Context: an optimization exercise on an open-source flow, tuned for small area. The choices shown serve that exercise and are no tape-out recipe.
RTL that was checked went through simulation tests only; none was proved equivalent to the original.
Some runs may be left out. An edit can pass the tests and still lose a function that they never use.
Only the layout flow was run in runs 4 and 11; the RTL was not checked for function there.

Run 1, routing congestion map:
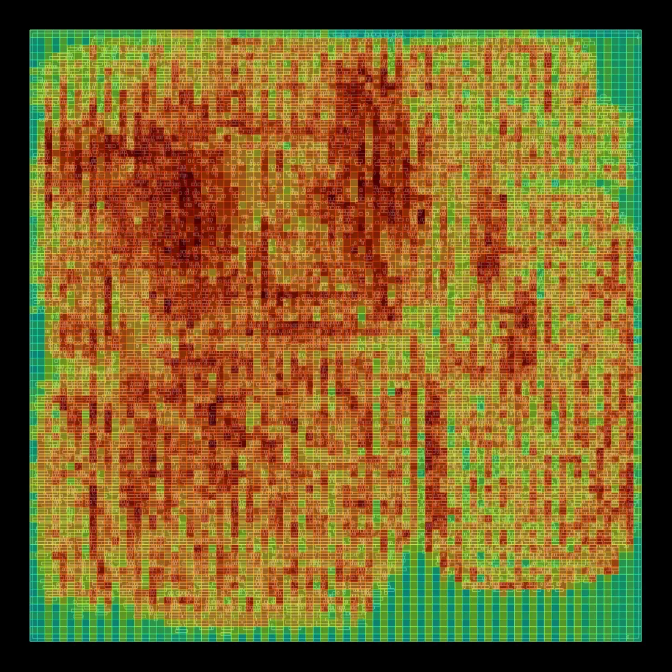
Run 1, supply network:
The bar under the picture is 200 µm long. Pins as bars on the die edge. Tap cells in gray.
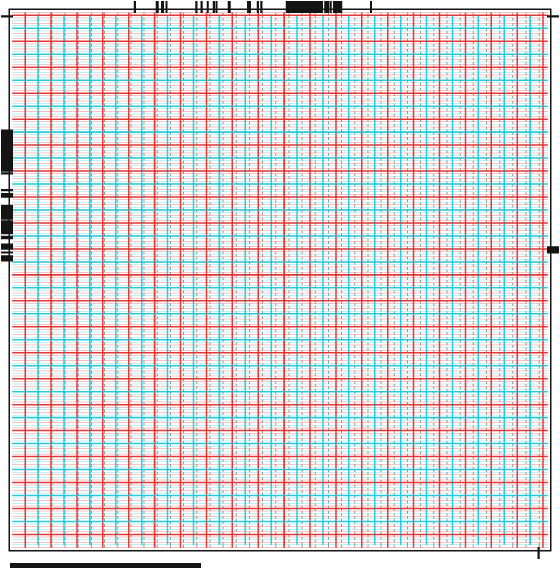
Run 1, cell classes on the final placement:
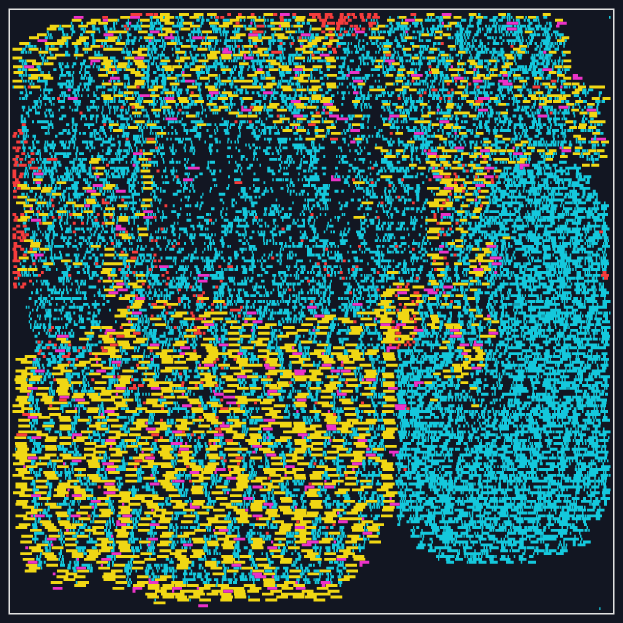
==> design/flow/design.v <==
`timescale          1ns/1ps
`default_nettype    none
module RV32_DECOMP	(	
		input	wire [15:0]  IRi,
		output	wire [31:0]  IRo
);
	reg	[31:0]  Instout;
	wire[15:0]  InstIn;
	assign	InstIn	= 	IRi; 
	assign	IRo		=  	Instout;
	wire [1:0] op   =   InstIn[1:0];
	wire [2:0] fun3 =   InstIn[15:13];
	wire [1:0] fun2 =   InstIn[11:10];
	wire [1:0] fun  =   InstIn[6:5];
	wire [4:0] Brs1 =   InstIn[11:7];
	wire [4:0] Brs2 =   InstIn[6:2];
	always @(*) begin
		Instout = 32'd0;
	    case(op)
	        2'b00:	 
	            	case(fun3)
	                	3'b000:	 
							Instout = {	2'b00, InstIn[10:7], InstIn[12:11], InstIn[5], InstIn[6], 2'b00, 5'b00010, 3'b000, 2'b01, InstIn[4:2], 7'b0010011 };
	                	3'b010:	 
	                    	Instout = { 5'd0, InstIn[5], InstIn[12:10], InstIn[6], 2'b00,2'b01, InstIn[9:7], 3'b010,2'b01, InstIn[4:2], 7'b0000011 };
	                	3'b110:	 
	                    	Instout = { 5'd0, InstIn[5], InstIn[12], 2'b01, InstIn[4:2], 2'b01, InstIn[9:7], 3'b010, InstIn[11:10], InstIn[6], 2'b00, 7'b0100011 };
	            	endcase
	        2'b01:	 
	            	case(fun3)
	                	3'b000:  
	                    	Instout = { {6{InstIn[12]}}, InstIn[12], InstIn[6:2], InstIn[11:7], 3'b000, InstIn[11:7], 7'b0010011 };
	                	3'b001:	 
	                    	Instout = { InstIn[12], InstIn[8], InstIn[10:9], InstIn[6], InstIn[7], InstIn[2], InstIn[11], InstIn[5:3], InstIn[12], {8{InstIn[12]}}, 5'b00001, 7'b1101111 };
	                	3'b010:	 
	                    	Instout = { {6{InstIn[12]}}, InstIn[12], InstIn[6:2], 5'b00000, 3'b000, InstIn[11:7], 7'b0010011 };
	                	3'b011:	 
							case(Brs1)
								5'b00010:  
									Instout = { {3{InstIn[12]}}, InstIn[12], InstIn[4:3], InstIn[5], InstIn[2], InstIn[6], 4'd0, Brs1, 3'b000, Brs1, 7'b0010011 };
								default:   
									Instout = { {14{InstIn[12]}}, InstIn[12], InstIn[6:2], Brs1, 7'b0110111 };
							endcase
	                	3'b100:	 
	                    	case(fun2)
	                    		2'b00:	 
	                        		Instout = { 7'b0000000, InstIn[6:2], 2'b01, InstIn[9:7], 3'b101, 2'b01, InstIn[9:7], 7'b0010011 };
	                    		2'b01:	 
	                        		Instout = { 7'b0100000, InstIn[6:2], 2'b01, InstIn[9:7], 3'b101, 2'b01, InstIn[9:7], 7'b0010011 };
	                    		2'b10:	 
	                        		Instout = { {6{InstIn[12]}}, InstIn[12], InstIn[6:2], 2'b01, InstIn[9:7], 3'b111,2'b01, InstIn[9:7], 7'b0010011	};
	                    		2'b11:
	                        		if(!InstIn[12]) begin
										case(fun)
											2'b11:	 
												Instout = { 7'b0000000, 2'b01, InstIn[4:2], 2'b01, InstIn[9:7], 3'b111,2'b01, InstIn[9:7], 7'b0110011 };
											2'b10:	 
												Instout = { 7'b0000000, 2'b01, InstIn[4:2], 2'b01, InstIn[9:7], 3'b110, 2'b01, InstIn[9:7], 7'b0110011 };
											2'b01:	 
												Instout = { 7'b0000000, 2'b01, InstIn[4:2], 2'b01, InstIn[9:7], 3'b100, 2'b01, InstIn[9:7], 7'b0110011 };
											2'b00:	 
												Instout = { 7'b0100000, 2'b01, InstIn[4:2], 2'b01, InstIn[9:7], 3'b000, 2'b01, InstIn[9:7], 7'b0110011 };
										endcase
	                        		end
	                    	endcase
	                	3'b101:	 
	                    	Instout = { InstIn[12], InstIn[8], InstIn[10:9], InstIn[6], InstIn[7], InstIn[2], InstIn[11], InstIn[5:3], InstIn[12], {8{InstIn[12]}}, 5'b00000, 7'b1101111 };
	                	3'b110:	 
	                    	Instout = { InstIn[12], {2{InstIn[12]}}, InstIn[12], InstIn[6:5], InstIn[2], 5'b00000, 2'b01, InstIn[9:7], 3'b000, InstIn[11:10], InstIn[4:3], InstIn[12], 7'b1100011 };
	                	3'b111:	 
	                    	Instout = { InstIn[12], {2{InstIn[12]}}, InstIn[12], InstIn[6:5], InstIn[2], 5'b00000, 2'b01, InstIn[9:7], 3'b001, InstIn[11:10], InstIn[4:3], InstIn[12], 7'b1100011 };
	            	endcase
	        2'b10:	 
	            	case(fun3)
	                	3'b000:	 
	                    	Instout = { 7'b0000000, InstIn[6:2], InstIn[11:7], 3'b001, InstIn[11:7], 7'b0010011 };
	                	3'b010:	 
	                    	Instout = {	4'd0, InstIn[3:2], InstIn[12], InstIn[6:4],	2'b00, 5'b00010, 3'b010, InstIn[11:7], 7'b000011 };	                
	                	3'b100:	 
	                    	case(InstIn[12])
								1'b0: 
									if(!Brs2)	 
										Instout = {12'd0,Brs1,3'b000,5'b00000,7'b1100111};
									else		 
										Instout = { 7'b0000000,Brs2,5'b00000,3'b000,Brs1,7'b0110011 };
								1'b1: 
									if(!Brs2&&!Brs1)	 
										Instout = { 12'd1,5'd0,3'b000,5'd0,7'b1110011 };
									else if(!Brs2)		 
										Instout = { 12'd0,Brs1,3'b000,5'b00001,7'b1100111 };
									else 				 
										Instout = { 7'b0000000,Brs2,Brs1,3'b000,Brs1,7'b0110011 };
							endcase
	                	3'b110:	 
	                    	Instout = {	4'd0,InstIn[8:7], InstIn[12], InstIn[6:2], 5'b00010,3'b010,	InstIn[11:9], 2'b00,7'b0100011 };
					endcase
	    endcase
	end
endmodule
module mirror (
	input [31:0] in, 
	output reg [31:0] out
);
    integer i;
    always @ *
        for(i=0; i<32; i=i+1)
            out[i] = in[31-i];
endmodule
module shr(
	input [31:0] a, 
	output [31:0] r, 
	input [4:0] shamt, 
	input ar 
);
    wire [31:0] r1, r2, r3, r4;
    wire fill = ar ? a[31] : 1'b0;
    assign r1 = shamt[0] ? {{1{fill}}, a[31:1]} : a;
    assign r2 = shamt[1] ? {{2{fill}}, r1[31:2]} : r1;
    assign r3 = shamt[2] ? {{4{fill}}, r2[31:4]} : r2;
    assign r4 = shamt[3] ? {{8{fill}}, r3[31:8]} : r3;
    assign r = shamt[4] ? {{16{fill}}, r4[31:16]} : r4;
endmodule
module shift(
	input wire [31:0] a,
	input wire [4:0] shamt,
	input wire [1:0] typ,	 
	output wire [31:0] r
);
    wire [31 : 0] ma, my, y, x, sy;
    mirror m1(.in(a), .out(ma));
    mirror m2(.in(y), .out(my));
    assign x = typ[0] ? ma : a;
    shr sh0(.a(x), .r(y), .shamt(shamt), .ar(typ[1]));
    assign r = typ[0] ? my : y;
endmodule
module ALU(
	input   wire [31:0] a, b,
	input   wire [4:0]  shamt,
	output  reg  [31:0] r,
	output  wire        cf, zf, vf, sf,
	input   wire [3:0]  alufn
);
    wire [31:0] add, sub, op_b;
    wire cfa, cfs;
    assign op_b = (~b);
    assign {cf, add} = alufn[0] ? (a + op_b + 1'b1) : (a + b);
    assign zf = (add == 0);
    assign sf = add[31];
    assign vf = (a[31] ^ (op_b[31]) ^ add[31] ^ cf);
    wire[31:0] sh;
    shift shift0 (
        .a(a),
        .shamt(shamt),
        .typ(alufn[1:0]),
        .r(sh)
	);
    always @ * begin
				(* full_case *)
				(* parallel_case *)
        case (alufn)
            4'b00_00 : r = add;
            4'b00_01 : r = add;
            4'b00_11 : r = b;
            4'b01_00:  r = a | b;
            4'b01_01:  r = a & b;
            4'b01_11:  r = a ^ b;
            4'b10_00:  r=sh;
            4'b10_01:  r=sh;
            4'b10_10:  r=sh;
            4'b11_01:  r = {31'b0,(sf != vf)};
            4'b11_11:  r = {31'b0,(~cf)};
			default:	r = add;
        endcase
    end
endmodule
module IMMGEN (
    input  wire [31:0]  INSTR,
    output reg  [31:0]  IMM
);
always @(*) begin
	case (INSTR[6:2])
		5'b00_100   : 	IMM = { {21{INSTR[31]}}, INSTR[30:25], INSTR[24:21], INSTR[20] };
		5'b01_000     :   	IMM = { {21{INSTR[31]}}, INSTR[30:25], INSTR[11:8], INSTR[7] };
		5'b01_101       :   	IMM = { INSTR[31], INSTR[30:20], INSTR[19:12], 12'b0 };
		5'b00_101     :   	IMM = { INSTR[31], INSTR[30:20], INSTR[19:12], 12'b0 };
		5'b11_011       : 	IMM = { {12{INSTR[31]}}, INSTR[19:12], INSTR[20], INSTR[30:25], INSTR[24:21], 1'b0 };
		5'b11_001      : 	IMM = { {21{INSTR[31]}}, INSTR[30:25], INSTR[24:21], INSTR[20] };
		5'b11_000    : 	IMM = { {20{INSTR[31]}}, INSTR[7], INSTR[30:25], INSTR[11:8], 1'b0};
		default           : 	IMM = { {21{INSTR[31]}}, INSTR[30:25], INSTR[24:21], INSTR[20] }; 
	endcase
end
endmodule
module RV32_DEC(
    input [31:0] INSTR,
    output	reg  [3:0]	  alu_fn,
    output alu_op2_src
);
    wire [2:0]  func3       =   INSTR[14:12];
    wire [6:0]  func7       =   INSTR[31:25];
    wire [11:0] csr         =   INSTR[31:20];
    wire [4:0]  opcode      =   INSTR[6:2];
    wire        W32         =   1; 
    wire        I           =   W32 & (opcode == 5'b00_100);
	wire        R           =   W32 & (opcode == 5'b01_100);
	wire        IorR        =   I | R;
	wire        instr_logic = 	((IorR==1'b1) && ((func3==3'b100) || (func3==3'b111) || (func3==3'b110)));
	wire        instr_shift = 	((IorR==1'b1) && ((func3==3'b001) || (func3==3'b101) ));
    wire        instr_slt   = 	((IorR==1'b1) && (func3==3'b010));
	wire        instr_sltu  = 	((IorR==1'b1) && (func3==3'b011));
	wire        instr_store = 	W32 & (opcode == 5'b01_000);
	wire        instr_load  = 	W32 & (opcode == 5'b00_000);
	wire        instr_add   = 	R & (func3 == 3'b000) & (~func7[5]);
	wire        instr_sub   = 	R & (func3 == 3'b000) & (func7[5]);
	wire        instr_addi  = 	I & (func3 == 3'b000);
	wire        instr_lui   = 	W32 & (opcode == 5'b01_101);
	wire        instr_auipc = 	W32 & (opcode == 5'b00_101);
	wire        instr_branch= 	W32 & (opcode == 5'b11_000);
	wire        instr_jalr  = 	W32 & (INSTR[6:2] == 5'b11_001);
	wire        instr_jal   = 	W32 & (INSTR[6:2] == 5'b11_011);
	wire        instr_sll   = 	((IorR==1'b1) && (func3 == 3'b001) && (func7 == 7'b0));
	wire        instr_srl   = 	((IorR==1'b1) && (func3 == 3'b101) && (func7 == 7'b0));
	wire        instr_sra   = 	((IorR==1'b1) && (func3 == 3'b101) && (func7 != 7'b0));
	wire        instr_and   = 	((IorR==1'b1) && (func3 == 3'b111));
	wire        instr_or    = 	((IorR==1'b1) && (func3 == 3'b110));
	wire        instr_xor   = 	((IorR==1'b1) && (func3 == 3'b100));
    assign      alu_op2_src =   R;
    always @ * begin
            case (1'b1)
                instr_load  :   alu_fn = 4'b00_00;
                instr_addi  :   alu_fn = 4'b00_00;
                instr_store :   alu_fn = 4'b00_00;
                instr_add   :   alu_fn = 4'b00_00;
                instr_jalr  :   alu_fn = 4'b00_00;
                instr_lui   :   alu_fn = 4'b00_11;
                instr_sll   :   alu_fn = 4'b10_01;
                instr_srl   :   alu_fn = 4'b10_00;
                instr_sra   :   alu_fn = 4'b10_10;
                instr_slt   :   alu_fn = 4'b11_01;
                instr_sltu  :   alu_fn = 4'b11_11;
                instr_and   :   alu_fn = 4'b01_01;
                instr_or    :   alu_fn = 4'b01_00;
                instr_xor   :   alu_fn = 4'b01_11;
                default     :   alu_fn = 4'b00_01;
            endcase
        end
endmodule
module BRANCH (
		input [2:0] 	cond,
		input [31:0] 	R1, R2,
		output reg		taken
);
	wire 		zf, cf, vf, sf;
	wire [31:0] add, op_b;
	assign op_b         = (~R2);
    assign {cf, add}    = (R1 + op_b + 1'b1);
    assign zf           = (add == 0);
    assign sf           = add[31];
    assign vf           = (R1[31] ^ (op_b[31]) ^ add[31] ^ cf);
	always @ * begin
      (* full_case *)
      case(cond)
          3'b000: 	taken = zf;          	 
          3'b001: 	taken = ~zf;         	 
          3'b100: 	taken = (sf != vf);  	 
          3'b101: 	taken = (sf == vf);  	 
          3'b110: taken = (~cf);      	 
          3'b111: taken = (cf);       	 
          default: 	taken = 1'b0;
      endcase
	end
endmodule
module mrdata_align(
    input wire [31:0] d,
    output wire [31:0] ed,
    input wire [1:0] size,
    input wire [1:0] A,
    input wire sign
);
    wire [31:0] s_ext, u_ext;
    wire [7:0] b;
    wire [15:0] hword;
    assign b = 	(A==2'd0) ? d[7:0] :
                	(A==2'd1) ? d[15:8] :
                	(A==2'd2) ? d[23:16] : d[31:24];
    assign hword = 	(A[1]==0) ? d[15:0] : d[31:16];
    assign u_ext =  (size==2'd0)  ? {24'd0,b}  :
                    (size==2'd1)  ? {16'd0,hword} : d;
    assign s_ext =  (size==2'd0)  ? {{24{b[7]}},b}   :
                    (size==2'd1)  ? {{24{hword[15]}},hword} : d;
    assign ed = sign ? u_ext : s_ext;
endmodule
module mwdata_align(
    input wire [31:0] d,
    output wire [31:0] fd,
    input wire [1:0] size,
    input wire [1:0] A
  );
    wire [7:0] b = d[7:0];
    wire [15:0] hword = d[15:0];
    wire [31:0] byte_word, hw_word;
    assign  byte_word = (A==2'd0) ? d :
                        (A==2'd1) ? {16'd0, b, 8'd0} :
                        (A==2'd2) ? {8'd0, b, 16'd0} : {b, 24'd0} ;
    assign  hw_word   = (~A[1])  ? d : {hword, 16'd0};
    assign fd = (size==2'd0) ? byte_word :
                (size==2'd1) ? hw_word : d;
endmodule
module NfiVe32_FU(
    input wire [31:0]   IDATA0,
    input wire [31:0]   IDATA1,
    input wire [31:0]   PC,
    input wire          C1,
    output wire [31:0]  INSTR,
    output wire         IS32
);
    wire [31:0] instr32;
    wire [31:0] instr   =   (~C1 & ~PC[1]) ? IDATA0 :                    
                            (~C1 & PC[1]) ? {16'h0, IDATA0[31:16]} :     
                            {IDATA0[15:0], IDATA1[31:16]} ;              
    wire        is32    =   instr[0] & instr[1];
    RV32_DECOMP nfive_decomp (.IRi(instr[15:0]), .IRo(instr32));
    assign INSTR    =   is32 ? instr : instr32;
    assign IS32     =   is32;
endmodule
module NfiVe32_XU(
    output wire [31:0]  ALUR,
    output wire [31:0]  NPC,
    output wire [31:0]  PC24,
    output wire [31:0]  PCI,
    input wire [31:0]   PC,
    input wire [31:0]   INSTR,
    input wire [31:0]   R1,
    input wire [31:0]   R2, 
    input wire          IS32
);
    wire        instr_branch    = 	(INSTR[6:2] == 5'b11_000);
	wire        instr_jalr      = 	(INSTR[6:2] == 5'b11_001);
	wire        instr_jal       = 	(INSTR[6:2] == 5'b11_011);
    wire        alu_op2_src;
    wire [31:0] imm;
    wire [31:0] pc4         = PC + 32'h4;
    wire [31:0] pc2         = PC + 32'h2;
    wire [31:0] pci         = PC + imm;
    wire [31:0] alu_op2     = alu_op2_src ? R2 : imm;
    wire [4:0]  alu_shamt 	= alu_op2[4:0]; 
    wire [3:0]  alu_fn;
    wire        branch_taken;
    IMMGEN      immgen      (.INSTR(INSTR), .IMM(imm));
	ALU
				alu         (.a(R1), .b(alu_op2),.shamt(alu_shamt),.r(ALUR),.alufn(alu_fn));
	BRANCH      brunint     (.cond(INSTR[14:12]),.R1(R1),.R2(R2),.taken(branch_taken));
	RV32_DEC    decoder     (.INSTR(INSTR),.alu_fn(alu_fn),.alu_op2_src(alu_op2_src));
    assign NPC = ((branch_taken & instr_branch) | (instr_jal)) ? pci :  (instr_jalr) ? ALUR : IS32 ? pc4 : pc2;
    assign PC24 = IS32 ? pc4 : pc2;
    assign PCI = pci;
endmodule
module NfiVe32_RF (
	input			HCLK,							 
	input			WR,
	input [ 4:0]	RA,
	input [ 4:0]	RB,
	input [ 4:0]	RW,
	input [31:0]	DW, 
	output [31:0]	DA, 
	output [31:0]	DB
);
 	reg [31:0] RF [31:0];
	assign DA = RF[RA] & {32{~(RA==5'd0)}};
	assign DB = RF[RB] & {32{~(RB==5'd0)}};
	always @ (posedge HCLK) 
		if(WR)
			if(RW!=5'd0) begin 
				RF[RW] <= DW;
			end
endmodule
module NfiVe_MDU (
	input clk,
	input rst_n,
	input start,
	output done,
	input [2:0] op,
	input mul_div,
	input [31:0] op1, op2,
	output [31:0] result
);
	wire [31:0] result_m, result_d;
	wire done_m, done_d;
	wire start_m, start_d;
	assign result = mul_div ? result_m : result_d;
	assign done = mul_div ? done_m : done_d;
	assign start_m = mul_div & start;
	assign start_d = ~mul_div & start;
	div div_unit (
		.clk(clk),
		.rst(rst_n),
		.dividend_i(op1),      
		.divisor_i(op2),       
		.start_i(start_d),                 
		.op_i(op),                
		.reg_waddr_i(5'd0),
		.result_o(result_d),        
		.ready_o(done_d)             
	);
	mul mul_unit (
    	.clk(clk),
		.rst_n(rst_n),
    	.op1(op1), 
		.op2(op2),
    	.op(op),
    	.result(result_m),
    	.done(done_m),
    	.start(start_m)
	);
endmodule
module NfiVe32_CORE (
	input					HCLK,							 
	input					HRESETn,						 
	output 	wire [31:0]		HADDR,				 
	output 	wire [ 2:0]  	HSIZE,				 
	output 	wire [ 1:0]  	HTRANS,				 
	output 	wire [31:0]  	HWDATA,				 
	output 	wire         	HWRITE,				 
	input  	wire [31:0]  	HRDATA,				 
	input  	wire         	HREADY,				 
	output	wire			SLEEP,
  	input  	wire         	NMI,				 
  	input  	wire         	IRQ,				 
    input  	wire [4:0]   	IRQ_NUM,			 
  	input  	wire 	    	SYSTICKCLK,			 
	output	wire			SYSTICKINT,
  	output 	wire [31:0]		IRQ_MASK,
	output	wire			SAFE_TO_HALT
);
    reg [1:0]   CYC, NCYC;
    reg         RUN;
    reg         IS32;
    reg         INEXCEPTION;
    reg [31:0]  PC;
	reg [31:0]  PCI;
    reg [31:0]  IDATA;
    reg [31:0]  PC24;
    reg [31:0]  INSTR;
	reg [31:0] ALU_R;
    reg [31:0]  CSR_CYCLE; 
    reg [31:0]  CSR_INSTRET;
    reg [31:0]  CSR_TIME;
    reg [31:0]  CSR_TIMELOAD;
    reg [31:0]  CSR_MIE;
    reg [31:0]  CSR_IRQMASK;
    reg [31:0]  CSR_EPC;
    wire [31:0] instr;
    wire [31:0] hrdata;
    wire [31:0] hwdata;
    wire [31:0] alur;
    wire [31:0] npc;
    wire [31:0] pc24, pci;
    wire        is32;
    wire        tmr_int;
    wire        unaligned = PC[1] & HRDATA[16] & HRDATA[17];
    wire        C0 = (CYC==2'h0), C1 = (CYC==2'h1), C2 = (CYC==2'h2), C3 = (CYC==2'h3);
    wire        shamt 	    =   INSTR[24:20];
	wire [6:0]	func7		=	INSTR[31:25];
	wire [2:0]	func3		=	INSTR[14:12];
    wire        instr_i     =   (INSTR[6:2] == 5'b00_100);
	wire        instr_r     =   (INSTR[6:2] == 5'b01_100);
    wire        instr_lui   = 	(INSTR[6:2] == 5'b01_101);
	wire        instr_auipc = 	(INSTR[6:2] == 5'b00_101);
	wire        instr_branch = 	(INSTR[6:2] == 5'b11_000);
	wire        instr_jalr  = 	(INSTR[6:2] == 5'b11_001);
	wire        instr_jal   = 	(INSTR[6:2] == 5'b11_011);
    wire        instr_store = 	(INSTR[6:2] == 5'b01_000);
	wire        instr_load  = 	(INSTR[6:2] == 5'b00_000);
	wire		instr_muldiv	=	instr_r & (INSTR[31:25] == 7'b1);
    wire [11:0] csr_num     =   INSTR[31:20]; 
    wire        instr_priv  =   (INSTR[6:2] ==  5'h1C);
    wire	    instr_rdcsr	=	instr_priv & (INSTR[14:12] == 3'd2);
    wire        instr_wrcsr =   instr_priv & (INSTR[14:12] == 3'd1);
    wire        instr_ecall =   instr_priv & (INSTR[14:12] == 3'b0) & (csr_num == 12'h0);
    wire        instr_ebreak=   instr_priv & (INSTR[14:12] == 3'b0) & (csr_num == 12'h1);
	wire        instr_mret  =   instr_priv & (INSTR[14:12] == 3'b0) & (csr_num == 12'h302);
	wire        instr_wfi   =   instr_priv & (INSTR[14:12] == 3'b0) & (csr_num == 12'h105);
    wire        rf_wr       =   instr_load | instr_r | instr_i | instr_jal | instr_jalr | instr_lui | instr_auipc;
    wire        exception   =   (CSR_MIE[0] & ((tmr_int & CSR_MIE[1]) | (IRQ & CSR_MIE[2]))) | NMI | instr_ecall;
    wire [31:0] pc_ex       =   instr_ecall ?   32'd12              :
								instr_ebreak?	32'd16				:
                                NMI         ?   32'd4               :
                                tmr_int     ?   32'd8               :
                                IRQ         ?   (32'd64+(IRQ_NUM<<2)) :   32'd60;
    assign IRQ_MASK = CSR_IRQMASK;
	wire [4:0] rs1 	    = 	INSTR[19:15];
	wire [4:0] rs2 	    = 	INSTR[24:20];
	wire [4:0] rd 	    = 	INSTR[11:7];
	wire [31:0] r1, r2;
	wire [31:0] rf_dw	= 	(instr_jal | instr_jalr)    ?   PC24    : 
                            (instr_auipc)               ?   PCI     : 
                            (instr_load)                ?   hrdata  : 
                            (instr_rdcsr)               ?   csr     :   
							(instr_muldiv)				?	mul_div_r : alur;
	NfiVe32_RF RF (
		.HCLK(HCLK),
		.WR(rf_wr & C3),
		.RA(rs1),
		.RB(rs2),
		.RW(rd),
		.DW(rf_dw),
		.DA(r1),
		.DB(r2)
	);
    wire [31:0] csr =   (csr_num==12'hC00) ? CSR_CYCLE      :
                        (csr_num==12'hC01) ? CSR_TIME       :
                        (csr_num==12'hC02) ? CSR_INSTRET    :
                        (csr_num==12'hC03) ? CSR_TIMELOAD   :   
                        (csr_num==12'h304) ? CSR_MIE        :   
                        (csr_num==12'h310) ? CSR_IRQMASK    :   
                        32'hBAAAAAAD;
    assign HADDR        = ~RUN ? 32'h0 : C3 ? {PC[31:2],2'b0} : C0 ? ({PC[31:2],2'b0}+32'h4) : C2 ? alur : 32'd0;
    assign HTRANS[0]    = 1'h0;
    assign HTRANS[1]    = ~RUN | C3 | (C0 & unaligned) | (C2 & (instr_load | instr_store));
    assign HWRITE       = C2 & instr_store;
    assign HSIZE        = {1'b0,INSTR[13:12]};
    assign HWDATA       = (C3 & instr_store) ? hwdata : 32'd0;
	assign SLEEP = C3 & instr_wfi;
    mrdata_align mralign(
        .d(HRDATA),
        .ed(hrdata),
        .size(HSIZE[1:0]),
		.A(ALU_R[1:0]),
        .sign(INSTR[14])
    );
    mwdata_align mwalign(
        .d(r2),
        .fd(hwdata),
        .size(HSIZE[1:0]),
        .A(alur[1:0])
    );
	NfiVe32_FU fetch_unit(
        .IDATA0(HRDATA),
        .IDATA1(IDATA),
        .PC(PC),
        .C1(C1),
        .INSTR(instr),
        .IS32(is32)
    );
    NfiVe32_XU exec_unit(
        .ALUR(alur),
        .NPC(npc),
        .PC24(pc24),
        .PCI(pci),
        .PC(PC),
        .INSTR(INSTR),
        .R1(r1),
        .R2(r2), 
        .IS32(IS32)
    );
	wire [31:0] mul_div_r;
	wire mul_div_start = C2 & instr_muldiv;
	wire mul_div_done;
	NfiVe_MDU MULDIV(
		.clk(HCLK), 
		.rst_n(HRESETn), 
		.start(mul_div_start), 
		.done(mul_div_done), 
		.mul_div(~func3[2]), 
		.op(func3), 
		.op1(r1), 
		.op2(r2), 
		.result(mul_div_r)
	);
    always @*
        case (CYC)
            2'h0:   	if(HREADY) begin
	            			if(~PC[1]) NCYC = 2'h2;                          
	                    	else if(HRDATA[16]&HRDATA[17]) NCYC = 2'h1;      
	                    	else NCYC = 2'h2;                                
                    	end 
                    	else 
                    		NCYC = 2'h0;
            2'h1:   	if(HREADY) 
            				NCYC = 2'h2; 
            			else 
            				NCYC = 2'h1;
            2'h2:   	if(instr_muldiv) begin
							if(mul_div_done)
								NCYC = 2'h3;
							else 
								NCYC = 2'h2;
						end else 
							NCYC = 2'h3;
            2'h3:   	if(HREADY) 
            				NCYC = 2'h0; 
            			else 
            				NCYC = 2'h3; 
            default: 	NCYC = 2'h0;
        endcase
    always @(posedge HCLK or negedge HRESETn)
		if(!HRESETn) RUN <= 0;
		else RUN <= 1;
    always @ (posedge HCLK or negedge HRESETn) if(!HRESETn) CYC <= 2'h0; else begin
        if(RUN) CYC <= NCYC;
    end
    always @ (posedge HCLK or negedge HRESETn) if(!HRESETn) INEXCEPTION <= 1'h0; else begin
		if(exception & C3 & !INEXCEPTION) INEXCEPTION <= 1'h1;
        else if(instr_mret & C3) INEXCEPTION <= 1'h0;
    end
    always @ (posedge HCLK or negedge HRESETn) if(!HRESETn) IDATA <= 32'h0; else begin
        if(C0)    
            IDATA <= HRDATA; 
    end
	always @(posedge HCLK or negedge HRESETn)
		if(!HRESETn) ALU_R <= 0;
		else if(C2) ALU_R <= alur;
    always @ (posedge HCLK or negedge HRESETn) if(!HRESETn) INSTR <= 32'h0; else begin
        if(C0 | C1)    
            INSTR <= instr; 
    end
    always @ (posedge HCLK or negedge HRESETn) if(!HRESETn) IS32 <= 1'h0; else begin
        if(C0 | C1) IS32 <= is32;
    end
    always @ (posedge HCLK or negedge HRESETn) if(!HRESETn) PC24 <= 32'h0; else begin
        if(C2)    
            PC24 <= pc24; 
    end
	always @ (posedge HCLK or negedge HRESETn) if(!HRESETn) PCI <= 32'h0; else begin
        if(C2)    
            PCI <= pci; 
    end
    always @ (posedge HCLK or negedge HRESETn) if(!HRESETn) PC <= 32'h0; else begin
        if(C2 & instr_mret)
            PC <= CSR_EPC;
		else if(C2 & exception & !INEXCEPTION)
            PC <= pc_ex;
        else if(C2 & ~mul_div_start)    
            PC <= npc; 
		else if(C2 & mul_div_start & mul_div_done)    
            PC <= npc; 
    end
    always @ (posedge HCLK or negedge HRESETn) if(!HRESETn) CSR_INSTRET <= 32'h0; else begin
        if(C3 & HREADY)    
            CSR_INSTRET <= CSR_INSTRET + 32'h1;
    end
    always @ (posedge HCLK or negedge HRESETn) if(!HRESETn) CSR_CYCLE <= 32'h0; else begin   
            if(RUN) CSR_CYCLE <= CSR_CYCLE + 32'h1;
    end
    wire    csr_time_zero   =   (CSR_TIME == 32'h0);
    assign  tmr_int         =   csr_time_zero;
	assign	SYSTICKINT		=	tmr_int;
    always @ (posedge HCLK or negedge HRESETn) if(!HRESETn) CSR_TIME <= 32'hFFFF_FFFF; else begin   
        if(instr_wrcsr & (csr_num == 12'hC03))
			CSR_TIME <= r1;	
		else if(SYSTICKCLK)
            if(csr_time_zero)
                CSR_TIME <= CSR_TIMELOAD;
            else 
                CSR_TIME <= CSR_TIME - 32'h1;
    end
    always @ (posedge HCLK or negedge HRESETn) if(!HRESETn) CSR_TIMELOAD <= 32'hFFFF_FFFF; else begin   
        if(instr_wrcsr & (csr_num == 12'hC03))
            CSR_TIMELOAD <= r1;
    end
    always @ (posedge HCLK or negedge HRESETn) if(!HRESETn) CSR_MIE <= 32'h0; else begin   
        if(instr_wrcsr & (csr_num == 12'h304))
            CSR_MIE <= r1;
    end
    always @ (posedge HCLK or negedge HRESETn) if(!HRESETn) CSR_IRQMASK <= 32'h0; else begin   
        if(instr_wrcsr & (csr_num == 12'h310))
            CSR_IRQMASK <= r1;
    end
    always @ (posedge HCLK or negedge HRESETn) if(!HRESETn) CSR_EPC <= 32'h0; else begin   
        if(exception & C2 & !INEXCEPTION)
            CSR_EPC <= npc;
    end
	assign SAFE_TO_HALT = (~(instr_store | instr_load)) & C2;
endmodule
module mul #(parameter size = 32) (
    input clk, 
    input rst_n,
    input [size-1:0] op1, op2,
    input [2:0] op,
    output wire [size-1:0] result,
    output done,
    input start
);
    reg[2*size-1:0] mul_temp;
    reg[2*size-1:0] mul_temp_invert;
    reg [size-1:0] mul_op1, mul_op2;
    wire [size-1:0] reg1_data_invert = ~op1 + 1;
    wire [size-1:0] reg2_data_invert = ~op2 + 1;
    reg [1:0] cntr;
    always @(posedge clk or negedge rst_n)
        if(~rst_n) cntr <= 2'b00;
        else 
            if(start) 
                cntr <= cntr + 1'b1; 
            else 
                cntr <= 2'b00;
    always @ (posedge clk) if(start) begin
        case (op)
                3'b000, 3'b011: begin
                    mul_op1 <= op1;
                    mul_op2 <= op2;
                end
                3'b010: begin
                    mul_op1 <= (op1[31] == 1'b1)? (reg1_data_invert): op1;
                    mul_op2 <= op2;
                end
                3'b001: begin
                    mul_op1 <= (op1[31] == 1'b1)? (reg1_data_invert): op1;
                    mul_op2 <= (op2[31] == 1'b1)? (reg2_data_invert): op2;
                end
                default: begin
                    mul_op1 <= op1;
                    mul_op2 <= op2;
                end
        endcase
    end
    always @(posedge clk) begin
        mul_temp <= mul_op1 * mul_op2;
        mul_temp_invert <= ~mul_temp + 1;
    end
    reg [31:0] reg_wdata;
    always @* begin
        case (op)
            3'b000: reg_wdata = mul_temp[31:0];
            3'b011: reg_wdata = mul_temp[63:32];
            3'b001: 
                case ({op1[31], op2[31]})
                    2'b00: reg_wdata = mul_temp[63:32];
                    2'b11: reg_wdata = mul_temp[63:32];
                    2'b10: reg_wdata = mul_temp_invert[63:32];
                    default: reg_wdata = mul_temp_invert[63:32];
                endcase
            3'b010: begin
                if (op1[31] == 1'b1) begin
                    reg_wdata = mul_temp_invert[63:32];
                end else begin
                    reg_wdata = mul_temp[63:32];
                end
            end
            default: reg_wdata = mul_temp[31:0];
        endcase
    end
    assign result = reg_wdata;
    assign done = (cntr == 2'b10);
endmodule
module div(
    input wire clk,
    input wire rst,
    input wire[31:0] dividend_i,       
    input wire[31:0] divisor_i,        
    input wire start_i,                   
    input wire[2:0] op_i,                 
    input wire[4:0] reg_waddr_i,  
    output reg[31:0] result_o,         
    output reg ready_o,                   
    output reg busy_o,                   
    output reg[4:0] reg_waddr_o   
    );
    localparam STATE_IDLE  = 4'b0001;
    localparam STATE_START = 4'b0010;
    localparam STATE_CALC  = 4'b0100;
    localparam STATE_END   = 4'b1000;
    reg[31:0] dividend_r;
    reg[31:0] divisor_r;
    reg[2:0] op_r;
    reg[3:0] state;
    reg[31:0] count;
    reg[31:0] div_result;
    reg[31:0] div_remain;
    reg[31:0] minuend;
    reg invert_result;
    wire op_div = (op_r == 3'b100);
    wire op_divu = (op_r == 3'b101);
    wire op_rem = (op_r == 3'b110);
    wire op_remu = (op_r == 3'b111);
    wire[31:0] dividend_invert = (-dividend_r);
    wire[31:0] divisor_invert = (-divisor_r);
    wire minuend_ge_divisor = minuend >= divisor_r;
    wire[31:0] minuend_sub_res = minuend - divisor_r;
    wire[31:0] div_result_tmp = minuend_ge_divisor? ({div_result[30:0], 1'b1}): ({div_result[30:0], 1'b0});
    wire[31:0] minuend_tmp = minuend_ge_divisor? minuend_sub_res[30:0]: minuend[30:0];
    always @ (posedge clk) begin
        if (rst == 1'b0) begin
            state <= STATE_IDLE;
            ready_o <= 1'b0;
            result_o <= 32'h0;
            div_result <= 32'h0;
            div_remain <= 32'h0;
            op_r <= 3'h0;
            reg_waddr_o <= 32'h0;
            dividend_r <= 32'h0;
            divisor_r <= 32'h0;
            minuend <= 32'h0;
            invert_result <= 1'b0;
            busy_o <= 1'b0;
            count <= 32'h0;
        end else begin
            case (state)
                STATE_IDLE: begin
                    if (start_i == 1'b1) begin
                        op_r <= op_i;
                        dividend_r <= dividend_i;
                        divisor_r <= divisor_i;
                        reg_waddr_o <= reg_waddr_i;
                        state <= STATE_START;
                        busy_o <= 1'b1;
                    end else begin
                        op_r <= 3'h0;
                        reg_waddr_o <= 32'h0;
                        dividend_r <= 32'h0;
                        divisor_r <= 32'h0;
                        ready_o <= 1'b0;
                        result_o <= 32'h0;
                        busy_o <= 1'b0;
                    end
                end
                STATE_START: begin
                    if (start_i == 1'b1) begin
                        if (divisor_r == 32'h0) begin
                            if (op_div | op_divu) begin
                                result_o <= 32'hffffffff;
                            end else begin
                                result_o <= dividend_r;
                            end
                            ready_o <= 1'b1;
                            state <= STATE_IDLE;
                            busy_o <= 1'b0;
                        end else begin
                            busy_o <= 1'b1;
                            count <= 32'h40000000;
                            state <= STATE_CALC;
                            div_result <= 32'h0;
                            div_remain <= 32'h0;
                            if (op_div | op_rem) begin
                                if (dividend_r[31] == 1'b1) begin
                                    dividend_r <= dividend_invert;
                                    minuend <= dividend_invert[31];
                                end else begin
                                    minuend <= dividend_r[31];
                                end
                                if (divisor_r[31] == 1'b1) begin
                                    divisor_r <= divisor_invert;
                                end
                            end else begin
                                minuend <= dividend_r[31];
                            end
                            if ((op_div && (dividend_r[31] ^ divisor_r[31] == 1'b1))
                                || (op_rem && (dividend_r[31] == 1'b1))) begin
                                invert_result <= 1'b1;
                            end else begin
                                invert_result <= 1'b0;
                            end
                        end
                    end else begin
                        state <= STATE_IDLE;
                        result_o <= 32'h0;
                        ready_o <= 1'b0;
                        busy_o <= 1'b0;
                    end
                end
                STATE_CALC: begin
                    if (start_i == 1'b1) begin
                        dividend_r <= {dividend_r[30:0], 1'b0};
                        div_result <= div_result_tmp;
                        count <= {1'b0, count[31:1]};
                        if (|count) begin
                            minuend <= {minuend_tmp[30:0], dividend_r[30]};
                        end else begin
                            state <= STATE_END;
                            if (minuend_ge_divisor) begin
                                div_remain <= minuend_sub_res;
                            end else begin
                                div_remain <= minuend;
                            end
                        end
                    end else begin
                        state <= STATE_IDLE;
                        result_o <= 32'h0;
                        ready_o <= 1'b0;
                        busy_o <= 1'b0;
                    end
                end
                STATE_END: begin
                    if (start_i == 1'b1) begin
                        ready_o <= 1'b1;
                        state <= STATE_IDLE;
                        busy_o <= 1'b0;
                        if (op_div | op_divu) begin
                            if (invert_result) begin
                                result_o <= (-div_result);
                            end else begin
                                result_o <= div_result;
                            end
                        end else begin
                            if (invert_result) begin
                                result_o <= (-div_remain);
                            end else begin
                                result_o <= div_remain;
                            end
                        end
                    end else begin
                        state <= STATE_IDLE;
                        result_o <= 32'h0;
                        ready_o <= 1'b0;
                        busy_o <= 1'b0;
                    end
                end
            endcase
        end
    end
endmodule
==> design/flow/run.sh <==
#!/bin/bash
# synth_recipe.tcl (not shown) runs the flow's synth.tcl, then flattens the netlist and writes it again
# the make line also repeats each setting of config.mk as NAME=value (left out here)
make -C /OpenROAD-flow-scripts/flow DESIGN_CONFIG=/design/flow/config.mk WORK_HOME=/design/flow/orfs CLKGATE_MAP_FILE= SYNTH_SCRIPT=/design/flow/synth_recipe.tcl finish
==> design/flow/config.mk <==
export PLATFORM = sky130hd
export DESIGN_NAME = NfiVe32_CORE
export DESIGN_NICKNAME = NfiVe32_CORE
export VERILOG_FILES = /design/flow/design.v
export SDC_FILE = /design/flow/constraint.sdc
export NUM_CORES = 4
export LEC_CHECK = 0
export ABC_AREA = 1
export CAP_MARGIN = 30
export CORE_MARGIN = 2
export CORE_UTILIZATION = 45
export SLEW_MARGIN = 20
==> design/flow/constraint.sdc <==
create_clock -name core_clock -period 15.0 [get_ports {HCLK}]
set_input_delay 3.0000 -clock core_clock [delete_from_list [all_inputs] [get_ports {HCLK}]]
set_output_delay 3.0000 -clock core_clock [all_outputs]
set_load 0.01 [all_outputs]
==> results.json, run 1 <==
{
  "syn_area_um2": 142100,
  "met1Wirelength_um": 239100,
  "synthTopCellsByArea": "edfxtp_1 23%, fa_1 13%, nand2_1 13%, inv_1 6.9%, nand3_1 5.6%",
  "n_clock_buffer": 272,
  "globalplace.congestion": 1.076,
  "busiest_layer": "met2",
  "dominantRegCellSynth": "edfxtp_1",
  "drtAntennaViolNets": 0,
  "cp-endpoint": "HWDATA[16]",
  "port_buffers": 145,
  "setup_viol": 0,
  "post-cts-setup-buffers": 0,
  "layout_common_cells": "4771 x nand2_1, 2607 x inv_1, 1575 x nand3_1, 1088 x edfxtp_1, 915 x a21oi_1",
  "nMultiInputCombCells": 12660,
  "wl_met2_um": 265100,
  "postSynthCellCount": 18117,
  "finalSetupTns_ns": 0,
  "seq_cells": 1791,
  "drc": 0,
  "yosys.area_share.simple_pct": 23.17,
  "r2r_end": "PC[3]",
  "clock_latency_ns": 0.96,
  "cts_sinks": 1791,
  "n_tap_cell": 4160,
  "yosys_warnings": 10,
  "dp_cells": 21802,
  "worstSetupPathType": "reg -> out",
  "fin_util_pct": 49.27,
  "numCtsBuffers": 208,
  "rr_startpoint": "INSTR[20]",
  "cts_hold_buf": 0,
  "setup_ws_ns": 2.413,
  "arrival_ns": 9.59,
  "ioPinCount": 148,
  "synth_common_cells": "4780 x nand2_1, 2615 x inv_1, 1577 x nand3_1",
  "fill_cells": 30861,
  "dpl.hpwl_um": 425900,
  "synth-edff-count": 1088,
  "hold_viol_final": 0,
  "area.sequential_um2": 48720,
  "clkCellAreaFrac_pct": 4.338,
  "cp_num_buf_inv": 7,
  "synth.area.mux_share_pct": 0.05724,
  "wl_met3_um": 64050,
  "vias": 132715,
  "dominant_cells": "multi-input combinational cells",
  "skew_ns": 0.1511,
  "critical_path_depth": 32,
  "max_cap_viol_count": 0,
  "min_period_ns": 12.59,
  "outcome": "complete, no violations",
  "initial_core_util_pct": 45.19,
  "cpPeakStageDelay_ns": 0.95,
  "die-area_um2": 320300,
  "fin_crit_sh_pct": 83.91,
  "yosysMostFrequentCell": "nand2_1",
  "cp_slowest_cell": "dfrtp_1",
  "reg2reg_depth": 35,
  "largestRegisters": "RF.RF (1024), MULDIV.mul_unit.mul_temp (64)"
}
Notes on 'routing congestion map' above:
grt met1 use: 48.68%
wire per inst: 27.50 µm
GRT met3 Usage: 8.356%

Notes on 'supply network' above:
Key: VDD = cyan; VSS = red
207 met1 rails follow the rows. 41 straps on met4. The core has 206 rows.
Die H: 565.9 µm

Notes on 'cell classes on the final placement' above:
Key: remaining logic cells = cyan [cells 15355]; clock drivers and dummy loads = magenta [cells 383]; registers = yellow [cells 1791]; remaining buffers and delay cells = red [cells 516]
sequential share of cell area: 31.45%
Site Rows: 206

## Run 2: files that changed since run 1, shown whole
==> design/flow/design.v <==
`timescale          1ns/1ps
`default_nettype    none
module RV32_DECOMP	(	
		input	wire [15:0]  IRi,
		output	wire [31:0]  IRo
);
	reg	[31:0]  Instout;
	wire[15:0]  InstIn;
	assign	InstIn	= 	IRi; 
	assign	IRo		=  	Instout;
	wire [1:0] op   =   InstIn[1:0];
	wire [2:0] fun3 =   InstIn[15:13];
	wire [1:0] fun2 =   InstIn[11:10];
	wire [1:0] fun  =   InstIn[6:5];
	wire [4:0] Brs1 =   InstIn[11:7];
	wire [4:0] Brs2 =   InstIn[6:2];
	always @(*) begin
		Instout = 32'd0;
	    case(op)
	        2'b00:	 
	            	case(fun3)
	                	3'b000:	 
							Instout = {	2'b00, InstIn[10:7], InstIn[12:11], InstIn[5], InstIn[6], 2'b00, 5'b00010, 3'b000, 2'b01, InstIn[4:2], 7'b0010011 };
	                	3'b010:	 
	                    	Instout = { 5'd0, InstIn[5], InstIn[12:10], InstIn[6], 2'b00,2'b01, InstIn[9:7], 3'b010,2'b01, InstIn[4:2], 7'b0000011 };
	                	3'b110:	 
	                    	Instout = { 5'd0, InstIn[5], InstIn[12], 2'b01, InstIn[4:2], 2'b01, InstIn[9:7], 3'b010, InstIn[11:10], InstIn[6], 2'b00, 7'b0100011 };
	            	endcase
	        2'b01:	 
	            	case(fun3)
	                	3'b000:  
	                    	Instout = { {6{InstIn[12]}}, InstIn[12], InstIn[6:2], InstIn[11:7], 3'b000, InstIn[11:7], 7'b0010011 };
	                	3'b001:	 
	                    	Instout = { InstIn[12], InstIn[8], InstIn[10:9], InstIn[6], InstIn[7], InstIn[2], InstIn[11], InstIn[5:3], InstIn[12], {8{InstIn[12]}}, 5'b00001, 7'b1101111 };
	                	3'b010:	 
	                    	Instout = { {6{InstIn[12]}}, InstIn[12], InstIn[6:2], 5'b00000, 3'b000, InstIn[11:7], 7'b0010011 };
	                	3'b011:	 
							case(Brs1)
								5'b00010:  
									Instout = { {3{InstIn[12]}}, InstIn[12], InstIn[4:3], InstIn[5], InstIn[2], InstIn[6], 4'd0, Brs1, 3'b000, Brs1, 7'b0010011 };
								default:   
									Instout = { {14{InstIn[12]}}, InstIn[12], InstIn[6:2], Brs1, 7'b0110111 };
							endcase
	                	3'b100:	 
	                    	case(fun2)
	                    		2'b00:	 
	                        		Instout = { 7'b0000000, InstIn[6:2], 2'b01, InstIn[9:7], 3'b101, 2'b01, InstIn[9:7], 7'b0010011 };
	                    		2'b01:	 
	                        		Instout = { 7'b0100000, InstIn[6:2], 2'b01, InstIn[9:7], 3'b101, 2'b01, InstIn[9:7], 7'b0010011 };
	                    		2'b10:	 
	                        		Instout = { {6{InstIn[12]}}, InstIn[12], InstIn[6:2], 2'b01, InstIn[9:7], 3'b111,2'b01, InstIn[9:7], 7'b0010011	};
	                    		2'b11:
	                        		if(!InstIn[12]) begin
										case(fun)
											2'b11:	 
												Instout = { 7'b0000000, 2'b01, InstIn[4:2], 2'b01, InstIn[9:7], 3'b111,2'b01, InstIn[9:7], 7'b0110011 };
											2'b10:	 
												Instout = { 7'b0000000, 2'b01, InstIn[4:2], 2'b01, InstIn[9:7], 3'b110, 2'b01, InstIn[9:7], 7'b0110011 };
											2'b01:	 
												Instout = { 7'b0000000, 2'b01, InstIn[4:2], 2'b01, InstIn[9:7], 3'b100, 2'b01, InstIn[9:7], 7'b0110011 };
											2'b00:	 
												Instout = { 7'b0100000, 2'b01, InstIn[4:2], 2'b01, InstIn[9:7], 3'b000, 2'b01, InstIn[9:7], 7'b0110011 };
										endcase
	                        		end
	                    	endcase
	                	3'b101:	 
	                    	Instout = { InstIn[12], InstIn[8], InstIn[10:9], InstIn[6], InstIn[7], InstIn[2], InstIn[11], InstIn[5:3], InstIn[12], {8{InstIn[12]}}, 5'b00000, 7'b1101111 };
	                	3'b110:	 
	                    	Instout = { InstIn[12], {2{InstIn[12]}}, InstIn[12], InstIn[6:5], InstIn[2], 5'b00000, 2'b01, InstIn[9:7], 3'b000, InstIn[11:10], InstIn[4:3], InstIn[12], 7'b1100011 };
	                	3'b111:	 
	                    	Instout = { InstIn[12], {2{InstIn[12]}}, InstIn[12], InstIn[6:5], InstIn[2], 5'b00000, 2'b01, InstIn[9:7], 3'b001, InstIn[11:10], InstIn[4:3], InstIn[12], 7'b1100011 };
	            	endcase
	        2'b10:	 
	            	case(fun3)
	                	3'b000:	 
	                    	Instout = { 7'b0000000, InstIn[6:2], InstIn[11:7], 3'b001, InstIn[11:7], 7'b0010011 };
	                	3'b010:	 
	                    	Instout = {	4'd0, InstIn[3:2], InstIn[12], InstIn[6:4],	2'b00, 5'b00010, 3'b010, InstIn[11:7], 7'b000011 };	                
	                	3'b100:	 
	                    	case(InstIn[12])
								1'b0: 
									if(!Brs2)	 
										Instout = {12'd0,Brs1,3'b000,5'b00000,7'b1100111};
									else		 
										Instout = { 7'b0000000,Brs2,5'b00000,3'b000,Brs1,7'b0110011 };
								1'b1: 
									if(!Brs2&&!Brs1)	 
										Instout = { 12'd1,5'd0,3'b000,5'd0,7'b1110011 };
									else if(!Brs2)		 
										Instout = { 12'd0,Brs1,3'b000,5'b00001,7'b1100111 };
									else 				 
										Instout = { 7'b0000000,Brs2,Brs1,3'b000,Brs1,7'b0110011 };
							endcase
	                	3'b110:	 
	                    	Instout = {	4'd0,InstIn[8:7], InstIn[12], InstIn[6:2], 5'b00010,3'b010,	InstIn[11:9], 2'b00,7'b0100011 };
					endcase
	    endcase
	end
endmodule
module IMMGEN (
    input  wire [31:0]  INSTR,
    output reg  [31:0]  IMM
);
always @(*) begin
	case (INSTR[6:2])
		5'b01_000     :   	IMM = { {21{INSTR[31]}}, INSTR[30:25], INSTR[11:8], INSTR[7] };
		5'b01_101       :   	IMM = { INSTR[31:12], 12'b0 };
		5'b00_101     :   	IMM = { INSTR[31:12], 12'b0 };
		5'b11_011       : 	IMM = { {12{INSTR[31]}}, INSTR[19:12], INSTR[20], INSTR[30:21], 1'b0 };
		5'b11_000    : 	IMM = { {20{INSTR[31]}}, INSTR[7], INSTR[30:25], INSTR[11:8], 1'b0};
		default           : 	IMM = { {21{INSTR[31]}}, INSTR[30:20] };
	endcase
end
endmodule
module RV32_DEC(
    input [31:0] INSTR,
    output	reg  [3:0]	  alu_fn
);
    wire [2:0]  func3       =   INSTR[14:12];
    wire [6:0]  func7       =   INSTR[31:25];
    wire [4:0]  opcode      =   INSTR[6:2];
    wire        I           =   (opcode == 5'b00_100);
	wire        R           =   (opcode == 5'b01_100);
	wire        IorR        =   I | R;
    wire        instr_slt   = 	IorR && (func3==3'b010);
	wire        instr_sltu  = 	IorR && (func3==3'b011);
	wire        instr_store = 	(opcode == 5'b01_000);
	wire        instr_load  = 	(opcode == 5'b00_000);
	wire        instr_add   = 	R & (func3 == 3'b000) & (~func7[5]);
	wire        instr_addi  = 	I & (func3 == 3'b000);
	wire        instr_lui   = 	(opcode == 5'b01_101);
	wire        instr_jalr  = 	(opcode == 5'b11_001);
	wire        instr_sll   = 	IorR && (func3 == 3'b001) && (func7 == 7'b0);
	wire        instr_srl   = 	IorR && (func3 == 3'b101) && (func7 == 7'b0);
	wire        instr_sra   = 	IorR && (func3 == 3'b101) && (func7 != 7'b0);
	wire        instr_and   = 	IorR && (func3 == 3'b111);
	wire        instr_or    = 	IorR && (func3 == 3'b110);
	wire        instr_xor   = 	IorR && (func3 == 3'b100);
    always @ * begin
            case (1'b1)
                instr_load  :   alu_fn = 4'b00_00;
                instr_addi  :   alu_fn = 4'b00_00;
                instr_store :   alu_fn = 4'b00_00;
                instr_add   :   alu_fn = 4'b00_00;
                instr_jalr  :   alu_fn = 4'b00_00;
                instr_lui   :   alu_fn = 4'b00_11;
                instr_sll   :   alu_fn = 4'b10_01;
                instr_srl   :   alu_fn = 4'b10_00;
                instr_sra   :   alu_fn = 4'b10_10;
                instr_slt   :   alu_fn = 4'b11_01;
                instr_sltu  :   alu_fn = 4'b11_11;
                instr_and   :   alu_fn = 4'b01_01;
                instr_or    :   alu_fn = 4'b01_00;
                instr_xor   :   alu_fn = 4'b01_11;
                default     :   alu_fn = 4'b00_01;
            endcase
        end
endmodule
module ALU(
	input   wire [31:0] a, b,
	output  reg  [31:0] r,
	output  wire        zf, lt, ltu,
	input   wire [3:0]  alufn
);
    wire [31:0] add;
    wire        cf;
    assign {cf, add} = {1'b0, a} + {1'b0, alufn[0] ? ~b : b} + {32'd0, alufn[0]};
    assign zf  = (add == 32'd0);
    assign lt  = a[31] ^ ~b[31] ^ cf;
    assign ltu = ~cf;
    reg  [31:0] ma, my;
    wire [31:0] x, y;
    integer i;
    always @* for (i = 0; i < 32; i = i + 1) ma[i] = a[31-i];
    assign x = alufn[0] ? ma : a;
    wire fill = alufn[1] & a[31];
    wire [31:0] r1s = b[0] ? {{1{fill}}, x[31:1]} : x;
    wire [31:0] r2s = b[1] ? {{2{fill}}, r1s[31:2]} : r1s;
    wire [31:0] r3s = b[2] ? {{4{fill}}, r2s[31:4]} : r2s;
    wire [31:0] r4s = b[3] ? {{8{fill}}, r3s[31:8]} : r3s;
    assign y = b[4] ? {{16{fill}}, r4s[31:16]} : r4s;
    always @* for (i = 0; i < 32; i = i + 1) my[i] = y[31-i];
    wire [31:0] sh = alufn[0] ? my : y;
    always @ * begin
        case (alufn)
            4'b00_11 : r = b;
            4'b01_00:  r = a | b;
            4'b01_01:  r = a & b;
            4'b01_11:  r = a ^ b;
            4'b10_00:  r = sh;
            4'b10_01:  r = sh;
            4'b10_10:  r = sh;
            4'b11_01:  r = {31'b0, lt};
            4'b11_11:  r = {31'b0, ltu};
			default:	r = add;
        endcase
    end
endmodule
module NfiVe_MDU (
	input clk,
	input rst_n,
	input start,
	output done,
	input [2:0] op,
	input [31:0] op1, op2,
	output [31:0] result
);
	reg  [5:0]  cnt;
	reg  [63:0] P;
	wire        ismul = ~op[2];
	wire        dz    = (op2 == 32'd0);
	always @(posedge clk or negedge rst_n)
		if (!rst_n) cnt <= 6'd0;
		else if (start) cnt <= cnt + 6'd1;
		else cnt <= 6'd0;
	assign done = ((cnt == 6'd2) & (ismul | dz)) | (cnt == 6'd35);
	wire [63:0] p_mul, p_div;
	wire [31:0] r_mul, r_div;
	mul mul_unit (.cnt(cnt[1:0]), .op(op[1:0]), .op1(op1), .op2(op2), .P(P), .Pn(p_mul), .result(r_mul));
	div div_unit (.cnt(cnt), .op(op[1:0]), .op1(op1), .op2(op2), .dz(dz), .P(P), .Pn(p_div), .result(r_div));
	always @(posedge clk)
		if (start & (ismul | (cnt <= 6'd33)))
			P <= ismul ? p_mul : p_div;
	assign result = ismul ? r_mul : r_div;
endmodule
module NfiVe32_CORE (
	input					HCLK,							 
	input					HRESETn,						 
	output 	wire [31:0]		HADDR,				 
	output 	wire [ 2:0]  	HSIZE,				 
	output 	wire [ 1:0]  	HTRANS,				 
	output 	wire [31:0]  	HWDATA,				 
	output 	wire         	HWRITE,				 
	input  	wire [31:0]  	HRDATA,				 
	input  	wire         	HREADY,				 
	output	wire			SLEEP,
  	input  	wire         	NMI,				 
  	input  	wire         	IRQ,				 
    input  	wire [4:0]   	IRQ_NUM,			 
  	input  	wire 	    	SYSTICKCLK,			 
	output	wire			SYSTICKINT,
  	output 	wire [31:0]		IRQ_MASK,
	output	wire			SAFE_TO_HALT
);
    reg [1:0]   CYC, NCYC;
    reg         RUN;
    reg         IS32;
    reg         INEXCEPTION;
    reg [31:0]  PC;
    reg [15:0]  IDATA;           
    reg [31:0]  INSTR;
    reg [31:0]  R1;              
    reg [31:0]  WB;              
    reg [31:0]  CSR_TIME;
    reg [31:0]  CSR_TIMELOAD;
    reg [2:0]   CSR_MIE;
    reg [31:0]  CSR_IRQMASK;
    reg [31:0]  CSR_EPC;
    wire        C0 = (CYC==2'h0), C1 = (CYC==2'h1), C2 = (CYC==2'h2), C3 = (CYC==2'h3);
	wire [2:0]	func3		=	INSTR[14:12];
    wire        instr_i     =   (INSTR[6:2] == 5'b00_100);
	wire        instr_r     =   (INSTR[6:2] == 5'b01_100);
    wire        instr_lui   = 	(INSTR[6:2] == 5'b01_101);
	wire        instr_auipc = 	(INSTR[6:2] == 5'b00_101);
	wire        instr_branch = 	(INSTR[6:2] == 5'b11_000);
	wire        instr_jalr  = 	(INSTR[6:2] == 5'b11_001);
	wire        instr_jal   = 	(INSTR[6:2] == 5'b11_011);
    wire        instr_store = 	(INSTR[6:2] == 5'b01_000);
	wire        instr_load  = 	(INSTR[6:2] == 5'b00_000);
	wire		instr_muldiv	=	instr_r & (INSTR[31:25] == 7'b1);
    wire [11:0] csr_num     =   INSTR[31:20]; 
    wire        instr_priv  =   (INSTR[6:2] ==  5'h1C);
    wire        instr_wrcsr =   instr_priv & (func3 == 3'd1);
    wire        instr_sys0  =   instr_priv & (func3 == 3'b0);
    wire        instr_ecall =   instr_sys0 & (csr_num == 12'h0);
    wire        instr_ebreak=   instr_sys0 & (csr_num == 12'h1);
	wire        instr_mret  =   instr_sys0 & (csr_num == 12'h302);
	wire        instr_wfi   =   instr_sys0 & (csr_num == 12'h105);
    wire        rf_wr       =   instr_load | instr_r | instr_i | instr_jal | instr_jalr | instr_lui | instr_auipc;
    wire        tmr_int     =   (CSR_TIME == 32'h0);
    wire        exception   =   (CSR_MIE[0] & ((tmr_int & CSR_MIE[1]) | (IRQ & CSR_MIE[2]))) | NMI | instr_ecall;
    wire [7:0]  irq_vec     =   8'd64 + {1'b0, IRQ_NUM, 2'b00};
    wire [31:0] pc_ex       =   instr_ecall ?   32'd12              :
								instr_ebreak?	32'd16				:
                                NMI         ?   32'd4               :
                                tmr_int     ?   32'd8               :
                                IRQ         ?   {24'd0, irq_vec}    :   32'd60;
    wire [31:0] finstr  =   C1 ? {HRDATA[15:0], IDATA} : PC[1] ? {16'h0, HRDATA[31:16]} : HRDATA;
    wire        fis32   =   finstr[0] & finstr[1];
    wire [31:0] fdecomp;
    RV32_DECOMP nfive_decomp (.IRi(finstr[15:0]), .IRo(fdecomp));
    wire [31:0] instr   =   fis32 ? finstr : fdecomp;
    wire        unaligned = PC[1] & HRDATA[16] & HRDATA[17];
	wire [4:0]  rd      = 	INSTR[11:7];
    wire [4:0]  ra      =   (C0 | C1) ? instr[19:15] : INSTR[24:20];
    reg  [31:0] RF [1:31];
    wire [31:0] rport   =   (ra == 5'd0) ? 32'd0 : RF[ra];
    wire [31:0] r1      =   R1;
    wire [31:0] r2      =   rport;
    wire [31:0] imm;
    wire [3:0]  alu_fn;
    wire [31:0] alur;
    wire        zf, lt, ltu;
    IMMGEN      immgen  (.INSTR(INSTR), .IMM(imm));
    RV32_DEC    decoder (.INSTR(INSTR), .alu_fn(alu_fn));
    ALU         alu     (.a(r1), .b((instr_r | instr_branch) ? r2 : imm), .r(alur), .zf(zf), .lt(lt), .ltu(ltu), .alufn(alu_fn));
    reg         taken;
    always @* case (func3)
        3'b000:  taken = zf;
        3'b001:  taken = ~zf;
        3'b100:  taken = lt;
        3'b101:  taken = ~lt;
        3'b110: taken = ltu;
        3'b111: taken = ~ltu;
        default:  taken = 1'b0;
    endcase
    wire [31:0] pci     =   PC + imm;
    wire [31:0] pcinc   =   PC + ((C0 | IS32) ? 32'd4 : 32'd2);
    wire [31:0] npc     =   ((taken & instr_branch) | instr_jal) ? pci : instr_jalr ? alur : pcinc;
	wire [31:0] mul_div_r;
	wire        mul_div_done;
	NfiVe_MDU MULDIV(
		.clk(HCLK), .rst_n(HRESETn), .start(C2 & instr_muldiv), .done(mul_div_done),
		.op(func3), .op1(r1), .op2(r2), .result(mul_div_r)
	);
    wire [1:0]  la      =   alur[1:0];
    wire [7:0]  lb      =   (la==2'd0) ? HRDATA[7:0] : (la==2'd1) ? HRDATA[15:8] : (la==2'd2) ? HRDATA[23:16] : HRDATA[31:24];
    wire [15:0] lh      =   la[1] ? HRDATA[31:16] : HRDATA[15:0];
    wire [31:0] hrdata  =   (func3[1:0]==2'd0) ? {{24{lb[7] & ~func3[2]}}, lb} :
                            (func3[1:0]==2'd1) ? {{16{lh[15] & ~func3[2]}}, lh} : HRDATA;
	wire [31:0] rf_dw	= 	(instr_jal | instr_jalr | instr_auipc) ? WB : 
                            instr_load      ?   hrdata  : 
							instr_muldiv    ?	mul_div_r : alur;
    always @(posedge HCLK)
        if (rf_wr & C3 & (rd != 5'd0))
            RF[rd] <= rf_dw;
    assign HADDR        = ~RUN ? 32'h0 : C3 ? {PC[31:2],2'b0} : C0 ? {pcinc[31:2],2'b0} : alur;
    assign HTRANS[0]    = 1'h0;
    assign HTRANS[1]    = ~RUN | C3 | (C0 & unaligned) | (C2 & (instr_load | instr_store));
    assign HWRITE       = C2 & instr_store;
    assign HSIZE        = {1'b0, INSTR[13:12]};
    assign HWDATA       = INSTR[13] ? r2 : INSTR[12] ? {2{r2[15:0]}} : {4{r2[7:0]}};
	assign SLEEP        = C3 & instr_wfi;
    assign IRQ_MASK     = CSR_IRQMASK;
	assign SYSTICKINT	= tmr_int;
	assign SAFE_TO_HALT = (~(instr_store | instr_load)) & C2;
    always @*
        case (CYC)
            2'h0:    NCYC = ~HREADY ? 2'h0 : unaligned ? 2'h1 : 2'h2;
            2'h1:    NCYC = HREADY ? 2'h2 : 2'h1;
            2'h2:    NCYC = (instr_muldiv & ~mul_div_done) ? 2'h2 : 2'h3;
            default:    NCYC = HREADY ? 2'h0 : 2'h3;
        endcase
    always @(posedge HCLK or negedge HRESETn)
		if(!HRESETn) RUN <= 0;
		else RUN <= 1;
    always @ (posedge HCLK or negedge HRESETn) if(!HRESETn) CYC <= 2'h0; else begin
        if(RUN) CYC <= NCYC;
    end
    always @ (posedge HCLK or negedge HRESETn) if(!HRESETn) INEXCEPTION <= 1'h0; else begin
		if(exception & C3 & !INEXCEPTION) INEXCEPTION <= 1'h1;
        else if(instr_mret & C3) INEXCEPTION <= 1'h0;
    end
    always @(posedge HCLK)
        if (C0) IDATA <= HRDATA[31:16];
    always @(posedge HCLK)
        if (C0 | C1) R1 <= rport;
    always @(posedge HCLK)
        if (C2) WB <= instr_auipc ? pci : pcinc;
    always @ (posedge HCLK or negedge HRESETn) if(!HRESETn) INSTR <= 32'h0; else begin
        if(C0 | C1)    
            INSTR <= instr; 
    end
    always @(posedge HCLK)
        if (C0 | C1) IS32 <= fis32;
    always @ (posedge HCLK or negedge HRESETn) if(!HRESETn) PC <= 32'h0; else begin
        if(C2 & instr_mret)
            PC <= CSR_EPC;
		else if(C2 & exception & !INEXCEPTION)
            PC <= pc_ex;
        else if(C2 & (~instr_muldiv | mul_div_done))
            PC <= npc; 
    end
    always @ (posedge HCLK or negedge HRESETn) if(!HRESETn) CSR_TIME <= 32'hFFFF_FFFF; else begin   
        if(instr_wrcsr & (csr_num == 12'hC03))
			CSR_TIME <= r1;	
		else if(SYSTICKCLK)
            if(tmr_int)
                CSR_TIME <= CSR_TIMELOAD;
            else 
                CSR_TIME <= CSR_TIME - 32'h1;
    end
    always @ (posedge HCLK or negedge HRESETn) if(!HRESETn) CSR_TIMELOAD <= 32'hFFFF_FFFF; else begin   
        if(instr_wrcsr & (csr_num == 12'hC03))
            CSR_TIMELOAD <= r1;
    end
    always @ (posedge HCLK or negedge HRESETn) if(!HRESETn) CSR_MIE <= 3'h0; else begin   
        if(instr_wrcsr & (csr_num == 12'h304))
            CSR_MIE <= r1[2:0];
    end
    always @ (posedge HCLK or negedge HRESETn) if(!HRESETn) CSR_IRQMASK <= 32'h0; else begin   
        if(instr_wrcsr & (csr_num == 12'h310))
            CSR_IRQMASK <= r1;
    end
    always @ (posedge HCLK or negedge HRESETn) if(!HRESETn) CSR_EPC <= 32'h0; else begin   
        if(exception & C2 & !INEXCEPTION)
            CSR_EPC <= npc;
    end
endmodule
module mul (
    input  wire [1:0]  cnt,
    input  wire [1:0]  op,           
    input  wire [31:0] op1, op2,
    input  wire [63:0] P,
    output wire [63:0] Pn,
    output wire [31:0] result
);
    wire        sa = (op == 2'b01) | (op == 2'b10);
    wire        sb = (op == 2'b01);
    wire [32:0] a  = {sa & op1[31], op1};
    reg  [8:0]  c;
    always @*
        case (cnt)
            2'd0:    c = {1'b0, op2[7:0]};
            2'd1:    c = {1'b0, op2[15:8]};
            2'd2:    c = {1'b0, op2[23:16]};
            default: c = {sb & op2[31], op2[31:24]};
        endcase
    wire signed [32:0] as = a;
    wire signed [8:0]  cs = c;
    wire signed [41:0] pp = as * cs;
    wire [33:0] hi = (cnt == 2'd0) ? 34'd0 : P[63:30];
    wire [41:0] t  = pp + {{8{hi[33]}}, hi};
    assign Pn     = {t[41:8], 6'd0, t[7:0], P[23:8]};
    assign result = (op == 2'b00) ? {t[7:0], P[23:0]} : t[39:8];
endmodule
module div (
    input  wire [5:0]  cnt,
    input  wire [1:0]  op,           
    input  wire [31:0] op1, op2,
    input  wire        dz,
    input  wire [63:0] P,
    output reg  [63:0] Pn,
    output wire [31:0] result
);
    wire        sgn   = ~op[0];
    wire        isrem = op[1];
    wire        sneg  = sgn & op1[31];
    wire        dneg  = sgn & op2[31];
    wire [32:0] rs = {P[63:32], P[31]};
    wire [33:0] df = {1'b0, rs} + {2'b11, dneg ? op2 : ~op2} + {33'd0, ~dneg};
    wire        ge = ~df[33];
    wire        first = (cnt == 6'd0);
    wire [31:0] nin   = first ? op1 : isrem ? P[63:32] : P[31:0];
    wire        nc    = first ? sneg : isrem ? sneg : (sneg ^ dneg);
    wire [31:0] nout  = (nin ^ {32{nc}}) + {31'd0, nc};
    always @*
        if (first)              Pn = {32'd0, nout};
        else if (cnt == 6'd33)  Pn = {P[63:32], nout};
        else                    Pn = {ge ? df[31:0] : rs[31:0], P[30:0], ge};
    assign result = dz ? (isrem ? op1 : 32'hFFFF_FFFF) : P[31:0];
endmodule
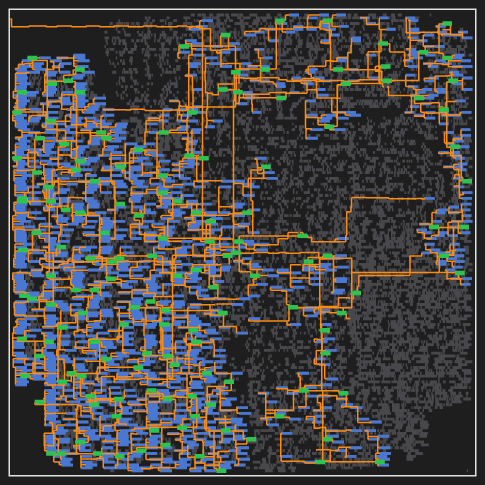
Run 2: clock wires, drivers and flops
Key: clock wires = orange [length 18100 µm]; clock-net drivers = green [count 151]; flip-flops = blue [count 1340]
Position of the flops: all over the die.

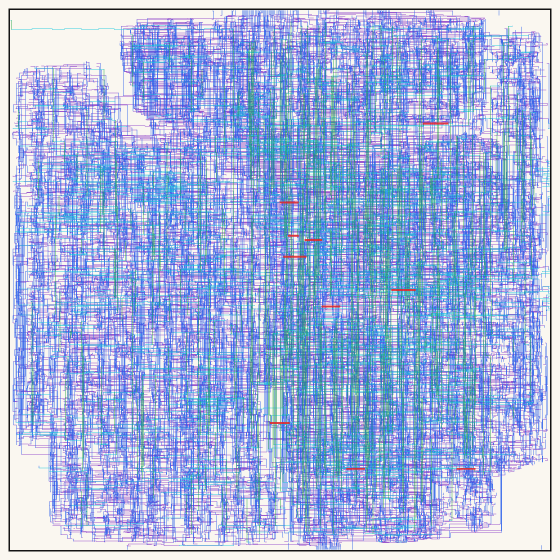
Run 2: wiring by layer
Key: M1 = purple [wire length 138 mm]; M5 = red [wire length 145 µm]; M3 = cyan [wire length 34.0 mm]; M2 = blue [wire length 164 mm]; M4 = green [wire length 28.7 mm]

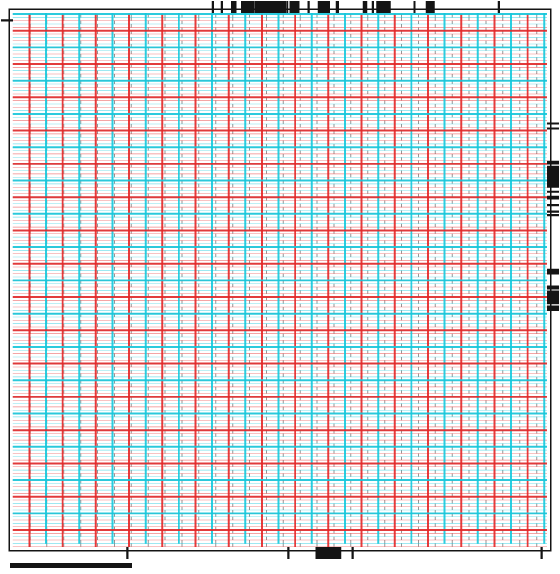
Run 2: supply network
The bar under the picture is 100 µm long. Pins as bars on the die edge. Tap cells in gray.
Key: VDD = cyan; VSS = red
161 met1 rails follow the rows. 32 straps on met4. The core has 160 rows.
Die H: 441.3 µm
die width: 441.3 µm

==> run 2 against run 1 <==
Net effect: setup slack got worse by 2.0 ns; via count fell by 42%; cell area fell by 36%; critical path depth rose by 13; routed wire length fell by 40%; still clean; sequential share of layout area rose by 8.3 points; largest cell class unchanged; synthesized cell count fell by 46%.
==> results.json, run 2 <==
{
  "cp_slowest_cell": "clkdlybuf4s50_1",
  "seq_cells": 1340,
  "cts_buffer_depth": 3,
  "port_buffers": 145,
  "reg2reg_depth": 69,
  "initial_core_util_pct": 45.29,
  "cts_sinks": 1340,
  "numCtsBuffers": 151,
  "n_tap_cell": 2511,
  "synthTopCellsByArea": "edfxtp_1 40%, nand2_1 12%, fa_1 6.5%, nand3_1 5.3%, dfrtp_1 4.0%",
  "bufAreaShareNonClock_pct": 6.894,
  "cpMostUsedCell": "nand2_1",
  "cpPeakStageDelay_ns": 0.54,
  "wl_met3_um": 33970,
  "finalSetupTns_ns": 0,
  "drtAntennaViolNets": 0,
  "min_period_ns": 14.55,
  "drc": 0,
  "globalplace.congestion": 1.123,
  "core_area_um2": 190000,
  "setup_ws_ns": 0.4489,
  "num_rows": 160,
  "critical_path_depth": 45,
  "drive_above_1_share_pct": 10.60,
  "hp-class": "reg -> reg",
  "ioPinCount": 148,
  "grt_pass1_wl_um": 516700,
  "cp_num_buf_inv": 10,
  "via_per_inst": 5.961,
  "multi_input_area_share_pct": 41.39,
  "postSynthCellCount": 9834,
  "fin_area_um2": 98810,
  "yosys.area_share.simple_pct": 21.68,
  "met2_usage_pct": 57.44,
  "dpl.hpwl_um": 257700,
  "area.sequential_um2": 39310,
  "arrival_ns": 11.55,
  "fin_cells": 12810,
  "wl_met2_um": 164200,
  "yosysMostFrequentCell": "nand2_1",
  "track_usage_pct": 36.89,
  "post-cts-setup-buffers": 0,
  "hold_viol_final": 0,
  "rr_startpoint": "CYC[1]",
  "grt_max_degree": 91,
  "dominant_cells": "multi-input combinational cells",
  "nMultiInputCombCells": 6992,
  "skew_ns": 0.07214,
  "worstSetupStartpointType": "input pin",
  "grt_use_met3_pct": 7.037,
  "cts_hold_buf": 0,
  "yosys_warnings": 8,
  "crit_fanout": 34,
  "die-area_um2": 194700,
  "cp-endpoint": "HADDR[24]",
  "synth.area.mux_share_pct": 0.1396,
  "met1_usage_pct": 46.84,
  "n_clock_buffer": 191,
  "r2r_setup_slack_ns": 1.64,
  "dominantRegCellSynth": "edfxtp_1",
  "layout_common_cells": "2681 x nand2_1, 1137 x edfxtp_1, 909 x inv_1, 908 x nand3_1, 648 x o21ai_0",
  "largestRegisters": "RF (992), MULDIV.P (64)",
  "largest_reg_flops": 992,
  "wl_per_cell_um": 28.50,
  "fin_crit_sh_pct": 97.01,
  "antenna_found_initial": 21,
  "worstSetupPathType": "in -> out",
  "synth_common_cells": "2682 x nand2_1, 1137 x edfxtp_1, 913 x inv_1, 913 x nand3_1, 657 x o21ai_0",
  "met1Wirelength_um": 138100,
  "seq_share_pct": 39.78,
  "busiest_layer": "met2",
  "top_register": "RF",
  "clkCellAreaFrac_pct": 5.097,
  "clock_latency_ns": 0.86,
  "fin_util_pct": 52.01,
  "setup_viol": 0,
  "r2r_end": "RF[16][31]",
  "outcome": "complete, no violations",
  "vias": 76365,
  "fill_cells": 17812,
  "max_cap_viol_count": 0,
  "dp_cells": 12518,
  "syn_area_um2": 86040,
  "synth-edff-count": 1137,
  "rsz0062_at_grt": "false"
}
==> run 3: changes to the inputs <==
--- a/design/flow/design.v
+++ b/design/flow/design.v
@@ -97,6 +97,21 @@
 	    endcase
 	end
 endmodule
+module radd #(parameter W = 32) (
+    input  wire [W-1:0] a, b,
+    input  wire         ci,
+    output wire [W-1:0] s,
+    output wire         co
+);
+    wire [W:0] c;
+    assign c[0] = ci;
+    genvar i;
+    generate for (i = 0; i < W; i = i + 1) begin : bit_
+        assign s[i]   = a[i] ^ b[i] ^ c[i];
+        assign c[i+1] = (a[i] & b[i]) | (c[i] & (a[i] ^ b[i]));
+    end endgenerate
+    assign co = c[W];
+endmodule
 module IMMGEN (
     input  wire [31:0]  INSTR,
     output reg  [31:0]  IMM
@@ -203,7 +218,10 @@
 	output done,
 	input [2:0] op,
 	input [31:0] op1, op2,
-	output [31:0] result
+	output [31:0] result,
+	input         wb_we,
+	input  [31:0] wb_d,
+	output [31:0] wb_q
 );
 	reg  [5:0]  cnt;
 	reg  [63:0] P;
@@ -219,8 +237,11 @@
 	mul mul_unit (.cnt(cnt[1:0]), .op(op[1:0]), .op1(op1), .op2(op2), .P(P), .Pn(p_mul), .result(r_mul));
 	div div_unit (.cnt(cnt), .op(op[1:0]), .op1(op1), .op2(op2), .dz(dz), .P(P), .Pn(p_div), .result(r_div));
 	always @(posedge clk)
-		if (start & (ismul | (cnt <= 6'd33)))
+		if (wb_we)
+			P[31:0] <= wb_d;
+		else if (start & (ismul | (cnt <= 6'd33)))
 			P <= ismul ? p_mul : p_div;
+	assign wb_q = P[31:0];
 	assign result = ismul ? r_mul : r_div;
 endmodule
 module NfiVe32_CORE (
@@ -247,10 +268,8 @@
     reg         IS32;
     reg         INEXCEPTION;
     reg [31:0]  PC;
-    reg [15:0]  IDATA;           
     reg [31:0]  INSTR;
     reg [31:0]  R1;              
-    reg [31:0]  WB;              
     reg [31:0]  CSR_TIME;
     reg [31:0]  CSR_TIMELOAD;
     reg [2:0]   CSR_MIE;
@@ -285,7 +304,7 @@
                                 NMI         ?   32'd4               :
                                 tmr_int     ?   32'd8               :
                                 IRQ         ?   {24'd0, irq_vec}    :   32'd60;
-    wire [31:0] finstr  =   C1 ? {HRDATA[15:0], IDATA} : PC[1] ? {16'h0, HRDATA[31:16]} : HRDATA;
+    wire [31:0] finstr  =   C1 ? {HRDATA[15:0], INSTR[15:0]} : PC[1] ? {16'h0, HRDATA[31:16]} : HRDATA;
     wire        fis32   =   finstr[0] & finstr[1];
     wire [31:0] fdecomp;
     RV32_DECOMP nfive_decomp (.IRi(finstr[15:0]), .IRo(fdecomp));
@@ -315,13 +334,18 @@
         default:  taken = 1'b0;
     endcase
     wire [31:0] pci     =   PC + imm;
-    wire [31:0] pcinc   =   PC + ((C0 | IS32) ? 32'd4 : 32'd2);
+    wire        four    =   C0 | IS32;
+    wire [30:0] pcinc_h;
+    radd #(31) pc_inc  (.a(PC[31:1]), .b({29'd0, four, ~four}), .ci(1'b0), .s(pcinc_h), .co());
+    wire [31:0] pcinc   =   {pcinc_h, PC[0]};
     wire [31:0] npc     =   ((taken & instr_branch) | instr_jal) ? pci : instr_jalr ? alur : pcinc;
 	wire [31:0] mul_div_r;
+	wire [31:0] WB;              
 	wire        mul_div_done;
 	NfiVe_MDU MULDIV(
 		.clk(HCLK), .rst_n(HRESETn), .start(C2 & instr_muldiv), .done(mul_div_done),
-		.op(func3), .op1(r1), .op2(r2), .result(mul_div_r)
+		.op(func3), .op1(r1), .op2(r2), .result(mul_div_r),
+		.wb_we(C2 & ~instr_muldiv), .wb_d(instr_auipc ? pci : pcinc), .wb_q(WB)
 	);
     wire [1:0]  la      =   alur[1:0];
     wire [7:0]  lb      =   (la==2'd0) ? HRDATA[7:0] : (la==2'd1) ? HRDATA[15:8] : (la==2'd2) ? HRDATA[23:16] : HRDATA[31:24];
@@ -362,16 +386,17 @@
         else if(instr_mret & C3) INEXCEPTION <= 1'h0;
     end
     always @(posedge HCLK)
-        if (C0) IDATA <= HRDATA[31:16];
-    always @(posedge HCLK)
         if (C0 | C1) R1 <= rport;
-    always @(posedge HCLK)
-        if (C2) WB <= instr_auipc ? pci : pcinc;
-    always @ (posedge HCLK or negedge HRESETn) if(!HRESETn) INSTR <= 32'h0; else begin
+    always @ (posedge HCLK or negedge HRESETn) if(!HRESETn) INSTR[12] <= 1'h0; else begin
         if(C0 | C1)    
-            INSTR <= instr; 
+            INSTR[12] <= instr[12]; 
     end
     always @(posedge HCLK)
+        if (C0 | C1) begin
+            INSTR[31:13] <= instr[31:13];
+            INSTR[11:0]  <= instr[11:0];
+        end
+    always @(posedge HCLK)
         if (C0 | C1) IS32 <= fis32;
     always @ (posedge HCLK or negedge HRESETn) if(!HRESETn) PC <= 32'h0; else begin
         if(C2 & instr_mret)
@@ -381,6 +406,8 @@
         else if(C2 & (~instr_muldiv | mul_div_done))
             PC <= npc; 
     end
+    wire [31:0] time_dec;
+    radd #(32) tdec (.a(CSR_TIME), .b(32'hFFFF_FFFF), .ci(1'b0), .s(time_dec), .co());
     always @ (posedge HCLK or negedge HRESETn) if(!HRESETn) CSR_TIME <= 32'hFFFF_FFFF; else begin   
         if(instr_wrcsr & (csr_num == 12'hC03))
 			CSR_TIME <= r1;	
@@ -388,7 +415,7 @@
             if(tmr_int)
                 CSR_TIME <= CSR_TIMELOAD;
             else 
-                CSR_TIME <= CSR_TIME - 32'h1;
+                CSR_TIME <= time_dec;
     end
     always @ (posedge HCLK or negedge HRESETn) if(!HRESETn) CSR_TIMELOAD <= 32'hFFFF_FFFF; else begin   
         if(instr_wrcsr & (csr_num == 12'hC03))
@@ -415,22 +442,21 @@
     output wire [63:0] Pn,
     output wire [31:0] result
 );
-    wire        sa = (op == 2'b01) | (op == 2'b10);
-    wire        sb = (op == 2'b01);
-    wire [32:0] a  = {sa & op1[31], op1};
-    reg  [8:0]  c;
+    wire        s1 = ((op == 2'b01) | (op == 2'b10)) & op1[31];
+    wire        s2 = (op == 2'b01) & op2[31] & (cnt == 2'd3);
+    reg  [7:0]  c;
     always @*
         case (cnt)
-            2'd0:    c = {1'b0, op2[7:0]};
-            2'd1:    c = {1'b0, op2[15:8]};
-            2'd2:    c = {1'b0, op2[23:16]};
-            default: c = {sb & op2[31], op2[31:24]};
+            2'd0:    c = op2[7:0];
+            2'd1:    c = op2[15:8];
+            2'd2:    c = op2[23:16];
+            default: c = op2[31:24];
         endcase
-    wire signed [32:0] as = a;
-    wire signed [8:0]  cs = c;
-    wire signed [41:0] pp = as * cs;
     wire [33:0] hi = (cnt == 2'd0) ? 34'd0 : P[63:30];
-    wire [41:0] t  = pp + {{8{hi[33]}}, hi};
+    wire [41:0] t  = {{8{hi[33]}}, hi} + op1 * c
+                   - {2'b0, (s1 ? c : 8'd0), 32'd0}
+                   - {2'b0, (s2 ? op1 : 32'd0), 8'd0}
+                   + {1'b0, s1 & s2, 40'd0};
     assign Pn     = {t[41:8], 6'd0, t[7:0], P[23:8]};
     assign result = (op == 2'b00) ? {t[7:0], P[23:0]} : t[39:8];
 endmodule
@@ -453,7 +479,8 @@
     wire        first = (cnt == 6'd0);
     wire [31:0] nin   = first ? op1 : isrem ? P[63:32] : P[31:0];
     wire        nc    = first ? sneg : isrem ? sneg : (sneg ^ dneg);
-    wire [31:0] nout  = (nin ^ {32{nc}}) + {31'd0, nc};
+    wire [31:0] nout;
+    radd #(32) neg (.a(nin ^ {32{nc}}), .b(32'd0), .ci(nc), .s(nout), .co());
     always @*
         if (first)              Pn = {32'd0, nout};
         else if (cnt == 6'd33)  Pn = {P[63:32], nout};
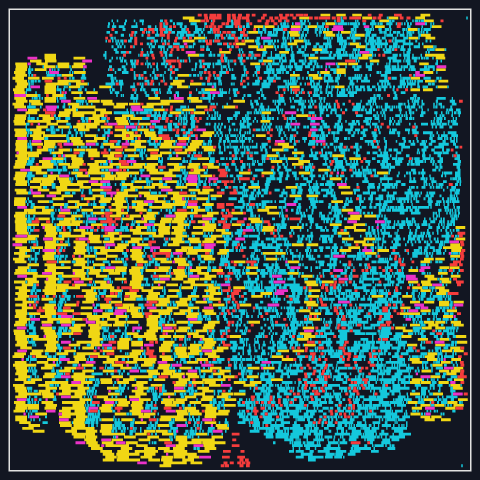
Run 3: cell classes on the final placement
Key: remaining logic cells = cyan [cells 7638]; remaining buffers and delay cells = red [cells 998]; clock drivers and dummy loads = magenta [cells 260]; registers = yellow [cells 1294]

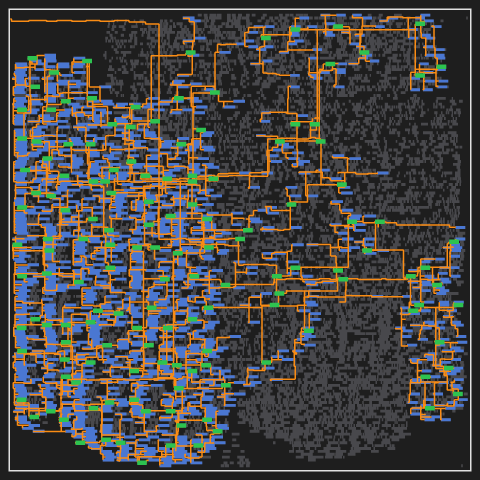
Run 3: clock wires, drivers and flops
Skew-Pair Late Insertion Delay: 0.84 ns
Worst Clk Skew: 0.07216 ns

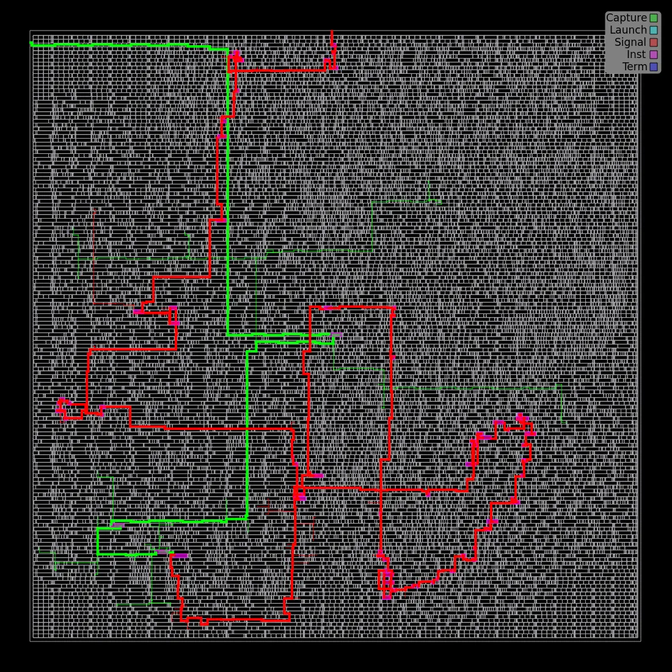
Run 3: path with the least slack
post-layout util: 53.99%
Final min period: 14.62 ns
final worst slack: 0.3809 ns

==> run 3 against run 2 <==
Net effect: global-route usage fell by 0.33 points; highest routed layer unchanged; utilization up 2.0 points; flip-flop and latch count fell by 46; synthesized cell count decreased by 3.6%; first-iteration DRC count rose by 2.6%; clock skew hardly changed; cell count decreased by 0.97%; via count is 0.41% higher; sequential share of layout area down 1.8 points; setup slack got worse by 0.068 ns; maximum frequency is 0.46% lower.
==> results.json, run 3 <==
{
  "cts_hold_buf": 0,
  "grt_pass1_wl_um": 508500,
  "fin_area_um2": 100100,
  "wl_met3_um": 35470,
  "fin_cells": 12686,
  "syn_area_um2": 83970,
  "largestRegisters": "RF (992), MULDIV.P (64)",
  "synth_common_cells": "1911 x nand2_1, 1120 x edfxtp_1, 929 x nand3_1",
  "r2r_setup_slack_ns": 1.48,
  "area.sequential_um2": 38070,
  "area_delta_synth_final_pct": 19.23,
  "n_tap_cell": 2480,
  "busiest_layer": "met2",
  "port_buffers": 145,
  "die_w_um": 436.0,
  "ioPinCount": 148,
  "met1Wirelength_um": 134500,
  "dp_cells": 12352,
  "wl_per_cell_um": 28.17,
  "post-cts-setup-buffers": 0,
  "numCtsBuffers": 146,
  "crit_fanout": 31,
  "bufAreaShareNonClock_pct": 9.255,
  "hp-class": "reg -> reg",
  "reg2reg_depth": 77,
  "nMultiInputCombCells": 6713,
  "synth-edff-count": 1120,
  "hold_viol_final": 0,
  "arrival_ns": 15.16,
  "track_usage_pct": 36.56,
  "synthTopCellsByArea": "edfxtp_1 40%, nand2_1 8.5%, ha_1 5.8%, nand3_1 5.5%, fa_1 5.4%",
  "finalSetupTns_ns": 0,
  "cts_buffer_depth": 3,
  "yosysMostFrequentCell": "nand2_1",
  "top_register": "RF",
  "yosys.area_share.simple_pct": 20.78,
  "dominantRegCellSynth": "edfxtp_1",
  "r2r_end": "RF[9][27]",
  "max_cap_viol_count": 0,
  "worstSetupStartpointType": "input pin",
  "outcome": "complete, no violations",
  "cts_sinks": 1294,
  "fin_crit_sh_pct": 97.46,
  "synth.area.mux_share_pct": 0.3934,
  "grt_max_degree": 96,
  "initial_core_util_pct": 45.28,
  "die_h_um": 436.0,
  "cpMostUsedCell": "buf_4",
  "yosys_warnings": 8,
  "seq_share_pct": 38.02,
  "largest_reg_flops": 992,
  "die-area_um2": 190100,
  "dominant_cells": "multi-input combinational cells",
  "dpl.hpwl_um": 250900,
  "globalplace.congestion": 1.108,
  "ctsRootBufferMaster": "clkbuf_16",
  "wl_met2_um": 159600,
  "fill_cells": 16980,
  "num_rows": 158,
  "core_area_um2": 185400,
  "rr_startpoint": "CYC[1]",
  "seq_cells": 1294,
  "cp_slowest_cell": "fa_1",
  "postSynthCellCount": 9479,
  "n_clock_buffer": 178,
  "cp_num_buf_inv": 22,
  "grt_use_met3_pct": 7.639,
  "cp-endpoint": "RF[9][27]",
  "clkCellAreaFrac_pct": 4.849,
  "worstSetupPathType": "in -> reg"
}
==> run 4: changes to the inputs <==
--- a/design/flow/design.v
+++ b/design/flow/design.v
@@ -174,7 +174,7 @@
 module ALU(
 	input   wire [31:0] a, b,
 	output  reg  [31:0] r,
-	output  wire        zf, lt, ltu,
+	output  wire        zf, lt, ltu, co,
 	input   wire [3:0]  alufn
 );
     wire [31:0] add;
@@ -183,6 +183,7 @@
     assign zf  = (add == 32'd0);
     assign lt  = a[31] ^ ~b[31] ^ cf;
     assign ltu = ~cf;
+    assign co  = cf;
     reg  [31:0] ma, my;
     wire [31:0] x, y;
     integer i;
@@ -221,7 +222,11 @@
 	output [31:0] result,
 	input         wb_we,
 	input  [31:0] wb_d,
-	output [31:0] wb_q
+	output [31:0] wb_q,
+	output [31:0] div_a,
+	output        div_sub,
+	input  [31:0] alu_s,
+	input         alu_c
 );
 	reg  [5:0]  cnt;
 	reg  [63:0] P;
@@ -235,7 +240,8 @@
 	wire [63:0] p_mul, p_div;
 	wire [31:0] r_mul, r_div;
 	mul mul_unit (.cnt(cnt[1:0]), .op(op[1:0]), .op1(op1), .op2(op2), .P(P), .Pn(p_mul), .result(r_mul));
-	div div_unit (.cnt(cnt), .op(op[1:0]), .op1(op1), .op2(op2), .dz(dz), .P(P), .Pn(p_div), .result(r_div));
+	div div_unit (.cnt(cnt), .op(op[1:0]), .op1(op1), .op2(op2), .dz(dz), .P(P), .Pn(p_div), .result(r_div),
+	              .sub_a(div_a), .sub(div_sub), .sum(alu_s), .carry(alu_c));
 	always @(posedge clk)
 		if (wb_we)
 			P[31:0] <= wb_d;
@@ -313,7 +319,19 @@
 	wire [4:0]  rd      = 	INSTR[11:7];
     wire [4:0]  ra      =   (C0 | C1) ? instr[19:15] : INSTR[24:20];
     reg  [31:0] RF [1:31];
-    wire [31:0] rport   =   (ra == 5'd0) ? 32'd0 : RF[ra];
+    wire [3:0]  ra_l    =   4'b1 << ra[1:0];
+    wire [7:0]  ra_h    =   8'b1 << ra[4:2];
+    reg  [31:0] rport, rgrp;
+    integer gi, gj;
+    always @* begin
+        rport = 32'd0;
+        for (gi = 0; gi < 8; gi = gi + 1) begin
+            rgrp = 32'd0;
+            for (gj = 0; gj < 4; gj = gj + 1)
+                if (gi*4 + gj > 0) rgrp = rgrp | ({32{ra_l[gj]}} & RF[gi*4 + gj]);
+            rport = rport | ({32{ra_h[gi]}} & rgrp);
+        end
+    end
     wire [31:0] r1      =   R1;
     wire [31:0] r2      =   rport;
     wire [31:0] imm;
@@ -322,7 +340,12 @@
     wire        zf, lt, ltu;
     IMMGEN      immgen  (.INSTR(INSTR), .IMM(imm));
     RV32_DEC    decoder (.INSTR(INSTR), .alu_fn(alu_fn));
-    ALU         alu     (.a(r1), .b((instr_r | instr_branch) ? r2 : imm), .r(alur), .zf(zf), .lt(lt), .ltu(ltu), .alufn(alu_fn));
+    wire        div_run =   instr_muldiv & func3[2];
+    wire [31:0] div_a;
+    wire        div_sub;
+    wire        alu_co;
+    ALU         alu     (.a(div_run ? div_a : r1), .b((instr_r | instr_branch) ? r2 : imm), .r(alur), .zf(zf), .lt(lt), .ltu(ltu), .co(alu_co),
+                         .alufn(div_run ? {3'b000, div_sub} : alu_fn));
     reg         taken;
     always @* case (func3)
         3'b000:  taken = zf;
@@ -345,7 +368,8 @@
 	NfiVe_MDU MULDIV(
 		.clk(HCLK), .rst_n(HRESETn), .start(C2 & instr_muldiv), .done(mul_div_done),
 		.op(func3), .op1(r1), .op2(r2), .result(mul_div_r),
-		.wb_we(C2 & ~instr_muldiv), .wb_d(instr_auipc ? pci : pcinc), .wb_q(WB)
+		.wb_we(C2 & ~instr_muldiv), .wb_d(instr_auipc ? pci : pcinc), .wb_q(WB),
+		.div_a(div_a), .div_sub(div_sub), .alu_s(alur), .alu_c(alu_co)
 	);
     wire [1:0]  la      =   alur[1:0];
     wire [7:0]  lb      =   (la==2'd0) ? HRDATA[7:0] : (la==2'd1) ? HRDATA[15:8] : (la==2'd2) ? HRDATA[23:16] : HRDATA[31:24];
@@ -442,21 +466,22 @@
     output wire [63:0] Pn,
     output wire [31:0] result
 );
-    wire        s1 = ((op == 2'b01) | (op == 2'b10)) & op1[31];
-    wire        s2 = (op == 2'b01) & op2[31] & (cnt == 2'd3);
-    reg  [7:0]  c;
+    wire        sa = (op == 2'b01) | (op == 2'b10);
+    wire        sb = (op == 2'b01);
+    wire [32:0] a  = {sa & op1[31], op1};
+    reg  [8:0]  c;
     always @*
         case (cnt)
-            2'd0:    c = op2[7:0];
-            2'd1:    c = op2[15:8];
-            2'd2:    c = op2[23:16];
-            default: c = op2[31:24];
+            2'd0:    c = {1'b0, op2[7:0]};
+            2'd1:    c = {1'b0, op2[15:8]};
+            2'd2:    c = {1'b0, op2[23:16]};
+            default: c = {sb & op2[31], op2[31:24]};
         endcase
+    wire signed [32:0] as = a;
+    wire signed [8:0]  cs = c;
+    wire signed [41:0] pp = as * cs;
     wire [33:0] hi = (cnt == 2'd0) ? 34'd0 : P[63:30];
-    wire [41:0] t  = {{8{hi[33]}}, hi} + op1 * c
-                   - {2'b0, (s1 ? c : 8'd0), 32'd0}
-                   - {2'b0, (s2 ? op1 : 32'd0), 8'd0}
-                   + {1'b0, s1 & s2, 40'd0};
+    wire [41:0] t  = pp + {{8{hi[33]}}, hi};
     assign Pn     = {t[41:8], 6'd0, t[7:0], P[23:8]};
     assign result = (op == 2'b00) ? {t[7:0], P[23:0]} : t[39:8];
 endmodule
@@ -467,15 +492,20 @@
     input  wire        dz,
     input  wire [63:0] P,
     output reg  [63:0] Pn,
-    output wire [31:0] result
+    output wire [31:0] result,
+    output wire [31:0] sub_a,
+    output wire        sub,
+    input  wire [31:0] sum,
+    input  wire        carry
 );
     wire        sgn   = ~op[0];
     wire        isrem = op[1];
     wire        sneg  = sgn & op1[31];
     wire        dneg  = sgn & op2[31];
     wire [32:0] rs = {P[63:32], P[31]};
-    wire [33:0] df = {1'b0, rs} + {2'b11, dneg ? op2 : ~op2} + {33'd0, ~dneg};
-    wire        ge = ~df[33];
+    assign sub_a = rs[31:0];
+    assign sub   = ~dneg;
+    wire        ge = rs[32] | carry;
     wire        first = (cnt == 6'd0);
     wire [31:0] nin   = first ? op1 : isrem ? P[63:32] : P[31:0];
     wire        nc    = first ? sneg : isrem ? sneg : (sneg ^ dneg);
@@ -484,6 +514,6 @@
     always @*
         if (first)              Pn = {32'd0, nout};
         else if (cnt == 6'd33)  Pn = {P[63:32], nout};
-        else                    Pn = {ge ? df[31:0] : rs[31:0], P[30:0], ge};
+        else                    Pn = {ge ? sum : rs[31:0], P[30:0], ge};
     assign result = dz ? (isrem ? op1 : 32'hFFFF_FFFF) : P[31:0];
 endmodule
--- a/design/flow/config.mk
+++ b/design/flow/config.mk
@@ -6,7 +6,11 @@
 export NUM_CORES = 4
 export LEC_CHECK = 0
 export ABC_AREA = 1
-export CAP_MARGIN = 30
+export CAP_MARGIN = 0
 export CORE_MARGIN = 2
-export CORE_UTILIZATION = 45
-export SLEW_MARGIN = 20
+export CORE_UTILIZATION = 65
+export CTS_BUF_LIST = sky130_fd_sc_hd__clkbuf_8
+export CTS_CLUSTER_DIAMETER = 100
+export CTS_CLUSTER_SIZE = 30
+export GPL_TIMING_DRIVEN = 0
+export SLEW_MARGIN = 0
==> run 4 against run 3 <==
Net effect: synthesized cell count fell by 7.5%; synthesized area fell by 4.3%; the flow now stops in 5_1_grt.
==> results.json, run 4 <==
{
  "outcome": "aborted with a tool error",
  "lastStage": "5_1_grt",
  "error_message": "[ERROR GRT-0116] Global routing finished with congestion. Check the congestion regions in the DRC Viewer.",
  "met1_usage_pct": 76.55,
  "grt_pass1_wl_um": 627000,
  "grt_max_degree": 104,
  "die_h_um": 355.6,
  "dp_cells": 10615,
  "post-cts-setup-buffers": 59,
  "place_ws_ns": -5.195,
  "avgSynthCellArea_um2": 9.163,
  "netlist.area_leader.share_pct": 41.87,
  "synthAdderAreaFrac_pct": 11.91,
  "ioPinCount": 148,
  "met2_usage_pct": 84.14,
  "cts_hold_buf": 0,
  "dpl.hpwl_um": 287000,
  "cts_resized": 319,
  "die_w_um": 355.6,
  "synth_compound_area_share_pct": 12.71,
  "track_usage_pct": 70.80,
  "ctsRootBufferMaster": "clkbuf_8",
  "overflow": 20,
  "busiest_layer": "met2",
  "yosys_warnings": 8,
  "synth_seq_cells": 1294,
  "numCtsBuffers": 56,
  "postSynthCellCount": 8767,
  "num_rows": 128,
  "synthXorXnorAreaFrac_pct": 1.723,
  "synth_common_cells": "2372 x nand2_1, 1120 x edfxtp_1, 830 x inv_1",
  "synth_top_family_by_area": "simple AND/OR/NAND/NOR gates",
  "synthTopCellsByArea": "edfxtp_1 42%, nand2_1 11%, fa_1 7.0%, ha_1 5.0%, inv_1 3.9%",
  "grt_use_met3_pct": 55.95,
  "synth-edff-count": 1120,
  "initial_core_util_pct": 65.74,
  "globalplace.congestion": 1.154,
  "cts_sinks": 1294,
  "htree_num_levels": 2,
  "dominantRegCellSynth": "edfxtp_1",
  "placed_area_um2": 85660,
  "synth.area.mux_share_pct": 0.08878,
  "cts_buffer_depth": 3,
  "yosysMostFrequentCell": "nand2_1",
  "ys_seq_area_share_pct": 47.39,
  "port_buffers": 145,
  "syn_area_um2": 80330,
  "synthArstFlopShare_pct": 13.45,
  "grt_pass1_vias": 85448,
  "synth_cell_type_count": 75,
  "yosysTopAreaCell": "edfxtp_1",
  "yosys.area_share.simple_pct": 19.23
}
==> run 5: changes to the inputs <==
--- a/design/flow/design.v
+++ b/design/flow/design.v
@@ -466,22 +466,29 @@
     output wire [63:0] Pn,
     output wire [31:0] result
 );
-    wire        sa = (op == 2'b01) | (op == 2'b10);
-    wire        sb = (op == 2'b01);
-    wire [32:0] a  = {sa & op1[31], op1};
-    reg  [8:0]  c;
+    wire        a32 = ((op == 2'b01) | (op == 2'b10)) & op1[31];    
+    reg  [7:0]  c;
     always @*
         case (cnt)
-            2'd0:    c = {1'b0, op2[7:0]};
-            2'd1:    c = {1'b0, op2[15:8]};
-            2'd2:    c = {1'b0, op2[23:16]};
-            default: c = {sb & op2[31], op2[31:24]};
+            2'd0:    c = op2[7:0];
+            2'd1:    c = op2[15:8];
+            2'd2:    c = op2[23:16];
+            default: c = op2[31:24];
         endcase
-    wire signed [32:0] as = a;
-    wire signed [8:0]  cs = c;
-    wire signed [41:0] pp = as * cs;
+    wire        c8 = (op == 2'b01) & op2[31] & (cnt == 2'd3);         
     wire [33:0] hi = (cnt == 2'd0) ? 34'd0 : P[63:30];
-    wire [41:0] t  = pp + {{8{hi[33]}}, hi};
+    wire [41:0] row0 = {9'd0, ~(a32 & c[0]), op1 & {32{c[0]}}};
+    wire [41:0] row1 = {8'd0, ~(a32 & c[1]), op1 & {32{c[1]}}, 1'd0};
+    wire [41:0] row2 = {7'd0, ~(a32 & c[2]), op1 & {32{c[2]}}, 2'd0};
+    wire [41:0] row3 = {6'd0, ~(a32 & c[3]), op1 & {32{c[3]}}, 3'd0};
+    wire [41:0] row4 = {5'd0, ~(a32 & c[4]), op1 & {32{c[4]}}, 4'd0};
+    wire [41:0] row5 = {4'd0, ~(a32 & c[5]), op1 & {32{c[5]}}, 5'd0};
+    wire [41:0] row6 = {3'd0, ~(a32 & c[6]), op1 & {32{c[6]}}, 6'd0};
+    wire [41:0] row7 = {2'd0, ~(a32 & c[7]), op1 & {32{c[7]}}, 7'd0};
+    wire [41:0] row8 = {1'd0, a32 & c8, ~(op1 & {32{c8}}), 8'd0};
+    wire [41:0] rowh = {8'd0, ~hi[33], hi[32:0]};
+    localparam [41:0] K = 42'h200_0000_0000 + 42'h1_0000_0000 + 42'h100 - 42'h2_0000_0000;
+    wire [41:0] t  = row0 + row1 + row2 + row3 + row4 + row5 + row6 + row7 + row8 + rowh + K;
     assign Pn     = {t[41:8], 6'd0, t[7:0], P[23:8]};
     assign result = (op == 2'b00) ? {t[7:0], P[23:0]} : t[39:8];
 endmodule
==> design/flow/config.mk (replaced) <==
export PLATFORM = sky130hd
export DESIGN_NAME = NfiVe32_CORE
export DESIGN_NICKNAME = NfiVe32_CORE
export VERILOG_FILES = /design/flow/design.v
export SDC_FILE = /design/flow/constraint.sdc
export NUM_CORES = 4
export LEC_CHECK = 0
export ABC_AREA = 1
export CAP_MARGIN = 20
export CORE_MARGIN = 2
export CORE_UTILIZATION = 50
export CTS_BUF_LIST = sky130_fd_sc_hd__clkbuf_16
export CTS_CLUSTER_DIAMETER = 60
export CTS_CLUSTER_SIZE = 25
export GPL_TIMING_DRIVEN = 0
export SLEW_MARGIN = 10
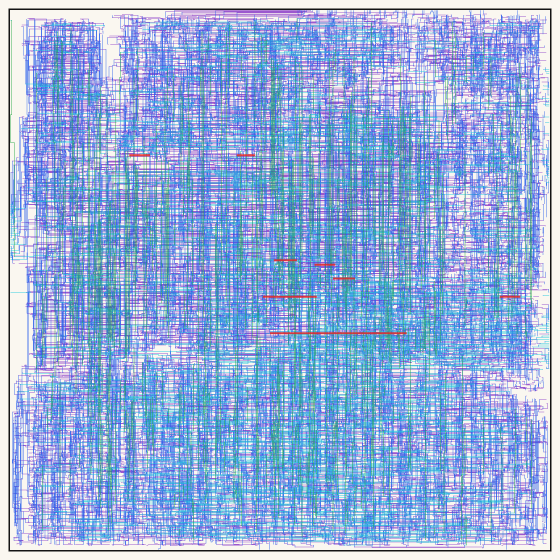
Run 5: wiring by layer
GRT Overall Usage: 46.70%
Routed WL: 388500 µm
wire per inst: 34.46 µm

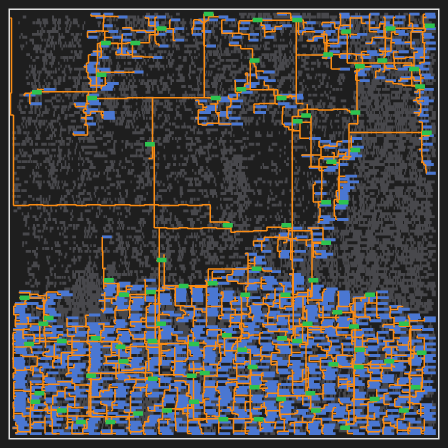
Run 5: clock wires, drivers and flops
Key: clock-net drivers = green [count 91]; clock wires = orange [length 14500 µm]; flip-flops = blue [count 1294]
There are 92 routed clock nets. Position of the flops: all over the die.
Skew-Pair Late Insertion Delay: 0.79 ns

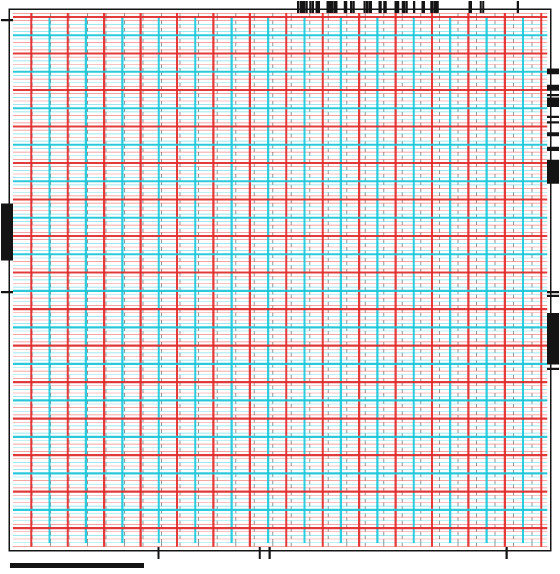
Run 5: supply network
The bar under the picture is 100 µm long. Pins as bars on the die edge. Tap cells in gray.
Die H: 402.3 µm
CORE AREA: 158000 µm²
die width: 402.3 µm

==> run 5 against run 4 <==
Net effect: the layout now fails its checks (negative setup slack); synthesized cell count is 1.9% lower; synthesized area is 1.2% lower.
==> results.json, run 5 <==
{
  "outcome": "complete, but fails checks",
  "so_faults": "negative setup slack",
  "critical_path_depth": 41,
  "yosys_warnings": 8,
  "synthTopCellsByArea": "edfxtp_1 42%, nand2_1 11%, fa_1 6.4%, ha_1 5.1%, nand3_1 4.0%",
  "overflow": 0,
  "area_delta_synth_final_pct": 16.48,
  "met1_usage_pct": 63.89,
  "postSynthCellCount": 8603,
  "htree_num_levels": 3,
  "synthXorXnorAreaFrac_pct": 1.645,
  "syn_area_um2": 79340,
  "drc": 0,
  "cp_top_family": "buffers and inverters",
  "antenna_found_initial": 34,
  "largest_reg_flops": 992,
  "slew_headroom_pct": 10.55,
  "cts_resized": 373,
  "synth.area.mux_share_pct": 0.06308,
  "dpl.hpwl_um": 293600,
  "crit_fanout": 19,
  "dp_cells": 10975,
  "cts_buffer_depth": 3,
  "hold_depth": 2,
  "skew_ns": 0.06323,
  "drt_iter0_markers": 13007,
  "setup_viol": 1,
  "avgSynthCellArea_um2": 9.222,
  "diodes": 24,
  "grt_max_degree": 104,
  "grt_use_met3_pct": 16.15,
  "netlist.area_leader.share_pct": 42.39,
  "tightestPinTransition_ns": 1.328,
  "drv_slew": 0,
  "finalSetupTns_ns": -0.06869,
  "cts_hold_buf": 0,
  "numCtsBuffers": 91,
  "globalplace.congestion": 1.105,
  "final_common_cell": "nand2_1",
  "worstSetupStartpointType": "input pin",
  "fill_cells": 13549,
  "dominantRegCellSynth": "edfxtp_1",
  "initial_core_util_pct": 50.21,
  "placed_area_um2": 86090,
  "ctsRootBufferMaster": "clkbuf_16",
  "synthArstFlopShare_pct": 13.45,
  "cts_sinks": 1294,
  "post-cts-setup-buffers": 65,
  "area.sequential_um2": 38070,
  "yosys.area_share.simple_pct": 19.22,
  "hold_viol_final": 0,
  "cp_slowest_cell": "o221ai_1",
  "yosysTopAreaCell": "edfxtp_1",
  "synth_common_cells": "2221 x nand2_1, 1120 x edfxtp_1, 785 x inv_1",
  "fin_cells": 11274,
  "top_register": "RF",
  "holdPathEnd": "CSR_EPC[25]",
  "yosysMostFrequentCell": "nand2_1",
  "num_rows": 146,
  "synthAdderAreaFrac_pct": 11.53,
  "die-area_um2": 161900,
  "synth_top_family_by_area": "simple AND/OR/NAND/NOR gates",
  "nMultiInputCombCells": 6007,
  "synth_cell_type_count": 77,
  "hp-class": "reg -> reg",
  "setup_ws_ns": -0.06869,
  "layout_common_cells": "2183 x nand2_1, 1120 x edfxtp_1, 784 x inv_1, 621 x nand3_1, 531 x o21ai_0",
  "bufAreaShareNonClock_pct": 7.866,
  "met1Wirelength_um": 144400,
  "fin_crit_sh_pct": 100.5,
  "synth_seq_cells": 1294,
  "r2r_setup_slack_ns": 1.73,
  "arrival_ns": 12.07,
  "clk_pin_slew_worst_paths_ns": 0.06,
  "drtAntennaViolNets": 0,
  "port_buffers": 145,
  "critical_path_required_ns": 12.00,
  "critPathLaunch": "HRDATA[31]",
  "grt_pass1_vias": 68533,
  "via_per_inst": 6.614,
  "ioPinCount": 148,
  "busiest_layer": "met1",
  "min_period_ns": 15.07,
  "vias": 74564,
  "synth-edff-count": 1120,
  "synth_compound_area_share_pct": 12.87,
  "r2r_end": "MULDIV.P[31]",
  "drive_above_1_share_pct": 12.07,
  "ys_seq_area_share_pct": 47.98,
  "grt_pass1_wl_um": 526700,
  "place_ws_ns": -5.251,
  "met2_usage_pct": 63.77
}
==> run 6: changes to the inputs <==
--- a/design/flow/config.mk
+++ b/design/flow/config.mk
@@ -9,8 +9,7 @@
 export CAP_MARGIN = 20
 export CORE_MARGIN = 2
 export CORE_UTILIZATION = 50
-export CTS_BUF_LIST = sky130_fd_sc_hd__clkbuf_16
-export CTS_CLUSTER_DIAMETER = 60
-export CTS_CLUSTER_SIZE = 25
-export GPL_TIMING_DRIVEN = 0
+export CTS_BUF_LIST = sky130_fd_sc_hd__clkbuf_8
+export CTS_CLUSTER_DIAMETER = 50
+export CTS_CLUSTER_SIZE = 15
 export SLEW_MARGIN = 10
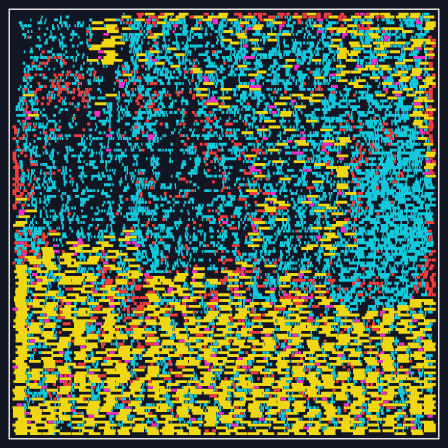
Run 6: cell classes on the final placement
Key: remaining buffers and delay cells = red [cells 919]; remaining logic cells = cyan [cells 6837]; registers = yellow [cells 1294]; clock drivers and dummy loads = magenta [cells 224]

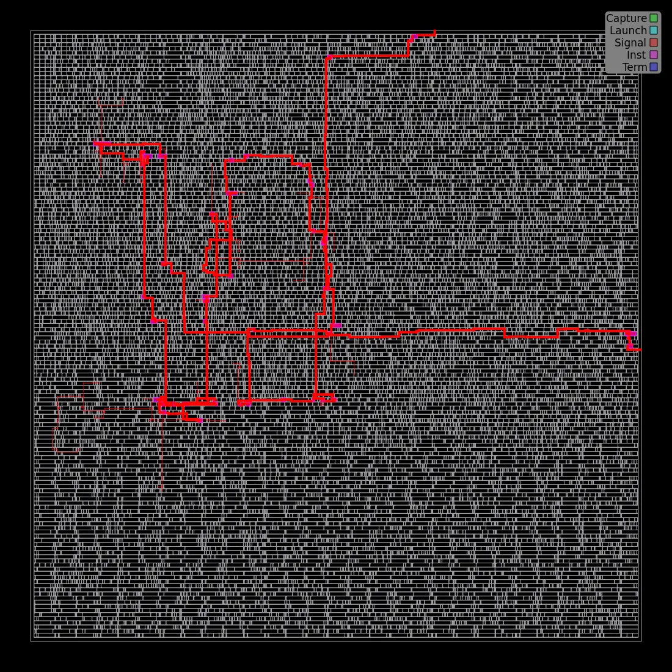
Run 6: path with the least slack
Finished Layout Cells: 11361
Final min period: 14.63 ns

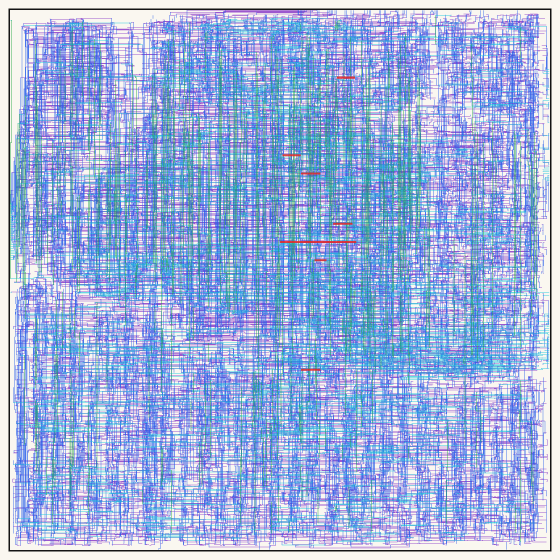
Run 6: wiring by layer
Key: M3 = cyan [wire length 48.6 mm]; M5 = red [wire length 125 µm]; M1 = purple [wire length 136 mm]; M4 = green [wire length 23.8 mm]; M2 = blue [wire length 145 mm]
via count: 71968
GRT Overall Usage: 42.96%

==> run 6 against run 5 <==
Net effect: setup slack better by 0.44 ns; largest cell class unchanged; now clean on timing, DRC and antenna; critical endpoint is now HADDR[28]; maximum frequency up 3.0%.
==> results.json, run 6 <==
{
  "outcome": "complete, no violations",
  "grt_pass1_wl_um": 494000,
  "multi_input_area_share_pct": 39.94,
  "wl_met2_um": 145200,
  "grt_use_met3_pct": 12.20,
  "overflow": 0,
  "dominantRegCellSynth": "edfxtp_1",
  "cts_sinks": 1294,
  "critPathLaunch": "HRDATA[31]",
  "arrival_ns": 11.63,
  "placed_area_um2": 88360,
  "die_h_um": 402.3,
  "synthTopCellsByArea": "edfxtp_1 42%, nand2_1 11%, fa_1 6.4%, ha_1 5.1%, nand3_1 4.0%",
  "met1_usage_pct": 59.38,
  "synthAdderAreaFrac_pct": 11.53,
  "top_register": "RF",
  "multi_input_area_um2": 36500,
  "drtAntennaViolNets": 0,
  "seq_share_pct": 41.65,
  "fin_util_pct": 57.84,
  "hp-class": "reg -> reg",
  "ys_seq_area_share_pct": 47.98,
  "ctsRootBufferMaster": "clkbuf_8",
  "die-area_um2": 161900,
  "core_area_um2": 158000,
  "busiest_layer": "met2",
  "cp_slowest_cell": "clkdlybuf4s50_1",
  "final_common_cell": "nand2_1",
  "globalplace.congestion": 1.080,
  "num_rows": 146,
  "setup_viol": 0,
  "r2r_setup_slack_ns": 1.75,
  "synthXorXnorAreaFrac_pct": 1.645,
  "layout_common_cells": "2216 x nand2_1, 1120 x edfxtp_1, 791 x inv_1, 696 x buf_4, 625 x nand3_1",
  "drt_iter0_markers": 11819,
  "cts_resized": 2,
  "synth_compound_area_share_pct": 12.87,
  "top_layer": "met5",
  "cp_num_buf_inv": 13,
  "initial_core_util_pct": 50.21,
  "synth-edff-count": 1120,
  "met1Wirelength_um": 136400,
  "hold_depth": 2,
  "fill_cells": 13967,
  "cts_hold_buf": 0,
  "area.sequential_um2": 38070,
  "synthArstFlopShare_pct": 13.45,
  "min_from": "CSR_EPC[7]",
  "wl_per_cell_um": 31.17,
  "grt_max_degree": 75,
  "fin_nets": 9812,
  "tightestPinTransition_ns": 1.305,
  "grt_pass1_vias": 67643,
  "via_per_inst": 6.335,
  "clk_pin_slew_worst_paths_ns": 0.06,
  "post-cts-setup-buffers": 0,
  "clock_latency_ns": 1.01,
  "cpPeakStageDelay_ns": 0.55,
  "yosys_warnings": 8,
  "dominant_cells": "registers",
  "antenna_found_initial": 22,
  "crit_path_end_kind": "primary output",
  "n_clock_buffer": 140,
  "port_buffers": 145,
  "skew_ns": 0.07957,
  "bufAreaShareNonClock_pct": 8.998,
  "synth_top_family_by_area": "simple AND/OR/NAND/NOR gates",
  "worstSetupStartpointType": "input pin",
  "hold_viol_final": 0,
  "nMultiInputCombCells": 6001,
  "timing.hold.ws_ns": 0.4824,
  "htree_num_levels": 4,
  "ioPinCount": 148,
  "cp-endpoint": "HADDR[28]",
  "first_pass_iters": 9,
  "r2r_end": "RF[14][24]",
  "area_delta_synth_final_pct": 15.20,
  "avgSynthCellArea_um2": 9.222,
  "max_cap_viol_count": 0,
  "drive_above_1_share_pct": 13.92,
  "n_all_buffers": 919,
  "drv_slew": 0,
  "reg2reg_depth": 63,
  "numCtsBuffers": 138,
  "yosysMostFrequentCell": "nand2_1",
  "synth_common_cells": "2221 x nand2_1, 1120 x edfxtp_1, 785 x inv_1",
  "largestRegisters": "RF (992), MULDIV.P (64)",
  "finalSetupTns_ns": 0,
  "crit_fanout": 29,
  "worstSetupPathType": "in -> out",
  "clkCellAreaFrac_pct": 3.098,
  "yosysTopAreaCell": "edfxtp_1",
  "seq_cells": 1294,
  "wl_um": 354100,
  "synth.area.mux_share_pct": 0.06308,
  "wl_met3_um": 48590,
  "critical_path_required_ns": 12.00,
  "max_freq_mhz": 68.34,
  "tritoncts": "yes",
  "postSynthCellCount": 8603,
  "slew_headroom_pct": 12.09,
  "syn_area_um2": 79340,
  "rr_startpoint": "CYC[1]",
  "setup_ws_ns": 0.3664,
  "fin_area_um2": 91400,
  "dp_cells": 11114,
  "met2_usage_pct": 60.57,
  "fin_crit_sh_pct": 97.56,
  "yosys.area_share.simple_pct": 19.22,
  "synth_cell_type_count": 77,
  "cts_buffer_depth": 3,
  "drc": 0,
  "place_ws_ns": -0.1449,
  "netlist.area_leader.share_pct": 42.39,
  "dpl.hpwl_um": 254900,
  "cp_top_family": "buffers and inverters",
  "die_w_um": 402.3,
  "holdPathEnd": "CSR_EPC[7]",
  "critical_path_depth": 49,
  "inverters": 836,
  "diodes": 15,
  "largest_reg_flops": 992,
  "synth_seq_cells": 1294,
  "n_tap_cell": 2072
}
==> run 7: changes to the inputs <==
==> design/flow/flow/run.sh (new file) <==
#!/bin/bash
set -e
export CTS_ARGS="-sink_clustering_enable -repair_clock_nets -dont_use_dummy_load -sink_clustering_size 15 -sink_clustering_max_diameter 50 -buf_list sky130_fd_sc_hd__clkbuf_8"
bash standard.sh > standard_flow.log 2>&1
==> design/flow/standard.sh (new file) <==
#!/bin/bash
# synth_recipe.tcl (not shown) runs the flow's synth.tcl, then flattens the netlist and writes it again
# the make line also repeats each setting of config.mk as NAME=value (left out here)
make -C /OpenROAD-flow-scripts/flow DESIGN_CONFIG=/design/flow/config.mk WORK_HOME=/design/flow/orfs CLKGATE_MAP_FILE= SYNTH_SCRIPT=/design/flow/synth_recipe.tcl "${@:-finish}"
removed: design/flow/run.sh
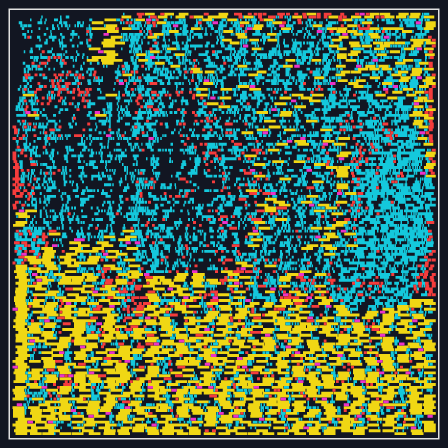
Run 7: cell classes on the final placement
post-layout util: 57.25%
Site Rows: 146
Final Cell Area: 90470 µm²

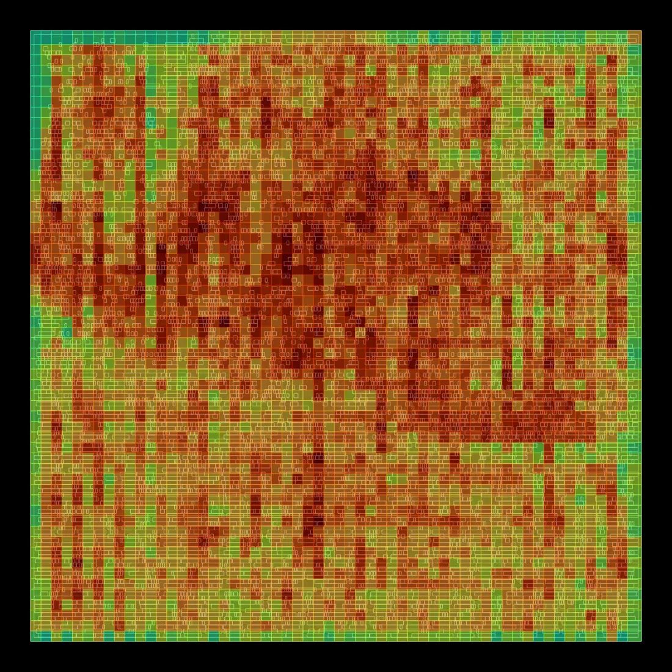
Run 7: routing congestion map
GRT busiest layer: met2
GRT Overall Usage: 42.91%
grt met1 use: 59.32%
wire per inst: 31.35 µm

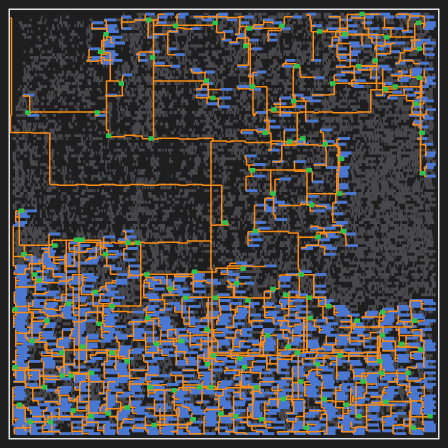
Run 7: clock wires, drivers and flops
Key: clock-net drivers = green [count 138]; clock wires = orange [length 15600 µm]; flip-flops = blue [count 1294]
Position of the flops: all over the die. There are 139 routed clock nets.

==> run 7 against run 6 <==
Net effect: via count decreased by 0.28%; first-iteration DRC count decreased by 5.8%; critical path type unchanged; highest routed layer unchanged.
==> results.json, run 7 <==
{
  "bufAreaShareNonClock_pct": 9.087,
  "synth-edff-count": 1120,
  "ctsRootBufferMaster": "clkbuf_8",
  "die-area_um2": 161900,
  "fill_cells": 14036,
  "clk_pin_slew_worst_paths_ns": 0.03,
  "avgSynthCellArea_um2": 9.222,
  "grt_pass1_vias": 67471,
  "hold_depth": 2,
  "post-cts-setup-buffers": 0,
  "met1Wirelength_um": 137200,
  "fin_nets": 9811,
  "netlist.area_leader.share_pct": 42.39,
  "synth_seq_cells": 1294,
  "synth.area.mux_share_pct": 0.06308,
  "min_period_ns": 14.65,
  "max_cap_viol_count": 0,
  "cts_hold_buf": 0,
  "arrival_ns": 11.65,
  "grt_max_degree": 75,
  "cp_num_buf_inv": 13,
  "wl_met3_um": 47180,
  "htree_num_levels": 4,
  "place_ws_ns": -0.1449,
  "cp_slowest_cell": "clkdlybuf4s50_1",
  "die_w_um": 402.3,
  "overflow": 0,
  "nMultiInputCombCells": 6001,
  "numCtsBuffers": 138,
  "die_h_um": 402.3,
  "crit_path_end_kind": "primary output",
  "dp_cells": 11114,
  "outcome": "complete, no violations",
  "cts_resized": 2,
  "min_from": "CSR_IRQMASK[15]",
  "cpPeakStageDelay_ns": 0.55,
  "first_pass_iters": 9,
  "max_freq_mhz": 68.27,
  "setup_ws_ns": 0.3514,
  "syn_area_um2": 79340,
  "vias": 71765,
  "inverters": 836,
  "initial_core_util_pct": 50.21,
  "slew_headroom_pct": 11.45,
  "dpl.hpwl_um": 254900,
  "wl_met2_um": 145100,
  "antenna_found_initial": 18,
  "crit_fanout": 29,
  "rr_startpoint": "CYC[1]",
  "critical_path_required_ns": 12.00,
  "multi_input_area_um2": 36520,
  "fin_crit_sh_pct": 97.66,
  "area.sequential_um2": 38070,
  "cts_buffer_depth": 3,
  "synthArstFlopShare_pct": 13.45,
  "wl_um": 353400,
  "synthXorXnorAreaFrac_pct": 1.645,
  "holdPathEnd": "CSR_IRQMASK[15]",
  "synth_compound_area_share_pct": 12.87,
  "yosys.area_share.simple_pct": 19.22,
  "setup_viol": 0,
  "yosysTopAreaCell": "edfxtp_1",
  "reg2reg_depth": 74,
  "top_layer": "met5",
  "postSynthCellCount": 8603,
  "diodes": 11,
  "critical_path_depth": 49,
  "met2_usage_pct": 60.87,
  "globalplace.congestion": 1.080,
  "cts_sinks": 1294,
  "grt_use_met3_pct": 11.91,
  "synth_top_family_by_area": "simple AND/OR/NAND/NOR gates",
  "via_per_inst": 6.368,
  "timing.hold.ws_ns": 0.4755,
  "ys_seq_area_share_pct": 47.98,
  "finalSetupTns_ns": 0,
  "ioPinCount": 148,
  "clock_latency_ns": 0.99,
  "final_common_cell": "nand2_1",
  "critPathLaunch": "HRDATA[31]",
  "drv_slew": 0,
  "tritoncts": "yes",
  "r2r_setup_slack_ns": 1.84,
  "cp_top_family": "buffers and inverters",
  "skew_ns": 0.1672,
  "drive_above_1_share_pct": 13.36,
  "clkCellAreaFrac_pct": 2.099,
  "worstSetupStartpointType": "input pin",
  "cp-endpoint": "HADDR[28]",
  "yosys_warnings": 8,
  "port_buffers": 145,
  "seq_cells": 1294,
  "core_area_um2": 158000,
  "synthAdderAreaFrac_pct": 11.53,
  "synth_cell_type_count": 77,
  "grt_pass1_wl_um": 493300,
  "n_tap_cell": 2072,
  "seq_share_pct": 42.08,
  "largest_reg_flops": 992,
  "fin_cells": 11270,
  "synthTopCellsByArea": "edfxtp_1 42%, nand2_1 11%, fa_1 6.4%, ha_1 5.1%, nand3_1 4.0%",
  "drtAntennaViolNets": 0,
  "multi_input_area_share_pct": 40.36,
  "top_register": "RF",
  "dominantRegCellSynth": "edfxtp_1",
  "hp-class": "reg -> reg",
  "placed_area_um2": 88360,
  "area_delta_synth_final_pct": 14.03,
  "n_all_buffers": 918,
  "drt_iter0_markers": 11132,
  "dominant_cells": "registers",
  "n_clock_buffer": 138,
  "layout_common_cells": "2216 x nand2_1, 1120 x edfxtp_1, 782 x inv_1, 695 x buf_4, 623 x nand3_1",
  "drc": 0,
  "yosysMostFrequentCell": "nand2_1",
  "hold_viol_final": 0,
  "largestRegisters": "RF (992), MULDIV.P (64)",
  "synth_common_cells": "2221 x nand2_1, 1120 x edfxtp_1, 785 x inv_1",
  "tightestPinTransition_ns": 1.314
}
==> run 8: changes to the inputs <==
--- a/design/flow/config.mk
+++ b/design/flow/config.mk
@@ -8,7 +8,7 @@
 export ABC_AREA = 1
 export CAP_MARGIN = 20
 export CORE_MARGIN = 2
-export CORE_UTILIZATION = 50
+export CORE_UTILIZATION = 55
 export CTS_BUF_LIST = sky130_fd_sc_hd__clkbuf_8
 export CTS_CLUSTER_DIAMETER = 50
 export CTS_CLUSTER_SIZE = 15
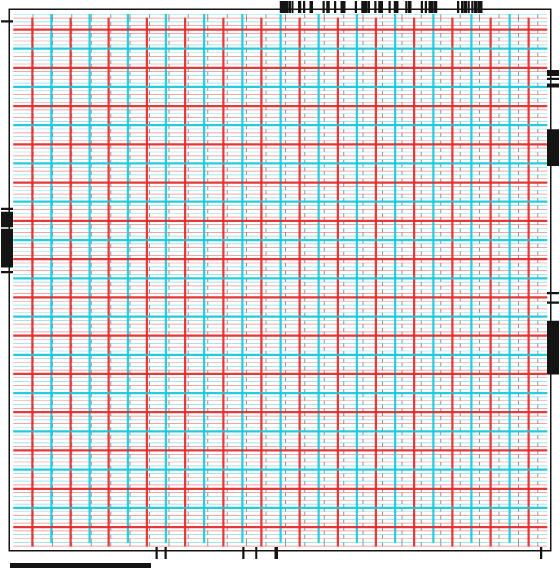
Run 8: supply network
The bar under the picture is 100 µm long. Pins as bars on the die edge. Tap cells in gray.
Key: VDD = cyan; VSS = red
1903 tap cells. 27 straps on met5. 27 straps on met4.

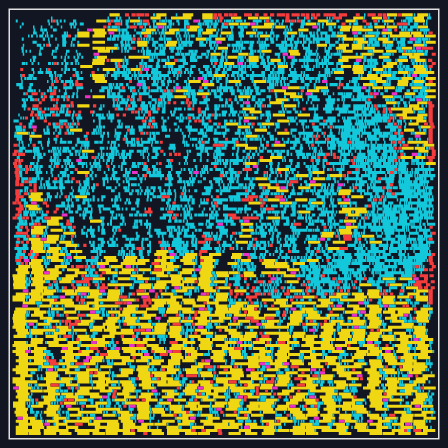
Run 8: cell classes on the final placement
Key: remaining logic cells = cyan [cells 6837]; clock-net drivers = magenta [cells 138]; remaining buffers and delay cells = red [cells 795]; registers = yellow [cells 1294]

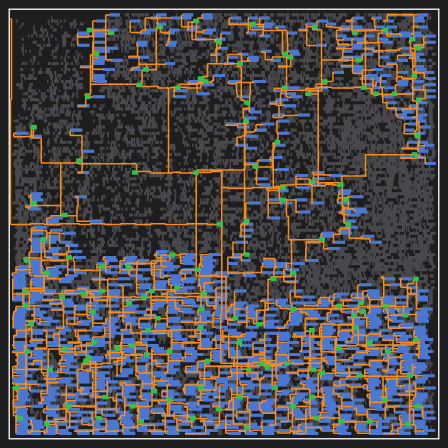
Run 8: clock wires, drivers and flops
Skew-Pair Late Insertion Delay: 0.97 ns

==> run 8 against run 7 <==
Net effect: die area down 9.0%; register-to-register slack better by 0.34 ns; setup slack better by 0.062 ns; critical path type unchanged; largest cell class unchanged; critical path depth up 1; maximum frequency up 0.42%; global-route usage up 2.0 points; highest routed layer unchanged.
==> results.json, run 8 <==
{
  "fin_crit_sh_pct": 97.24,
  "bufAreaShareNonClock_pct": 8.059,
  "tritoncts": "yes",
  "synth-edff-count": 1120,
  "antenna_found_initial": 17,
  "track_usage_pct": 44.91,
  "dpl.hpwl_um": 238600,
  "dp_cells": 10820,
  "synthAdderAreaFrac_pct": 11.53,
  "ctsRootBufferMaster": "clkbuf_8",
  "fin_area_um2": 89220,
  "place_ws_ns": -0.2725,
  "tightestPinTransition_ns": 1.278,
  "cts_hold_buf": 0,
  "synthXorXnorAreaFrac_pct": 1.645,
  "core_area_um2": 143500,
  "cp_slowest_cell": "clkdlybuf4s50_1",
  "initial_core_util_pct": 55.29,
  "yosys.area_share.simple_pct": 19.22,
  "die-area_um2": 147300,
  "hold_viol_final": 0,
  "met1Wirelength_um": 123600,
  "vias": 71584,
  "slew_headroom_pct": 14.24,
  "cts_buffer_depth": 3,
  "critical_path_required_ns": 12.00,
  "worstSetupStartpointType": "input pin",
  "fin_nets": 9688,
  "area_delta_synth_final_pct": 12.46,
  "hold_depth": 2,
  "wl_um": 333600,
  "seq_cells": 1294,
  "syn_area_um2": 79340,
  "setup_ws_ns": 0.4133,
  "drive_above_1_share_pct": 12.17,
  "numCtsBuffers": 138,
  "grt_pass1_vias": 67248,
  "n_tap_cell": 1903,
  "outcome": "complete, no violations",
  "max_cap_viol_count": 0,
  "cp_num_buf_inv": 15,
  "cpPeakStageDelay_ns": 0.56,
  "dominantRegCellSynth": "edfxtp_1",
  "first_pass_iters": 9,
  "wl_met3_um": 49050,
  "netlist.area_leader.share_pct": 42.39,
  "synth_top_family_by_area": "simple AND/OR/NAND/NOR gates",
  "ys_seq_area_share_pct": 47.98,
  "cp_top_family": "buffers and inverters",
  "overflow": 0,
  "clk_pin_slew_worst_paths_ns": 0.03,
  "hp-class": "reg -> reg",
  "synth_seq_cells": 1294,
  "multi_input_area_share_pct": 40.91,
  "cp-endpoint": "HADDR[28]",
  "synth_common_cells": "2221 x nand2_1, 1120 x edfxtp_1, 785 x inv_1",
  "dominant_cells": "registers",
  "cts_sinks": 1294,
  "htree_num_levels": 4,
  "wl_per_cell_um": 30.38,
  "inverters": 836,
  "grt_pass1_wl_um": 473800,
  "met2_usage_pct": 63.05,
  "final_common_cell": "nand2_1",
  "yosysTopAreaCell": "edfxtp_1",
  "fin_util_pct": 62.19,
  "holdPathEnd": "CSR_EPC[12]",
  "critical_path_depth": 50,
  "num_rows": 139,
  "reg2reg_depth": 67,
  "layout_common_cells": "2218 x nand2_1, 1120 x edfxtp_1, 780 x inv_1, 626 x nand3_1, 579 x buf_4",
  "fill_cells": 12121,
  "setup_viol": 0,
  "synthTopCellsByArea": "edfxtp_1 42%, nand2_1 11%, fa_1 6.4%, ha_1 5.1%, nand3_1 4.0%",
  "fin_cells": 10981,
  "yosys_warnings": 8,
  "area.sequential_um2": 38070
}
==> run 9: changes to the inputs <==
--- a/design/flow/config.mk
+++ b/design/flow/config.mk
@@ -8,8 +8,9 @@
 export ABC_AREA = 1
 export CAP_MARGIN = 20
 export CORE_MARGIN = 2
-export CORE_UTILIZATION = 55
+export CORE_UTILIZATION = 50
 export CTS_BUF_LIST = sky130_fd_sc_hd__clkbuf_8
 export CTS_CLUSTER_DIAMETER = 50
 export CTS_CLUSTER_SIZE = 15
+export PLACE_DENSITY_LB_ADDON = 0.2
 export SLEW_MARGIN = 10
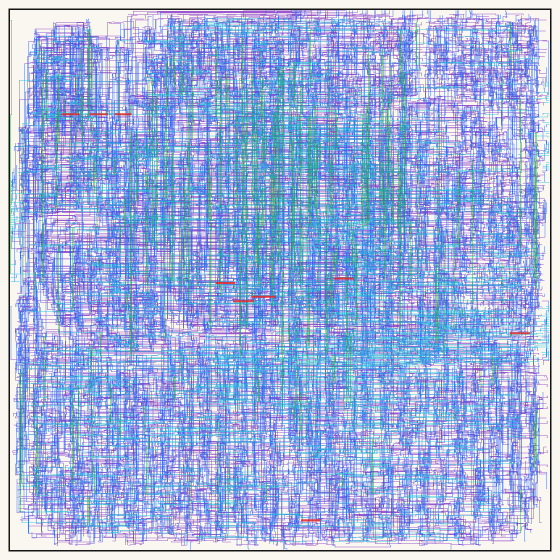
Run 9: wiring by layer
wire per inst: 30.92 µm
GRT Overall Usage: 42.02%
via count: 71033
Routed WL: 345000 µm

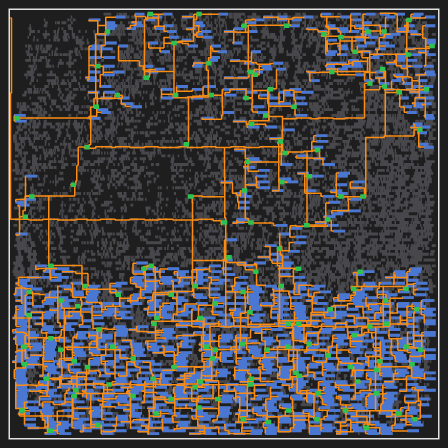
Run 9: clock wires, drivers and flops
Skew-Pair Late Insertion Delay: 0.95 ns

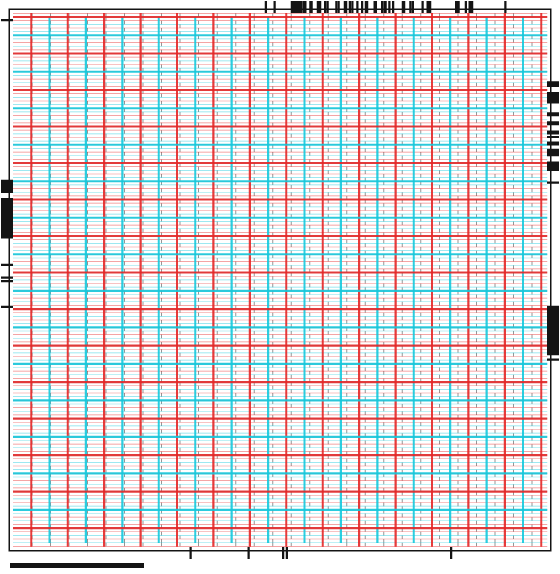
Run 9: supply network
The bar under the picture is 100 µm long. Pins as bars on the die edge. Tap cells in gray.
Key: VSS = red; VDD = cyan
148 signal pins sit on the boundary. 2072 tap cells.

==> run 9 against run 8 <==
Net effect: sequential share of layout area down 0.13 points; setup slack lost 0.071 ns; cell area increased by 0.30%; register-to-register slack lost 0.56 ns; highest routed layer unchanged; critical path depth is the same.
==> results.json, run 9 <==
{
  "arrival_ns": 11.66,
  "die-area_um2": 161900,
  "synth_top_family_by_area": "simple AND/OR/NAND/NOR gates",
  "drive_above_1_share_pct": 12.14,
  "yosys_warnings": 8,
  "cts_hold_buf": 0,
  "rsz0062_at_grt": "false",
  "met2_usage_pct": 58.79,
  "core_area_um2": 158000,
  "initial_core_util_pct": 50.21,
  "fin_util_pct": 56.64,
  "timing.hold.ws_ns": 0.4774,
  "hp-class": "reg -> reg",
  "clk_pin_slew_worst_paths_ns": 0.05,
  "grt_pass1_vias": 66337,
  "synth-edff-count": 1120,
  "drc": 0,
  "drt_iter0_markers": 11025,
  "seq_cells": 1294,
  "n_tap_cell": 2072,
  "fill_cells": 14094,
  "antenna_found_initial": 27,
  "post-cts-setup-buffers": 0,
  "synth_compound_area_share_pct": 12.87,
  "cts_buffer_depth": 3,
  "final_common_cell": "nand2_1",
  "postSynthCellCount": 8603,
  "setup_viol": 0,
  "cpMostUsedCell": "nand2_1",
  "bufAreaShareNonClock_pct": 8.130,
  "min_period_ns": 14.66,
  "hold_depth": 2,
  "grt_pass1_wl_um": 485200,
  "setup_ws_ns": 0.3424,
  "seq_share_pct": 42.54,
  "min_from": "CSR_EPC[18]",
  "crit_path_end_kind": "primary output",
  "first_pass_iters": 9,
  "ctsRootBufferMaster": "clkbuf_8",
  "synth_cell_type_count": 77,
  "yosysTopAreaCell": "edfxtp_1",
  "cp_num_buf_inv": 12,
  "ys_seq_area_share_pct": 47.98,
  "reg2reg_depth": 77,
  "dominant_cells": "registers",
  "area.sequential_um2": 38070,
  "critical_path_required_ns": 12.00,
  "inverters": 836,
  "cts_resized": 0,
  "nMultiInputCombCells": 6001,
  "die_h_um": 402.3,
  "n_all_buffers": 805,
  "holdPathEnd": "CSR_EPC[18]",
  "synthAdderAreaFrac_pct": 11.53,
  "dpl.hpwl_um": 247200,
  "synth_common_cells": "2221 x nand2_1, 1120 x edfxtp_1, 785 x inv_1",
  "place_ws_ns": -0.2577,
  "largestRegisters": "RF (992), MULDIV.P (64)",
  "drtAntennaViolNets": 0,
  "n_clock_buffer": 142,
  "clkCellAreaFrac_pct": 2.184,
  "max_cap_viol_count": 0,
  "yosysMostFrequentCell": "nand2_1",
  "grt_max_degree": 76,
  "max_freq_mhz": 68.22,
  "largest_reg_flops": 992,
  "wl_met2_um": 141000,
  "rr_startpoint": "CYC[1]",
  "fin_nets": 9702,
  "cpPeakStageDelay_ns": 0.65,
  "fin_crit_sh_pct": 97.72,
  "outcome": "complete, no violations",
  "top_layer": "met5",
  "cp-endpoint": "HADDR[30]",
  "ioPinCount": 148,
  "crit_fanout": 6,
  "tritoncts": "yes",
  "tightestPinTransition_ns": 1.449,
  "synthXorXnorAreaFrac_pct": 1.645,
  "r2r_end": "RF[11][31]",
  "synth_seq_cells": 1294,
  "diodes": 7,
  "numCtsBuffers": 142,
  "skew_ns": 0.1325,
  "cts_sinks": 1294,
  "synth.area.mux_share_pct": 0.06308,
  "port_buffers": 145,
  "hold_viol_final": 0,
  "via_per_inst": 6.367,
  "slew_headroom_pct": 2.405,
  "finalSetupTns_ns": 0,
  "yosys.area_share.simple_pct": 19.22,
  "netlist.area_leader.share_pct": 42.39,
  "globalplace.congestion": 1.081,
  "met1Wirelength_um": 136100,
  "cp_top_family": "compound AO/OA/AOI/OAI gates",
  "fin_cells": 11157,
  "num_rows": 146,
  "wl_met3_um": 48240,
  "dp_cells": 10998,
  "placed_area_um2": 87360,
  "worstSetupStartpointType": "input pin",
  "area_delta_synth_final_pct": 12.80,
  "overflow": 0,
  "critical_path_depth": 50,
  "worstSetupPathType": "in -> out",
  "critPathLaunch": "HRDATA[30]",
  "syn_area_um2": 79340,
  "cp_slowest_cell": "clkdlybuf4s50_1",
  "layout_common_cells": "2220 x nand2_1, 1120 x edfxtp_1, 782 x inv_1, 626 x nand3_1, 588 x buf_4",
  "top_register": "RF",
  "busiest_layer": "met1",
  "grt_use_met3_pct": 12.68,
  "multi_input_area_um2": 36440,
  "avgSynthCellArea_um2": 9.222,
  "met1_usage_pct": 59.32,
  "synthArstFlopShare_pct": 13.45,
  "r2r_setup_slack_ns": 1.62,
  "drv_slew": 0,
  "synthTopCellsByArea": "edfxtp_1 42%, nand2_1 11%, fa_1 6.4%, ha_1 5.1%, nand3_1 4.0%",
  "htree_num_levels": 4,
  "multi_input_area_share_pct": 40.72,
  "fin_area_um2": 89490,
  "die_w_um": 402.3,
  "dominantRegCellSynth": "edfxtp_1"
}
==> run 10: changes to the inputs <==
==> design/flow/flow/run.sh (replaced) <==
#!/bin/bash
# The standard layout with two changes:
#  - synthesis maps with an area-first ABC script (flow/abc_area.script:
#    "map -a" in place of "map -B 0.9"); everything else in ORFS is unchanged,
#    the scripts are used from a copy so that only that one file differs;
#  - clock tree synthesis adds no dummy loads and uses clkbuf_8 leaf clusters.
set -euo pipefail
W=$(pwd)
rm -rf "$W/orfs_scripts"
cp -r "$FLOW_HOME/scripts" "$W/orfs_scripts"
cp "$W/flow/abc_area.script" "$W/orfs_scripts/abc_area.script"
export SCRIPTS_DIR="$W/orfs_scripts"
export CTS_ARGS="-sink_clustering_enable -repair_clock_nets -dont_use_dummy_load -sink_clustering_size 15 -sink_clustering_max_diameter 50 -buf_list sky130_fd_sc_hd__clkbuf_8"
bash standard.sh > "$W/standard_flow.log" 2>&1
==> design/flow/flow/abc_area.script (new file) <==
strash
dch
map -a
topo
stime -c
buffer -c
upsize -c
dnsize -c
--- a/design/flow/config.mk
+++ b/design/flow/config.mk
@@ -12,5 +12,4 @@
 export CTS_BUF_LIST = sky130_fd_sc_hd__clkbuf_8
 export CTS_CLUSTER_DIAMETER = 50
 export CTS_CLUSTER_SIZE = 15
-export PLACE_DENSITY_LB_ADDON = 0.2
 export SLEW_MARGIN = 10
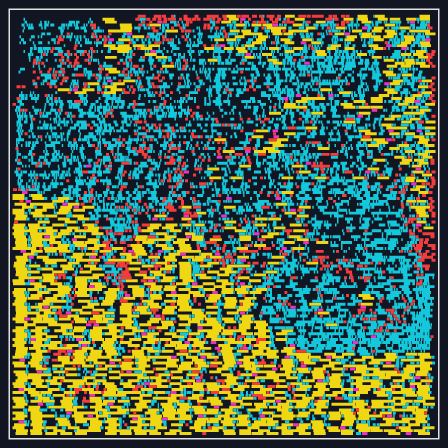
Run 10: cell classes on the final placement
Key: clock-net drivers = magenta [cells 134]; registers = yellow [cells 1294]; remaining buffers and delay cells = red [cells 1094]; remaining logic cells = cyan [cells 6042]

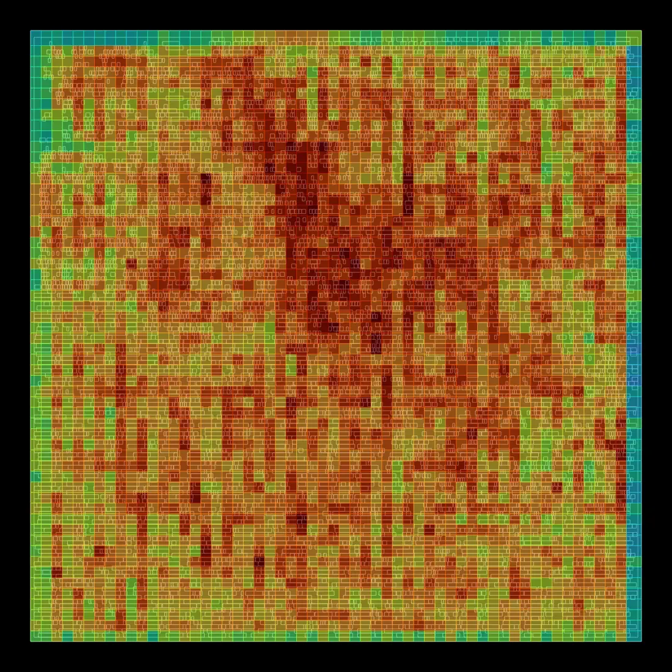
Run 10: routing congestion map
wire per inst: 31.63 µm
GRT met3 Usage: 11.75%
grt met1 use: 59.89%
M2 GR Usage: 59.49%

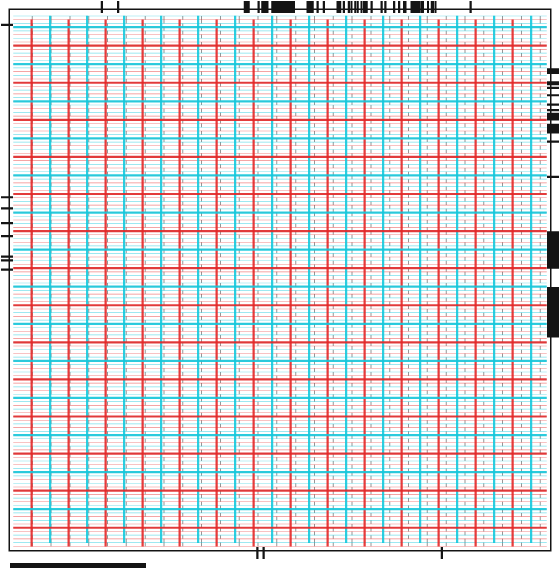
Run 10: supply network
The bar under the picture is 100 µm long. Pins as bars on the die edge. Tap cells in gray.
Key: VDD = cyan; VSS = red
144 met1 rails follow the rows. 28 straps on met5. 2030 tap cells. The core has 143 rows.

==> run 10 against run 9 <==
Net effect: still clean on timing, DRC and antenna; worst hold slack better by 0.0068 ns; setup slack worse by 0.015 ns; synthesized area is 3.1% lower; global-route usage hardly changed; maximum frequency hardly changed; via count is 4.1% lower; die area is 3.1% lower; critical endpoint unchanged.
==> results.json, run 10 <==
{
  "outcome": "complete, no violations",
  "rr_startpoint": "CYC[0]",
  "worstSetupStartpointType": "input pin",
  "placed_area_um2": 87410,
  "fill_cells": 13031,
  "clkCellAreaFrac_pct": 2.047,
  "largest_reg_flops": 992,
  "tritoncts": "yes",
  "nMultiInputCombCells": 5219,
  "diodes": 12,
  "area_delta_synth_final_pct": 17.21,
  "n_tap_cell": 2030,
  "drive_above_1_share_pct": 17.14,
  "num_rows": 143,
  "multi_input_area_share_pct": 38.72,
  "wl_met2_um": 138800,
  "synth.area.mux_share_pct": 0.1188,
  "fin_util_pct": 59.17,
  "crit_fanout": 26,
  "cp_slowest_cell": "clkdlybuf4s50_1",
  "busiest_layer": "met1",
  "worstSetupPathType": "in -> out",
  "inverters": 823,
  "hold_depth": 2,
  "wl_um": 335500,
  "grt_max_degree": 106,
  "r2r_end": "RF[6][28]",
  "critical_path_required_ns": 12.00,
  "fin_cells": 10606,
  "fin_nets": 9188,
  "bufAreaShareNonClock_pct": 10.65,
  "grt_pass1_vias": 64040,
  "die_w_um": 396.1,
  "cts_sinks": 1294,
  "synth_cell_type_count": 81,
  "largestRegisters": "RF (992), MULDIV.P (64)",
  "top_register": "RF",
  "arrival_ns": 11.67,
  "synth_compound_area_share_pct": 18.70,
  "reg2reg_depth": 74,
  "cp_num_buf_inv": 17,
  "met1Wirelength_um": 133100,
  "fin_area_um2": 90100,
  "postSynthCellCount": 7793,
  "cts_buffer_depth": 3,
  "numCtsBuffers": 134,
  "drt_iter0_markers": 10544,
  "globalplace.congestion": 1.104,
  "initial_core_util_pct": 50.48,
  "die-area_um2": 156900,
  "synth-edff-count": 1120,
  "final_common_cell": "nand2_1",
  "synthAdderAreaFrac_pct": 11.91,
  "skew_ns": 0.1865,
  "drtAntennaViolNets": 0,
  "place_ws_ns": -0.8758,
  "cp_top_family": "buffers and inverters",
  "yosys_warnings": 8,
  "cpMostUsedCell": "nand2_1",
  "holdPathEnd": "CSR_IRQMASK[17]",
  "cp-endpoint": "HADDR[30]",
  "vias": 68113,
  "syn_area_um2": 76860,
  "dominantRegCellSynth": "edfxtp_1",
  "yosysTopAreaCell": "edfxtp_1",
  "yosysMostFrequentCell": "nand2_1",
  "hold_viol_final": 0,
  "timing.hold.ws_ns": 0.4842,
  "min_from": "CSR_IRQMASK[17]",
  "htree_num_levels": 4,
  "n_clock_buffer": 134,
  "critPathLaunch": "HRDATA[14]",
  "dp_cells": 10430,
  "synthTopCellsByArea": "edfxtp_1 44%, fa_1 6.6%, nand2_1 5.8%, a22oi_1 5.7%, ha_1 5.3%",
  "drv_slew": 0,
  "core_area_um2": 152300,
  "antenna_found_initial": 20,
  "seq_cells": 1294,
  "dpl.hpwl_um": 244000,
  "min_period_ns": 14.67,
  "hp-class": "reg -> reg",
  "ioPinCount": 148,
  "setup_viol": 0,
  "netlist.area_leader.share_pct": 43.76,
  "grt_pass1_wl_um": 470300,
  "synth_common_cells": "1196 x nand2_1, 1120 x edfxtp_1, 729 x inv_1",
  "synth_seq_cells": 1294,
  "synthArstFlopShare_pct": 13.45,
  "ys_seq_area_share_pct": 49.52,
  "yosys.area_share.simple_pct": 11.46,
  "area.sequential_um2": 38070,
  "synth_top_family_by_area": "compound AO/OA/AOI/OAI gates",
  "max_freq_mhz": 68.16,
  "dominant_cells": "registers",
  "setup_ws_ns": 0.3279,
  "cts_resized": 11,
  "track_usage_pct": 42.04,
  "via_per_inst": 6.422,
  "slew_headroom_pct": 13.93,
  "overflow": 0,
  "tightestPinTransition_ns": 1.278,
  "crit_path_end_kind": "primary output",
  "drc": 0
}
==> run 11: changes to the inputs <==
--- a/design/flow/design.v
+++ b/design/flow/design.v
@@ -356,22 +356,22 @@
         3'b111: taken = ~ltu;
         default:  taken = 1'b0;
     endcase
-    wire [31:0] pci     =   PC + imm;
+    wire [31:0] agu     =   ((instr_load | instr_store | instr_jalr) ? r1 : PC) + imm;
     wire        four    =   C0 | IS32;
     wire [30:0] pcinc_h;
     radd #(31) pc_inc  (.a(PC[31:1]), .b({29'd0, four, ~four}), .ci(1'b0), .s(pcinc_h), .co());
     wire [31:0] pcinc   =   {pcinc_h, PC[0]};
-    wire [31:0] npc     =   ((taken & instr_branch) | instr_jal) ? pci : instr_jalr ? alur : pcinc;
+    wire [31:0] npc     =   ((taken & instr_branch) | instr_jal | instr_jalr) ? agu : pcinc;
 	wire [31:0] mul_div_r;
 	wire [31:0] WB;              
 	wire        mul_div_done;
 	NfiVe_MDU MULDIV(
 		.clk(HCLK), .rst_n(HRESETn), .start(C2 & instr_muldiv), .done(mul_div_done),
 		.op(func3), .op1(r1), .op2(r2), .result(mul_div_r),
-		.wb_we(C2 & ~instr_muldiv), .wb_d(instr_auipc ? pci : pcinc), .wb_q(WB),
+		.wb_we(C2 & ~instr_muldiv), .wb_d(instr_auipc ? agu : pcinc), .wb_q(WB),
 		.div_a(div_a), .div_sub(div_sub), .alu_s(alur), .alu_c(alu_co)
 	);
-    wire [1:0]  la      =   alur[1:0];
+    wire [1:0]  la      =   agu[1:0];
     wire [7:0]  lb      =   (la==2'd0) ? HRDATA[7:0] : (la==2'd1) ? HRDATA[15:8] : (la==2'd2) ? HRDATA[23:16] : HRDATA[31:24];
     wire [15:0] lh      =   la[1] ? HRDATA[31:16] : HRDATA[15:0];
     wire [31:0] hrdata  =   (func3[1:0]==2'd0) ? {{24{lb[7] & ~func3[2]}}, lb} :
@@ -382,7 +382,7 @@
     always @(posedge HCLK)
         if (rf_wr & C3 & (rd != 5'd0))
             RF[rd] <= rf_dw;
-    assign HADDR        = ~RUN ? 32'h0 : C3 ? {PC[31:2],2'b0} : C0 ? {pcinc[31:2],2'b0} : alur;
+    assign HADDR        = ~RUN ? 32'h0 : C3 ? {PC[31:2],2'b0} : C0 ? {pcinc[31:2],2'b0} : agu;
     assign HTRANS[0]    = 1'h0;
     assign HTRANS[1]    = ~RUN | C3 | (C0 & unaligned) | (C2 & (instr_load | instr_store));
     assign HWRITE       = C2 & instr_store;
==> design/flow/flow/run.sh (replaced) <==
#!/bin/bash
set -e
export CTS_ARGS="-sink_clustering_enable -repair_clock_nets -dont_use_dummy_load -sink_clustering_size 15 -sink_clustering_max_diameter 50 -buf_list sky130_fd_sc_hd__clkbuf_8"
bash standard.sh > standard_flow.log 2>&1
removed: design/flow/flow/abc_area.script
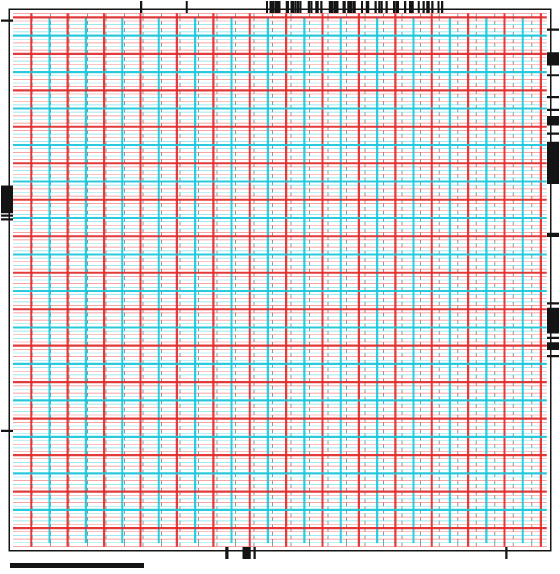
Run 11: supply network
The bar under the picture is 100 µm long. Pins as bars on the die edge. Tap cells in gray.
Die H: 402.6 µm
die width: 402.6 µm

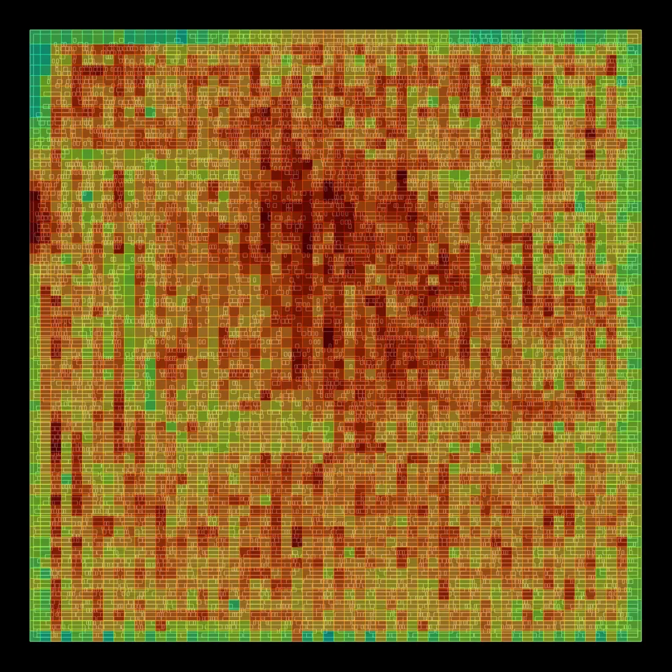
Run 11: routing congestion map
GRT Overall Usage: 42.18%
GRT met3 Usage: 11.82%

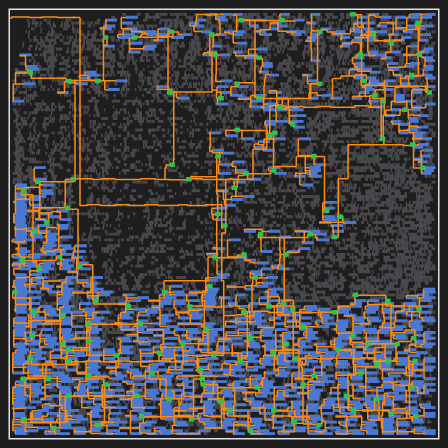
Run 11: clock wires, drivers and flops
Key: clock wires = orange [length 16000 µm]; clock-net drivers = green [count 140]; flip-flops = blue [count 1294]
Position of the flops: all over the die. There are 141 routed clock nets.
Skew-Pair Late Insertion Delay: 0.94 ns
Worst Clk Skew: 0.1163 ns

==> run 11 against run 10 <==
Net effect: die area is 3.3% higher; global-route usage increased by 0.14 points; setup slack better by 0.25 ns; via count rose by 3.1%; synthesized area is 3.3% higher; clock skew fell by 0.070 ns; routed wire length grew 3.6%; worst hold slack got worse by 0.0030 ns; still clean; non-clock buffer count shrank 357.
==> results.json, run 11 <==
{
  "yosysTopAreaCell": "edfxtp_1",
  "synthTopCellsByArea": "edfxtp_1 42%, nand2_1 10%, fa_1 6.4%, ha_1 5.1%, o21ai_0 4.2%",
  "drt_iter0_markers": 11423,
  "synth.area.mux_share_pct": 0.03780,
  "synthAdderAreaFrac_pct": 11.52,
  "postSynthCellCount": 8551,
  "netlist.area_leader.share_pct": 42.34,
  "inverters": 865,
  "globalplace.congestion": 1.090,
  "largest_reg_flops": 992,
  "cp-endpoint": "RF[5][29]",
  "overflow": 0,
  "synth_top_family_by_area": "simple AND/OR/NAND/NOR gates",
  "grt_max_degree": 99,
  "wl_um": 347600,
  "nMultiInputCombCells": 5910,
  "cts_buffer_depth": 3,
  "min_from": "CSR_IRQMASK[21]",
  "met2_usage_pct": 60.76,
  "wl_per_cell_um": 31.50,
  "tritoncts": "yes",
  "crit_fanout": 31,
  "seq_cells": 1294,
  "reg2reg_depth": 65,
  "grt_pass1_wl_um": 486100,
  "fin_util_pct": 56.27,
  "critPathLaunch": "HRDATA[1]",
  "critical_path_required_ns": 15.67,
  "slew_headroom_pct": 7.972,
  "max_freq_mhz": 69.36,
  "setup_viol": 0,
  "dpl.hpwl_um": 251300,
  "rr_startpoint": "CYC[1]",
  "dominantRegCellSynth": "edfxtp_1",
  "drc": 0,
  "initial_core_util_pct": 50.27,
  "placed_area_um2": 86840,
  "synthArstFlopShare_pct": 13.45,
  "n_clock_buffer": 140,
  "fin_cells": 11034,
  "met1_usage_pct": 60.17,
  "antenna_found_initial": 31,
  "crit_path_end_kind": "flop",
  "synth-edff-count": 1120,
  "holdPathEnd": "CSR_IRQMASK[21]",
  "synth_common_cells": "2196 x nand2_1, 1120 x edfxtp_1, 821 x inv_1",
  "yosys_warnings": 8,
  "worstSetupStartpointType": "input pin",
  "place_ws_ns": -0.1787,
  "die-area_um2": 162100,
  "final_common_cell": "nand2_1",
  "bufAreaShareNonClock_pct": 7.579,
  "grt_pass1_vias": 65403,
  "drv_slew": 0,
  "yosys.area_share.simple_pct": 18.02,
  "worstSetupPathType": "in -> reg",
  "wl_met2_um": 145200,
  "fill_cells": 14076,
  "synth_cell_type_count": 78,
  "hold_viol_final": 0,
  "tightestPinTransition_ns": 1.366,
  "setup_ws_ns": 0.5819,
  "outcome": "complete, no violations",
  "htree_num_levels": 4,
  "multi_input_area_share_pct": 40.81,
  "num_rows": 146,
  "busiest_layer": "met2",
  "drtAntennaViolNets": 0,
  "via_per_inst": 6.364,
  "numCtsBuffers": 140,
  "cp_top_family": "compound AO/OA/AOI/OAI gates"
}
==> run 12: changes to the inputs <==
--- a/design/flow/design.v
+++ b/design/flow/design.v
@@ -239,7 +239,7 @@
 	assign done = ((cnt == 6'd2) & (ismul | dz)) | (cnt == 6'd35);
 	wire [63:0] p_mul, p_div;
 	wire [31:0] r_mul, r_div;
-	mul mul_unit (.cnt(cnt[1:0]), .op(op[1:0]), .op1(op1), .op2(op2), .P(P), .Pn(p_mul), .result(r_mul));
+	mul mul_unit (.cnt(start ? cnt[1:0] : 2'd3), .op(op[1:0]), .op1(op1), .op2(op2), .P(P), .Pn(p_mul), .result(r_mul));
 	div div_unit (.cnt(cnt), .op(op[1:0]), .op1(op1), .op2(op2), .dz(dz), .P(P), .Pn(p_div), .result(r_div),
 	              .sub_a(div_a), .sub(div_sub), .sum(alu_s), .carry(alu_c));
 	always @(posedge clk)
--- a/design/flow/config.mk
+++ b/design/flow/config.mk
@@ -8,7 +8,7 @@
 export ABC_AREA = 1
 export CAP_MARGIN = 20
 export CORE_MARGIN = 2
-export CORE_UTILIZATION = 50
+export CORE_UTILIZATION = 55
 export CTS_BUF_LIST = sky130_fd_sc_hd__clkbuf_8
 export CTS_CLUSTER_DIAMETER = 50
 export CTS_CLUSTER_SIZE = 15
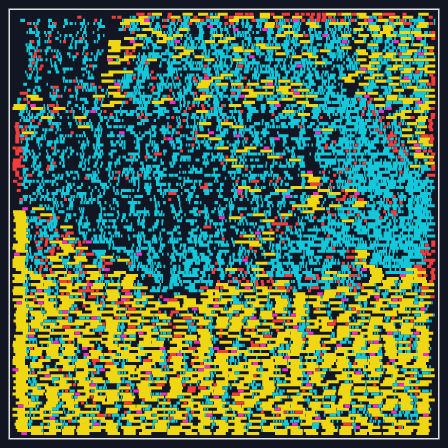
Run 12: cell classes on the final placement
Key: clock-net drivers = magenta [cells 134]; remaining buffers and delay cells = red [cells 630]; registers = yellow [cells 1294]; remaining logic cells = cyan [cells 6896]

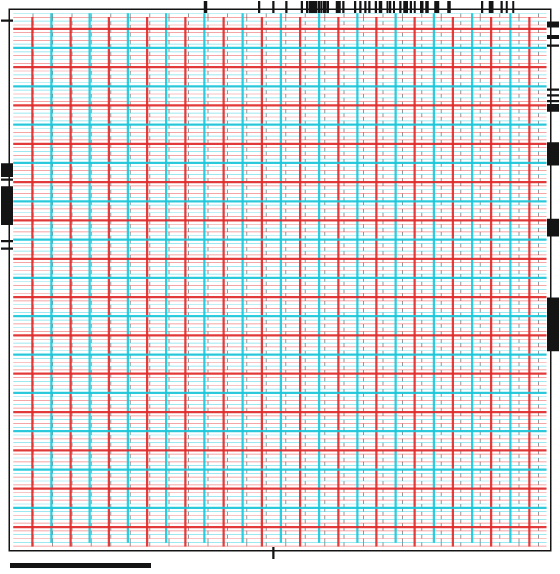
Run 12: supply network
The bar under the picture is 100 µm long. Pins as bars on the die edge. Tap cells in gray.
Key: VDD = cyan; VSS = red
The core has 139 rows. 148 signal pins sit on the boundary. 140 met1 rails follow the rows. 27 straps on met4. 1903 tap cells.

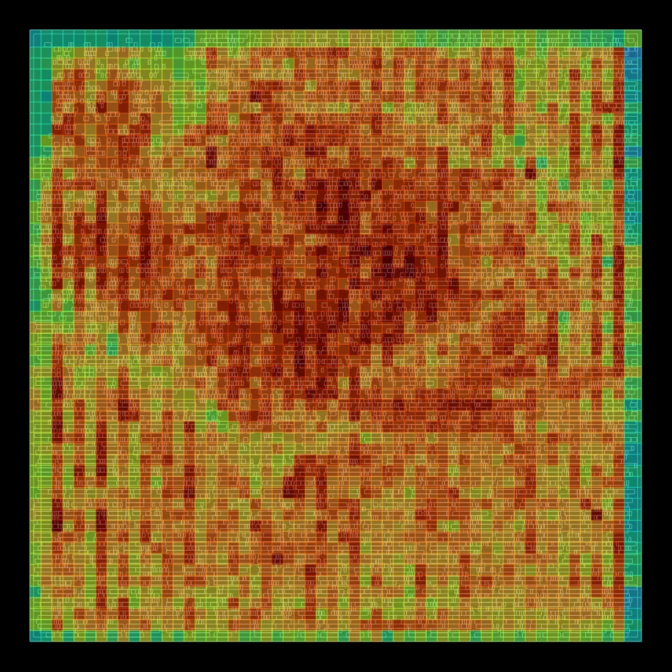
Run 12: routing congestion map
M2 GR Usage: 62.65%
GRT Overall Usage: 43.92%

==> run 12 against run 11 <==
Net effect: flip-flop and latch count unchanged; critical endpoint is now RF[30][30]; sequential share of layout area increased by 0.69 points; critical path depth increased by 6; global-route usage increased by 1.7 points; via count increased by 0.33%.
==> results.json, run 12 <==
{
  "drtAntennaViolNets": 0,
  "grt_use_met3_pct": 14.00,
  "met1_usage_pct": 60.51,
  "yosys.area_share.simple_pct": 18.58,
  "setup_ws_ns": 0.5691,
  "wl_um": 327000,
  "drt_iter0_markers": 11445,
  "syn_area_um2": 79120,
  "reg2reg_depth": 73,
  "busiest_layer": "met2",
  "fin_cells": 10865,
  "clock_latency_ns": 0.95,
  "cp_num_buf_inv": 16,
  "min_from": "CSR_IRQMASK[5]",
  "drv_slew": 0,
  "grt_max_degree": 100,
  "tightestPinTransition_ns": 1.261,
  "post-cts-setup-buffers": 0,
  "seq_cells": 1294,
  "synth_top_family_by_area": "simple AND/OR/NAND/NOR gates",
  "wl_met2_um": 135600,
  "hold_viol_final": 0,
  "dpl.hpwl_um": 230000,
  "die-area_um2": 146900,
  "multi_input_area_um2": 36220,
  "area.sequential_um2": 38070,
  "synth_cell_type_count": 73,
  "synthAdderAreaFrac_pct": 11.57,
  "hp-class": "reg -> reg",
  "skew_ns": 0.1549,
  "port_buffers": 145,
  "grt_pass1_wl_um": 462300,
  "max_freq_mhz": 69.30,
  "fin_util_pct": 61.15,
  "initial_core_util_pct": 55.28,
  "yosys_warnings": 8,
  "r2r_setup_slack_ns": 1.76,
  "nMultiInputCombCells": 6039,
  "synthArstFlopShare_pct": 13.45,
  "core_area_um2": 143100,
  "multi_input_area_share_pct": 41.38,
  "setup_viol": 0,
  "inverters": 857,
  "holdPathEnd": "CSR_IRQMASK[5]",
  "crit_fanout": 31,
  "crit_path_end_kind": "flop",
  "largest_reg_flops": 992,
  "cp_slowest_cell": "clkdlybuf4s50_1",
  "via_per_inst": 6.484,
  "antenna_found_initial": 15,
  "postSynthCellCount": 8659,
  "cp_top_family": "simple AND/OR/NAND/NOR gates",
  "drc": 0,
  "overflow": 0,
  "die_w_um": 383.3,
  "slew_headroom_pct": 15.01,
  "rr_startpoint": "CYC[1]",
  "synth-edff-count": 1120,
  "netlist.area_leader.share_pct": 42.51,
  "htree_num_levels": 4,
  "tritoncts": "yes",
  "cts_hold_buf": 0,
  "critical_path_required_ns": 15.70,
  "wl_per_cell_um": 30.10,
  "critPathLaunch": "HRDATA[11]",
  "cts_buffer_depth": 3,
  "bufAreaShareNonClock_pct": 6.575,
  "worstSetupStartpointType": "input pin",
  "largestRegisters": "RF (992), MULDIV.P (64)",
  "numCtsBuffers": 134,
  "grt_pass1_vias": 65680,
  "cp-endpoint": "RF[30][30]",
  "globalplace.congestion": 1.100,
  "synthTopCellsByArea": "edfxtp_1 43%, nand2_1 11%, fa_1 6.4%, ha_1 5.1%, o21ai_0 4.1%",
  "synth_common_cells": "2351 x nand2_1, 1120 x edfxtp_1, 800 x inv_1",
  "vias": 70451,
  "final_common_cell": "nand2_1",
  "synth.area.mux_share_pct": 0.1012,
  "num_rows": 139,
  "die_h_um": 383.3,
  "timing.hold.ws_ns": 0.4805,
  "n_clock_buffer": 134,
  "yosysTopAreaCell": "edfxtp_1",
  "place_ws_ns": -0.2288,
  "worstSetupPathType": "in -> reg",
  "placed_area_um2": 85500,
  "dominantRegCellSynth": "edfxtp_1",
  "outcome": "complete, no violations",
  "fill_cells": 12354
}
==> run 13: changes to the inputs <==
--- a/design/flow/config.mk
+++ b/design/flow/config.mk
@@ -8,7 +8,7 @@
 export ABC_AREA = 1
 export CAP_MARGIN = 20
 export CORE_MARGIN = 2
-export CORE_UTILIZATION = 55
+export CORE_UTILIZATION = 60
 export CTS_BUF_LIST = sky130_fd_sc_hd__clkbuf_8
 export CTS_CLUSTER_DIAMETER = 50
 export CTS_CLUSTER_SIZE = 15
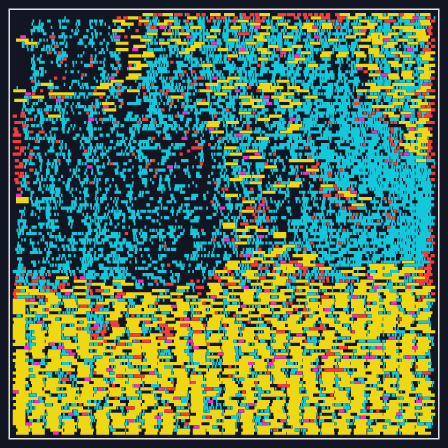
Run 13: cell classes on the final placement
Key: registers = yellow [cells 1294]; remaining buffers and delay cells = red [cells 556]; remaining logic cells = cyan [cells 6897]; clock-net drivers = magenta [cells 131]
CORE AREA: 131100 µm²
post-layout util: 66.21%
Final Cell Area: 86830 µm²
Site Rows: 133
sequential share of cell area: 43.84%

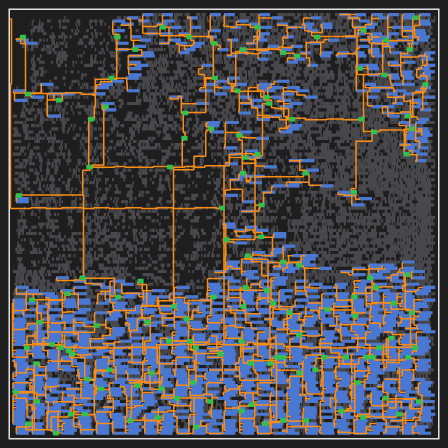
Run 13: clock wires, drivers and flops
Key: clock-net drivers = green [count 131]; flip-flops = blue [count 1294]; clock wires = orange [length 14300 µm]
Position of the flops: all over the die. There are 132 routed clock nets.

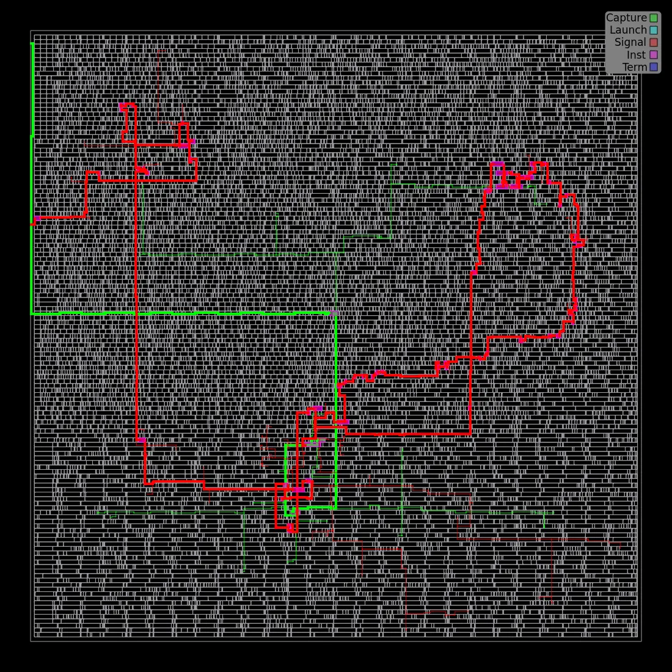
Run 13: path with the least slack
Finished Layout Cells: 10646
final worst slack: 0.5289 ns
Setup TNS: 0 ns
Final min period: 14.47 ns

==> run 13 against run 12 <==
Net effect: first-iteration DRC count increased by 12%; register-to-register slack got worse by 0.51 ns; cell area decreased by 0.79%; sequential share of layout area increased by 0.35 points; critical path depth decreased by 3; count of clock-buffer cells in the layout decreased by 3; still clean on timing, DRC and antenna.
==> results.json, run 13 <==
{
  "synthTopCellsByArea": "edfxtp_1 43%, nand2_1 11%, fa_1 6.4%, ha_1 5.1%, o21ai_0 4.1%",
  "met2_usage_pct": 65.63,
  "synthXorXnorAreaFrac_pct": 1.561,
  "wl_per_cell_um": 30.61,
  "ioPinCount": 148,
  "fill_cells": 10386,
  "ys_seq_area_share_pct": 48.11,
  "port_buffers": 145,
  "cp_num_buf_inv": 12,
  "final_common_cell": "nand2_1",
  "area.sequential_um2": 38070,
  "via_per_inst": 6.717,
  "synth_compound_area_share_pct": 13.36,
  "rsz0062_at_grt": "false",
  "wl_met2_um": 131400,
  "diodes": 13,
  "largestRegisters": "RF (992), MULDIV.P (64)",
  "grt_pass1_vias": 66954,
  "busiest_layer": "met2",
  "r2r_end": "RF[7][31]",
  "hp-class": "reg -> reg",
  "drtAntennaViolNets": 0,
  "max_freq_mhz": 69.10,
  "post-cts-setup-buffers": 0,
  "r2r_setup_slack_ns": 1.25,
  "initial_core_util_pct": 60.34,
  "outcome": "complete, no violations",
  "antenna_found_initial": 21,
  "top_layer": "met5",
  "cp_slowest_cell": "fa_1",
  "rr_startpoint": "CYC[1]",
  "largest_reg_flops": 992,
  "yosys_warnings": 8,
  "numCtsBuffers": 131,
  "placed_area_um2": 84760,
  "synth.area.mux_share_pct": 0.1012,
  "postSynthCellCount": 8659,
  "layout_common_cells": "2347 x nand2_1, 1120 x edfxtp_1, 793 x inv_1, 645 x o21ai_0, 509 x nor2_1",
  "fin_nets": 9502,
  "die_w_um": 367.1,
  "grt_max_degree": 100,
  "arrival_ns": 15.16,
  "n_clock_buffer": 131,
  "synth_seq_cells": 1294,
  "synth-edff-count": 1120,
  "place_ws_ns": -0.1606,
  "synth_common_cells": "2351 x nand2_1, 1120 x edfxtp_1, 800 x inv_1",
  "vias": 71506,
  "n_tap_cell": 1755,
  "die_h_um": 367.1,
  "yosysTopAreaCell": "edfxtp_1",
  "first_pass_iters": 8,
  "synth_cell_type_count": 73,
  "timing.hold.ws_ns": 0.4840,
  "wl_um": 325900,
  "multi_input_area_share_pct": 41.75,
  "cts_sinks": 1294,
  "yosys.area_share.simple_pct": 18.58,
  "area_delta_synth_final_pct": 9.738,
  "critical_path_required_ns": 15.69,
  "clkCellAreaFrac_pct": 2.077,
  "n_all_buffers": 556,
  "multi_input_area_um2": 36250,
  "syn_area_um2": 79120,
  "tightestPinTransition_ns": 1.307,
  "drt_iter0_markers": 12776,
  "worstSetupPathType": "in -> reg",
  "synthAdderAreaFrac_pct": 11.57,
  "slew_headroom_pct": 12.58,
  "yosysMostFrequentCell": "nand2_1",
  "grt_pass1_wl_um": 460800,
  "met1_usage_pct": 64.82,
  "overflow": 0,
  "critical_path_depth": 69,
  "track_usage_pct": 47.28,
  "avgSynthCellArea_um2": 9.138,
  "inverters": 857,
  "cp-endpoint": "RF[30][30]",
  "drive_above_1_share_pct": 9.236,
  "netlist.area_leader.share_pct": 42.51,
  "cpPeakStageDelay_ns": 0.55,
  "met1Wirelength_um": 117200,
  "clk_pin_slew_worst_paths_ns": 0.09,
  "bufAreaShareNonClock_pct": 6.042,
  "tritoncts": "yes",
  "clock_latency_ns": 0.92,
  "max_cap_viol_count": 0,
  "dominant_cells": "registers",
  "htree_num_levels": 4,
  "crit_fanout": 31,
  "hold_viol_final": 0,
  "wl_met3_um": 56400,
  "hold_depth": 2,
  "nMultiInputCombCells": 6040,
  "drc": 0,
  "reg2reg_depth": 66,
  "ctsRootBufferMaster": "clkbuf_8",
  "dpl.hpwl_um": 230500,
  "cpMostUsedCell": "nand2_1",
  "globalplace.congestion": 1.082,
  "top_register": "RF",
  "holdPathEnd": "CSR_IRQMASK[21]",
  "skew_ns": 0.1253,
  "worstSetupStartpointType": "input pin",
  "critPathLaunch": "HRDATA[5]",
  "die-area_um2": 134800,
  "synthArstFlopShare_pct": 13.45,
  "dp_cells": 10493,
  "grt_use_met3_pct": 18.00,
  "drv_slew": 0,
  "cts_buffer_depth": 3,
  "cts_resized": 0,
  "seq_cells": 1294,
  "crit_path_end_kind": "flop",
  "setup_viol": 0,
  "cts_hold_buf": 0,
  "cp_top_family": "simple AND/OR/NAND/NOR gates",
  "fin_crit_sh_pct": 96.47,
  "dominantRegCellSynth": "edfxtp_1",
  "synth_top_family_by_area": "simple AND/OR/NAND/NOR gates",
  "min_from": "CSR_IRQMASK[21]"
}
==> run 14: changes to the inputs <==
==> design/flow/flow/run.sh (replaced) <==
#!/bin/bash
set -e
export CTS_ARGS="-sink_clustering_enable -repair_clock_nets -dont_use_dummy_load -sink_clustering_size 10 -sink_clustering_max_diameter 50 -buf_list sky130_fd_sc_hd__clkbuf_4"
bash standard.sh > standard_flow.log 2>&1
--- a/design/flow/config.mk
+++ b/design/flow/config.mk
@@ -8,8 +8,8 @@
 export ABC_AREA = 1
 export CAP_MARGIN = 20
 export CORE_MARGIN = 2
-export CORE_UTILIZATION = 60
-export CTS_BUF_LIST = sky130_fd_sc_hd__clkbuf_8
+export CORE_UTILIZATION = 55
+export CTS_BUF_LIST = sky130_fd_sc_hd__clkbuf_4
 export CTS_CLUSTER_DIAMETER = 50
-export CTS_CLUSTER_SIZE = 15
+export CTS_CLUSTER_SIZE = 10
 export SLEW_MARGIN = 10
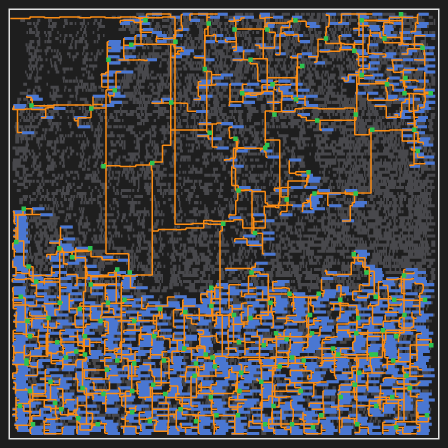
Run 14: clock wires, drivers and flops
Key: flip-flops = blue [count 1294]; clock wires = orange [length 15600 µm]; clock-net drivers = green [count 162]
There are 163 routed clock nets. Position of the flops: all over the die.
Skew-Pair Late Insertion Delay: 1.32 ns
Worst Clk Skew: 0.1721 ns

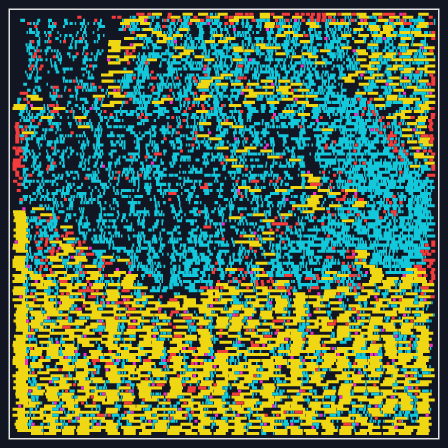
Run 14: cell classes on the final placement
Key: registers = yellow [cells 1294]; remaining logic cells = cyan [cells 6896]; remaining buffers and delay cells = red [cells 623]; clock-net drivers = magenta [cells 162]
CORE AREA: 143100 µm²
sequential share of cell area: 43.83%
post-layout util: 60.68%
Site Rows: 139

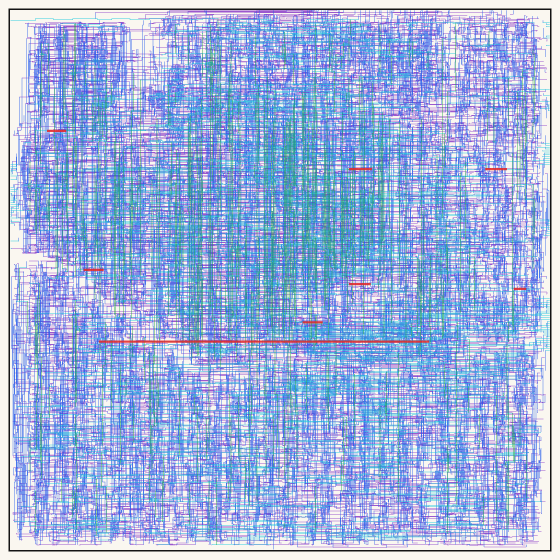
Run 14: wiring by layer
Key: M2 = blue [wire length 135 mm]; M4 = green [wire length 20.5 mm]; M3 = cyan [wire length 48.4 mm]; M1 = purple [wire length 124 mm]; M5 = red [wire length 320 µm]
via count: 70654
wire per inst: 30.06 µm
Routed WL: 327900 µm

==> run 14 against run 13 <==
Net effect: still clean; sequential share of layout area about the same; utilization fell by 5.5 points; register-to-register slack improved by 0.20 ns; setup slack improved by 0.13 ns; critical endpoint is now RF[4][30]; largest cell class unchanged.
==> results.json, run 14 <==
{
  "outcome": "complete, no violations",
  "met2_usage_pct": 62.40,
  "reg2reg_depth": 67,
  "timing.hold.ws_ns": 0.4863,
  "critical_path_required_ns": 16.01,
  "track_usage_pct": 44.01,
  "die-area_um2": 146900,
  "nMultiInputCombCells": 6039,
  "diodes": 28,
  "yosysMostFrequentCell": "nand2_1",
  "synth_compound_area_share_pct": 13.36,
  "post-cts-setup-buffers": 0,
  "bufAreaShareNonClock_pct": 6.574,
  "placed_area_um2": 85500,
  "fin_area_um2": 86860,
  "die_h_um": 383.3,
  "finalSetupTns_ns": 0,
  "dominant_cells": "registers",
  "avgSynthCellArea_um2": 9.138,
  "fill_cells": 12452,
  "fin_crit_sh_pct": 95.59,
  "synthXorXnorAreaFrac_pct": 1.561,
  "initial_core_util_pct": 55.28,
  "critical_path_depth": 71,
  "place_ws_ns": -0.2288,
  "slew_headroom_pct": 12.14,
  "hold_depth": 2,
  "multi_input_area_share_pct": 41.66,
  "synth.area.mux_share_pct": 0.1012,
  "yosysTopAreaCell": "edfxtp_1",
  "area.sequential_um2": 38070,
  "grt_max_degree": 100,
  "wl_met3_um": 48420,
  "synthTopCellsByArea": "edfxtp_1 43%, nand2_1 11%, fa_1 6.4%, ha_1 5.1%, o21ai_0 4.1%",
  "wl_met2_um": 134800,
  "port_buffers": 145,
  "n_clock_buffer": 162,
  "yosys_warnings": 8,
  "rsz0062_at_grt": "false",
  "seq_cells": 1294,
  "globalplace.congestion": 1.100,
  "fin_cells": 10906,
  "min_period_ns": 14.34,
  "tritoncts": "yes",
  "arrival_ns": 15.35,
  "ys_seq_area_share_pct": 48.11,
  "cp_slowest_cell": "fa_1",
  "n_tap_cell": 1903,
  "critPathLaunch": "HRDATA[11]",
  "dpl.hpwl_um": 230000,
  "cts_sinks": 1294,
  "first_pass_iters": 7,
  "worstSetupPathType": "in -> reg",
  "die_w_um": 383.3,
  "crit_path_end_kind": "flop"
}
==> run 15: changes to the inputs <==
==> design/flow/flow/run.sh (replaced) <==
#!/bin/bash
set -e
export CTS_ARGS="-sink_clustering_enable -repair_clock_nets -dont_use_dummy_load -sink_clustering_size 8 -sink_clustering_max_diameter 40 -buf_list sky130_fd_sc_hd__clkbuf_4"
bash standard.sh > standard_flow.log 2>&1
--- a/design/flow/config.mk
+++ b/design/flow/config.mk
@@ -10,6 +10,6 @@
 export CORE_MARGIN = 2
 export CORE_UTILIZATION = 55
 export CTS_BUF_LIST = sky130_fd_sc_hd__clkbuf_4
-export CTS_CLUSTER_DIAMETER = 50
-export CTS_CLUSTER_SIZE = 10
+export CTS_CLUSTER_DIAMETER = 40
+export CTS_CLUSTER_SIZE = 8
 export SLEW_MARGIN = 10
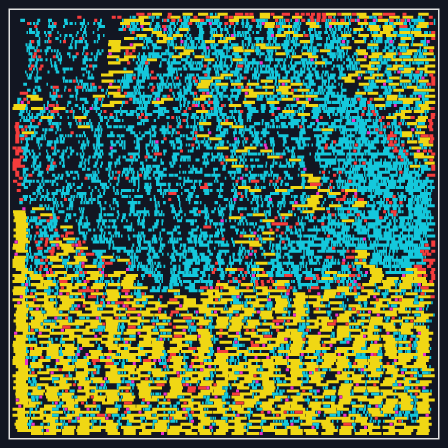
Run 15: cell classes on the final placement
Key: remaining buffers and delay cells = red [cells 623]; registers = yellow [cells 1294]; clock-net drivers = magenta [cells 204]; remaining logic cells = cyan [cells 6896]
Final Cell Area: 87150 µm²
sequential share of cell area: 43.68%

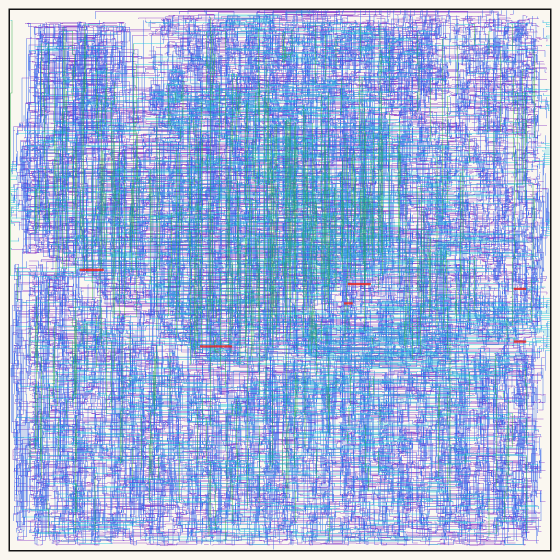
Run 15: wiring by layer
via count: 70790
Routed WL: 327700 µm
GRT Overall Usage: 44.04%

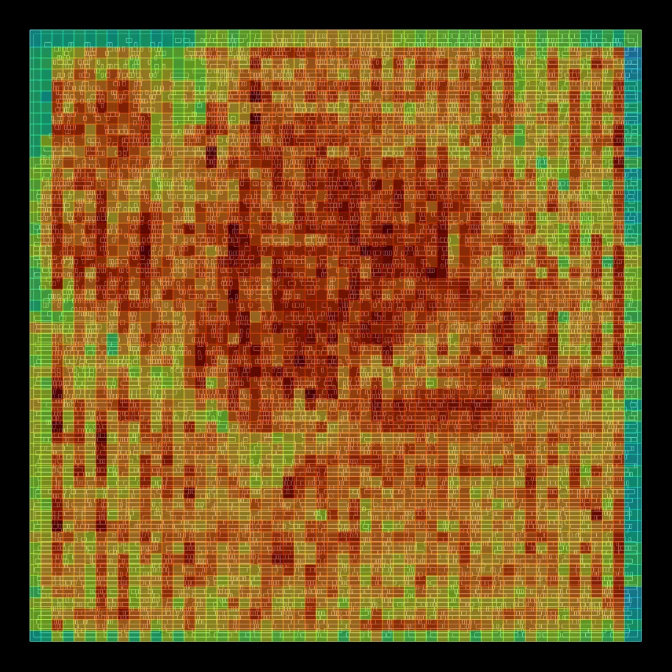
Run 15: routing congestion map
post-layout util: 60.89%
GRT met3 Usage: 15.29%
M2 GR Usage: 62.21%
wire per inst: 29.95 µm

==> run 15 against run 14 <==
Net effect: still clean; flip-flop and latch count did not move; register-to-register slack improved by 0.06 ns; non-clock buffer count did not move; critical path depth did not move; first-iteration DRC count fell by 2.3%.
==> results.json, run 15 <==
{
  "dominantRegCellSynth": "edfxtp_1",
  "arrival_ns": 15.32,
  "first_pass_iters": 7,
  "fin_cells": 10941,
  "rsz0062_at_grt": "false",
  "critPathLaunch": "HRDATA[12]",
  "critical_path_depth": 71,
  "clk_pin_slew_worst_paths_ns": 0.08,
  "initial_core_util_pct": 55.28,
  "hold_depth": 2,
  "setup_ws_ns": 0.6560,
  "multi_input_area_share_pct": 41.52,
  "layout_common_cells": "2350 x nand2_1, 1120 x edfxtp_1, 796 x inv_1, 642 x o21ai_0, 510 x nor2_1",
  "die-area_um2": 146900,
  "ctsRootBufferMaster": "clkbuf_4",
  "worstSetupPathType": "in -> reg",
  "largestRegisters": "RF (992), MULDIV.P (64)",
  "synth.area.mux_share_pct": 0.1012,
  "cts_sinks": 1294,
  "n_tap_cell": 1903,
  "post-cts-setup-buffers": 0,
  "fin_crit_sh_pct": 95.63,
  "port_buffers": 145,
  "wl_met3_um": 49770,
  "yosys_warnings": 8,
  "yosys.area_share.simple_pct": 18.58,
  "cp_slowest_cell": "clkdlybuf4s50_1",
  "bufAreaShareNonClock_pct": 6.543,
  "min_period_ns": 14.34,
  "die_w_um": 383.3,
  "top_layer": "met5",
  "synthAdderAreaFrac_pct": 11.57,
  "crit_path_end_kind": "flop",
  "outcome": "complete, no violations",
  "holdPathEnd": "CSR_IRQMASK[5]",
  "synthXorXnorAreaFrac_pct": 1.561,
  "overflow": 0,
  "clock_latency_ns": 1.29,
  "grt_max_degree": 100,
  "core_area_um2": 143100,
  "wl_met2_um": 134900,
  "globalplace.congestion": 1.100,
  "die_h_um": 383.3,
  "yosysMostFrequentCell": "nand2_1",
  "setup_viol": 0,
  "skew_ns": 0.2387,
  "avgSynthCellArea_um2": 9.138,
  "syn_area_um2": 79120,
  "dpl.hpwl_um": 230000,
  "dominant_cells": "registers",
  "timing.hold.ws_ns": 0.4852,
  "synthTopCellsByArea": "edfxtp_1 43%, nand2_1 11%, fa_1 6.4%, ha_1 5.1%, o21ai_0 4.1%",
  "place_ws_ns": -0.2288,
  "seq_cells": 1294,
  "num_rows": 139,
  "hold_viol_final": 0,
  "cp-endpoint": "RF[2][30]",
  "tritoncts": "yes",
  "synth_seq_cells": 1294,
  "placed_area_um2": 85500,
  "cp_top_family": "simple AND/OR/NAND/NOR gates",
  "nMultiInputCombCells": 6039,
  "slew_headroom_pct": 11.13,
  "drive_above_1_share_pct": 10.50,
  "met1Wirelength_um": 123000,
  "n_clock_buffer": 204,
  "antenna_found_initial": 13,
  "synth_compound_area_share_pct": 13.36,
  "area.sequential_um2": 38070,
  "min_from": "CSR_IRQMASK[5]",
  "reg2reg_depth": 67,
  "crit_fanout": 31,
  "fill_cells": 12466,
  "yosysTopAreaCell": "edfxtp_1",
  "diodes": 21,
  "top_register": "RF",
  "grt_pass1_vias": 66383,
  "cp_num_buf_inv": 17,
  "finalSetupTns_ns": 0,
  "critical_path_required_ns": 15.97,
  "ys_seq_area_share_pct": 48.11
}

==> screenshots <==
Routing congestion map.
(a)
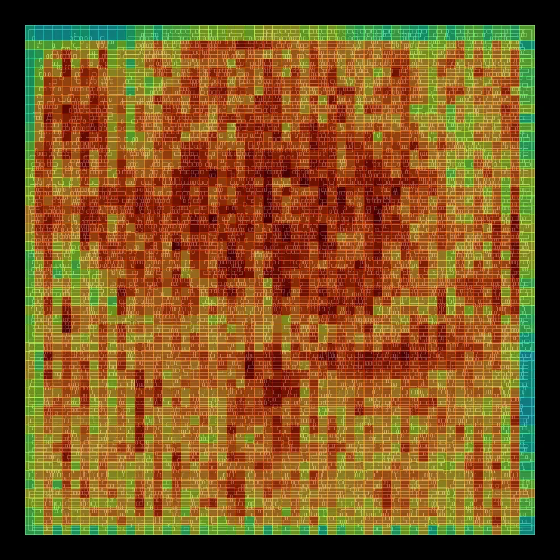
(b)
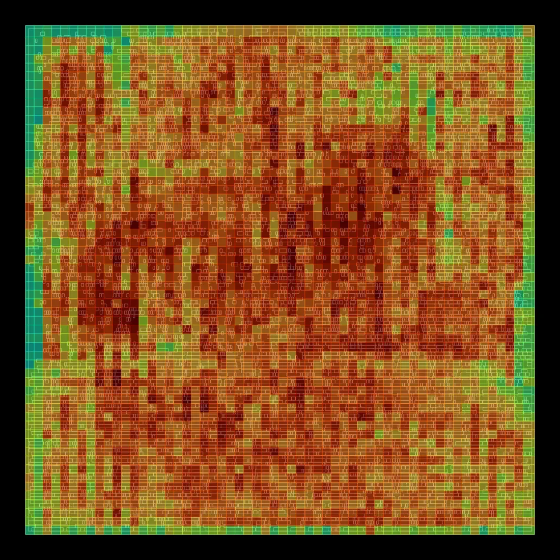
(c)
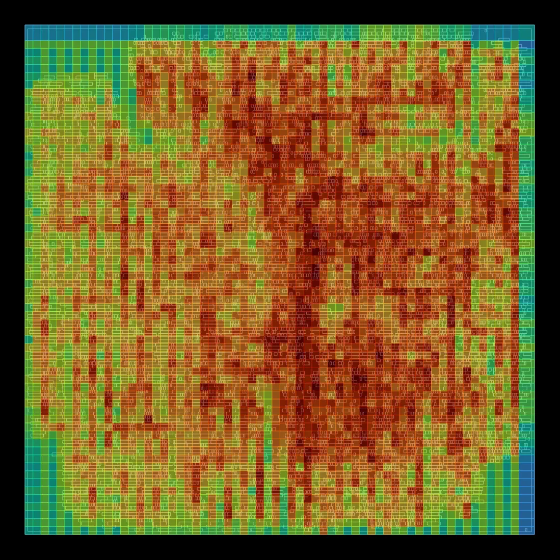
(c) comes from run 2.
(a) comes from run 8.
(b) comes from run 5.
The one with the lowest track usage is (c).


==> gallery <==
Cell classes on the final placement.
image #1
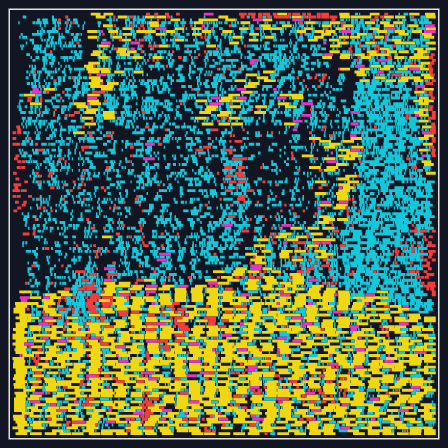
image #2
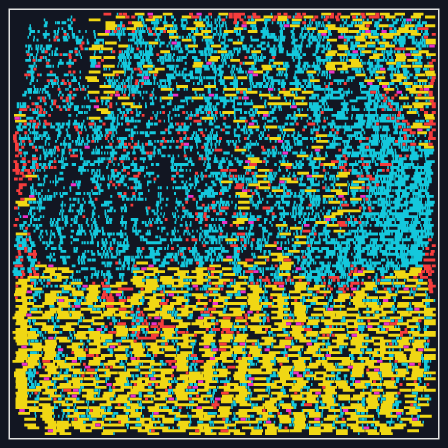
image #3
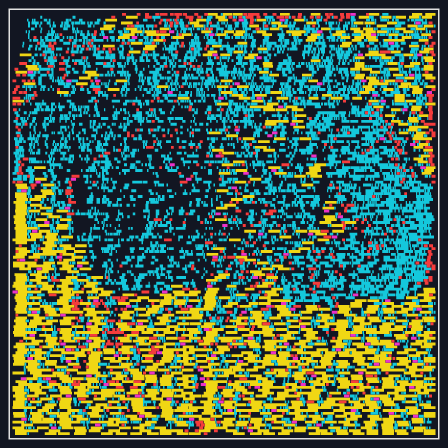
image #4
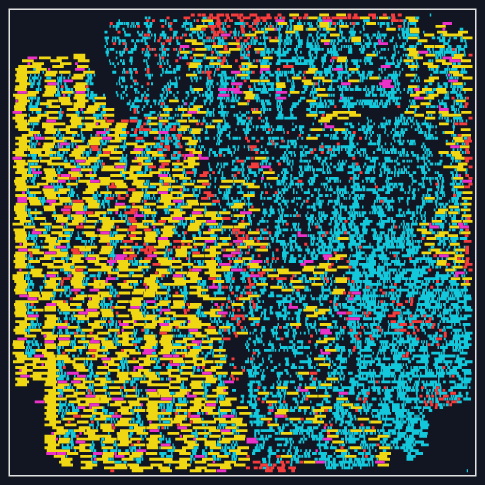
- image #4 = run 2
- image #1 = run 5
- image #2 = run 9
- image #3 = run 11

Key to image #1:
Key: registers = yellow [cells 1294]; remaining logic cells = cyan [cells 6843]; remaining buffers and delay cells = red [cells 871]; clock drivers and dummy loads = magenta [cells 170]

==> port drivers added, routing unchanged <==
The results above use ideal ports. As a check the final layouts listed here were re-extracted and re-timed, cells and wires unchanged.
Step 1: set_driving_cell puts a clkbuf_16 on HCLK and a buf_2 on each other input, an assumption about the parent block.
Step 2 also shifts input and output timing later by t, the mid clock arrival at the registers, as if the neighbouring blocks saw the same clock.
Three values: ideal, step 1, step 2; two values: the first two.
run | t (ns) | slack for setup (ns) | cell pins on the clock port's net
run 1 | 0.998 | 2.413 / 2.296 / 3.294 | 1
run 2 | 0.915 | 0.449 / 0.420 / -0.226 | 1
run 3 | 0.899 | 0.381 / 0.451 / -0.448 | 1
run 5 | 0.849 | -0.069 / -0.093 / -0.635 | 1
run 6 | 1.051 | 0.366 / 0.339 / -0.317 | 1
run 7 | 1.000 | 0.351 / 0.324 / -0.234 | 1
run 8 | 0.968 | 0.413 / 0.390 / -0.163 | 1
run 9 | 0.965 | 0.342 / 0.319 / -0.269 | 1
run 10 | 0.970 | 0.328 / 0.267 / -0.472 | 1
run 11 | 0.974 | 0.582 / 0.570 / -0.404 | 1
run 12 | 0.945 | 0.569 / 0.521 / -0.424 | 1
run 13 | 0.930 | 0.529 / 0.583 / -0.347 | 1
run 14 | 1.313 | 0.662 / 0.626 / -0.687 | 1
run 15 | 1.246 | 0.656 / 0.610 / -0.636 | 1
With both steps, setup timing fails in 12 of these runs, where it was met with ideal ports. For run 14, which loses most, drivers alone change the setup slack by -0.036 ns; drivers and shift together by -1.349 ns.
